Background: an optimization exercise with open tools, aiming at small area. Do not read the settings as production practice.
RTL that was checked went through simulation tests only; none was proved equivalent to the original.
Not every run is shown, and edits may drop behaviour that the tests do not exercise.
Function not checked in runs 5 and 6: the RTL went through the layout flow alone.

[flow/config.mk]
export PLATFORM = sky130hd
export DESIGN_NAME = my_chip
export DESIGN_NICKNAME = my_chip
export VERILOG_FILES = /design/flow/design.v
export SDC_FILE = /design/flow/constraint.sdc
export NUM_CORES = 4
export LEC_CHECK = 0
export CAP_MARGIN = 20
export CORE_MARGIN = 2
export CORE_UTILIZATION = 40
export SLEW_MARGIN = 20
[flow/constraint.sdc]
create_clock -name core_clock -period 10.0 [get_ports {clock}]
set_input_delay 2.0000 -clock core_clock [delete_from_list [all_inputs] [get_ports {clock}]]
set_output_delay 2.0000 -clock core_clock [all_outputs]
set_load 0.01 [all_outputs]
[flow/design.v]
`default_nettype none
module MagComp
  #(parameter WIDTH = 30)
  (output logic AltB, AeqB, AgtB,
   input logic [WIDTH-1:0] A,
   input logic [WIDTH-1:0] B);
  assign AltB= (A<B);
  assign AgtB= (A>B);
  assign AeqB= (A==B);
endmodule : MagComp
module Adder
  #(parameter WIDTH = 30)
  (output logic [WIDTH:0] S,
   input logic add,
   input logic [WIDTH-1:0] A,
   input logic [WIDTH-1:0] B);
  assign S = add ? A+B : A-B;
endmodule : Adder
module Multiplier
  #(parameter WIDTH = 30)
  (output logic [(WIDTH*2)-1:0] S,
   input logic [WIDTH-1:0] A,
   input logic [WIDTH-1:0] B);
  assign S = A*B;
endmodule : Multiplier
module Mux2to1
  #(parameter WIDTH = 30)
  (output logic [WIDTH-1:0]Y,
   input logic S,
   input logic [WIDTH-1:0]I0,
   input logic [WIDTH-1:0]I1);
  assign Y=S?I1:I0;
endmodule : Mux2to1
module Register
  #(parameter WIDTH = 3)
  (input logic [WIDTH-1:0] D,
   input logic en, clear,
   input logic clock,
   output logic [WIDTH-1:0] Q);
  always_ff @(posedge clock)
    if (clear)
      Q <= 0;
    else if (en)
      Q <= D;
    else
      Q <= Q;
endmodule: Register
module Counter
  #(parameter WIDTH = 4)
  (input logic clock,
   input logic clear,
   input logic en,
   output logic [WIDTH-1:0] Q);
  always_ff @(posedge clock) begin
    if (clear) begin
      Q <= 0;
    end
    else if (en) begin
      Q <= Q + 1'b1;
    end
    else begin
      Q <= Q;
    end
  end
endmodule: Counter
module Synchronizer
  (input logic async,
   input logic clock,
   output logic sync);
  logic tmp1, tmp2;
  assign tmp2 = tmp1;
  always_ff @(posedge clock)
    tmp1 <= async;
  always_ff @(posedge clock)
    sync <= tmp2;
endmodule : Synchronizer
module ShiftRegister_8_128 
  (input logic [7:0] data_in,
   input logic en,
   input logic clock, rst,
   output logic [127:0] Q);
  always_ff @(posedge clock) begin
    if (rst) begin
      Q <= 128'b0;
    end
    else if (en) begin
      Q <= {Q[119:0],data_in};
    end
    else begin
      Q <= Q;
    end
  end
endmodule : ShiftRegister_8_128
module ShiftRegister_6_96
  (input logic [5:0] data_in,
   input logic en,
   input logic clock, rst,
   output logic [95:0] Q);
  always_ff @(posedge clock) begin
    if (rst) begin
      Q <= 96'b0;
    end
    else if (en) begin
      Q <= {Q[89:0],data_in};
    end
    else begin
      Q <= Q;
    end
  end
endmodule : ShiftRegister_6_96
module ShiftRegister_48_96
  (input logic [47:0] data_in,
   input logic en,
   input logic clock, rst,
   output logic [95:0] Q);
  always_ff @(posedge clock) begin
    if (rst) begin
      Q <= 96'b0;
    end
    else if (en) begin
      Q <= {Q[47:0],data_in};
    end
    else begin
      Q <= Q;
    end
  end
endmodule : ShiftRegister_48_96
module edge_detector (
    input logic signal,
    input logic clk,
    output logic pulse
);
    logic tmp1;
    always_ff @(posedge clk) begin
        tmp1<=signal;
    end
    assign pulse = (~tmp1)& signal;
endmodule: edge_detector
module ShiftRegister_12_96
  (input logic [11:0] data_in,
   input logic en,
   input logic clock, rst,
   output logic [95:0] Q);
  always_ff @(posedge clock) begin
    if (rst) begin
      Q <= 96'b0;
    end
    else if (en) begin
      Q <= {Q[83:0],data_in};
    end
    else begin
      Q <= Q;
    end
  end
endmodule : ShiftRegister_12_96
module ShiftRegister_20_160
  (input logic [19:0] data_in,
   input logic en,
   input logic clock, rst,
   output logic [159:0] Q);
  always_ff @(posedge clock) begin
    if (rst) begin
      Q <= 160'b0;
    end
    else if (en) begin
      Q <= {Q[149:0],data_in};
    end
    else begin
      Q <= Q;
    end
  end
endmodule : ShiftRegister_20_160
module ShiftRegister_96_96
  (input logic [95:0] data_in,
   input logic en,
   input logic clock, rst,
   output logic [95:0] Q);
  always_ff @(posedge clock) begin
    if (rst) begin
      Q <= 96'b0;
    end
    else if (en) begin
      Q <= data_in;
    end
    else begin
      Q <= Q;
    end
  end
endmodule : ShiftRegister_96_96
module ShiftRegister_160_160
  (input logic [159:0] data_in,
   input logic en,
   input logic clock, rst,
   output logic [159:0] Q);
  always_ff @(posedge clock) begin
    if (rst) begin
      Q <= 160'b0;
    end
    else if (en) begin
      Q <= data_in;
    end
    else begin
      Q <= Q;
    end
  end
endmodule : ShiftRegister_160_160
module ShiftRegister_80_160
  (input logic [79:0] data_in,
   input logic en,
   input logic clock, rst,
   output logic [159:0] Q);
  always_ff @(posedge clock) begin
    if (rst) begin
      Q <= 160'b0;
    end
    else if (en) begin
      Q <= {Q[79:0],data_in};
    end
    else begin
      Q <= Q;
    end
  end
endmodule : ShiftRegister_80_160
module ShiftRegister_40_160
  (input logic [39:0] data_in,
   input logic en,
   input logic clock, rst,
   output logic [159:0] Q);
  always_ff @(posedge clock) begin
    if (rst) begin
      Q <= 160'b0;
    end
    else if (en) begin
      Q <= {Q[119:0],data_in};
    end
    else begin
      Q <= Q;
    end
  end
endmodule : ShiftRegister_40_160
`default_nettype none
module Add_Path(input logic [63:0] mat_A, mat_B,
                input logic clk, rst, add_en,
                input logic sign,
                output logic [159:0] mat_out,
                output logic finish);
    logic shift_en;
    logic [19:0] shift_in;
    logic [4:0] add1_out, add2_out;
    logic [3:0] add1_in1, add1_in2, add2_in1, add2_in2;
    Adder #(4) add1 (.S(add1_out), .add(~sign), .A(add1_in1), .B(add1_in2));
    Adder #(4) add2 (.S(add2_out), .add(~sign), .A(add2_in1), .B(add2_in2));
    assign shift_in[19:10] = {5'b0, add1_out};
    assign shift_in[9:0] = {5'b0, add2_out};
    ShiftRegister_20_160 shift1 (.data_in(shift_in), .en(shift_en), .clock(clk), .rst(rst), .Q(mat_out));
    add_fsm fsm (.mat_A(mat_A), .mat_B(mat_B), .clk(clk), .rst(rst), .add_en(add_en),
                 .add1_in1(add1_in1), .add1_in2(add1_in2), .add2_in1(add2_in1), .add2_in2(add2_in2),
                 .shift_en(shift_en), .finish(finish));
endmodule : Add_Path
module add_fsm (input logic [63:0] mat_A, mat_B,
                input logic clk, rst, add_en,
                output logic [3:0] add1_in1, add1_in2, add2_in1, add2_in2,
                output logic shift_en, finish);
    logic [3:0] mat_A_1, mat_A_2, mat_A_3, mat_A_4;
    logic [3:0] mat_A_5, mat_A_6, mat_A_7, mat_A_8;
    logic [3:0] mat_A_9, mat_A_10, mat_A_11, mat_A_12;
    logic [3:0] mat_A_13, mat_A_14, mat_A_15, mat_A_16;
    logic [3:0] mat_B_1, mat_B_2, mat_B_3, mat_B_4;
    logic [3:0] mat_B_5, mat_B_6, mat_B_7, mat_B_8;
    logic [3:0] mat_B_9, mat_B_10, mat_B_11, mat_B_12;
    logic [3:0] mat_B_13, mat_B_14, mat_B_15, mat_B_16;
    assign mat_A_1 = mat_A[63:60];
    assign mat_A_2 = mat_A[59:56];
    assign mat_A_3 = mat_A[55:52];
    assign mat_A_4 = mat_A[51:48];
    assign mat_A_5 = mat_A[47:44];
    assign mat_A_6 = mat_A[43:40];
    assign mat_A_7 = mat_A[39:36];
    assign mat_A_8 = mat_A[35:32];
    assign mat_A_9 = mat_A[31:28];
    assign mat_A_10 = mat_A[27:24];
    assign mat_A_11 = mat_A[23:20];
    assign mat_A_12 = mat_A[19:16];
    assign mat_A_13 = mat_A[15:12];
    assign mat_A_14 = mat_A[11:8];
    assign mat_A_15 = mat_A[7:4];
    assign mat_A_16 = mat_A[3:0];
    assign mat_B_1 = mat_B[63:60];
    assign mat_B_2 = mat_B[59:56];
    assign mat_B_3 = mat_B[55:52];
    assign mat_B_4 = mat_B[51:48];
    assign mat_B_5 = mat_B[47:44];
    assign mat_B_6 = mat_B[43:40];
    assign mat_B_7 = mat_B[39:36];
    assign mat_B_8 = mat_B[35:32];
    assign mat_B_9 = mat_B[31:28];
    assign mat_B_10 = mat_B[27:24];
    assign mat_B_11 = mat_B[23:20];
    assign mat_B_12 = mat_B[19:16];
    assign mat_B_13 = mat_B[15:12];
    assign mat_B_14 = mat_B[11:8];
    assign mat_B_15 = mat_B[7:4];
    assign mat_B_16 = mat_B[3:0];
    enum logic [3:0] {S,A1,A2,A3,A4,A5,A6,A7,A8,E} cur_state, n_state;
    always_comb begin
        case(cur_state)
            S: begin
                add1_in1 = 4'b0;
                add1_in2 = 4'b0;
                add2_in1 = 4'b0;
                add2_in2 = 4'b0;
                shift_en = 1'b0;
                finish = 1'b0;
                if(add_en) begin
                    n_state = A1;
                end
                else begin
                    n_state = S;
                end
            end
            A1: begin
                add1_in1 = mat_A_1;
                add1_in2 = mat_B_1;
                add2_in1 = mat_A_2;
                add2_in2 = mat_B_2;
                shift_en = 1'b1;
                finish = 1'b0;
                n_state = A2;
            end
            A2: begin
                add1_in1 = mat_A_3;
                add1_in2 = mat_B_3;
                add2_in1 = mat_A_4;
                add2_in2 = mat_B_4;
                shift_en = 1'b1;
                finish = 1'b0;
                n_state = A3;
            end
            A3: begin
                add1_in1 = mat_A_5;
                add1_in2 = mat_B_5;
                add2_in1 = mat_A_6;
                add2_in2 = mat_B_6;
                shift_en = 1'b1;
                finish = 1'b0;
                n_state = A4;
            end
            A4: begin
                add1_in1 = mat_A_7;
                add1_in2 = mat_B_7;
                add2_in1 = mat_A_8;
                add2_in2 = mat_B_8;
                shift_en = 1'b1;
                finish = 1'b0;
                n_state = A5;
            end
            A5: begin
                add1_in1 = mat_A_9;
                add1_in2 = mat_B_9;
                add2_in1 = mat_A_10;
                add2_in2 = mat_B_10;
                shift_en = 1'b1;
                finish = 1'b0;
                n_state = A6;
            end
            A6: begin
                add1_in1 = mat_A_11;
                add1_in2 = mat_B_11;
                add2_in1 = mat_A_12;
                add2_in2 = mat_B_12;
                shift_en = 1'b1;
                finish = 1'b0;
                n_state = A7;
            end
            A7: begin
                add1_in1 = mat_A_13;
                add1_in2 = mat_B_13;
                add2_in1 = mat_A_14;
                add2_in2 = mat_B_14;
                shift_en = 1'b1;
                finish = 1'b0;
                n_state = A8;
            end
            A8: begin
                add1_in1 = mat_A_15;
                add1_in2 = mat_B_15;
                add2_in1 = mat_A_16;
                add2_in2 = mat_B_16;
                shift_en = 1'b1;
                finish = 1'b0;
                n_state = E;
            end
            E: begin
                add1_in1 = 4'b0;
                add1_in2 = 4'b0;
                add2_in1 = 4'b0;
                add2_in2 = 4'b0;
                shift_en = 1'b0;
                finish = 1'b1;
                n_state = E;
            end
            default: begin
                add1_in1 = 4'b0;
                add1_in2 = 4'b0;
                add2_in1 = 4'b0;
                add2_in2 = 4'b0;
                shift_en = 1'b0;
                finish = 1'b0;
                n_state = S;
            end
        endcase
    end
    always_ff @(posedge clk) begin
        if(rst)
            cur_state <= S;
        else
            cur_state <= n_state;
    end
endmodule : add_fsm
`default_nettype none
module Multiply_Path(input logic [63:0] mat_A, mat_B,
                     input logic clk, rst, mult_en,
                     output logic [159:0] mat_out,
                     output logic finish);
    logic [3:0] mult1_in1, mult1_in2;
    logic [7:0] mult1_out;
    logic [3:0] mult2_in1, mult2_in2;
    logic [7:0] mult2_out;
    logic [3:0] mult3_in1, mult3_in2;
    logic [7:0] mult3_out;
    logic [3:0] mult4_in1, mult4_in2;
    logic [7:0] mult4_out;
    logic [3:0] mult5_in1, mult5_in2;
    logic [7:0] mult5_out;
    logic [3:0] mult6_in1, mult6_in2;
    logic [7:0] mult6_out;
    logic [3:0] mult7_in1, mult7_in2;
    logic [7:0] mult7_out;
    logic [3:0] mult8_in1, mult8_in2;
    logic [7:0] mult8_out;
    logic [7:0] add_in1, add_in2, add_in3, add_in4;
    logic [9:0] add_out;
    logic [7:0] add_in5, add_in6, add_in7, add_in8;
    logic [9:0] add_out2;
    logic layer_1_en, layer_2_en;
    Multiplier #(4) mult1(.S(mult1_out),
                          .A(mult1_in1),
                          .B(mult1_in2));
    Multiplier #(4) mult2(.S(mult2_out),
                          .A(mult2_in1),
                          .B(mult2_in2));
    Multiplier #(4) mult3(.S(mult3_out),
                          .A(mult3_in1),
                          .B(mult3_in2));
    Multiplier #(4) mult4(.S(mult4_out),
                          .A(mult4_in1),
                          .B(mult4_in2));
    Multiplier #(4) mult5(.S(mult5_out),
                          .A(mult5_in1),
                          .B(mult5_in2));
    Multiplier #(4) mult6(.S(mult6_out),
                          .A(mult6_in1),
                          .B(mult6_in2));
    Multiplier #(4) mult7(.S(mult7_out),
                          .A(mult7_in1),
                          .B(mult7_in2));
    Multiplier #(4) mult8(.S(mult8_out),
                          .A(mult8_in1),
                          .B(mult8_in2));
    Register #(32) layer_1_reg(.D({mult1_out, mult2_out, mult3_out, mult4_out}),
                               .en(layer_1_en),
                               .clock(clk),
                               .clear(rst),
                               .Q({add_in1, add_in2, add_in3, add_in4}));
    Register #(32) layer_1_2_reg(.D({mult5_out, mult6_out, mult7_out, mult8_out}),
                                 .en(layer_1_en),
                                 .clock(clk),
                                 .clear(rst),
                                 .Q({add_in5, add_in6, add_in7, add_in8}));
    assign add_out = add_in1 + add_in2 + add_in3 + add_in4;
    assign add_out2 = add_in5 + add_in6 + add_in7 + add_in8;
    ShiftRegister_20_160 shift_register(.data_in({add_out, add_out2}),
                                      .en(layer_2_en),
                                      .clock(clk),
                                      .rst(rst),
                                      .Q(mat_out));
    mult_fsm fsm(.mat_A(mat_A),
                 .mat_B(mat_B),
                 .clk(clk),
                 .rst(rst),
                 .mult_en(mult_en),
                 .mult1_in1(mult1_in1),
                 .mult1_in2(mult1_in2),
                 .mult2_in1(mult2_in1),
                 .mult2_in2(mult2_in2),
                 .mult3_in1(mult3_in1),
                 .mult3_in2(mult3_in2),
                 .mult4_in1(mult4_in1),
                 .mult4_in2(mult4_in2),
                 .mult5_in1(mult5_in1),
                 .mult5_in2(mult5_in2),
                 .mult6_in1(mult6_in1),
                 .mult6_in2(mult6_in2),
                 .mult7_in1(mult7_in1),
                 .mult7_in2(mult7_in2),
                 .mult8_in1(mult8_in1),
                 .mult8_in2(mult8_in2),
                 .layer_1_en(layer_1_en),
                 .layer_2_en(layer_2_en),
                 .finish(finish));
endmodule : Multiply_Path
module mult_fsm(input logic [63:0] mat_A, mat_B,
                input logic clk, rst, mult_en,
                output logic [3:0] mult1_in1, mult1_in2,
                output logic [3:0] mult2_in1, mult2_in2,
                output logic [3:0] mult3_in1, mult3_in2,
                output logic [3:0] mult4_in1, mult4_in2,
                output logic [3:0] mult5_in1, mult5_in2,
                output logic [3:0] mult6_in1, mult6_in2,
                output logic [3:0] mult7_in1, mult7_in2,
                output logic [3:0] mult8_in1, mult8_in2,
                output logic layer_1_en, layer_2_en, finish);
    logic [3:0] mat_A_1, mat_A_2, mat_A_3, mat_A_4;
    logic [3:0] mat_A_5, mat_A_6, mat_A_7, mat_A_8;
    logic [3:0] mat_A_9, mat_A_10, mat_A_11, mat_A_12;
    logic [3:0] mat_A_13, mat_A_14, mat_A_15, mat_A_16;
    logic [3:0] mat_B_1, mat_B_2, mat_B_3, mat_B_4;
    logic [3:0] mat_B_5, mat_B_6, mat_B_7, mat_B_8;
    logic [3:0] mat_B_9, mat_B_10, mat_B_11, mat_B_12;
    logic [3:0] mat_B_13, mat_B_14, mat_B_15, mat_B_16;
    assign mat_A_1 = mat_A[63:60];
    assign mat_A_2 = mat_A[59:56];
    assign mat_A_3 = mat_A[55:52];
    assign mat_A_4 = mat_A[51:48];
    assign mat_A_5 = mat_A[47:44];
    assign mat_A_6 = mat_A[43:40];
    assign mat_A_7 = mat_A[39:36];
    assign mat_A_8 = mat_A[35:32];
    assign mat_A_9 = mat_A[31:28];
    assign mat_A_10 = mat_A[27:24];
    assign mat_A_11 = mat_A[23:20];
    assign mat_A_12 = mat_A[19:16];
    assign mat_A_13 = mat_A[15:12];
    assign mat_A_14 = mat_A[11:8];
    assign mat_A_15 = mat_A[7:4];
    assign mat_A_16 = mat_A[3:0];
    assign mat_B_1 = mat_B[63:60];
    assign mat_B_2 = mat_B[59:56];
    assign mat_B_3 = mat_B[55:52];
    assign mat_B_4 = mat_B[51:48];
    assign mat_B_5 = mat_B[47:44];
    assign mat_B_6 = mat_B[43:40];
    assign mat_B_7 = mat_B[39:36];
    assign mat_B_8 = mat_B[35:32];
    assign mat_B_9 = mat_B[31:28];
    assign mat_B_10 = mat_B[27:24];
    assign mat_B_11 = mat_B[23:20];
    assign mat_B_12 = mat_B[19:16];
    assign mat_B_13 = mat_B[15:12];
    assign mat_B_14 = mat_B[11:8];
    assign mat_B_15 = mat_B[7:4];
    assign mat_B_16 = mat_B[3:0];
    enum logic [4:0] {S,M1,M2A1,M3A2,M4A3,M5A4,M6A5,M7A6,M8A7,A8,E} cur_state, n_state;
    always_comb begin
        case(cur_state)
            S: begin
                mult1_in1 = 4'b0;
                mult1_in2 = 4'b0;
                mult2_in1 = 4'b0;
                mult2_in2 = 4'b0;
                mult3_in1 = 4'b0;
                mult3_in2 = 4'b0;
                mult4_in1 = 4'b0;
                mult4_in2 = 4'b0;
                mult5_in1 = 4'b0;
                mult5_in2 = 4'b0;
                mult6_in1 = 4'b0;
                mult6_in2 = 4'b0;
                mult7_in1 = 4'b0;
                mult7_in2 = 4'b0;
                mult8_in1 = 4'b0;
                mult8_in2 = 4'b0;
                layer_1_en = 1'b0;
                layer_2_en = 1'b0;
                finish = 1'b0;
                if(mult_en)
                    n_state = M1;
                else
                    n_state = S;
            end
            M1: begin
                mult1_in1 = mat_A_1;
                mult1_in2 = mat_B_1;
                mult2_in1 = mat_A_2;
                mult2_in2 = mat_B_5;
                mult3_in1 = mat_A_3;
                mult3_in2 = mat_B_9;
                mult4_in1 = mat_A_4;
                mult4_in2 = mat_B_13;
                mult5_in1 = mat_A_1;
                mult5_in2 = mat_B_2;
                mult6_in1 = mat_A_2;
                mult6_in2 = mat_B_6;
                mult7_in1 = mat_A_3;
                mult7_in2 = mat_B_10;
                mult8_in1 = mat_A_4;
                mult8_in2 = mat_B_14;
                layer_1_en = 1'b1;
                layer_2_en = 1'b0;
                finish = 1'b0;
                n_state = M2A1;
            end
            M2A1: begin
                mult1_in1 = mat_A_1;
                mult1_in2 = mat_B_3;
                mult2_in1 = mat_A_2;
                mult2_in2 = mat_B_7;
                mult3_in1 = mat_A_3;
                mult3_in2 = mat_B_11;
                mult4_in1 = mat_A_4;
                mult4_in2 = mat_B_15;
                mult5_in1 = mat_A_1;
                mult5_in2 = mat_B_4;
                mult6_in1 = mat_A_2;
                mult6_in2 = mat_B_8;
                mult7_in1 = mat_A_3;
                mult7_in2 = mat_B_12;
                mult8_in1 = mat_A_4;
                mult8_in2 = mat_B_16;
                layer_1_en = 1'b1;
                layer_2_en = 1'b1;
                finish = 1'b0;
                n_state = M3A2;
            end
            M3A2: begin
                mult1_in1 = mat_A_5;
                mult1_in2 = mat_B_1;
                mult2_in1 = mat_A_6;
                mult2_in2 = mat_B_5;
                mult3_in1 = mat_A_7;
                mult3_in2 = mat_B_9;
                mult4_in1 = mat_A_8;
                mult4_in2 = mat_B_13;
                mult5_in1 = mat_A_5;
                mult5_in2 = mat_B_2;
                mult6_in1 = mat_A_6;
                mult6_in2 = mat_B_6;
                mult7_in1 = mat_A_7;
                mult7_in2 = mat_B_10;
                mult8_in1 = mat_A_8;
                mult8_in2 = mat_B_14;
                layer_1_en = 1'b1;
                layer_2_en = 1'b1;
                finish = 1'b0;
                n_state = M4A3;
            end
            M4A3: begin
                mult1_in1 = mat_A_5;
                mult1_in2 = mat_B_3;
                mult2_in1 = mat_A_6;
                mult2_in2 = mat_B_7;
                mult3_in1 = mat_A_7;
                mult3_in2 = mat_B_11;
                mult4_in1 = mat_A_8;
                mult4_in2 = mat_B_15;
                mult5_in1 = mat_A_5;
                mult5_in2 = mat_B_4;
                mult6_in1 = mat_A_6;
                mult6_in2 = mat_B_8;
                mult7_in1 = mat_A_7;
                mult7_in2 = mat_B_12;
                mult8_in1 = mat_A_8;
                mult8_in2 = mat_B_16;
                layer_1_en = 1'b1;
                layer_2_en = 1'b1;
                finish = 1'b0;
                n_state = M5A4;
            end
            M5A4: begin
                mult1_in1 = mat_A_9;
                mult1_in2 = mat_B_1;
                mult2_in1 = mat_A_10;
                mult2_in2 = mat_B_5;
                mult3_in1 = mat_A_11;
                mult3_in2 = mat_B_9;
                mult4_in1 = mat_A_12;
                mult4_in2 = mat_B_13;
                mult5_in1 = mat_A_9;
                mult5_in2 = mat_B_2;
                mult6_in1 = mat_A_10;
                mult6_in2 = mat_B_6;
                mult7_in1 = mat_A_11;
                mult7_in2 = mat_B_10;
                mult8_in1 = mat_A_12;
                mult8_in2 = mat_B_14;
                layer_1_en = 1'b1;
                layer_2_en = 1'b1;
                finish = 1'b0;
                n_state = M6A5;
            end
            M6A5: begin
                mult1_in1 = mat_A_9;
                mult1_in2 = mat_B_3;
                mult2_in1 = mat_A_10;
                mult2_in2 = mat_B_7;
                mult3_in1 = mat_A_11;
                mult3_in2 = mat_B_11;
                mult4_in1 = mat_A_12;
                mult4_in2 = mat_B_15;
                mult5_in1 = mat_A_9;
                mult5_in2 = mat_B_4;
                mult6_in1 = mat_A_10;
                mult6_in2 = mat_B_8;
                mult7_in1 = mat_A_11;
                mult7_in2 = mat_B_12;
                mult8_in1 = mat_A_12;
                mult8_in2 = mat_B_16;
                layer_1_en = 1'b1;
                layer_2_en = 1'b1;
                finish = 1'b0;
                n_state = M7A6;
            end
            M7A6: begin
                mult1_in1 = mat_A_13;
                mult1_in2 = mat_B_1;
                mult2_in1 = mat_A_14;
                mult2_in2 = mat_B_5;
                mult3_in1 = mat_A_15;
                mult3_in2 = mat_B_9;
                mult4_in1 = mat_A_16;
                mult4_in2 = mat_B_13;
                mult5_in1 = mat_A_13;
                mult5_in2 = mat_B_2;
                mult6_in1 = mat_A_14;
                mult6_in2 = mat_B_6;
                mult7_in1 = mat_A_15;
                mult7_in2 = mat_B_10;
                mult8_in1 = mat_A_16;
                mult8_in2 = mat_B_14;
                layer_1_en = 1'b1;
                layer_2_en = 1'b1;
                finish = 1'b0;
                n_state = M8A7;
            end
            M8A7: begin
                mult1_in1 = mat_A_13;
                mult1_in2 = mat_B_3;
                mult2_in1 = mat_A_14;
                mult2_in2 = mat_B_7;
                mult3_in1 = mat_A_15;
                mult3_in2 = mat_B_11;
                mult4_in1 = mat_A_16;
                mult4_in2 = mat_B_15;
                mult5_in1 = mat_A_13;
                mult5_in2 = mat_B_4;
                mult6_in1 = mat_A_14;
                mult6_in2 = mat_B_8;
                mult7_in1 = mat_A_15;
                mult7_in2 = mat_B_12;
                mult8_in1 = mat_A_16;
                mult8_in2 = mat_B_16;
                layer_1_en = 1'b1;
                layer_2_en = 1'b1;
                finish = 1'b0;
                n_state = A8;
            end
            A8: begin
                mult1_in1 = 4'b0;
                mult1_in2 = 4'b0;
                mult2_in1 = 4'b0;
                mult2_in2 = 4'b0;
                mult3_in1 = 4'b0;
                mult3_in2 = 4'b0;
                mult4_in1 = 4'b0;
                mult4_in2 = 4'b0;
                mult5_in1 = 4'b0;
                mult5_in2 = 4'b0;
                mult6_in1 = 4'b0;
                mult6_in2 = 4'b0;
                mult7_in1 = 4'b0;
                mult7_in2 = 4'b0;
                mult8_in1 = 4'b0;
                mult8_in2 = 4'b0;
                layer_1_en = 1'b0;
                layer_2_en = 1'b1;
                finish = 1'b0;
                n_state = E;
            end
            E: begin
                mult1_in1 = 4'b0;
                mult1_in2 = 4'b0;
                mult2_in1 = 4'b0;
                mult2_in2 = 4'b0;
                mult3_in1 = 4'b0;
                mult3_in2 = 4'b0;
                mult4_in1 = 4'b0;
                mult4_in2 = 4'b0;
                mult5_in1 = 4'b0;
                mult5_in2 = 4'b0;
                mult6_in1 = 4'b0;
                mult6_in2 = 4'b0;
                mult7_in1 = 4'b0;
                mult7_in2 = 4'b0;
                mult8_in1 = 4'b0;
                mult8_in2 = 4'b0;
                layer_1_en = 1'b0;
                layer_2_en = 1'b0;
                finish = 1'b1;
                n_state = E;
            end
            default: begin
                mult1_in1 = 4'b0;
                mult1_in2 = 4'b0;
                mult2_in1 = 4'b0;
                mult2_in2 = 4'b0;
                mult3_in1 = 4'b0;
                mult3_in2 = 4'b0;
                mult4_in1 = 4'b0;
                mult4_in2 = 4'b0;
                mult5_in1 = 4'b0;
                mult5_in2 = 4'b0;
                mult6_in1 = 4'b0;
                mult6_in2 = 4'b0;
                mult7_in1 = 4'b0;
                mult7_in2 = 4'b0;
                mult8_in1 = 4'b0;
                mult8_in2 = 4'b0;
                layer_1_en = 1'b0;
                layer_2_en = 1'b0;
                finish = 1'b0;
                n_state = S;
            end
        endcase
    end
    always_ff @(posedge clk) begin
        if(rst)
            cur_state <= S;
        else
            cur_state <= n_state;
    end
endmodule : mult_fsm
`default_nettype none
module Matrix_Calculator 
    (input logic [7:0] data_in,
     input logic enter, sw,
     input logic [1:0] operation,
     input logic clk, rst,
     output logic [4:0] data_out,
     output logic finish, error,
     output logic [3:0] index);
    logic input_en;
    logic[127:0] input_matrix;
    logic[1:0] input_op;
    logic[159:0] add_output, mul_output;
    logic[159:0] selected_output;
    logic[63:0] input_matrix_A, input_matrix_B;
    logic add_en, mul_en;
    logic add_finish, mul_finish;
    logic switch_pulse, enter_pulse;
    assign input_matrix_A = input_matrix[127:64];
    assign input_matrix_B = input_matrix[63:0];
    ShiftRegister_8_128 shift_register(.data_in(data_in),
                                      .en(enter_pulse && input_en),
                                      .clock(clk),
                                      .rst(rst),
                                      .Q(input_matrix));
    Register #(2) op_reg(.D(operation),
                         .en(enter_pulse && input_en),
                         .clock(clk),
                         .clear(rst),
                         .Q(input_op));
    Mux2to1 #(160) output_mux(.Y(selected_output),
                             .I1(add_output),
                             .I0(mul_output),
                             .S(input_op[1]));
    matrix_calc_fsm fsm(.clk(clk),
                        .rst(rst),
                        .enter(enter_pulse),
                        .add_finish(add_finish),
                        .mul_finish(mul_finish),
                        .finish(finish),
                        .input_op(input_op),
                        .input_en(input_en),
                        .error(error),
                        .mul_en(mul_en),
                        .add_en(add_en));
    Add_Path add_logic(.mat_A(input_matrix_A),
                       .mat_B(input_matrix_B),
                       .clk(clk),
                       .rst(rst),
                       .add_en(add_en),
                       .sign(input_op[0]),
                       .mat_out(add_output),
                       .finish(add_finish));
    Multiply_Path mul_logic(.mat_A(input_matrix_A),
                            .mat_B(input_matrix_B),
                            .clk(clk),
                            .rst(rst),
                            .mult_en(mul_en),
                            .mat_out(mul_output),
                            .finish(mul_finish));
    edge_detector sw_de(.clk(clk),
                        .signal(sw),
                        .pulse(switch_pulse));
    edge_detector ed_de(.clk(clk),
                        .signal(enter),
                        .pulse(enter_pulse));
    logic [4:0] index_count;
    Counter #(5) index_counter(.clock(clk),
                               .clear(rst),
                               .en(finish && switch_pulse),
                               .Q(index_count));
    assign index = index_count[4:1];
    always_comb begin
        case(index_count)
            5'b0000_0: data_out = selected_output[159:155];
            5'b0000_1: data_out = selected_output[154:150];
            5'b0001_0: data_out = selected_output[149:145];
            5'b0001_1: data_out = selected_output[144:140];
            5'b0010_0: data_out = selected_output[139:135];
            5'b0010_1: data_out = selected_output[134:130];
            5'b0011_0: data_out = selected_output[129:125];
            5'b0011_1: data_out = selected_output[124:120];
            5'b0100_0: data_out = selected_output[119:115];
            5'b0100_1: data_out = selected_output[114:110];
            5'b0101_0: data_out = selected_output[109:105];
            5'b0101_1: data_out = selected_output[104:100];
            5'b0110_0: data_out = selected_output[99:95];
            5'b0110_1: data_out = selected_output[94:90];
            5'b0111_0: data_out = selected_output[89:85];
            5'b0111_1: data_out = selected_output[84:80];
            5'b1000_0: data_out = selected_output[79:75];
            5'b1000_1: data_out = selected_output[74:70];
            5'b1001_0: data_out = selected_output[69:65];
            5'b1001_1: data_out = selected_output[64:60];
            5'b1010_0: data_out = selected_output[59:55];
            5'b1010_1: data_out = selected_output[54:50];
            5'b1011_0: data_out = selected_output[49:45];
            5'b1011_1: data_out = selected_output[44:40];
            5'b1100_0: data_out = selected_output[39:35];
            5'b1100_1: data_out = selected_output[34:30];
            5'b1101_0: data_out = selected_output[29:25];
            5'b1101_1: data_out = selected_output[24:20];
            5'b1110_0: data_out = selected_output[19:15];
            5'b1110_1: data_out = selected_output[14:10];
            5'b1111_0: data_out = selected_output[9:5];
            5'b1111_1: data_out = selected_output[4:0];
            default: data_out = 5'b0;
        endcase
    end
endmodule : Matrix_Calculator
module matrix_calc_fsm (input logic clk, rst,
                        input logic enter,
                        input logic [1:0] input_op,
                        input logic add_finish, mul_finish,
                        output logic finish,
                        output logic input_en, error,
                        output logic mul_en, add_en);
    enum logic [4:0] {S,S1,S2,S3,S4,S5,S6,S7,S8,
                      S9,S10,S11,S12,S13,S14,S15,S16,
                      M,A,E,F} cur_state, n_state;
    always_comb begin
        case(cur_state)
            S: begin
                input_en = 1'b1;
                error = 1'b0;
                mul_en = 1'b0;
                add_en = 1'b0;
                finish = 1'b0;
                if(enter) begin
                    n_state = S1;
                end
                else begin
                    n_state = S;
                end
            end
            S1: begin
                input_en = 1'b1;
                error = 1'b0;
                mul_en = 1'b0;
                add_en = 1'b0;
                finish = 1'b0;
                if(enter) begin
                    n_state = S2;
                end
                else begin
                    n_state = S1;
                end
            end
            S2: begin
                input_en = 1'b1;
                error = 1'b0;
                mul_en = 1'b0;
                add_en = 1'b0;
                finish = 1'b0;
                if(enter) begin
                    n_state = S3;
                end
                else begin
                    n_state = S2;
                end
            end
            S3: begin
                input_en = 1'b1;
                error = 1'b0;
                mul_en = 1'b0;
                add_en = 1'b0;
                finish = 1'b0;
                if(enter) begin
                    n_state = S4;
                end
                else begin
                    n_state = S3;
                end
            end
            S4: begin
                input_en = 1'b1;
                error = 1'b0;
                mul_en = 1'b0;
                add_en = 1'b0;
                finish = 1'b0;
                if(enter) begin
                    n_state = S5;
                end
                else begin
                    n_state = S4;
                end
            end
            S5: begin
                input_en = 1'b1;
                error = 1'b0;
                mul_en = 1'b0;
                add_en = 1'b0;
                finish = 1'b0;
                if(enter) begin
                    n_state = S6;
                end
                else begin
                    n_state = S5;
                end
            end
            S6: begin
                input_en = 1'b1;
                error = 1'b0;
                mul_en = 1'b0;
                add_en = 1'b0;
                finish = 1'b0;
                if(enter) begin
                    n_state = S7;
                end
                else begin
                    n_state = S6;
                end
            end
            S7: begin
                input_en = 1'b1;
                error = 1'b0;
                mul_en = 1'b0;
                add_en = 1'b0;
                finish = 1'b0;
                if(enter) begin
                    n_state = S8;
                end
                else begin
                    n_state = S7;
                end
            end
            S8: begin
                input_en = 1'b1;
                error = 1'b0;
                mul_en = 1'b0;
                add_en = 1'b0;
                finish = 1'b0;
                if(enter) begin
                    n_state = S9;
                end
                else begin
                    n_state = S8;
                end
            end
            S9: begin
                input_en = 1'b1;
                error = 1'b0;
                mul_en = 1'b0;
                add_en = 1'b0;
                finish = 1'b0;
                if(enter) begin
                    n_state = S10;
                end
                else begin
                    n_state = S9;
                end
            end
            S10: begin
                input_en = 1'b1;
                error = 1'b0;
                mul_en = 1'b0;
                add_en = 1'b0;
                finish = 1'b0;
                if(enter) begin
                    n_state = S11;
                end
                else begin
                    n_state = S10;
                end
            end
            S11: begin
                input_en = 1'b1;
                error = 1'b0;
                mul_en = 1'b0;
                add_en = 1'b0;
                finish = 1'b0;
                if(enter) begin
                    n_state = S12;
                end
                else begin
                    n_state = S11;
                end
            end
            S12: begin
                input_en = 1'b1;
                error = 1'b0;
                mul_en = 1'b0;
                add_en = 1'b0;
                finish = 1'b0;
                if(enter) begin
                    n_state = S13;
                end
                else begin
                    n_state = S12;
                end
            end
            S13: begin
                input_en = 1'b1;
                error = 1'b0;
                mul_en = 1'b0;
                add_en = 1'b0;
                finish = 1'b0;
                if(enter) begin
                    n_state = S14;
                end
                else begin
                    n_state = S13;
                end
            end
            S14: begin
                input_en = 1'b1;
                error = 1'b0;
                mul_en = 1'b0;
                add_en = 1'b0;
                finish = 1'b0;
                if(enter) begin
                    n_state = S15;
                end
                else begin
                    n_state = S14;
                end
            end
            S15: begin
                input_en = 1'b1;
                error = 1'b0;
                mul_en = 1'b0;
                add_en = 1'b0;
                finish = 1'b0;
                if(enter) begin
                    n_state = S16;
                end
                else begin
                    n_state = S15;
                end
            end
            S16: begin
                input_en = 1'b0;
                mul_en = 1'b0;
                add_en = 1'b0;
                finish = 1'b0;
                if (input_op == 2'b00) begin
                    n_state = M;
                    error = 1'b0;
                    mul_en = 1'b1;
                end
                else if (input_op[1] == 1'b1) begin
                    n_state = A;
                    error = 1'b0;
                    add_en = 1'b1;
                end
                else begin
                    n_state = F;
                    error = 1'b1;
                end
            end
            F: begin
                input_en = 1'b0;
                error = 1'b1;
                mul_en = 1'b0;
                add_en = 1'b0;
                finish = 1'b0;
                n_state = F;
            end
            M: begin
                input_en = 1'b0;
                mul_en = 1'b0;
                add_en = 1'b0;
                error = 1'b0;
                if (mul_finish) begin
                    n_state = E;
                    finish = 1'b1;
                end
                else begin
                    n_state = M;
                    finish = 1'b0;
                end
            end
            A: begin
                input_en = 1'b0;
                mul_en = 1'b0;
                add_en = 1'b0;
                error = 1'b0;
                if (add_finish) begin
                    n_state = E;
                    finish = 1'b1;
                end
                else begin
                    n_state = A;
                    finish = 1'b0;
                end
            end
            E: begin
                input_en = 1'b0;
                mul_en = 1'b0;
                add_en = 1'b0;
                error = 1'b0;
                finish = 1'b1;
                n_state = E;
            end
            default: begin
                input_en = 1'b0;
                mul_en = 1'b0;
                add_en = 1'b0;
                error = 1'b0;
                finish = 1'b0;
                n_state = S;
            end
        endcase
    end
    always_ff @(posedge clk) begin
        if(rst)
            cur_state <= S;
        else
            cur_state <= n_state;
    end
endmodule : matrix_calc_fsm
`default_nettype none
module my_chip (
    input logic [11:0] io_in,  
    output logic [11:0] io_out,  
    input logic clock,
    input logic reset  
);
    logic [7:0] data_in;
    logic enter, sw;
    logic rst;
    logic [1:0] operation;
    logic [4:0] data_out;
    logic finish, error;
    logic [3:0] index;
    Synchronizer sync1(.async(io_in[0]), .clock(clock), .sync(data_in[0]));
    Synchronizer sync2(.async(io_in[1]), .clock(clock), .sync(data_in[1]));
    Synchronizer sync3(.async(io_in[2]), .clock(clock), .sync(data_in[2]));
    Synchronizer sync4(.async(io_in[3]), .clock(clock), .sync(data_in[3]));
    Synchronizer sync5(.async(io_in[4]), .clock(clock), .sync(data_in[4]));
    Synchronizer sync6(.async(io_in[5]), .clock(clock), .sync(data_in[5]));
    Synchronizer sync7(.async(io_in[6]), .clock(clock), .sync(data_in[6]));
    Synchronizer sync8(.async(io_in[7]), .clock(clock), .sync(data_in[7]));
    Synchronizer sync9(.async(io_in[8]), .clock(clock), .sync(enter));
    Synchronizer sync10(.async(io_in[9]), .clock(clock), .sync(sw));
    Synchronizer sync11(.async(io_in[10]), .clock(clock), .sync(operation[0]));
    Synchronizer sync12(.async(io_in[11]), .clock(clock), .sync(operation[1]));
    Synchronizer sync13(.async(reset), .clock(clock), .sync(rst));
    assign io_out[4:0] = data_out[4:0];
    assign io_out[5] = finish;
    assign io_out[6] = error;
    assign io_out[10:7] = index[3:0];
    assign io_out[11] = 1'b0;
    Matrix_Calculator matrix_calculator(.data_in(data_in),
                                        .enter(enter),
                                        .sw(sw),
                                        .operation(operation), 
                                        .clk(clock), 
                                        .rst(rst), 
                                        .data_out(data_out), 
                                        .finish(finish), 
                                        .error(error), 
                                        .index(index));
endmodule
[flow/run.sh]
#!/bin/bash
# synth_recipe.tcl (not shown) runs the flow's synth.tcl, then flattens the netlist and writes it again
# the make line also repeats each setting of config.mk as NAME=value (left out here)
make -C /OpenROAD-flow-scripts/flow DESIGN_CONFIG=/design/flow/config.mk WORK_HOME=/design/flow/orfs CLKGATE_MAP_FILE= SYNTH_SCRIPT=/design/flow/synth_recipe.tcl finish
Run 1, signal routing as the flow saved it:
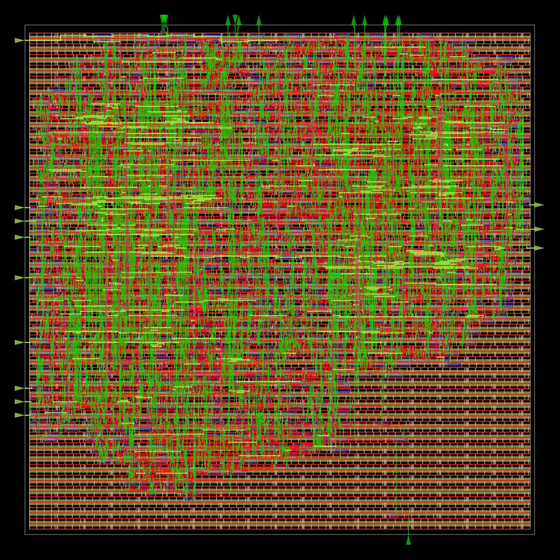
wire length on met2: 35,800 um
GR Util All Layers: 22.0%
DR WL met3: 3990 um
routed via count: 21,800
max layer used: met4

Run 1, M1 wires:
Scale: 2 px per um.
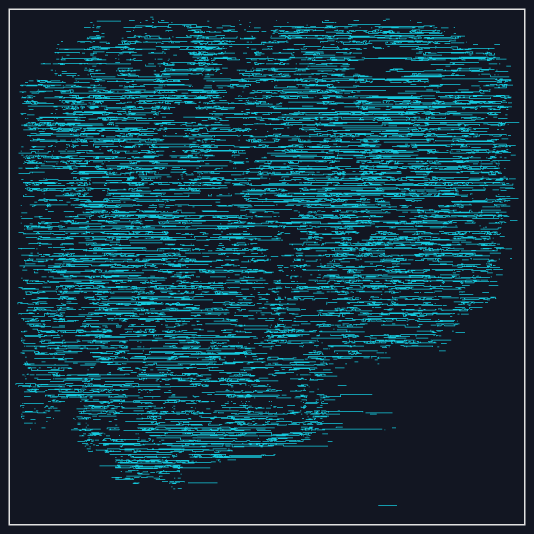
nets with wire on the layer	3,092
wire length on this layer	33.1 mm
main direction	horizontal
longest straight run	75.9 um

Run 1, flops by top-level scope:
Scale: 2 px per um. Other sequential cells in the stronger gray, the rest of the logic in the fainter gray.
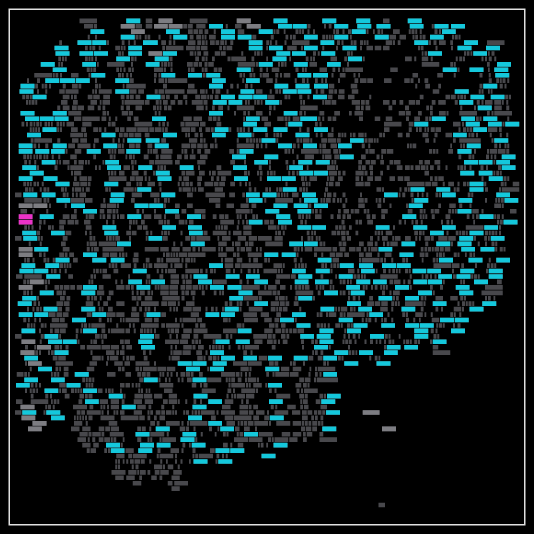
color	scope	placed flops
cyan	matrix_calculator	454
magenta	sync1	2

## run 1: cell type report
class | instances | share of cell area (%)
clock buffer | 72 | 5.35
sequential | 480 | 34.3
clock inverter | 26 | 1.04
timing repair buffer | 53 | 1.66
tap | 846 | 3.78
inverter | 63 | 0.844
multi-input combinational | 2373 | 53.0
## run 1: kinds of logic after synthesis
group / count (synthesis) / share of synthesized area (%)
compound gates: 812 / 20.2
xor+xnor: 50 / 1.71
fa+ha+maj: 196 / 11.5
buf+inv: 291 / 4.79
flops: 480 / 37.5
mux: 85 / 3.50
other cells: 1 / 0.0146
simple gates: 1229 / 20.8
## run 1: state kept, by name, summed over array words and instances (netlist names), 4 cells and up
signal / cells
matrix_calculator.mul_logic.shift_register.Q: 160
matrix_calculator.shift_register.Q: 128
matrix_calculator.add_logic.shift1.Q: 80
matrix_calculator.mul_logic.layer_1_2_reg.Q: 32
matrix_calculator.mul_logic.layer_1_reg.Q: 32
matrix_calculator.fsm.cur_state: 5
matrix_calculator.index_counter.Q: 5
matrix_calculator.add_logic.fsm.cur_state: 4
matrix_calculator.mul_logic.fsm.cur_state: 4
==> impl_results.md, run 1 <==
- Final Hold Vio Count: 0
- Worst setup SP type: flop
- Syn_area_per_cell: just over 8 um^2
- Clock H-tree levels: 2
- Slowest Stage Delay on Critical Path: about 0.65 ns
- Placed instance area: between 20,000 and 30,000 um^2
- Sink Count: 480
- Clock Latency Late Sink: roughly 0.62 ns
- Final Instance Area: 28,000 um^2
- Critical path peak fanout: 56
- Worst path slowest cell: buf_4
- Fin Hold WS: between 0.3 and 0.4 ns
- Pre-CTS WS: between 4 and 5 ns
- Initial antenna violation count: 0
- Outcome: finished clean
- Register area share after synthesis: 37.5%
- RSZ-0062 raised after global routing: no
- Largest net degree at the start of global routing: ~110
- CP Data Required Time: roughly 8 ns
- Critical path depth: 8
- TritonCTS Buffers: 52
- CP endpoint: io_out[3]
- Layout cells sized above 1: under 10%
- Setup crit end kind: output pin
- Count leader, synth: nand2_1
- Post-synth top cells: nand2_1 (847), dfxtp_1 (480), a21oi_1 (454), clkbuf_1 (148), nor2_1 (139)
- Placed cell count: between 3,000 and 4,000
- Routed len/inst: around 19 um
- Final GP Congestion: 0.898
- FF-to-FF End: matrix_calculator.mul_logic.layer_1_reg.Q[23]$_SDFFE_PP0P_
- Yosys warnings: 11
- Post-CTS setup buffers: 0
- Worst slew margin: approximately a quarter
- Worst Path Buf+Inv: 2
- Area of the multi-input gates: roughly 15,000 um^2
- DPL Wire Length: about 52,000 um
- Total Neg Setup Slack: 0 ns
- Worst reg2reg path depth: 13
- Number of synthesized flops with an enable pin: 0
- Die area: 66,100 um^2
- Syn Std Cell Area: ~26,000 um^2
- CTS tree: done
- Min-delay worst type: reg -> reg
- Ant. Diodes: 0
- Most frequent cells in the layout: nand2_1 (847), dfxtp_1 (475), a21oi_1 (454)
- Count of hold-fix buffers inserted at cts: 0
==> run 2: a larger rewrite; changed files in full <==
==> flow/design.v <==
`default_nettype none
module Synchronizer
  (input logic async,
   input logic clock,
   output logic sync);
  logic tmp1;
  always_ff @(posedge clock)
    tmp1 <= async;
  always_ff @(posedge clock)
    sync <= tmp1;
endmodule : Synchronizer
`default_nettype none
module my_chip (
    input logic [11:0] io_in,  
    output logic [11:0] io_out,  
    input logic clock,
    input logic reset  
);
    logic [11:0] in_s;
    logic rst;
    genvar g;
    generate
        for (g = 0; g < 12; g = g + 1) begin : sync
            Synchronizer s(.async(io_in[g]), .clock(clock), .sync(in_s[g]));
        end
    endgenerate
    Synchronizer sync_rst(.async(reset), .clock(clock), .sync(rst));
    wire [7:0] din   = in_s[7:0];
    wire       enter = in_s[8];
    wire       sw    = in_s[9];
    wire [1:0] opin  = in_s[11:10];
    logic en_d, pe_d, sw_d;
    wire pe = enter & ~en_d;
    wire ps = sw & ~sw_d;
    always_ff @(posedge clock) begin
        en_d <= enter;
        pe_d <= pe;
        sw_d <= sw;
    end
    logic ph;
    always_ff @(posedge clock)
        if (rst) ph <= 1'b0;
        else     ph <= ~ph;
    logic [4:0] pc;
    logic [1:0] op;
    always_ff @(posedge clock)
        if (rst) pc <= 5'd0;
        else if (pe_d & ~pc[4]) pc <= pc + 5'd1;
    always_ff @(posedge clock)
        if (pe_d & (pc == 5'd15)) op <= opin;
    wire       full = pc[4];
    wire [2:0] wring = pc[3] ? {1'b1, pc[1], pc[0]} : {1'b0, pc[2], pc[1]};
    wire       wslot = pc[3] ? pc[2] : pc[0];
    wire       wgo   = (pe | pe_d) & ~full & (ph ^ wslot);
    logic [63:0] P0, P1;
    generate
        for (g = 0; g < 8; g = g + 1) begin : ring
            always_ff @(posedge clock) begin
                P1[8*g+7:8*g] <= P0[8*g+7:8*g];
                P0[8*g+7:8*g] <= (wgo && wring == g) ? din : P1[8*g+7:8*g];
            end
        end
    endgenerate
    logic f1, fin;
    wire  err = full & (op == 2'b01);
    always_ff @(posedge clock)
        if (rst) begin
            f1  <= 1'b0;
            fin <= 1'b0;
        end else begin
            f1  <= full & ~(op == 2'b01);
            fin <= f1;
        end
    logic [4:0] n;
    always_ff @(posedge clock)
        if (rst) n <= 5'd0;
        else if (ps & fin) n <= n + 5'd1;
    wire [3:0] k = n[4:1] + {3'b0, fin};
    wire [1:0] i = k[3:2];
    wire [1:0] j = k[1:0];
    logic [3:0] X0, X1, Y0, Y1;
    always_comb begin
        case (i)
            2'd0: {X0, X1} = P0[7:0];
            2'd1: {X0, X1} = P0[15:8];
            2'd2: {X0, X1} = P0[23:16];
            default: {X0, X1} = P0[31:24];
        endcase
        case (j)
            2'd0: begin Y0 = P0[39:36]; Y1 = P0[55:52]; end
            2'd1: begin Y0 = P0[35:32]; Y1 = P0[51:48]; end
            2'd2: begin Y0 = P0[47:44]; Y1 = P0[63:60]; end
            default: begin Y0 = P0[43:40]; Y1 = P0[59:56]; end
        endcase
    end
    wire sub = op[1] & op[0];
    wire [3:0] a_el = j[0] ? X1 : X0;
    wire [3:0] b_el = (i[0] ? Y1 : Y0) ^ {4{sub}};
    wire [4:0] addsum = ((ph == j[1]) ? {1'b0, a_el} : 5'd0)
                      + ((ph == i[1]) ? {1'b0, b_el} : 5'd0);
    wire [8:0] mulsum = X0 * Y0 + X1 * Y1;
    wire [8:0] S = op[1] ? {4'd0, addsum} : mulsum;
    logic [8:0] Sp;
    always_ff @(posedge clock)
        Sp <= S;
    wire [9:0] C = S + Sp + {9'd0, sub};
    logic [9:0] R;
    always_ff @(posedge clock)
        if (~fin | (ps & n[0]))
            R <= {C[9:5], C[4] ^ sub, C[3:0]};
    assign io_out[4:0]  = n[0] ? R[4:0] : R[9:5];
    assign io_out[5]    = fin;
    assign io_out[6]    = err;
    assign io_out[10:7] = n[4:1];
    assign io_out[11]   = 1'b0;
endmodule
==> flow/config.mk <==
export PLATFORM = sky130hd
export DESIGN_NAME = my_chip
export DESIGN_NICKNAME = my_chip
export VERILOG_FILES = /design/flow/design.v
export SDC_FILE = /design/flow/constraint.sdc
export NUM_CORES = 4
export LEC_CHECK = 0
export ABC_AREA = 1
export CAP_MARGIN = 20
export CORE_MARGIN = 2
export CORE_UTILIZATION = 40
export SLEW_MARGIN = 20
Run 2, pin map:
Scale: 3 px per um. Pins as bars across the die edge, other pins in gray.
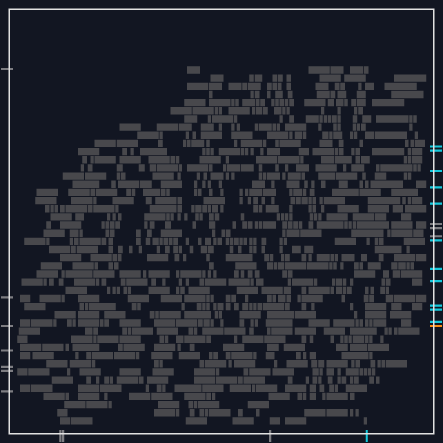
color	port	pins	direction	edge
orange	reset	1	input	right
cyan	io_out	12	output	11 right, 1 bottom

Run 2, metal layers overlaid:
Scale: 4 px per um. Two of the layers only.
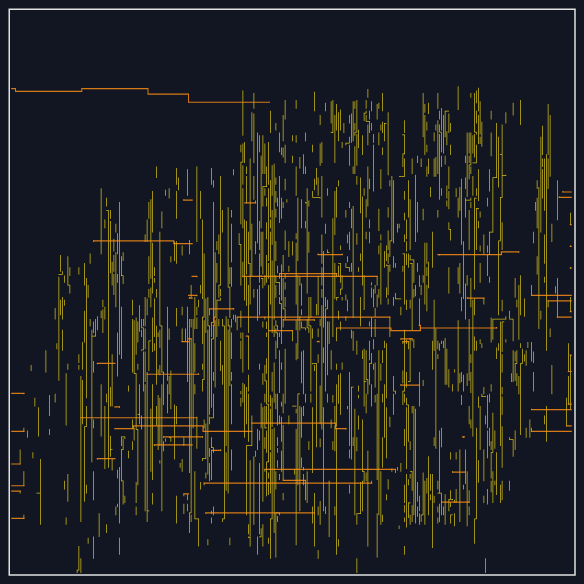
color	layer	wire length
yellow	met2	6,950 um
orange	met3	612 um
routed len/inst: 13.9 um
GR Util All Layers: 16.9%
Routed WL: 15,400 um
routed via count: 5,269

==> run 2 against run 1 <==
  * Routed wire length decreased by 79%
  * Sequential share of layout area increased by 12 points
  * Non-clock buffer count decreased by 29
  * Highest routed layer unchanged
  * Still clean
  * Largest cell class is now registers
  * Cell count decreased by 72%
  * Synthesized area decreased by 71%
  * Via count decreased by 76%
  * Sequential cell count decreased by 289
  * Critical endpoint is now R[7]$_DFFE_PP_
  * Register-to-register slack got worse by 1.8 ns
==> impl_results.md, run 2 <==
- First-pass GRT wire length: 26,200 um (was 118,000 um)
- Placed cell count: 1,075 (was 3,815)
- Sink Count: 191 (was 480)
- Skew final: 0.0143 ns (was 0.0204 ns)
- Number of multi-input logic gates: 540 (was 2,373)
- Final Hold Vio Count: 0 (unchanged)
- Pre-CTS WS: 3.18 ns (was 4.49 ns)
- Clock Latency Late Sink: 0.44 ns (was 0.62 ns)
- Seq/total area: 46.4% (was 34.3%)
- RSZ-0062 raised after global routing: no (unchanged)
- Outcome: finished clean (unchanged)
- CTS tree: done (unchanged)
- Critical path peak fanout: 18 (was 56)
- Buffer share of cell area: 2.83% (was 1.66%)
- Fin Hold WS: 0.329 ns (was 0.325 ns)
- Post-CTS setup buffers: 0 (unchanged)
- Die height: 141 um (was 257 um)
- Die area: 19,900 um^2 (was 66,100 um^2)
- Yosys warnings: 2 (was 11)
- Non-CTS buffers: 24 (was 53)
- Fraction of area in multi-input gates: 36.6% (was 53.0%)
- Largest cell class by area: registers (was multi-input gates)
- Slew @ Worst Pin: 0.907 ns (was 1.13 ns)
- CP Data Required Time: 10.18 ns (was 8.00 ns)
- CP endpoint: R[7]$_DFFE_PP_ (was io_out[3])
- Final GP Congestion: 0.887 (was 0.898)
- Post-synthesis async set-or-reset flop share: 0% (unchanged)
- Setup crit end kind: flop (was output pin)
- Seq_cells: 191 (was 480)
- FF-to-FF End: R[7]$_DFFE_PP_ (was matrix_calculator.mul_logic.layer_1_reg.Q[23]$_SDFFE_PP0P_)
- Area of the multi-input gates: 3110 um^2 (was 14,800 um^2)
- Worst slew margin: 38.9% (was 24.7%)
- Count of hold-fix buffers inserted at cts: 0 (unchanged)
- Largest net degree at the start of global routing: 21 (was 111)
- Signal inverters: 86 (was 63)
- Number of synthesized flops with an enable pin: 12 (was 0)
- Clock H-tree levels: 4 (was 2)
- Syn Std Cell Area: 7510 um^2 (was 25,600 um^2)
- Min-delay worst type: reg -> reg (unchanged)
- Syn_area_per_cell: 8.92 um^2 (was 8.14 um^2)
- Tap Cells: 234 (was 846)
- Count leader, synth: nand2_1 (unchanged)
- TritonCTS Buffers: 17 (was 52)
- Worst setup SP type: flop (unchanged)
- Clock-cell share: 6.96% (was 6.38%)
- Most frequent cells in the layout: nand2_1 (193), dfxtp_1 (179), o21ai_0 (88) (was nand2_1 (847), dfxtp_1 (475), a21oi_1 (454))
- Total Neg Setup Slack: 0 ns (unchanged)
- Regs by FF count: P0 (64), P1 (64) (was matrix_calculator.mul_logic.shift_register.Q (160), matrix_calculator.shift_register.Q (128), matrix_calculator.add_logic.shift1.Q (80))
- Clkbuf count: 18 (was 72)
- Placed instance area: 7910 um^2 (was 26,200 um^2)
- Register area share after synthesis: 52.5% (was 37.5%)
- DPL Wire Length: 11,400 um (was 52,200 um)
- Worst reg2reg path depth: 27 (was 13)
-- run 2: logic make-up after synthesis --
logic type,share of synthesized area [%]
XOR/XNOR,1.28
other,0.0499
adder cells (fa/ha/maj),11.9
AND/OR/NAND/NOR,19.3
buffers and inverters,6.15
multiplexers,0.133
AO/OA/AOI/OAI,8.71
flip-flops,52.5
-- run 2: critical path, stage by stage, from the launching register on --
cell,delay [ns]
dfxtp_1,0.37
ha_1,0.27
ha_1,0.21
inv_1,0.05
nand2_1,0.04
nand2_1,0.35
clkinv_1,0.55
nand2_1,0.17
nand2_1,0.06
nand2_1,0.07
and3_1,0.25
nor2_1,0.09
fa_1,0.53
inv_1,0.05
fa_1,0.47
inv_1,0.05
fa_1,0.52
inv_1,0.05
fa_1,0.52
fa_1,0.48
o31ai_1,0.31
o21ai_0,0.12
a21oi_1,0.19
ha_1,0.31
a21o_1,0.20
inv_1,0.06
o21ai_0,0.10
xor2_1,0.15
-- run 2: metal layers --
metal	vias up	share of wire, %	wire (um)
met3	25	4.0	611
met5	-	0	0
met1	2393	49	7550
li1	2760	-	-
met2	91	45	6950
met4	0	2.1	324
Run 2, signal routing as the flow saved it:
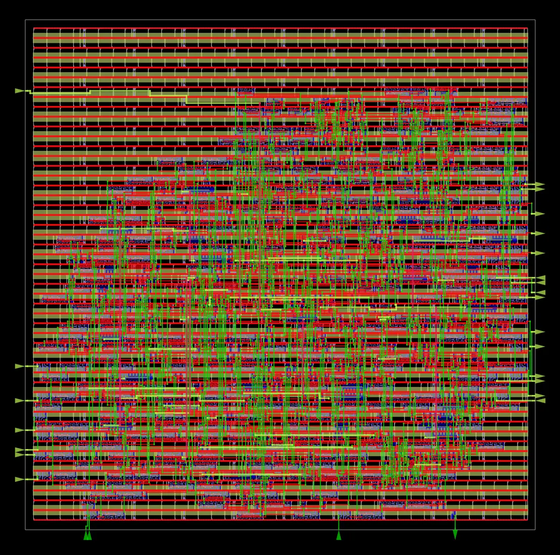

## Run 3: what changed since run 2
--- a/flow/config.mk
+++ b/flow/config.mk
@@ -5,7 +5,6 @@
 export SDC_FILE = /design/flow/constraint.sdc
 export NUM_CORES = 4
 export LEC_CHECK = 0
-export ABC_AREA = 1
 export CAP_MARGIN = 20
 export CORE_MARGIN = 2
 export CORE_UTILIZATION = 40
Run 3, signal routing as the flow saved it:
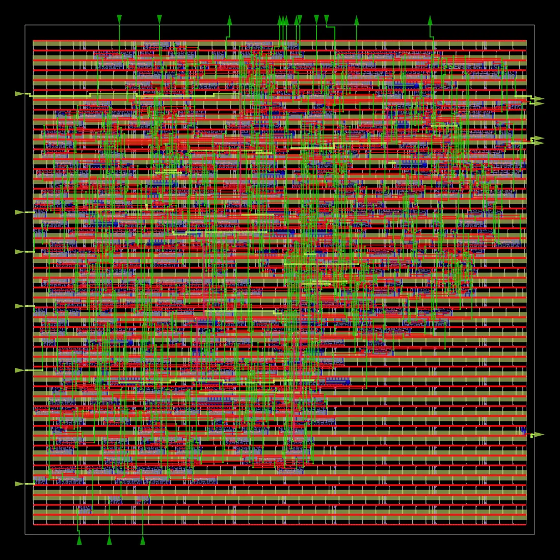
wire length on met1: 6180 um
Routed WL: 13,100 um
wire length on met2: 6430 um
GR Util All Layers: 14.2%

==> run 3 against run 2 <==
  * Final area down 0.19%
  * Clock-buffer cell count unchanged
  * Non-clock buffer count unchanged
  * Highest routed layer unchanged
  * Still clean
  * Global-route usage down 2.7 points
  * Sequential share of layout area up 0.089 points
==> impl_results.md, run 3 <==
- Regs by FF count: P0 (64), P1 (64) (unchanged)
- Critical path peak fanout: 12 (was 18)
- Worst path slowest cell: xnor2_2 (was clkinv_1)
- Total Neg Setup Slack: 0 ns (unchanged)
- Family with the most delay on the worst path: adder cells (unchanged)
- Layout cells sized above 1: 20.8% (was 5.15%)
- Post-Synth XOR/XNOR Area: 2.93% (was 1.28%)
- Setup crit end kind: flop (unchanged)
- Die area: 19,700 um^2 (was 19,900 um^2)
- Post-synthesis adder-cell area fraction: 12.1% (was 11.9%)
- DPL Wire Length: 9560 um (was 11,400 um)
- Area of the multi-input gates: 3250 um^2 (was 3110 um^2)
- First-pass GRT wire length: 21,800 um (was 26,200 um)
- Placed instance area: 7860 um^2 (was 7910 um^2)
- Critical path's most frequent cell: inv_1
- Slew @ Worst Pin: 1.07 ns (was 0.907 ns)
- Slowest Stage Delay on Critical Path: 0.82 ns (was 0.55 ns)
- Pre-CTS WS: 2.95 ns (was 3.18 ns)
- Ant. Diodes: 0 (unchanged)
- Final Instance Area: 8480 um^2 (was 8500 um^2)
- Post-synthesis async set-or-reset flop share: 0% (unchanged)
- Largest net degree at the start of global routing: 23 (was 21)
- Clock Latency Late Sink: 0.43 ns (was 0.44 ns)
- CTS tree: done (unchanged)
- Syn Std Cell Area: 7430 um^2 (was 7510 um^2)
- Initial antenna violation count: 0 (unchanged)
- Mux contribution to synthesized area: 17.2% (was 0.133%)
- Final GP Congestion: 0.807 (was 0.887)
- Outcome: finished clean (unchanged)
- Complex-gate fraction of the synthesized area: 3.13% (was 8.71%)
- Largest family of logic cells by synthesized area: multiplexers (was simple AND/OR/NAND/NOR gates)
- Routed via count: 4,081 (was 5,269)
- Post-synth top cells: dfxtp_1 (179), mux2_2 (72), ha_1 (38), inv_1 (36), and2_1 (33) (was nand2_1 (193), dfxtp_1 (179), o21ai_0 (88), inv_1 (85), nor2_1 (64))
- Sink Count: 191 (unchanged)
- Post-CTS setup buffers: 0 (unchanged)
- Count of hold-fix buffers inserted at cts: 0 (unchanged)
- Register area share after synthesis: 53.1% (was 52.5%)
- RSZ-0062 raised after global routing: no (unchanged)
Run 3, placed cells, one color a class:
Scale: 3 px per um. Fill, decap, tap and diode cells in gray.
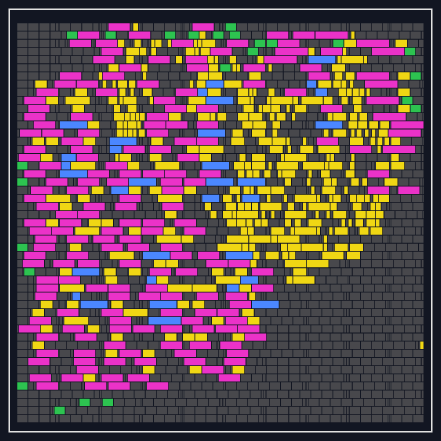
color	class	cells	share of their area
magenta	flops	191	48%
green	other buffers and delay cells	24	2.9%
yellow	all other logic	365	41%
blue	clock drivers and dummy loads	32	7.6%

==> run 3: changes by cell type after synthesis, sizes merged, moves of 11 or more <==
cell / change
nand2: -175
nor2: -44
o21ai: -81
a21oi: -17
xnor2: +11
nor2b: +11
or2: -13
inv: -48
nand3: -40
nand4: -13
mux2: +72
mux4: +16
and2: +33
==> run 3: final cells by class <==
class,count,area share (%)
flip-flops and latches,191,46.5
multi-input cells,328,38.3
clock inverters,14,2.21
clock buffers,18,5.18
repair buffers,24,2.83
well taps,229,3.38
inverters,37,1.64
==> run 3: worst max-delay path by stage <==
stage,endpoint,cells after the start,start
6_report,R[9]$_DFFE_PP_,24,n[1]$_SDFFE_PP0P_
3_3_place_gp,R[9]$_DFFE_PP_,24,n[1]$_SDFFE_PP0P_
2_1_floorplan,R[9]$_DFFE_PP_,25,n[1]$_SDFFE_PP0P_
3_5_place_dp,R[9]$_DFFE_PP_,24,n[1]$_SDFFE_PP0P_
5_1_grt,R[9]$_DFFE_PP_,24,n[1]$_SDFFE_PP0P_
4_1_cts,R[9]$_DFFE_PP_,24,n[1]$_SDFFE_PP0P_
## Run 4: what changed since run 3
--- a/flow/config.mk
+++ b/flow/config.mk
@@ -8,4 +8,5 @@
 export CAP_MARGIN = 20
 export CORE_MARGIN = 2
 export CORE_UTILIZATION = 40
+export CTS_BUF_LIST = sky130_fd_sc_hd__clkbuf_8
 export SLEW_MARGIN = 20
Run 4, pin map:
Scale: 3 px per um. Pins as bars across the die edge, other pins in gray.
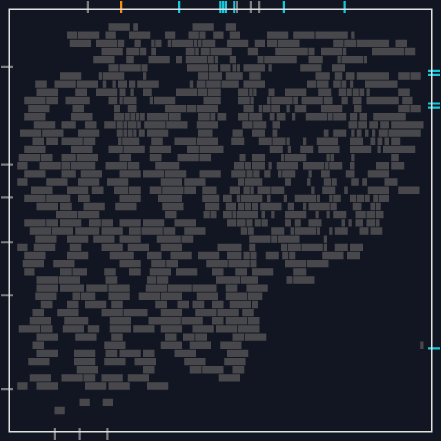
color	port	pins	direction	edge
cyan	io_out	12	output	7 top, 5 right
orange	reset	1	input	top
all pins by edge	12 top, 6 left, 5 right, 3 bottom

==> run 4 against run 3 <==
  * Still clean on timing, DRC and antenna
  * Setup slack better by 0.043 ns
  * Critical path depth did not move
  * Synthesized cell count unchanged
  * Register-to-register slack improved by 0.04 ns
  * Largest cell class unchanged
==> impl_results.md, run 4 <==
- CP startpoint: n[1]$_SDFFE_PP0P_ (unchanged)
- Regs by FF count: P0 (64), P1 (64) (unchanged)
- Slowest Stage Delay on Critical Path: 0.79 ns (was 0.82 ns)
- Outcome: finished clean (unchanged)
- Seq/total area: 47.6% (was 46.5%)
- Routed len/inst: 15.5 um (was 15.6 um)
- Worst slew margin: 30.8% (was 28.2%)
- Largest cell class by area: registers (unchanged)
- Signal inverters: 37 (unchanged)
- Wire length on met1: 6040 um (was 6180 um)
- Post-CTS setup buffers: 0 (unchanged)
- Die height: 140 um (unchanged)
- Initial antenna violation count: 0 (unchanged)
- TritonCTS Buffers: 17 (unchanged)
- Most frequent cells in the layout: dfxtp_1 (179), mux2_2 (72), ha_1 (38) (unchanged)
- Total Neg Setup Slack: 0 ns (unchanged)
- Worst Path Buf+Inv: 5 (unchanged)
- Max layer used: met4 (unchanged)
- CTS tree: done (unchanged)
- Die area: 19,700 um^2 (unchanged)
- Slew @ Worst Pin: 1.03 ns (was 1.07 ns)
- Count of hold-fix buffers inserted at cts: 0 (unchanged)
- Worst path slowest cell: xnor2_2 (unchanged)
- Post-synthesis adder-cell area fraction: 12.1% (unchanged)
- Critical path's most frequent cell: inv_1 (unchanged)
- First-pass GRT wire length: 21,700 um (was 21,800 um)
- Clock H-tree levels: 4 (unchanged)
- Worst setup SP type: flop (unchanged)
- Non-CTS buffers: 24 (unchanged)
- Post-Synth Simple-Gate Area: 8.16% (unchanged)
- Skew final: 0.0134 ns (was 0.00933 ns)
- Count leader, synth: dfxtp_1 (unchanged)
- Sink Count: 191 (unchanged)
- Seq_cells: 191 (unchanged)
- Register area share after synthesis: 53.1% (unchanged)
- Largest family of logic cells by synthesized area: multiplexers (unchanged)
- Syn Std Cell Area: 7430 um^2 (unchanged)
- Post-Synth XOR/XNOR Area: 2.93% (unchanged)
- RSZ-0062 raised after global routing: no (unchanged)
- Fraction of area in multi-input gates: 39.1% (was 38.3%)
Run 4, M1 wires:
Scale: 4 px per um.
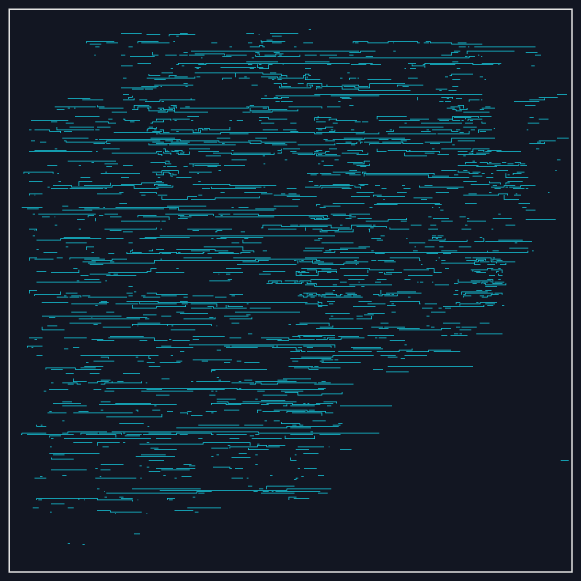
main direction	horizontal
longest straight run	46.9 um
wire length on this layer	6,040 um
nets with wire on the layer	649
share of all routed wire	46%
routed via count: 4,083
grt met1 use: 18.0%
Routed WL: 13,000 um

[run 4: cell counts after synthesis]
No cell type changed its count.
[run 4: metrics by stage]
step / cell area (um^2) / worst slack (ns) / util (%) / hold WS (ns)
after floorplan: 7430 / 3.65 / - / 0.310
after global placement: 7860 / 3.09 / 43.4 / 0.311
after detailed placement: 7860 / 2.95 / 43.4 / 0.314
after CTS: 8290 / 2.93 / 45.8 / 0.330
after global routing: 8290 / 2.57 / 45.8 / 0.333
final: 8290 / 2.99 / 45.8 / 0.331
[run 4: final timing paths]
path	endpoint	slack (ns)	cells past startpoint
worst max-delay path	R[9]$_DFFE_PP_	2.99	24
worst min-delay path	sync[1].s.sync$_DFF_P_	0.33	0
worst min register to register	sync[1].s.sync$_DFF_P_	0.33	0
worst max register to register	R[9]$_DFFE_PP_	2.99	24
[run 4: cell families after synthesis]
family                     after synthesis
muxes                                   99
DFF                                    191
AOI/OAI and AO/OA                       35
buffers and inverters                   56
xor gates and xnor gates                24
adders and majority gates               59
and+or+nand+nor                        110
other                                    1
## Run 5: what changed since run 4
--- a/flow/design.v
+++ b/flow/design.v
@@ -45,7 +45,7 @@
     logic [1:0] op;
     always_ff @(posedge clock)
         if (rst) pc <= 5'd0;
-        else if (pe_d & ~pc[4]) pc <= pc + 5'd1;
+        else if (pe_d & ~pc[4] | pc[4] & ~pc[1]) pc <= pc + 5'd1;
     always_ff @(posedge clock)
         if (pe_d & (pc == 5'd15)) op <= opin;
     wire       full = pc[4];
@@ -61,21 +61,14 @@
             end
         end
     endgenerate
-    logic f1, fin;
     wire  err = full & (op == 2'b01);
-    always_ff @(posedge clock)
-        if (rst) begin
-            f1  <= 1'b0;
-            fin <= 1'b0;
-        end else begin
-            f1  <= full & ~(op == 2'b01);
-            fin <= f1;
-        end
+    wire  fin = pc[4] & pc[1] & ~(op == 2'b01);
     logic [4:0] n;
+    wire  [4:0] np = n + {4'd0, fin};
     always_ff @(posedge clock)
         if (rst) n <= 5'd0;
-        else if (ps & fin) n <= n + 5'd1;
-    wire [3:0] k = n[4:1] + {3'b0, fin};
+        else if (ps) n <= np;
+    wire [3:0] k = np[4:1];
     wire [1:0] i = k[3:2];
     wire [1:0] j = k[1:0];
     logic [3:0] X0, X1, Y0, Y1;
@@ -104,11 +97,12 @@
     always_ff @(posedge clock)
         Sp <= S;
     wire [9:0] C = S + Sp + {9'd0, sub};
-    logic [9:0] R;
+    wire [9:0] Cf = {C[9:5], C[4] ^ sub, C[3:0]};
+    logic [4:0] R;
     always_ff @(posedge clock)
-        if (~fin | (ps & n[0]))
-            R <= {C[9:5], C[4] ^ sub, C[3:0]};
-    assign io_out[4:0]  = n[0] ? R[4:0] : R[9:5];
+        if (~fin | ps)
+            R <= np[0] ? Cf[4:0] : Cf[9:5];
+    assign io_out[4:0]  = R;
     assign io_out[5]    = fin;
     assign io_out[6]    = err;
     assign io_out[10:7] = n[4:1];
==> run 5 against run 4 <==
  * Die area decreased by 3.3%
  * Maximum frequency down 14%
  * Synthesized area down 3.4%
  * Routed wire length is 1.7% higher
  * Clock-buffer cell count rose by 2
  * Sequential cell count is 7 lower
  * Setup slack worse by 1.2 ns
  * Synthesized cell count fell by 0.87%
  * Via count rose by 0.49%
  * Utilization is 0.24 points higher
  * Non-clock buffer count unchanged
==> impl_results.md, run 5 <==
- Largest net degree at the start of global routing: 18 (was 23)
- Worst Hold Endpoint: sync[1].s.sync$_DFF_P_ (unchanged)
- Count leader, synth: dfxtp_1 (unchanged)
- Wire length on met2: 6570 um (was 6360 um)
- Slowest Stage Delay on Critical Path: 0.79 ns (about the same)
- Final GP Congestion: 0.815 (was 0.807)
- Syn_area_per_cell: 12.6 um^2 (was 12.9 um^2)
- Layout cells sized above 1: 19.0% (was 20.8%)
- Fin Hold WS: 0.333 ns (was 0.331 ns)
- Post-CTS setup buffers: 0 (unchanged)
- Worst reg2reg path depth: 26 (was 24)
- Most frequent cells in the layout: dfxtp_1 (177), mux2_2 (66), ha_1 (37) (was dfxtp_1 (179), mux2_2 (72), ha_1 (38))
- Critical path peak fanout: 17 (was 12)
- Final Instance Area: 8030 um^2 (was 8290 um^2)
- Min-delay worst type: reg -> reg (unchanged)
- Grt met1 use: 18.7% (was 18.0%)
- First-pass GRT wire length: 21,500 um (was 21,700 um)
- Family with the most delay on the worst path: adder cells (unchanged)
- CTS tree: done (unchanged)
- Outcome: finished clean (unchanged)
- CP Data Required Time: 10.20 ns (was 10.22 ns)
- FF-to-FF End: R[2]$_DFFE_PP_ (was R[9]$_DFFE_PP_)
- Final Hold Vio Count: 0 (unchanged)
- WHS Path Cells: 0 (unchanged)
- RSZ-0062 raised after global routing: no (unchanged)
- Post-synthesis async set-or-reset flop share: 0% (unchanged)
- Regs by FF count: P0 (64), P1 (64) (unchanged)
- Sink Count: 184 (was 191)
- Die area: 19,000 um^2 (was 19,700 um^2)
- Worst Path Buf+Inv: 3 (was 5)
- Slew @ Worst Pin: 1.01 ns (was 1.03 ns)
- Final Worst Setup Slack: 1.80 ns (was 2.99 ns)
- Ant. Diodes: 0 (unchanged)
- Wire length on met1: 6110 um (was 6040 um)
- Total Neg Setup Slack: 0 ns (unchanged)
- Routed WL: 13,200 um (was 13,000 um)
- Skew final: 0.0141 ns (was 0.0134 ns)
- TritonCTS Buffers: 17 (unchanged)
- Clock H-tree levels: 4 (unchanged)
- DPL Wire Length: 9780 um (was 9560 um)
- Placed instance area: 7610 um^2 (was 7860 um^2)
- Critical path depth: 26 (was 24)
- Count of hold-fix buffers inserted at cts: 0 (unchanged)
- CP startpoint: op[1]$_DFFE_PP_ (was n[1]$_SDFFE_PP0P_)
- Die height: 138 um (was 140 um)
- CP endpoint: R[2]$_DFFE_PP_ (was R[9]$_DFFE_PP_)
- Worst path slowest cell: xor2_1 (was xnor2_2)
- Initial antenna violation count: 0 (unchanged)
- Clock Latency Late Sink: 0.46 ns (was 0.45 ns)
==> run 5: changes by cell type after synthesis, sizes merged, moves of 3 or more <==
cell    delta
a21oi      +6
inv        -6
mux2       -6
nand2      +6
nand2b     +6
o21ai      +6
edfxtp     -5
nor2b      -5
and2       -4
buf        -4
nand3      -3
nor2       +3
nor4b      -3
or3        +3
==> run 5: kinds of logic (layout without fill, tap and decap cells) <==
logic type                 after synthesis  count (layout)  share of synthesized area (%)
AOI/OAI and AO/OA                       57              57                           5.16
buffers and inverters                   48              87                           2.96
muxes                                   91              91                           16.6
and+or+nand+nor                        111             111                           8.05
DFF                                    184             184                           52.3
other                                    1               1                         0.0522
xor gates and xnor gates                20              20                           2.54
adders and majority gates               58              58                           12.3
==> run 5: cell type report <==
class / instances / area (um^2)
Timing Repair Buffer: 24 / 240
Sequential cell: 184 / 3750
Clock buffer: 20 / 275
Clock inverter: 12 / 139
Inverter: 31 / 116
Multi-Input combinational cell: 338 / 3220
Tap cell: 225 / 282
Fill cell: 1588 / 9390
Run 5, pin map:
Scale: 3 px per um. Pins as bars across the die edge, other pins in gray.
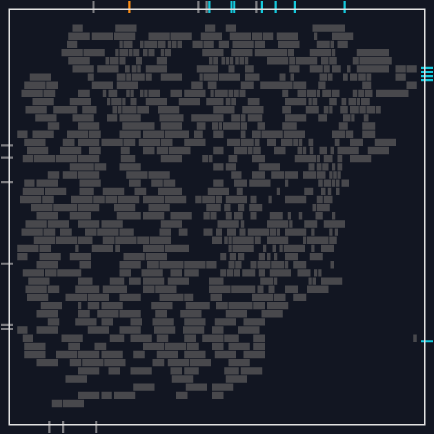
color	port	pins	direction	edge
orange	reset	1	input	top
cyan	io_out	12	output	7 top, 5 right

Run 5, signal routing as the flow saved it:
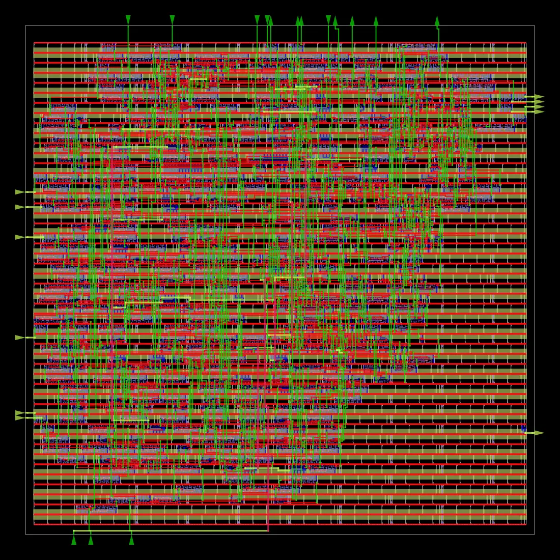
routed len/inst: 15.9 um
DR WL met3: 281 um
routed via count: 4,103

## Run 6: what changed since run 5
--- a/flow/config.mk
+++ b/flow/config.mk
@@ -9,4 +9,6 @@
 export CORE_MARGIN = 2
 export CORE_UTILIZATION = 40
 export CTS_BUF_LIST = sky130_fd_sc_hd__clkbuf_8
+export CTS_CLUSTER_DIAMETER = 80
+export CTS_CLUSTER_SIZE = 40
 export SLEW_MARGIN = 20
==> run 6 against run 5 <==
  * Die area unchanged
  * Still clean
  * Maximum frequency unchanged
  * Sequential share of layout area unchanged
  * First-iteration DRC count unchanged
  * Highest routed layer unchanged
  * Critical endpoint unchanged
  * Routed wire length unchanged
  * Largest cell class unchanged
  * Critical path depth unchanged
==> impl_results.md, run 6 <==
- First-pass GRT wire length: 21,500 um (unchanged)
- Sink Count: 184 (unchanged)
- Largest net degree at the start of global routing: 18 (unchanged)
- Tap Cells: 225 (unchanged)
- Largest family of logic cells by synthesized area: multiplexers (unchanged)
- GR Util All Layers: 15.1% (unchanged)
- CP Data Required Time: 10.20 ns (about the same)
- Layout cells sized above 1: 19.0% (unchanged)
- CTS tree: done (unchanged)
- Skew final: 0.0141 ns (unchanged)
- Critical path's most frequent cell: fa_1 (unchanged)
- Area of the multi-input gates: 3220 um^2 (unchanged)
- Clock Latency Late Sink: 0.46 ns (about the same)
- Syn Std Cell Area: 7180 um^2 (unchanged)
- Outcome: finished clean (unchanged)
- Mux contribution to synthesized area: 16.6% (unchanged)
- Post-synthesis async set-or-reset flop share: 0% (unchanged)
- Clkbuf count: 20 (unchanged)
- TritonCTS Buffers: 17 (unchanged)
- Number of synthesized flops with an enable pin: 7 (unchanged)
- WHS Path Cells: 0 (unchanged)
- Setup crit end kind: flop (unchanged)
- Signal inverters: 31 (unchanged)
- Number of multi-input logic gates: 338 (unchanged)
- Ant. Diodes: 0 (unchanged)
- Total Neg Setup Slack: 0 ns (unchanged)
- Syn_area_per_cell: 12.6 um^2 (unchanged)
[run 6: cell counts after synthesis]
No cell type changed its count.
[run 6: layer usage]
layer	share of wire (%)	vias to the layer above	GRT usage (%)
met5	0	-	0
met4	2.0	0	6.29
met3	2.1	18	3.11
met2	50	44	25.8
met1	46	2037	18.7
li1	-	2004	-
[run 6: stage by stage]
step                utilization (%)  worst slack (ns)  hold slack (ns)  cell area [um^2]  instances
floorplan                         -              2.83            0.310              7180        570
global placement               43.7              2.05            0.312              7610        802
detailed placement             43.7              1.76            0.312              7610        802
CTS                            46.1              1.78            0.334              8030        834
global route                   46.1              1.24            0.343              8030        834
finish                         46.1              1.80            0.333              8030        834
[run 6: path summary, 6_finish.rpt]
path	start	to	slack, ns
max	op[1]$_DFFE_PP_	R[2]$_DFFE_PP_	1.80
min	sync[1].s.tmp1$_DFF_P_	sync[1].s.sync$_DFF_P_	0.33
max reg2reg	op[1]$_DFFE_PP_	R[2]$_DFFE_PP_	1.80
min reg2reg	sync[1].s.tmp1$_DFF_P_	sync[1].s.sync$_DFF_P_	0.33
Run 6, metal layers overlaid:
Scale: 4 px per um. Two of the layers only.
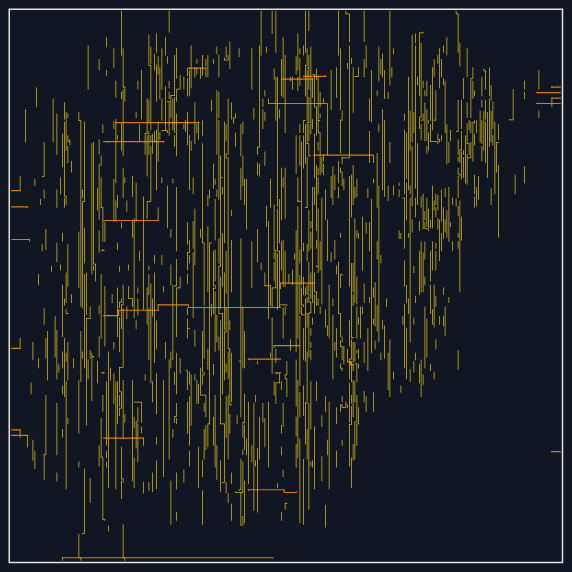
color	layer	wire length
yellow	met2	6,570 um
orange	met3	282 um

Run 6, placed cells, one color a class:
Scale: 3 px per um. Fill, decap, tap and diode cells in gray.
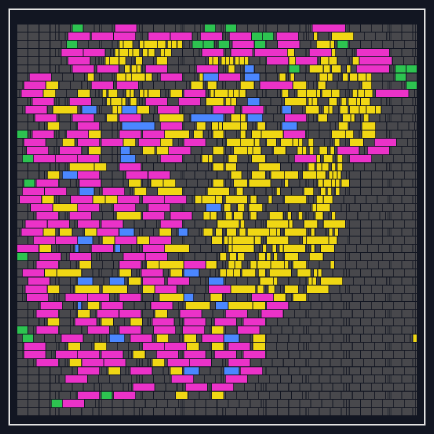
color	class	cells	share of their area
green	other buffers and delay cells	24	3.1%
blue	clock drivers and dummy loads	32	5.3%
magenta	flops	184	48%
yellow	all other logic	369	43%

--- run 7 (changed files replaced; the others as in run 6) ---
removed: flow/run.sh
==> flow/design.v <==
`default_nettype none
module Synchronizer
  (input logic async,
   input logic clock,
   output logic sync);
  logic tmp1;
  always_ff @(posedge clock)
    tmp1 <= async;
  always_ff @(posedge clock)
    sync <= tmp1;
endmodule : Synchronizer
`default_nettype none
module DotTree (input logic [15:0] pp0, pp1,
                output logic [8:0] s);
    function automatic logic [1:0] fa(input logic a, b, c);
        fa = {(a & b) | (a & c) | (b & c), a ^ b ^ c};
    endfunction
    function automatic logic [1:0] ha(input logic a, b);
        ha = {a & b, a ^ b};
    endfunction
    logic d_s1, d_c1, d_s2, d_c2, d_s3, d_c3, d_s4, d_c4, d_s5, d_c5, d_s6, d_c6, d_s7, d_c7, d_s8, d_c8, d_s9, d_c9, d_s10, d_c10, d_s11, d_c11, d_s12, d_c12, d_s13, d_c13, d_s14, d_c14, d_s15, d_c15, d_s16, d_c16, d_s17, d_c17, d_s18, d_c18, d_s19, d_c19, d_s20, d_c20, d_s21, d_c21, d_s22, d_c22, d_s23, d_c23, d_s24, d_c24, d_s25, d_c25, d_s26, d_c26, d_s27, d_c27, d_s28, d_c28;
    assign {d_c1, d_s1} = ha(pp0[0], pp1[0]);
    assign {d_c2, d_s2} = fa(pp0[1], pp0[4], pp1[1]);
    assign {d_c3, d_s3} = fa(pp1[4], d_c1, d_s2);
    assign {d_c4, d_s4} = fa(pp0[2], pp0[5], pp0[8]);
    assign {d_c5, d_s5} = fa(pp1[2], pp1[5], pp1[8]);
    assign {d_c6, d_s6} = fa(d_c2, d_c3, d_s4);
    assign {d_c7, d_s7} = ha(d_s5, d_s6);
    assign {d_c8, d_s8} = fa(pp0[3], pp0[6], pp0[9]);
    assign {d_c9, d_s9} = fa(pp0[12], pp1[3], pp1[6]);
    assign {d_c10, d_s10} = fa(pp1[9], pp1[12], d_c4);
    assign {d_c11, d_s11} = fa(d_c5, d_c6, d_c7);
    assign {d_c12, d_s12} = fa(d_s8, d_s9, d_s10);
    assign {d_c13, d_s13} = ha(d_s11, d_s12);
    assign {d_c14, d_s14} = fa(pp0[7], pp0[10], pp0[13]);
    assign {d_c15, d_s15} = fa(pp1[7], pp1[10], pp1[13]);
    assign {d_c16, d_s16} = fa(d_c8, d_c9, d_c10);
    assign {d_c17, d_s17} = fa(d_c11, d_c12, d_c13);
    assign {d_c18, d_s18} = fa(d_s14, d_s15, d_s16);
    assign {d_c19, d_s19} = ha(d_s17, d_s18);
    assign {d_c20, d_s20} = fa(pp0[11], pp0[14], pp1[11]);
    assign {d_c21, d_s21} = fa(pp1[14], d_c14, d_c15);
    assign {d_c22, d_s22} = fa(d_c16, d_c17, d_c18);
    assign {d_c23, d_s23} = fa(d_c19, d_s20, d_s21);
    assign {d_c24, d_s24} = ha(d_s22, d_s23);
    assign {d_c25, d_s25} = fa(pp0[15], pp1[15], d_c20);
    assign {d_c26, d_s26} = fa(d_c21, d_c22, d_c23);
    assign {d_c27, d_s27} = fa(d_c24, d_s25, d_s26);
    assign {d_c28, d_s28} = fa(d_c25, d_c26, d_c27);
    assign s = {d_c28, d_s28, d_s27, d_s24, d_s19, d_s13, d_s7, d_s3, d_s1};
endmodule : DotTree
module SumAdd (input logic [8:0] s, sp, input logic cin,
               output logic [9:0] c);
    function automatic logic [1:0] fa(input logic a, b, c);
        fa = {(a & b) | (a & c) | (b & c), a ^ b ^ c};
    endfunction
    function automatic logic [1:0] ha(input logic a, b);
        ha = {a & b, a ^ b};
    endfunction
    logic e_s1, e_c1, e_s2, e_c2, e_s3, e_c3, e_s4, e_c4, e_s5, e_c5, e_s6, e_c6, e_s7, e_c7, e_s8, e_c8, e_s9, e_c9;
    assign {e_c1, e_s1} = fa(cin, s[0], sp[0]);
    assign {e_c2, e_s2} = fa(s[1], sp[1], e_c1);
    assign {e_c3, e_s3} = fa(s[2], sp[2], e_c2);
    assign {e_c4, e_s4} = fa(s[3], sp[3], e_c3);
    assign {e_c5, e_s5} = fa(s[4], sp[4], e_c4);
    assign {e_c6, e_s6} = fa(s[5], sp[5], e_c5);
    assign {e_c7, e_s7} = fa(s[6], sp[6], e_c6);
    assign {e_c8, e_s8} = fa(s[7], sp[7], e_c7);
    assign {e_c9, e_s9} = fa(s[8], sp[8], e_c8);
    assign c = {e_c9, e_s9, e_s8, e_s7, e_s6, e_s5, e_s4, e_s3, e_s2, e_s1};
endmodule : SumAdd
`default_nettype none
module my_chip (
    input logic [11:0] io_in,  
    output logic [11:0] io_out,  
    input logic clock,
    input logic reset  
);
    function automatic logic [4:0] inc5(input logic [4:0] x, input logic cin);
        logic c;
        c = cin;
        for (int b = 0; b < 5; b++) begin
            inc5[b] = x[b] ^ c;
            c = x[b] & c;
        end
    endfunction
    logic [11:0] in_s;
    logic rst;
    genvar g;
    generate
        for (g = 0; g < 12; g = g + 1) begin : sync
            Synchronizer s(.async(io_in[g]), .clock(clock), .sync(in_s[g]));
        end
    endgenerate
    Synchronizer sync_rst(.async(reset), .clock(clock), .sync(rst));
    wire [7:0] din   = in_s[7:0];
    wire       enter = in_s[8];
    wire       sw    = in_s[9];
    wire [1:0] opin  = in_s[11:10];
    logic en_d, pe_d, sw_d;
    wire pe = enter & ~en_d;
    wire ps = sw & ~sw_d;
    always_ff @(posedge clock) begin
        en_d <= enter;
        pe_d <= pe;
        sw_d <= sw;
    end
    logic ph;
    always_ff @(posedge clock)
        if (rst) ph <= 1'b0;
        else     ph <= ~ph;
    logic [4:0] pc;
    logic [1:0] op;
    always_ff @(posedge clock)
        if (rst) pc <= 5'd0;
        else pc <= inc5(pc, pe_d & ~pc[4] | pc[4] & ~pc[1]);
    always_ff @(posedge clock)
        if (pe_d & (pc == 5'd15)) op <= opin;
    wire       full = pc[4];
    wire [2:0] wring = pc[3] ? {1'b1, pc[1], pc[0]} : {1'b0, pc[2], pc[1]};
    wire       wslot = pc[3] ? pc[2] : pc[0];
    wire       wgo   = (pe | pe_d) & ~full & (ph ^ wslot);
    logic [63:0] P0, P1;
    generate
        for (g = 0; g < 8; g = g + 1) begin : ring
            always_ff @(posedge clock) begin
                P1[8*g+7:8*g] <= P0[8*g+7:8*g];
                P0[8*g+7:8*g] <= (wgo && wring == g) ? din : P1[8*g+7:8*g];
            end
        end
    endgenerate
    wire  err = full & (op == 2'b01);
    wire  fin = pc[4] & pc[1] & ~(op == 2'b01);
    logic [4:0] n;
    wire  [4:0] np = inc5(n, fin);
    always_ff @(posedge clock)
        if (rst) n <= 5'd0;
        else if (ps) n <= np;
    wire [1:0] i = np[4:3];
    wire [1:0] j = np[2:1];
    logic [3:0] X0, X1, Y0, Y1;
    always_comb begin
        case (i)
            2'd0: {X0, X1} = P0[7:0];
            2'd1: {X0, X1} = P0[15:8];
            2'd2: {X0, X1} = P0[23:16];
            default: {X0, X1} = P0[31:24];
        endcase
        case (j)
            2'd0: begin Y0 = P0[39:36]; Y1 = P0[55:52]; end
            2'd1: begin Y0 = P0[35:32]; Y1 = P0[51:48]; end
            2'd2: begin Y0 = P0[47:44]; Y1 = P0[63:60]; end
            default: begin Y0 = P0[43:40]; Y1 = P0[59:56]; end
        endcase
    end
    wire mul = ~op[1];
    wire sub = op[1] & op[0];
    wire [3:0] aval = (ph == j[1]) ? (j[0] ? X1 : X0) : 4'd0;
    wire [3:0] bval = (ph == i[1]) ? ((i[0] ? Y1 : Y0) ^ {4{sub}}) : 4'd0;
    logic [15:0] pp0, pp1;    
    always_comb
        for (int a = 0; a < 4; a++)
            for (int b = 0; b < 4; b++) begin
                pp0[4*a+b] = mul & X0[a] & Y0[b];
                pp1[4*a+b] = mul & X1[a] & Y1[b];
                if (b == 0) pp0[4*a+b] = mul ? X0[a] & Y0[b] : aval[a];
                if (a == 0) pp1[4*a+b] = mul ? X1[a] & Y1[b] : bval[b];
            end
    logic [8:0] S, Sp;
    DotTree dot(.pp0(pp0), .pp1(pp1), .s(S));
    always_ff @(posedge clock)
        Sp <= S;
    logic [9:0] C;
    SumAdd sum(.s(S), .sp(Sp), .cin(sub), .c(C));
    wire [9:0] Cf = {C[9:5], C[4] ^ sub, C[3:0]};
    logic [4:0] R;
    always_ff @(posedge clock)
        if (~fin | ps)
            R <= np[0] ? Cf[4:0] : Cf[9:5];
    assign io_out[4:0]  = R;
    assign io_out[5]    = fin;
    assign io_out[6]    = err;
    assign io_out[10:7] = n[4:1];
    assign io_out[11]   = 1'b0;
endmodule
==> flow/flow/run.sh <==
#!/bin/bash
# Standard ORFS layout, with two changes: CTS adds no dummy loads, and the
# port buffers are the smallest buffer (buf_1). Full output in flow_make.log.
set -euo pipefail
export CTS_ARGS="-sink_clustering_enable -repair_clock_nets -dont_use_dummy_load -buf_list sky130_fd_sc_hd__clkbuf_8"
export BUFFER_PORTS_ARGS="-buffer_cell sky130_fd_sc_hd__buf_1"
bash standard.sh finish > flow_make.log 2>&1
==> flow/standard.sh <==
#!/bin/bash
# synth_recipe.tcl (not shown) runs the flow's synth.tcl, then flattens the netlist and writes it again
# the make line also repeats each setting of config.mk as NAME=value (left out here)
make -C /OpenROAD-flow-scripts/flow DESIGN_CONFIG=/design/flow/config.mk WORK_HOME=/design/flow/orfs CLKGATE_MAP_FILE= SYNTH_SCRIPT=/design/flow/synth_recipe.tcl "${@:-finish}"
==> flow/config.mk <==
export PLATFORM = sky130hd
export DESIGN_NAME = my_chip
export DESIGN_NICKNAME = my_chip
export VERILOG_FILES = /design/flow/design.v
export SDC_FILE = /design/flow/constraint.sdc
export NUM_CORES = 4
export LEC_CHECK = 0
export CAP_MARGIN = 20
export CORE_MARGIN = 2
export CORE_UTILIZATION = 40
export CTS_BUF_LIST = sky130_fd_sc_hd__clkbuf_8
export SLEW_MARGIN = 20
==> run 7 against run 6 <==
  * Clock-buffer cell count fell by 3
  * Synthesized area fell by 5.2%
  * First-iteration DRC count fell by 18%
  * Global-route usage fell by 0.24 points
  * Setup slack got worse by 0.90 ns
  * Sequential cell count did not move
  * Largest cell class unchanged
==> impl_results.md, run 7 <==
- First-pass GRT wire length: 20,200 um (was 21,500 um)
- WHS Path Cells: 0 (unchanged)
- Final Worst Setup Slack: 0.899 ns (was 1.80 ns)
- Seq. cell area: 3750 um^2 (unchanged)
- Syn_area_per_cell: 13.6 um^2 (was 12.6 um^2)
- Count leader, synth: dfxtp_1 (unchanged)
- Setup crit end kind: flop (unchanged)
- Skew final: 0.0309 ns (was 0.0141 ns)
- DPL Wire Length: 9250 um (was 9780 um)
- Outcome: finished clean (unchanged)
- Worst slew margin: 45.1% (was 32.7%)
- Initial antenna violation count: 0 (unchanged)
- Hold Crit Start: P0[58]$_DFF_P_ (was sync[1].s.tmp1$_DFF_P_)
- CP endpoint: R[2]$_DFFE_PP_ (unchanged)
- Slew @ Worst Pin: 0.817 ns (was 1.01 ns)
- Regs by FF count: P0 (64), P1 (64) (unchanged)
- Final GP Congestion: 0.858 (was 0.815)
- Area of the multi-input gates: 2810 um^2 (was 3220 um^2)
- Die height: 134 um (was 138 um)
- Post-layout util: 44.1% (was 46.1%)
- Worst Hold Endpoint: P1[58]$_DFF_P_ (was sync[1].s.sync$_DFF_P_)
- Count of hold-fix buffers inserted at cts: 0 (unchanged)
- Pre-CTS WS: 0.867 ns (was 1.76 ns)
- Clock Latency Late Sink: 0.45 ns (was 0.46 ns)
- CTS tree: done (unchanged)
- Global Route met3 Usage: 4.08% (was 3.11%)
- Sink Count: 184 (unchanged)
- Min-delay worst type: reg -> reg (unchanged)
- RSZ-0062 raised after global routing: no (unchanged)
- Ant. Diodes: 0 (unchanged)
- Most frequent cells in the layout: dfxtp_1 (177), mux2_2 (73), inv_1 (33) (was dfxtp_1 (177), mux2_2 (66), ha_1 (37))
- Slowest Stage Delay on Critical Path: 0.68 ns (was 0.79 ns)
- Placed cell count: 729 (was 802)
- Filler cell count: 1,580 (was 1,588)
- Worst path slowest cell: mux4_1 (was xor2_1)
- Post-synth top cells: dfxtp_1 (177), mux2_2 (73), inv_1 (33), fa_1 (31), mux2i_1 (23) (was dfxtp_1 (177), mux2_2 (66), ha_1 (37), inv_1 (31), and2_1 (28))
- Post-Synth XOR/XNOR Area: 2.30% (was 2.54%)
- Post-Synth Simple-Gate Area: 6.33% (was 8.05%)
- Final Non-Filler Cells: 746 (was 834)
- Post-synthesis async set-or-reset flop share: 0% (unchanged)
- Grt met1 use: 18.9% (was 18.7%)
- Final Hold Vio Count: 0 (unchanged)
- Routed WL: 12,300 um (was 13,200 um)
- Critical path peak fanout: 16 (was 17)
- Worst reg2reg path depth: 30 (was 26)
## run 7: layer usage
metal	routed length [um]	vias to the layer above
li1	-	1701
met1	5840	1777
met2	5840	41
met3	333	16
met4	238	0
met5	0	-
## run 7: final cells by class
cell class	count	share of cell area [%]
well taps	220	3.77
flip-flops and latches	184	51.4
clock buffers	17	3.20
inverters	33	1.69
repair buffers	27	1.54
multi-input cells	265	38.4
## run 7: worst max-delay path, delay by kind of cell (launching register included)
family | cells | cell delay (ns)
flip-flops | 1 | 0.62
adder cells (fa/ha/maj) | 17 | 5.71
XOR/XNOR | 1 | 0.45
AND/OR/NAND/NOR | 2 | 0.49
buffers and inverters | 7 | 0.41
AO/OA/AOI/OAI | 1 | 0.23
multiplexers | 2 | 0.95
Run 7, M1 wires:
Scale: 4 px per um.
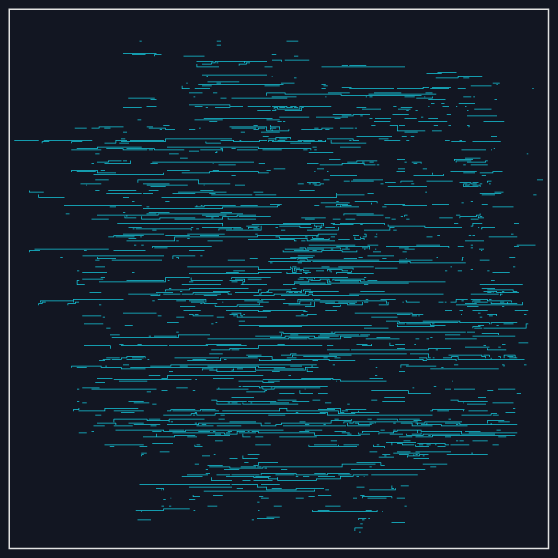
share of all routed wire	48%
wire length on this layer	5,840 um
longest straight run	43.7 um
nets with wire on the layer	537
main direction	horizontal

Run 7, signal routing as the flow saved it:
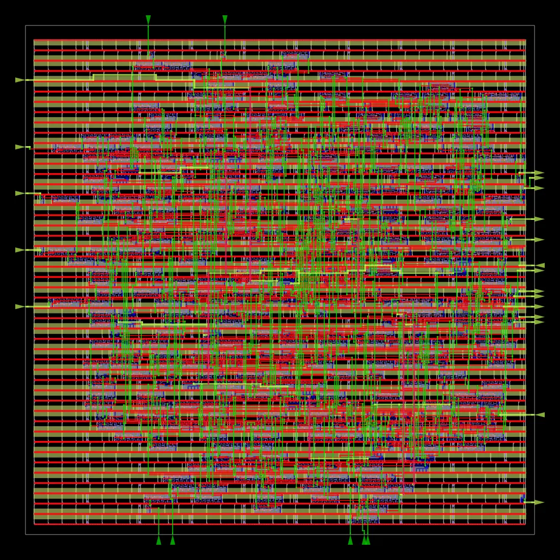
DR WL met3: 333 um
routed len/inst: 16.4 um

Run 7, placed cells, one color a class:
Scale: 4 px per um. Fill, decap, tap and diode cells in gray.
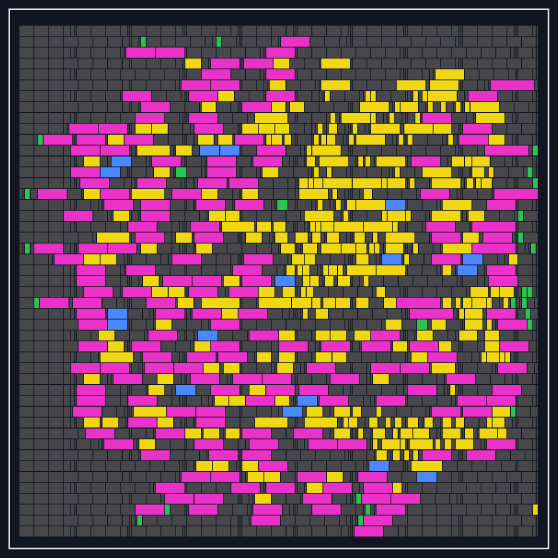

## Run 8: what changed since run 7
--- a/flow/config.mk
+++ b/flow/config.mk
@@ -7,6 +7,6 @@
 export LEC_CHECK = 0
 export CAP_MARGIN = 20
 export CORE_MARGIN = 2
-export CORE_UTILIZATION = 40
-export CTS_BUF_LIST = sky130_fd_sc_hd__clkbuf_8
+export CORE_UTILIZATION = 65
+export PLACE_DENSITY = 0.75
 export SLEW_MARGIN = 20
Run 8, placed cells, one color a class:
Scale: 4 px per um. Fill, decap, tap and diode cells in gray.
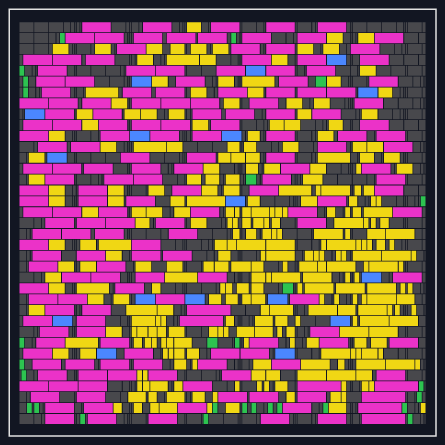
color	class	cells	share of their area
blue	cells driving clock nets	17	3.3%
green	other buffers and delay cells	28	1.7%
magenta	flops	184	53%
yellow	all other logic	298	42%
post-layout util: 70.5%
Seq/total area: 52.0%

==> run 8 against run 7 <==
  * Critical path depth unchanged
  * Final area down 1.3%
  * Setup slack better by 0.032 ns
  * Utilization up 26 points
  * Register-to-register slack better by 0.03 ns
  * Critical endpoint unchanged
  * Largest cell class unchanged
==> impl_results.md, run 8 <==
- Worst Hold Endpoint: sync[4].s.sync$_DFF_P_ (was P1[58]$_DFF_P_)
- Final GP Congestion: 0.927 (was 0.858)
- Largest net degree at the start of global routing: 18 (unchanged)
- Setup crit end kind: flop (unchanged)
- Placed cell count: 646 (was 729)
- Routed len/inst: 18.0 um (was 16.4 um)
- Seq. cell area: 3750 um^2 (unchanged)
- Slowest Stage Delay on Critical Path: 0.71 ns (was 0.68 ns)
- Grt met1 use: 32.0% (was 18.9%)
- FF-to-FF End: R[2]$_DFFE_PP_ (unchanged)
- CTS tree: done (unchanged)
- Layout cells sized above 1: 21.8% (was 21.7%)
- First-pass GRT wire length: 19,500 um (was 20,200 um)
- Post-CTS setup buffers: 0 (unchanged)
- Critical path's most frequent cell: fa_1 (unchanged)
- Most frequent cells in the layout: dfxtp_1 (177), mux2_2 (73), inv_1 (33) (unchanged)
- Final Instance Area: 7210 um^2 (was 7310 um^2)
- Outcome: finished clean (unchanged)
- Worst Path Buf+Inv: 7 (unchanged)
- Min-delay worst type: reg -> reg (unchanged)
- Routed via count: 3,557 (was 3,535)
- Clock H-tree levels: 4 (unchanged)
- Met2 GRT Util: 36.7% (was 24.5%)
- Count leader, synth: dfxtp_1 (unchanged)
- Wire length on met1: 5550 um (was 5840 um)
- Syn Std Cell Area: 6800 um^2 (unchanged)
- Final Hold Vio Count: 0 (unchanged)
- Wire length on met2: 5740 um (was 5840 um)
- Pre-CTS WS: 0.850 ns (was 0.867 ns)
Run 8, metal layers overlaid:
Scale: 6 px per um. Two of the layers only.
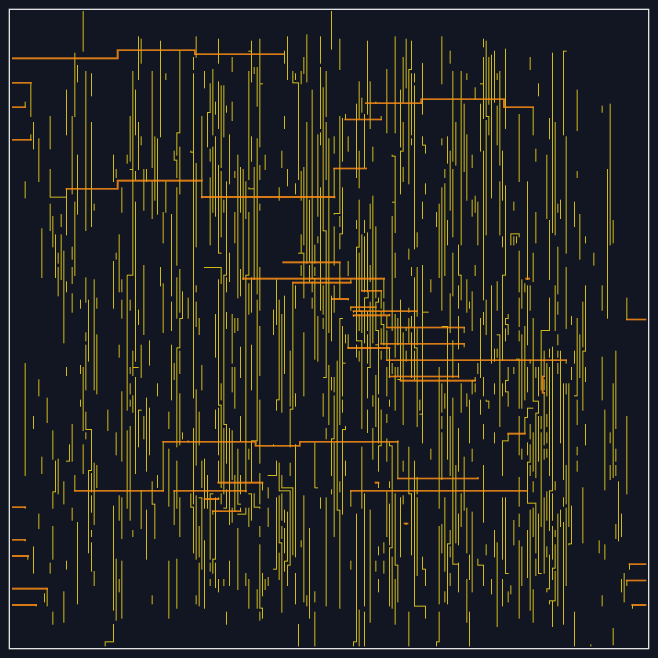
color	layer	wire length
yellow	met2	5,740 um
orange	met3	457 um

## run 8: layout make-up
type / count / area share, %
Sequential cell: 184 / 52.0
Multi-Input combinational cell: 265 / 39.0
Clock buffer: 17 / 3.24
Tap cell: 136 / 2.36
Inverter: 33 / 1.72
Timing Repair Buffer: 28 / 1.67
## run 8: worst max path at each step
stage                     slack, ns             from  depth (start not counted)              to
after floorplan                1.52  op[0]$_DFFE_PP_                         31  R[2]$_DFFE_PP_
after global placement         1.11  op[1]$_DFFE_PP_                         30  R[2]$_DFFE_PP_
after detailed placement       0.85  op[1]$_DFFE_PP_                         29  R[2]$_DFFE_PP_
after CTS                      0.83  op[1]$_DFFE_PP_                         29  R[2]$_DFFE_PP_
after global routing           0.44  op[1]$_DFFE_PP_                         32  R[3]$_DFFE_PP_
final                          0.93  op[1]$_DFFE_PP_                         30  R[2]$_DFFE_PP_
## run 8: metrics by stage
step	util [%]	hold slack, ns
final	70.5	0.321
after detailed placement	68.2	0.312
after global routing	70.5	0.332
after global placement	68.2	0.311
after floorplan	-	0.310
after CTS	70.5	0.324
## Run 9: what changed since run 8
==> flow/flow/run.sh (replaced) <==
#!/bin/bash
# Standard ORFS layout, with two changes: CTS adds no dummy loads, and the
# port buffers are the smallest buffer (buf_1). Full output in flow_make.log.
set -euo pipefail
export CTS_ARGS="-sink_clustering_enable -repair_clock_nets -dont_use_dummy_load -buf_list sky130_fd_sc_hd__clkbuf_8 -sink_clustering_size 30 -sink_clustering_max_diameter 100"
export BUFFER_PORTS_ARGS="-buffer_cell sky130_fd_sc_hd__buf_1"
bash standard.sh finish > flow_make.log 2>&1
--- a/flow/config.mk
+++ b/flow/config.mk
@@ -7,6 +7,6 @@
 export LEC_CHECK = 0
 export CAP_MARGIN = 20
 export CORE_MARGIN = 2
-export CORE_UTILIZATION = 65
-export PLACE_DENSITY = 0.75
+export CORE_UTILIZATION = 40
+export CTS_BUF_LIST = sky130_fd_sc_hd__clkbuf_8
 export SLEW_MARGIN = 20
==> run 9 against run 8 <==
  * Hold slack improved by 0.00094 ns
  * Register-to-register slack worse by 0.03 ns
  * Global-route usage decreased by 8.5 points
  * Clock skew increased by 0.0046 ns
  * Synthesized cell count stayed put
  * Cell count increased by 13%
  * Critical path depth is the same
  * Critical endpoint unchanged
  * Largest cell class unchanged
==> impl_results.md, run 9 <==
- Outcome: finished clean (unchanged)
- Syn Std Cell Area: 6800 um^2 (unchanged)
- CTS tree: done (unchanged)
- Global Route met3 Usage: 4.08% (was 5.76%)
- Slew @ Worst Pin: 0.817 ns (was 0.799 ns)
- Final Instance Area: 7310 um^2 (was 7210 um^2)
- Filler cell count: 1,580 (was 744)
- Initial antenna violation count: 0 (unchanged)
- DR WL met3: 333 um (was 456 um)
- Grt met1 use: 18.9% (was 32.0%)
- Routed via count: 3,535 (was 3,557)
- Register area share after synthesis: 55.2% (unchanged)
- Slowest Stage Delay on Critical Path: 0.68 ns (was 0.71 ns)
- Regs by FF count: P0 (64), P1 (64) (unchanged)
- Placed instance area: 7080 um^2 (was 6980 um^2)
- Skew final: 0.0309 ns (was 0.0263 ns)
- Met2 GRT Util: 24.5% (was 36.7%)
- Clock H-tree levels: 4 (unchanged)
- Sink Count: 184 (unchanged)
- First-pass GRT wire length: 20,200 um (was 19,500 um)
- Placed cell count: 729 (was 646)
- Layout cells sized above 1: 21.7% (was 21.8%)
- Final Worst Setup Slack: 0.899 ns (was 0.931 ns)
- Setup crit end kind: flop (unchanged)
- Routed len/inst: 16.4 um (was 18.0 um)
- Critical path's most frequent cell: fa_1 (unchanged)
- Final Non-Filler Cells: 746 (was 663)
- Fin Hold WS: 0.322 ns (was 0.321 ns)
- Worst setup SP type: flop (unchanged)
- Min-delay worst type: reg -> reg (unchanged)
- Wire length on met2: 5840 um (was 5740 um)
- Critical path peak fanout: 16 (unchanged)
- Final Hold Vio Count: 0 (unchanged)
- Max layer used: met4 (unchanged)
- Yosys warnings: 4 (unchanged)
- Worst slew margin: 45.1% (was 46.4%)
- Syn_area_per_cell: 13.6 um^2 (unchanged)
- Count of hold-fix buffers inserted at cts: 0 (unchanged)
[run 9: worst paths after layout]
check	from	endpoint	slack, ns	depth (start not counted)
setup reg to reg	op[1]$_DFFE_PP_	R[2]$_DFFE_PP_	0.90	30
hold reg to reg	P0[58]$_DFF_P_	P1[58]$_DFF_P_	0.32	0
hold / removal	P0[58]$_DFF_P_	P1[58]$_DFF_P_	0.32	0
setup / recovery	op[1]$_DFFE_PP_	R[2]$_DFFE_PP_	0.90	30
[run 9: cell type report]
type                            instances  area [um^2]  area share, %
Sequential cell                       184         3750           51.4
Multi-Input combinational cell        265         2810           38.4
Tap cell                              220          275           3.77
Clock buffer                           17          234           3.20
Inverter                               33          124           1.69
Timing Repair Buffer                   27          113           1.54
[run 9: kinds of logic after synthesis]
kind of cell | after synthesis | share of synthesized area (%)
flip-flops | 184 | 55.2
multiplexers | 107 | 19.2
AND/OR/NAND/NOR | 77 | 6.33
buffers and inverters | 53 | 3.53
adder cells (fa/ha/maj) | 45 | 11.7
AO/OA/AOI/OAI | 18 | 1.77
XOR/XNOR | 17 | 2.30
other | 1 | 0.0551
Run 9, metal layers overlaid:
Scale: 4 px per um. Two of the layers only.
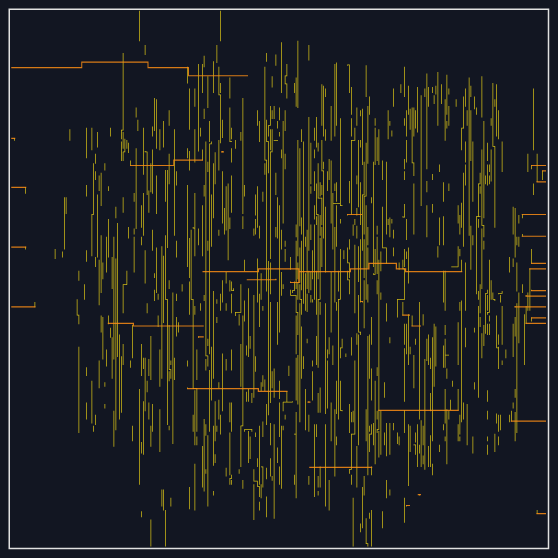
color	layer	wire length
orange	met3	333 um
yellow	met2	5,840 um

Run 9, pin map:
Scale: 4 px per um. Pins as bars across the die edge, other pins in gray.
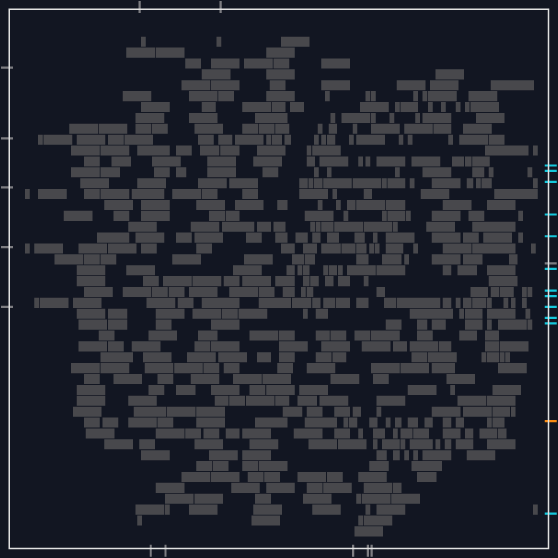
color	port	pins	direction	edge
orange	reset	1	input	right
cyan	io_out	12	output	right
chip width: 134 um
die height: 134 um
Buffers on Ports: 24

## Run 10: what changed since run 9
==> flow/run.sh (new file) <==
#!/bin/bash
# synth_recipe.tcl (not shown) runs the flow's synth.tcl, then flattens the netlist and writes it again
# the make line also repeats each setting of config.mk as NAME=value (left out here)
make -C /OpenROAD-flow-scripts/flow DESIGN_CONFIG=/design/flow/config.mk WORK_HOME=/design/flow/orfs CLKGATE_MAP_FILE= SYNTH_SCRIPT=/design/flow/synth_recipe.tcl finish
removed: flow/flow/run.sh
removed: flow/standard.sh
==> run 10 against run 9 <==
  * Still clean on timing, DRC and antenna
  * Global-route usage rose by 0.81 points
  * Maximum frequency increased by 0.72%
  * First-iteration DRC count up 7.1%
  * Setup slack better by 0.065 ns
  * Critical path type unchanged
  * Critical path depth unchanged
  * Final area increased by 4.9%
  * Utilization up 2.2 points
  * Synthesized area unchanged
  * Highest routed layer unchanged
  * Clock skew fell by 0.0060 ns
  * Via count up 1.1%
==> impl_results.md, run 10 <==
- Post-CTS setup buffers: 0 (unchanged)
- Buffers on Ports: 24 (unchanged)
- DR WL met3: 405 um (was 333 um)
- WHS Path Cells: 0 (unchanged)
- Initial antenna violation count: 0 (unchanged)
- CP Data Required Time: 10.23 ns (was 10.18 ns)
- Worst Hold Endpoint: sync[11].s.sync$_DFF_P_ (was P1[58]$_DFF_P_)
- Slew @ Worst Pin: 0.751 ns (was 0.817 ns)
- Outcome: finished clean (unchanged)
- R2R Path Start: op[1]$_DFFE_PP_ (unchanged)
- Count of hold-fix buffers inserted at cts: 0 (unchanged)
- Register area share after synthesis: 55.2% (unchanged)
- Total Neg Setup Slack: 0 ns (unchanged)
- CP endpoint: R[2]$_DFFE_PP_ (unchanged)
- Family with the most delay on the worst path: adder cells (unchanged)
- CTS tree: done (unchanged)
- Regs by FF count: P0 (64), P1 (64) (unchanged)
- Global Route met3 Usage: 4.61% (was 4.08%)
- Critical path's most frequent cell: fa_1 (unchanged)
- First-pass GRT wire length: 21,000 um (was 20,200 um)
- RSZ-0062 raised after global routing: no (unchanged)
[run 10: cell count changes in the layout (fill, tap and decap cells not counted), sizes merged]
| cell | change |
|---|---|
| buf | -23 |
| bufinv | +3 |
| clkbuf | +1 |
| clkdlybuf4s50 | +24 |
| clkinv | +3 |
| clkinvlp | +1 |
| inv | +6 |
[run 10: cell families (layout without fill, tap and decap cells)]
logic type                 count (synthesis)  after routing  share of synthesized area (%)
and+or+nand+nor                           77             77                           6.33
DFF                                      184            184                           55.2
muxes                                    107            107                           19.2
adders and majority gates                 45             45                           11.7
xor gates and xnor gates                  17             17                           2.30
buffers and inverters                     53             92                           3.53
AOI/OAI and AO/OA                         18             18                           1.77
other                                      1              1                         0.0551
[run 10: area by class of cell]
cell class,instances,area (um^2)
fill,1509,8920
sequential,184,3750
multi-input combinational,265,2810
tap,220,275
timing repair buffer,28,270
clock buffer,18,248
clock inverter,13,185
inverter,33,124
Run 10, pin map:
Scale: 4 px per um. Pins as bars across the die edge, other pins in gray.
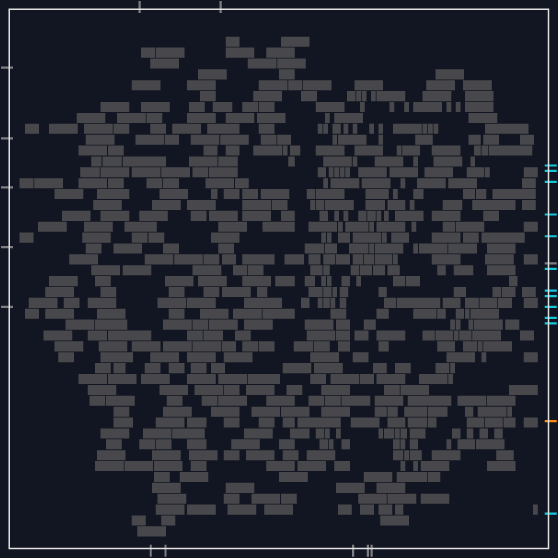
color	port	pins	direction	edge
cyan	io_out	12	output	right
orange	reset	1	input	right
all pins by edge	14 right, 5 left, 5 bottom, 2 top

Run 10, metal layers overlaid:
Scale: 4 px per um. Two of the layers only.
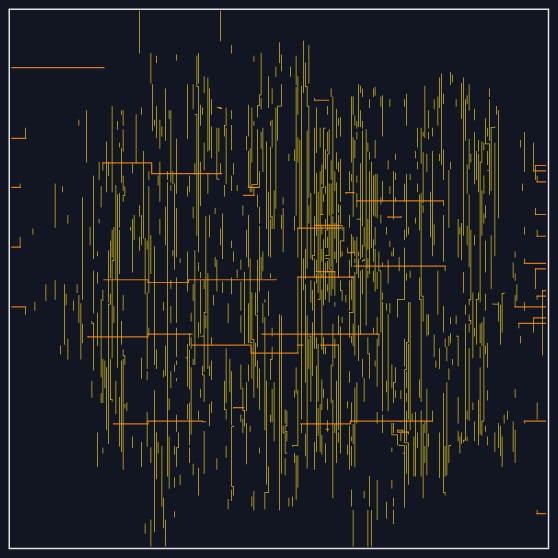
color	layer	wire length
yellow	met2	6,100 um
orange	met3	405 um

--- run 11 (changed files replaced; the others as in run 10) ---
removed: flow/run.sh
==> flow/design.v <==
`default_nettype none
module Synchronizer
  (input logic async,
   input logic clock,
   output logic sync);
  logic tmp1;
  always_ff @(posedge clock)
    tmp1 <= async;
  always_ff @(posedge clock)
    sync <= tmp1;
endmodule : Synchronizer
`default_nettype none
module DotTree (input logic [15:0] pp0, pp1,
                output logic [8:0] s);
    function automatic logic [1:0] fa(input logic a, b, c);
        fa = {(a & b) | (a & c) | (b & c), a ^ b ^ c};
    endfunction
    function automatic logic [1:0] ha(input logic a, b);
        ha = {a & b, a ^ b};
    endfunction
    logic d_s1, d_c1, d_s2, d_c2, d_s3, d_c3, d_s4, d_c4, d_s5, d_c5, d_s6, d_c6, d_s7, d_c7, d_s8, d_c8, d_s9, d_c9, d_s10, d_c10, d_s11, d_c11, d_s12, d_c12, d_s13, d_c13, d_s14, d_c14, d_s15, d_c15, d_s16, d_c16, d_s17, d_c17, d_s18, d_c18, d_s19, d_c19, d_s20, d_c20, d_s21, d_c21, d_s22, d_c22, d_s23, d_c23, d_s24, d_c24, d_s25, d_c25, d_s26, d_c26, d_s27, d_c27, d_s28, d_c28;
    HalfAdd d_h1(.a(pp0[0]), .b(pp1[0]), .co(d_c1), .s(d_s1));
    FullAdd d_f2(.a(pp0[1]), .b(pp0[4]), .c(pp1[1]), .co(d_c2), .s(d_s2));
    FullAdd d_f3(.a(pp1[4]), .b(d_c1), .c(d_s2), .co(d_c3), .s(d_s3));
    FullAdd d_f4(.a(pp0[2]), .b(pp0[5]), .c(pp0[8]), .co(d_c4), .s(d_s4));
    FullAdd d_f5(.a(pp1[2]), .b(pp1[5]), .c(pp1[8]), .co(d_c5), .s(d_s5));
    FullAdd d_f6(.a(d_c2), .b(d_c3), .c(d_s4), .co(d_c6), .s(d_s6));
    HalfAdd d_h7(.a(d_s5), .b(d_s6), .co(d_c7), .s(d_s7));
    FullAdd d_f8(.a(pp0[3]), .b(pp0[6]), .c(pp0[9]), .co(d_c8), .s(d_s8));
    FullAdd d_f9(.a(pp0[12]), .b(pp1[3]), .c(pp1[6]), .co(d_c9), .s(d_s9));
    FullAdd d_f10(.a(pp1[9]), .b(pp1[12]), .c(d_c4), .co(d_c10), .s(d_s10));
    FullAdd d_f11(.a(d_c5), .b(d_c6), .c(d_c7), .co(d_c11), .s(d_s11));
    FullAdd d_f12(.a(d_s8), .b(d_s9), .c(d_s10), .co(d_c12), .s(d_s12));
    HalfAdd d_h13(.a(d_s11), .b(d_s12), .co(d_c13), .s(d_s13));
    FullAdd d_f14(.a(pp0[7]), .b(pp0[10]), .c(pp0[13]), .co(d_c14), .s(d_s14));
    FullAdd d_f15(.a(pp1[7]), .b(pp1[10]), .c(pp1[13]), .co(d_c15), .s(d_s15));
    FullAdd d_f16(.a(d_c8), .b(d_c9), .c(d_c10), .co(d_c16), .s(d_s16));
    FullAdd d_f17(.a(d_c11), .b(d_c12), .c(d_c13), .co(d_c17), .s(d_s17));
    FullAdd d_f18(.a(d_s14), .b(d_s15), .c(d_s16), .co(d_c18), .s(d_s18));
    HalfAdd d_h19(.a(d_s17), .b(d_s18), .co(d_c19), .s(d_s19));
    FullAdd d_f20(.a(pp0[11]), .b(pp0[14]), .c(pp1[11]), .co(d_c20), .s(d_s20));
    FullAdd d_f21(.a(pp1[14]), .b(d_c14), .c(d_c15), .co(d_c21), .s(d_s21));
    FullAdd d_f22(.a(d_c16), .b(d_c17), .c(d_c18), .co(d_c22), .s(d_s22));
    FullAdd d_f23(.a(d_c19), .b(d_s20), .c(d_s21), .co(d_c23), .s(d_s23));
    HalfAdd d_h24(.a(d_s22), .b(d_s23), .co(d_c24), .s(d_s24));
    FullAdd d_f25(.a(pp0[15]), .b(pp1[15]), .c(d_c20), .co(d_c25), .s(d_s25));
    FullAdd d_f26(.a(d_c21), .b(d_c22), .c(d_c23), .co(d_c26), .s(d_s26));
    FullAdd d_f27(.a(d_c24), .b(d_s25), .c(d_s26), .co(d_c27), .s(d_s27));
    FullAdd d_f28(.a(d_c25), .b(d_c26), .c(d_c27), .co(d_c28), .s(d_s28));
    assign s = {d_c28, d_s28, d_s27, d_s24, d_s19, d_s13, d_s7, d_s3, d_s1};
endmodule : DotTree
module SumAdd (input logic [8:0] s, sp, input logic cin,
               output logic [9:0] c);
    function automatic logic [1:0] fa(input logic a, b, c);
        fa = {(a & b) | (a & c) | (b & c), a ^ b ^ c};
    endfunction
    function automatic logic [1:0] ha(input logic a, b);
        ha = {a & b, a ^ b};
    endfunction
    logic e_s1, e_c1, e_s2, e_c2, e_s3, e_c3, e_s4, e_c4, e_s5, e_c5, e_s6, e_c6, e_s7, e_c7, e_s8, e_c8, e_s9, e_c9;
    FullAdd e_f1(.a(cin), .b(s[0]), .c(sp[0]), .co(e_c1), .s(e_s1));
    FullAdd e_f2(.a(s[1]), .b(sp[1]), .c(e_c1), .co(e_c2), .s(e_s2));
    FullAdd e_f3(.a(s[2]), .b(sp[2]), .c(e_c2), .co(e_c3), .s(e_s3));
    FullAdd e_f4(.a(s[3]), .b(sp[3]), .c(e_c3), .co(e_c4), .s(e_s4));
    FullAdd e_f5(.a(s[4]), .b(sp[4]), .c(e_c4), .co(e_c5), .s(e_s5));
    FullAdd e_f6(.a(s[5]), .b(sp[5]), .c(e_c5), .co(e_c6), .s(e_s6));
    FullAdd e_f7(.a(s[6]), .b(sp[6]), .c(e_c6), .co(e_c7), .s(e_s7));
    FullAdd e_f8(.a(s[7]), .b(sp[7]), .c(e_c7), .co(e_c8), .s(e_s8));
    FullAdd e_f9(.a(s[8]), .b(sp[8]), .c(e_c8), .co(e_c9), .s(e_s9));
    assign c = {e_c9, e_s9, e_s8, e_s7, e_s6, e_s5, e_s4, e_s3, e_s2, e_s1};
endmodule : SumAdd
module FullAdd (input logic a, b, c, output logic co, s);
    assign co = (a & b) | (a & c) | (b & c);
    assign s = a ^ b ^ c;
endmodule : FullAdd
module HalfAdd (input logic a, b, output logic co, s);
    assign co = a & b;
    assign s = a ^ b;
endmodule : HalfAdd
`default_nettype none
module my_chip (
    input logic [11:0] io_in,  
    output logic [11:0] io_out,  
    input logic clock,
    input logic reset  
);
    function automatic logic [4:0] inc5(input logic [4:0] x, input logic cin);
        logic c;
        c = cin;
        for (int b = 0; b < 5; b++) begin
            inc5[b] = x[b] ^ c;
            c = x[b] & c;
        end
    endfunction
    logic [11:0] in_s;
    logic rst;
    genvar g;
    generate
        for (g = 0; g < 12; g = g + 1) begin : sync
            Synchronizer s(.async(io_in[g]), .clock(clock), .sync(in_s[g]));
        end
    endgenerate
    Synchronizer sync_rst(.async(reset), .clock(clock), .sync(rst));
    wire [7:0] din   = in_s[7:0];
    wire       enter = in_s[8];
    wire       sw    = in_s[9];
    wire [1:0] opin  = in_s[11:10];
    logic en_d, pe_d, sw_d;
    wire pe = enter & ~en_d;
    wire ps = sw & ~sw_d;
    always_ff @(posedge clock) begin
        en_d <= enter;
        pe_d <= pe;
        sw_d <= sw;
    end
    logic ph;
    always_ff @(posedge clock)
        if (rst) ph <= 1'b0;
        else     ph <= ~ph;
    logic [4:0] pc;
    logic [1:0] op;
    always_ff @(posedge clock)
        if (rst) pc <= 5'd0;
        else pc <= inc5(pc, pe_d & ~pc[4] | pc[4] & ~pc[1]);
    always_ff @(posedge clock)
        if (pe_d & (pc == 5'd15)) op <= opin;
    wire       full = pc[4];
    wire [2:0] wring = pc[3] ? {1'b1, pc[1], pc[0]} : {1'b0, pc[2], pc[1]};
    wire       wslot = pc[3] ? pc[2] : pc[0];
    wire       wgo   = (pe | pe_d) & ~full & (ph ^ wslot);
    logic [63:0] P0, P1;
    generate
        for (g = 0; g < 8; g = g + 1) begin : ring
            always_ff @(posedge clock) begin
                P1[8*g+7:8*g] <= P0[8*g+7:8*g];
                P0[8*g+7:8*g] <= (wgo && wring == g) ? din : P1[8*g+7:8*g];
            end
        end
    endgenerate
    wire  err = full & (op == 2'b01);
    wire  fin = pc[4] & pc[1] & ~(op == 2'b01);
    logic [4:0] n;
    wire  [4:0] np = inc5(n, fin);
    always_ff @(posedge clock)
        if (rst) n <= 5'd0;
        else if (ps) n <= np;
    wire [1:0] i = np[4:3];
    wire [1:0] j = np[2:1];
    logic [3:0] X0, X1, Y0, Y1;
    always_comb begin
        case (i)
            2'd0: {X0, X1} = P0[7:0];
            2'd1: {X0, X1} = P0[15:8];
            2'd2: {X0, X1} = P0[23:16];
            default: {X0, X1} = P0[31:24];
        endcase
        case (j)
            2'd0: begin Y0 = P0[39:36]; Y1 = P0[55:52]; end
            2'd1: begin Y0 = P0[35:32]; Y1 = P0[51:48]; end
            2'd2: begin Y0 = P0[47:44]; Y1 = P0[63:60]; end
            default: begin Y0 = P0[43:40]; Y1 = P0[59:56]; end
        endcase
    end
    wire mul = ~op[1];
    wire sub = op[1] & op[0];
    wire [3:0] aval = (ph == j[1]) ? (j[0] ? X1 : X0) : 4'd0;
    wire [3:0] bval = (ph == i[1]) ? ((i[0] ? Y1 : Y0) ^ {4{sub}}) : 4'd0;
    logic [15:0] pp0, pp1;    
    wire [3:0] Y0g = {Y0[3:1] & {3{mul}}, Y0[0]};
    wire [3:0] X1g = {X1[3:1] & {3{mul}}, X1[0]};
    always_comb
        for (int a = 0; a < 4; a++)
            for (int b = 0; b < 4; b++) begin
                pp0[4*a+b] = X0[a] & Y0g[b];
                pp1[4*a+b] = X1g[a] & Y1[b];
                if (b == 0) pp0[4*a+b] = mul ? X0[a] & Y0[b] : aval[a];
                if (a == 0) pp1[4*a+b] = mul ? X1[a] & Y1[b] : bval[b];
            end
    logic [8:0] S, Sp;
    DotTree dot(.pp0(pp0), .pp1(pp1), .s(S));
    always_ff @(posedge clock)
        Sp <= S;
    logic [9:0] C;
    SumAdd sum(.s(S), .sp(Sp), .cin(sub), .c(C));
    wire [9:0] Cf = {C[9:5], C[4] ^ sub, C[3:0]};
    logic [4:0] R;
    always_ff @(posedge clock)
        if (~fin | ps)
            R <= np[0] ? Cf[4:0] : Cf[9:5];
    assign io_out[4:0]  = R;
    assign io_out[5]    = fin;
    assign io_out[6]    = err;
    assign io_out[10:7] = n[4:1];
    assign io_out[11]   = 1'b0;
endmodule
==> flow/flow/run.sh <==
#!/bin/bash
# Standard ORFS layout, with two changes: CTS adds no dummy loads, and the
# port buffers are the smallest buffer (buf_1). Full output in flow_make.log.
set -euo pipefail
export CTS_ARGS="-sink_clustering_enable -repair_clock_nets -dont_use_dummy_load -buf_list sky130_fd_sc_hd__clkbuf_8"
export BUFFER_PORTS_ARGS="-buffer_cell sky130_fd_sc_hd__buf_1"
bash standard.sh finish > flow_make.log 2>&1
==> flow/standard.sh <==
#!/bin/bash
# synth_recipe.tcl (not shown) runs the flow's synth.tcl, then flattens the netlist and writes it again
# the make line also repeats each setting of config.mk as NAME=value (left out here)
make -C /OpenROAD-flow-scripts/flow DESIGN_CONFIG=/design/flow/config.mk WORK_HOME=/design/flow/orfs CLKGATE_MAP_FILE= SYNTH_SCRIPT=/design/flow/synth_recipe.tcl "${@:-finish}"
==> flow/config.mk <==
export PLATFORM = sky130hd
export DESIGN_NAME = my_chip
export DESIGN_NICKNAME = my_chip
export VERILOG_FILES = /design/flow/design.v
export SDC_FILE = /design/flow/constraint.sdc
export NUM_CORES = 4
export LEC_CHECK = 0
export CAP_MARGIN = 0
export CORE_MARGIN = 2
export CORE_UTILIZATION = 40
export CTS_BUF_LIST = sky130_fd_sc_hd__clkbuf_8
export SLEW_MARGIN = 0
Run 11, M1 wires:
Scale: 4 px per um.
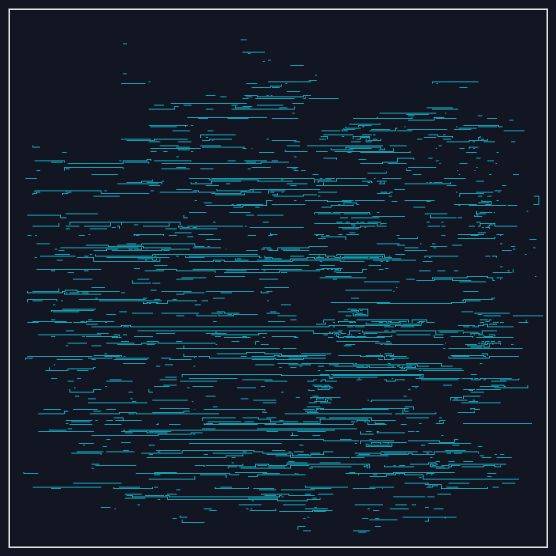
wire length on this layer	5,800 um
longest straight run	51.5 um
Routed WL: 12,100 um
grt met1 use: 19.3%

Run 11, placed cells, one color a class:
Scale: 4 px per um. Fill, decap, tap and diode cells in gray.
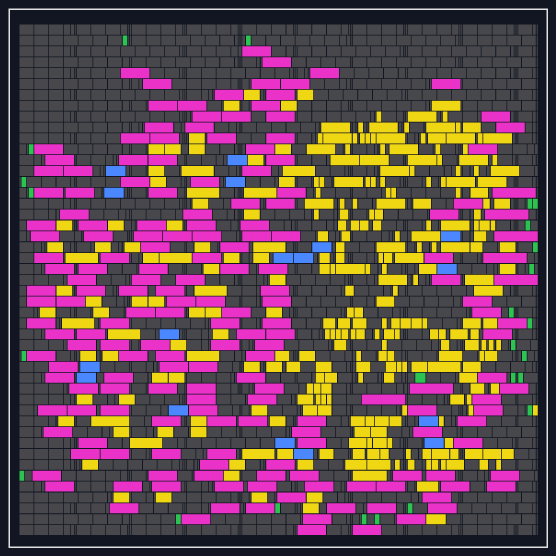
color	class	cells	share of their area
blue	cells driving clock nets	17	3.4%
magenta	flops	184	54%
yellow	all other logic	290	41%
green	other buffers and delay cells	25	1.4%
Core Area: 16,600 um^2
FP Rows: 47
Final Instance Area: 7250 um^2

==> run 11 against run 10 <==
  * Clock-buffer cell count decreased by 1
  * Via count decreased by 2.3%
  * Die area decreased by 0.48%
  * Synthesized area decreased by 0.50%
  * Still clean
  * Critical path depth unchanged
  * Clock skew increased by 0.017 ns
==> impl_results.md, run 11 <==
- First-pass GRT wire length: 20,100 um (was 21,000 um)
- Global Route met3 Usage: 4.08% (was 4.61%)
- Largest net degree at the start of global routing: 19 (was 18)
- Die area: 18,000 um^2 (was 18,100 um^2)
- Skew final: 0.0420 ns (was 0.0249 ns)
- Register area share after synthesis: 55.4% (was 55.2%)
- Buffer share of cell area: 1.35% (was 3.53%)
- Worst Path Buf+Inv: 8 (was 7)
- Tap Cells: 220 (unchanged)
- Syn_area_per_cell: 13.7 um^2 (was 13.6 um^2)
- DPL Wire Length: 9130 um (was 9410 um)
- Die height: 134 um (about the same)
- Post-Synth XOR/XNOR Area: 1.61% (was 2.30%)
- Met2 GRT Util: 24.7% (was 26.0%)
- Layout cells sized above 1: 22.1% (was 23.8%)
- Routed len/inst: 16.4 um (was 16.8 um)
- Slowest Stage Delay on Critical Path: 0.65 ns (was 0.71 ns)
- Wire length on met1: 5800 um (was 5920 um)
- Max layer used: met4 (unchanged)
- Family with the most delay on the worst path: adder cells (unchanged)
- Post-layout util: 43.7% (was 46.2%)
- Largest family of logic cells by synthesized area: multiplexers (unchanged)
- Count leader, synth: dfxtp_1 (unchanged)
- Post-CTS setup buffers: 0 (unchanged)
- Min-delay worst type: reg -> reg (unchanged)
- Final Hold Vio Count: 0 (unchanged)
- Post-synth top cells: dfxtp_1 (177), mux2_2 (69), inv_1 (34), fa_1 (31), nand2_1 (30) (was dfxtp_1 (177), mux2_2 (73), inv_1 (33), fa_1 (31), mux2i_1 (23))
- Mux contribution to synthesized area: 17.5% (was 19.2%)
- Sink Count: 184 (unchanged)
- Non-CTS buffers: 25 (was 28)
- Clock H-tree levels: 4 (unchanged)
- Outcome: finished clean (unchanged)
- Signal inverters: 34 (was 33)
[run 11: changes by cell type after synthesis, moves of 4 or more]
| cell | before | now |
|---|---|---|
| mux2i_1 | 23 | 9 |
| nand2_1 | 22 | 30 |
| and3_1 | 1 | 8 |
| xnor2_1 | 13 | 6 |
| mux2_2 | 73 | 69 |
| nand2b_1 | 5 | 1 |
| nor2_1 | 19 | 15 |
[run 11: path summary, 6_finish.rpt]
kind                        start             end  slack [ns]  depth (start not counted)
setup / recovery  op[1]$_DFFE_PP_  R[2]$_DFFE_PP_        0.79                         30
hold / removal      P0[1]$_DFF_P_   P1[1]$_DFF_P_        0.32                          0
setup reg to reg  op[1]$_DFFE_PP_  R[2]$_DFFE_PP_        0.79                         30
hold reg to reg     P0[1]$_DFF_P_   P1[1]$_DFF_P_        0.32                          0
[run 11: metrics by stage]
stage	hold WS, ns	instance area (um^2)	setup WS (ns)	instances
after detailed placement	0.313	7010	0.702	719
after global routing	0.325	7250	0.221	736
after global placement	0.309	7010	0.883	719
after CTS	0.328	7250	0.706	736
after floorplan	0.310	6770	1.52	494
final	0.320	7250	0.786	736
## Run 12: what changed since run 11
--- a/flow/config.mk
+++ b/flow/config.mk
@@ -5,8 +5,8 @@
 export SDC_FILE = /design/flow/constraint.sdc
 export NUM_CORES = 4
 export LEC_CHECK = 0
-export CAP_MARGIN = 0
+export CAP_MARGIN = 20
 export CORE_MARGIN = 2
 export CORE_UTILIZATION = 40
 export CTS_BUF_LIST = sky130_fd_sc_hd__clkbuf_8
-export SLEW_MARGIN = 0
+export SLEW_MARGIN = 20
Run 12, pin map:
Scale: 4 px per um. Pins as bars across the die edge, other pins in gray.
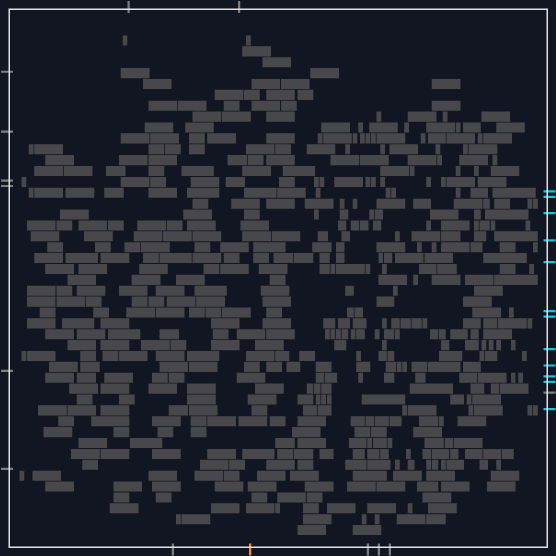
color	port	pins	direction	edge
cyan	io_out	12	output	right
orange	reset	1	input	bottom
all pins by edge	13 right, 6 left, 5 bottom, 2 top

Run 12, metal layers overlaid:
Scale: 4 px per um. Two of the layers only.
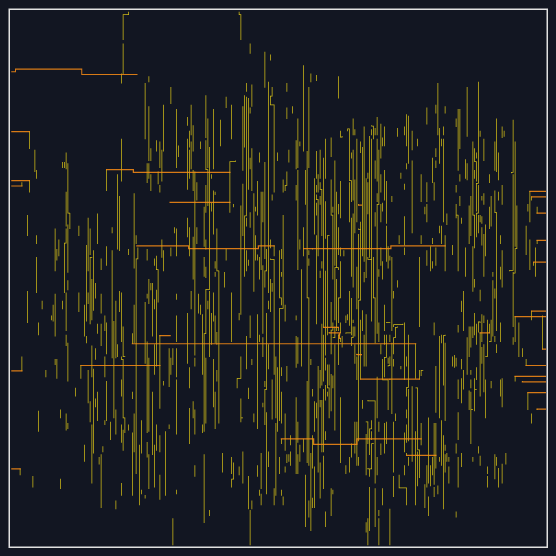
color	layer	wire length
yellow	met2	5,800 um
orange	met3	383 um

==> run 12 against run 11 <==
  * Still clean on timing, DRC and antenna
  * First-iteration DRC count stayed put
  * Maximum frequency unchanged
  * Non-clock buffer count did not move
  * Largest cell class unchanged
==> impl_results.md, run 12 <==
- Critical path peak fanout: 14 (unchanged)
- First-pass GRT wire length: 20,100 um (unchanged)
- Count leader, synth: dfxtp_1 (unchanged)
- Skew final: 0.0420 ns (unchanged)
- Global Route met3 Usage: 4.08% (unchanged)
- Routed len/inst: 16.4 um (unchanged)
- Worst Path Buf+Inv: 8 (unchanged)
- Met2 GRT Util: 24.7% (unchanged)
- Placed cell count: 719 (unchanged)
- Slowest Stage Delay on Critical Path: 0.65 ns (about the same)
- Final Instance Area: 7250 um^2 (unchanged)
- Outcome: finished clean (unchanged)
- WHS Path Cells: 0 (unchanged)
- Hold Crit Start: P0[1]$_DFF_P_ (unchanged)
- CP Data Required Time: 10.18 ns (about the same)
- Final Non-Filler Cells: 736 (unchanged)
- DR WL met3: 383 um (unchanged)
- Worst slew margin: 45.9% (unchanged)
- GRT busiest layer: met2 (unchanged)
- Layout cells sized above 1: 22.1% (unchanged)
- Post-layout util: 43.7% (unchanged)
- Worst reg2reg path depth: 30 (unchanged)
- Family with the most delay on the worst path: adder cells (unchanged)
- FP Rows: 47 (unchanged)
- RSZ-0062 raised after global routing: no (unchanged)
- Most frequent cells in the layout: dfxtp_1 (177), mux2_2 (69), inv_1 (34) (unchanged)
- Post-synthesis async set-or-reset flop share: 0% (unchanged)
- Setup crit end kind: flop (unchanged)
- Critical path's most frequent cell: fa_1 (unchanged)
- Post-synth top cells: dfxtp_1 (177), mux2_2 (69), inv_1 (34), fa_1 (31), nand2_1 (30) (unchanged)
- Buffers on Ports: 24 (unchanged)
- Pre-CTS WS: 0.702 ns (unchanged)
- Count of hold-fix buffers inserted at cts: 0 (unchanged)
- Die height: 134 um (unchanged)
- Routed via count: 3,491 (unchanged)
- CTS tree: done (unchanged)
- Largest net degree at the start of global routing: 19 (unchanged)
- Max layer used: met4 (unchanged)
- Worst setup SP type: flop (unchanged)
==> run 12: cell counts after synthesis <==
Identical to the previous run, type by type.
==> run 12: worst paths after layout <==
path                                  endpoint
worst max-delay path            R[2]$_DFFE_PP_
worst min-delay path             P1[1]$_DFF_P_
worst max register to register  R[2]$_DFFE_PP_
worst min register to register   P1[1]$_DFF_P_
==> run 12: cells by family after synthesis <==
group	Yosys count	share of synthesized area, %
multiplexers	92	17.5
adder cells (fa/ha/maj)	45	11.8
other	1	0.0554
XOR/XNOR	10	1.61
AO/OA/AOI/OAI	27	2.86
buffers and inverters	54	3.83
AND/OR/NAND/NOR	81	6.93
flip-flops	184	55.4
==> run 12: area by class of cell <==
cell class	instances	area [um^2]	share of cell area [%]
sequential	184	3750	51.8
multi-input combinational	256	2760	38.1
tap	220	275	3.80
clock buffer	17	234	3.23
inverter	34	128	1.76
timing repair buffer	25	97.6	1.35
## Run 13: what changed since run 12
==> flow/flow/run.sh (replaced) <==
#!/bin/bash
# Standard ORFS layout, with two changes: CTS adds no dummy loads, and the
# port buffers are the smallest buffer (buf_1). Full output in flow_make.log.
set -euo pipefail
export CTS_ARGS="-repair_clock_nets -dont_use_dummy_load -buf_list sky130_fd_sc_hd__clkbuf_8"
export BUFFER_PORTS_ARGS="-buffer_cell sky130_fd_sc_hd__buf_1"
bash standard.sh finish > flow_make.log 2>&1
Run 13, signal routing as the flow saved it:
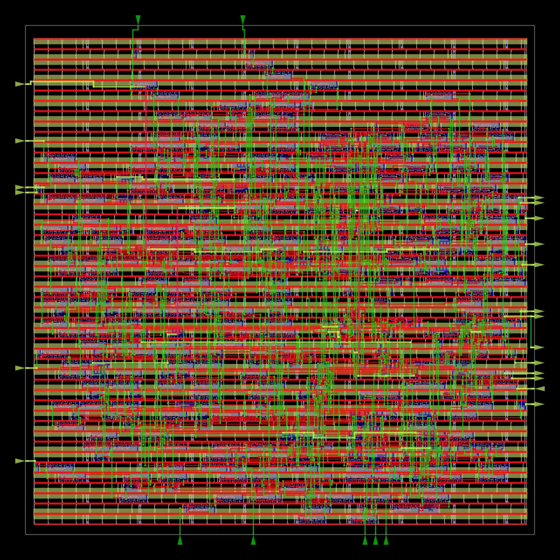
routed len/inst: 16.4 um
DR WL met3: 383 um
wire length on met2: 5800 um
GR Util All Layers: 14.9%
routed via count: 3,491

==> run 13 against run 12 <==
  * Register-to-register slack about the same
  * Critical path depth unchanged
  * Non-clock buffer count unchanged
  * Hold slack unchanged
  * Sequential share of layout area unchanged
  * Die area unchanged
  * Synthesized area unchanged
  * First-iteration DRC count unchanged
  * Clock skew unchanged
  * Synthesized cell count unchanged
  * Largest cell class unchanged
  * Highest routed layer unchanged
==> impl_results.md, run 13 <==
- Count of hold-fix buffers inserted at cts: 0 (unchanged)
- Die height: 134 um (unchanged)
- R2R Path Start: op[1]$_DFFE_PP_ (unchanged)
- Outcome: finished clean (unchanged)
- Worst reg2reg path depth: 30 (unchanged)
- Fin Hold WS: 0.320 ns (unchanged)
- Slew @ Worst Pin: 0.808 ns (unchanged)
- Family with the most delay on the worst path: adder cells (unchanged)
- Final Hold Vio Count: 0 (unchanged)
- Wire length on met1: 5800 um (unchanged)
- TritonCTS Buffers: 17 (unchanged)
- Syn_area_per_cell: 13.7 um^2 (unchanged)
- Grt met1 use: 19.3% (unchanged)
- Worst path slowest cell: mux4_2 (unchanged)
- Placed cell count: 719 (unchanged)
- Core Area: 16,600 um^2 (unchanged)
- Skew final: 0.0420 ns (unchanged)
- Met2 GRT Util: 24.7% (unchanged)
- Number of synthesized flops with an enable pin: 7 (unchanged)
- First-pass GRT wire length: 20,100 um (unchanged)
- Most frequent cells in the layout: dfxtp_1 (177), mux2_2 (69), inv_1 (34) (unchanged)
- Clock Latency Late Sink: 0.45 ns (about the same)
- Largest family of logic cells by synthesized area: multiplexers (unchanged)
- FF-to-FF End: R[2]$_DFFE_PP_ (unchanged)
- Critical path depth: 30 (unchanged)
- Count leader, synth: dfxtp_1 (unchanged)
- Critical path peak fanout: 14 (unchanged)
- Post-synth top cells: dfxtp_1 (177), mux2_2 (69), inv_1 (34), fa_1 (31), nand2_1 (30) (unchanged)
- RSZ-0062 raised after global routing: no (unchanged)
- Complex-gate fraction of the synthesized area: 2.86% (unchanged)
run 13: metrics by stage:
step	setup WS, ns	utilization (%)
6_report	0.786	43.7
5_1_grt	0.221	43.7
4_1_cts	0.706	43.7
3_5_place_dp	0.702	42.3
3_3_place_gp	0.883	42.3
2_1_floorplan	1.52	-
run 13: cell type report:
cell class | count | area (um^2)
tap | 220 | 275
sequential | 184 | 3750
timing repair buffer | 25 | 97.6
fill | 1540 | 9340
clock buffer | 17 | 234
inverter | 34 | 128
multi-input combinational | 256 | 2760
run 13: worst max path at each step:
stage / from / endpoint
floorplan: op[1]$_DFFE_PP_ / R[2]$_DFFE_PP_
global placement: op[1]$_DFFE_PP_ / R[2]$_DFFE_PP_
detailed placement: op[1]$_DFFE_PP_ / R[2]$_DFFE_PP_
CTS: op[1]$_DFFE_PP_ / R[2]$_DFFE_PP_
global route: op[1]$_DFFE_PP_ / R[3]$_DFFE_PP_
finish: op[1]$_DFFE_PP_ / R[2]$_DFFE_PP_
## Run 14: what changed since run 13
==> flow/flow/run.sh (replaced) <==
#!/bin/bash
# Standard ORFS layout, with two changes: CTS adds no dummy loads, and the
# port buffers are the smallest buffer (buf_1). Full output in flow_make.log.
set -euo pipefail
export CTS_ARGS="-sink_clustering_enable -sink_clustering_levels 1 -sink_clustering_size 25 -sink_clustering_max_diameter 60 -repair_clock_nets -dont_use_dummy_load -buf_list sky130_fd_sc_hd__clkbuf_8"
export BUFFER_PORTS_ARGS="-buffer_cell sky130_fd_sc_hd__buf_1"
bash standard.sh finish > flow_make.log 2>&1
==> run 14 against run 13 <==
  * Synthesized area stayed put
  * First-iteration DRC count stayed put
  * Highest routed layer unchanged
  * Clock skew stayed put
  * Non-clock buffer count stayed put
==> impl_results.md, run 14 <==
- Largest cell class by area: registers (unchanged)
- R2R Path Start: op[1]$_DFFE_PP_ (unchanged)
- Final Non-Filler Cells: 736 (unchanged)
- Clock-cell share: 3.23% (unchanged)
- Setup crit end kind: flop (unchanged)
- Worst reg2reg path depth: 30 (unchanged)
- Signal inverters: 34 (unchanged)
- Initial antenna violation count: 0 (unchanged)
- Filler cell count: 1,540 (unchanged)
- Post-synthesis async set-or-reset flop share: 0% (unchanged)
- Placed cell count: 719 (unchanged)
- Layout cells sized above 1: 22.1% (unchanged)
- Final Instance Area: 7250 um^2 (unchanged)
- Slew @ Worst Pin: 0.808 ns (unchanged)
- Core Area: 16,600 um^2 (unchanged)
- Routed len/inst: 16.4 um (unchanged)
- Critical path peak fanout: 14 (unchanged)
- Total Neg Setup Slack: 0 ns (unchanged)
- Count of hold-fix buffers inserted at cts: 0 (unchanged)
- Yosys warnings: 2 (unchanged)
- Outcome: finished clean (unchanged)
- DR WL met3: 383 um (unchanged)
- TritonCTS Buffers: 17 (unchanged)
- Number of synthesized flops with an enable pin: 7 (unchanged)
- Ant. Diodes: 0 (unchanged)
- Clock H-tree levels: 4 (unchanged)
- Placed instance area: 7010 um^2 (unchanged)
- Final Hold Vio Count: 0 (unchanged)
- Fraction of area in multi-input gates: 38.1% (unchanged)
- Syn_area_per_cell: 13.7 um^2 (unchanged)
- Final GP Congestion: 0.874 (unchanged)
- Largest net degree at the start of global routing: 19 (unchanged)
- Pre-CTS WS: 0.702 ns (unchanged)
- Regs by FF count: P0 (64), P1 (64) (unchanged)
- Count leader, synth: dfxtp_1 (unchanged)
- Buffer share of cell area: 1.35% (unchanged)
- Worst Path Buf+Inv: 8 (unchanged)
- Global Route met3 Usage: 4.08% (unchanged)
- CP endpoint: R[2]$_DFFE_PP_ (unchanged)
- Max layer used: met4 (unchanged)
- CTS tree: done (unchanged)
- Routed via count: 3,491 (unchanged)
==> run 14: cell counts after synthesis <==
Identical to the previous run, type by type.
==> run 14: kinds of logic (layout without fill, tap and decap cells) <==
kind of cell,Yosys count,after routing,synth area share (%)
other,1,1,0.0554
flip-flops,184,184,55.4
adder cells (fa/ha/maj),45,45,11.8
buffers and inverters,54,76,3.83
XOR/XNOR,10,10,1.61
AO/OA/AOI/OAI,27,27,2.86
multiplexers,92,92,17.5
AND/OR/NAND/NOR,81,81,6.93
==> run 14: worst min-delay path by stage <==
stage,end,slack [ns],from
2_1_floorplan,sync[0].s.sync$_DFF_P_,0.31,sync[0].s.tmp1$_DFF_P_
3_3_place_gp,sync[8].s.sync$_DFF_P_,0.31,sync[8].s.tmp1$_DFF_P_
6_report,P1[1]$_DFF_P_,0.32,P0[1]$_DFF_P_
3_5_place_dp,sync[1].s.sync$_DFF_P_,0.31,sync[1].s.tmp1$_DFF_P_
4_1_cts,P1[37]$_DFF_P_,0.33,P0[37]$_DFF_P_
5_1_grt,P1[37]$_DFF_P_,0.33,P0[37]$_DFF_P_
## Run 15: what changed since run 14
==> flow/flow/run.sh (replaced) <==
#!/bin/bash
# Standard ORFS layout, with two changes: CTS adds no dummy loads, and the
# port buffers are the smallest buffer (buf_1). Full output in flow_make.log.
set -euo pipefail
export CTS_ARGS="-sink_clustering_enable -sink_buffer_max_cap_derate 1.0 -repair_clock_nets -dont_use_dummy_load -buf_list sky130_fd_sc_hd__clkbuf_8"
export BUFFER_PORTS_ARGS="-buffer_cell sky130_fd_sc_hd__buf_1"
bash standard.sh finish > flow_make.log 2>&1
==> run 15 against run 14 <==
  * Via count unchanged
  * Register-to-register slack is essentially flat
  * Sequential cell count stayed put
==> impl_results.md, run 15 <==
- Hold Crit Start: P0[1]$_DFF_P_ (unchanged)
- Post-synthesis async set-or-reset flop share: 0% (unchanged)
- Filler cell count: 1,540 (unchanged)
- Routed via count: 3,491 (unchanged)
- Critical path depth: 30 (unchanged)
- Area of the multi-input gates: 2760 um^2 (unchanged)
- Critical path's most frequent cell: fa_1 (unchanged)
- Register area share after synthesis: 55.4% (unchanged)
- Fin Hold WS: 0.320 ns (unchanged)
- Initial antenna violation count: 0 (unchanged)
- TritonCTS Buffers: 17 (unchanged)
- CP Data Required Time: 10.18 ns (about the same)
- Final Non-Filler Cells: 736 (unchanged)
- Final Hold Vio Count: 0 (unchanged)
- Post-synth top cells: dfxtp_1 (177), mux2_2 (69), inv_1 (34), fa_1 (31), nand2_1 (30) (unchanged)
- Worst setup SP type: flop (unchanged)
- Post-CTS setup buffers: 0 (unchanged)
- Clock Latency Late Sink: 0.45 ns (about the same)
- Clock H-tree levels: 4 (unchanged)
- Post-layout util: 43.7% (unchanged)
- Die area: 18,000 um^2 (unchanged)
- Buffers on Ports: 24 (unchanged)
- CP endpoint: R[2]$_DFFE_PP_ (unchanged)
- Yosys warnings: 2 (unchanged)
- FF-to-FF End: R[2]$_DFFE_PP_ (unchanged)
- Seq. cell area: 3750 um^2 (unchanged)
- Routed len/inst: 16.4 um (unchanged)
- Pre-CTS WS: 0.702 ns (unchanged)
- Syn_area_per_cell: 13.7 um^2 (unchanged)
- Most frequent cells in the layout: dfxtp_1 (177), mux2_2 (69), inv_1 (34) (unchanged)
- Total Neg Setup Slack: 0 ns (unchanged)
- GR Util All Layers: 14.9% (unchanged)
- Routed WL: 12,100 um (unchanged)
- Outcome: finished clean (unchanged)
- R2R Path Start: op[1]$_DFFE_PP_ (unchanged)
-- run 15: cell counts after synthesis --
No cell type changed its count.
-- run 15: cell families (layout without fill, tap and decap cells) --
| logic type | Yosys count | in the layout | synth area share [%] |
|---|---|---|---|
| other | 1 | 1 | 0.0554 |
| AO/OA/AOI/OAI | 27 | 27 | 2.86 |
| XOR/XNOR | 10 | 10 | 1.61 |
| buffers and inverters | 54 | 76 | 3.83 |
| multiplexers | 92 | 92 | 17.5 |
| flip-flops | 184 | 184 | 55.4 |
| adder cells (fa/ha/maj) | 45 | 45 | 11.8 |
| AND/OR/NAND/NOR | 81 | 81 | 6.93 |
-- run 15: layer usage --
| metal | vias up | global-route usage [%] | wire length (um) |
|---|---|---|---|
| li1 | 1695 | - | - |
| met1 | 1743 | 19.3 | 5800 |
| met2 | 47 | 24.7 | 5800 |
| met3 | 6 | 4.08 | 383 |
| met4 | 0 | 4.04 | 113 |
| met5 | - | 0 | 0 |
-- run 15: cell type report --
type / count / share of cell area (%)
well taps: 220 / 3.80
flip-flops and latches: 184 / 51.8
inverters: 34 / 1.76
repair buffers: 25 / 1.35
clock buffers: 17 / 3.23
multi-input cells: 256 / 38.1
## Run 16: what changed since run 15
==> flow/flow/run.sh (replaced) <==
#!/bin/bash
# Standard ORFS layout, with two changes: CTS adds no dummy loads, and the
# port buffers are the smallest buffer (buf_1). Full output in flow_make.log.
set -euo pipefail
export CTS_ARGS="-sink_clustering_enable -sink_buffer_max_cap_derate 0.5 -repair_clock_nets -dont_use_dummy_load -buf_list sky130_fd_sc_hd__clkbuf_8"
export BUFFER_PORTS_ARGS="-buffer_cell sky130_fd_sc_hd__buf_1"
bash standard.sh finish > flow_make.log 2>&1
==> run 16 against run 15 <==
  * Cell count unchanged
  * Critical endpoint unchanged
  * Utilization unchanged
  * Final area unchanged
  * Global-route usage did not move
  * Highest routed layer unchanged
  * Sequential cell count unchanged
  * Routed wire length unchanged
  * Still clean
  * Clock skew did not move
==> impl_results.md, run 16 <==
- Outcome: finished clean (unchanged)
- Yosys warnings: 2 (unchanged)
- FP Rows: 47 (unchanged)
- Worst reg2reg path depth: 30 (unchanged)
- Core Area: 16,600 um^2 (unchanged)
- First-pass GRT wire length: 20,100 um (unchanged)
- Syn Std Cell Area: 6770 um^2 (unchanged)
- Post-Synth XOR/XNOR Area: 1.61% (unchanged)
- Chip width: 134 um (unchanged)
- GR Util All Layers: 14.9% (unchanged)
- Setup crit end kind: flop (unchanged)
- Worst Path Buf+Inv: 8 (unchanged)
- Final Non-Filler Cells: 736 (unchanged)
- Clock Latency Late Sink: 0.45 ns (about the same)
- Buffers on Ports: 24 (unchanged)
- Pre-CTS WS: 0.702 ns (unchanged)
- Post-synthesis async set-or-reset flop share: 0% (unchanged)
- Complex-gate fraction of the synthesized area: 2.86% (unchanged)
- Worst setup SP type: flop (unchanged)
- Number of synthesized flops with an enable pin: 7 (unchanged)
- Slowest Stage Delay on Critical Path: 0.65 ns (about the same)
- Count of hold-fix buffers inserted at cts: 0 (unchanged)
- Post-synthesis adder-cell area fraction: 11.8% (unchanged)
- Worst path slowest cell: mux4_2 (unchanged)
- WHS Path Cells: 0 (unchanged)
- Placed instance area: 7010 um^2 (unchanged)
- CTS tree: done (unchanged)
- Worst slew margin: 45.9% (unchanged)
- Critical path's most frequent cell: fa_1 (unchanged)
## run 16: cell counts after synthesis
No cell type changed its count.
## run 16: metal layers
metal / wire [um] / track usage [%] / up-vias / share of wire (%)
met2: 5800 / 24.7 / 47 / 48
met5: 0 / 0 / - / 0
met1: 5800 / 19.3 / 1743 / 48
met3: 383 / 4.08 / 6 / 3.2
li1: - / - / 1695 / -
met4: 113 / 4.04 / 0 / 0.93
## run 16: worst max path at each step
stage / endpoint / slack, ns
global placement: R[2]$_DFFE_PP_ / 0.88
floorplan: R[2]$_DFFE_PP_ / 1.52
global route: R[3]$_DFFE_PP_ / 0.22
CTS: R[2]$_DFFE_PP_ / 0.71
detailed placement: R[2]$_DFFE_PP_ / 0.70
finish: R[2]$_DFFE_PP_ / 0.79
## run 16: final cells by class
| cell class | instances | area, um^2 |
|---|---|---|
| well taps | 220 | 275 |
| clock buffers | 17 | 234 |
| repair buffers | 25 | 97.6 |
| fillers | 1540 | 9340 |
| multi-input cells | 256 | 2760 |
| flip-flops and latches | 184 | 3750 |
| inverters | 34 | 128 |

[re-timing with driven ports]
The results above use ideal ports. As a check the final layouts listed here were re-extracted and re-timed, cells and wires unchanged. Step 1: set_driving_cell puts a clkbuf_16 on clock and a buf_2 on each other input, an assumption about the parent block. Step 2 times the ports against the registers' clock, not the clock port: input delays grow and output delays shrink by t, the midpoint of the rising clock arrivals with the driver on. Three values: ideal ports, drivers, drivers and shift; two values: the first two.
| run | t (ns) | setup slack, ns | worst setup path after step 2 | latest minus earliest clock arrival (ns) | worst slew at a driven data input, ns |
|---|---|---|---|---|---|
| run 1 | 0.666 | 3.794 / 3.734 / 4.400 | register to output | 0.024 / 0.024 | 0.04 |
| run 2 | 0.476 | 3.148 / 3.148 / 3.148 | register to register | 0.014 / 0.015 | 0.03 |
| run 3 | 0.464 | 2.947 / 2.947 / 2.947 | register to register | 0.010 / 0.010 | 0.03 |
| run 4 | 0.484 | 2.990 / 2.990 / 2.990 | register to register | 0.015 / 0.015 | 0.03 |
| run 5 | 0.487 | 1.802 / 1.802 / 1.802 | register to register | 0.015 / 0.014 | 0.04 |
| run 6 | 0.487 | 1.802 / 1.802 / 1.802 | register to register | 0.015 / 0.014 | 0.04 |
| run 7 | 0.471 | 0.899 / 0.899 / 0.899 | register to register | 0.032 / 0.032 | 0.03 |
| run 8 | 0.464 | 0.931 / 0.931 / 0.931 | register to register | 0.026 / 0.026 | 0.03 |
| run 9 | 0.471 | 0.899 / 0.899 / 0.899 | register to register | 0.032 / 0.032 | 0.03 |
| run 10 | 0.508 | 0.964 / 0.964 / 0.964 | register to register | 0.025 / 0.025 | 0.03 |
| run 11 | 0.463 | 0.786 / 0.786 / 0.786 | register to register | 0.045 / 0.045 | 0.03 |
| run 12 | 0.463 | 0.786 / 0.786 / 0.786 | register to register | 0.045 / 0.045 | 0.03 |
| run 13 | 0.463 | 0.786 / 0.786 / 0.786 | register to register | 0.045 / 0.045 | 0.03 |
| run 14 | 0.463 | 0.786 / 0.786 / 0.786 | register to register | 0.045 / 0.045 | 0.03 |
| run 15 | 0.463 | 0.786 / 0.786 / 0.786 | register to register | 0.045 / 0.045 | 0.03 |
| run 16 | 0.463 | 0.786 / 0.786 / 0.786 | register to register | 0.045 / 0.045 | 0.03 |
After both steps setup and hold are still met in every run listed.
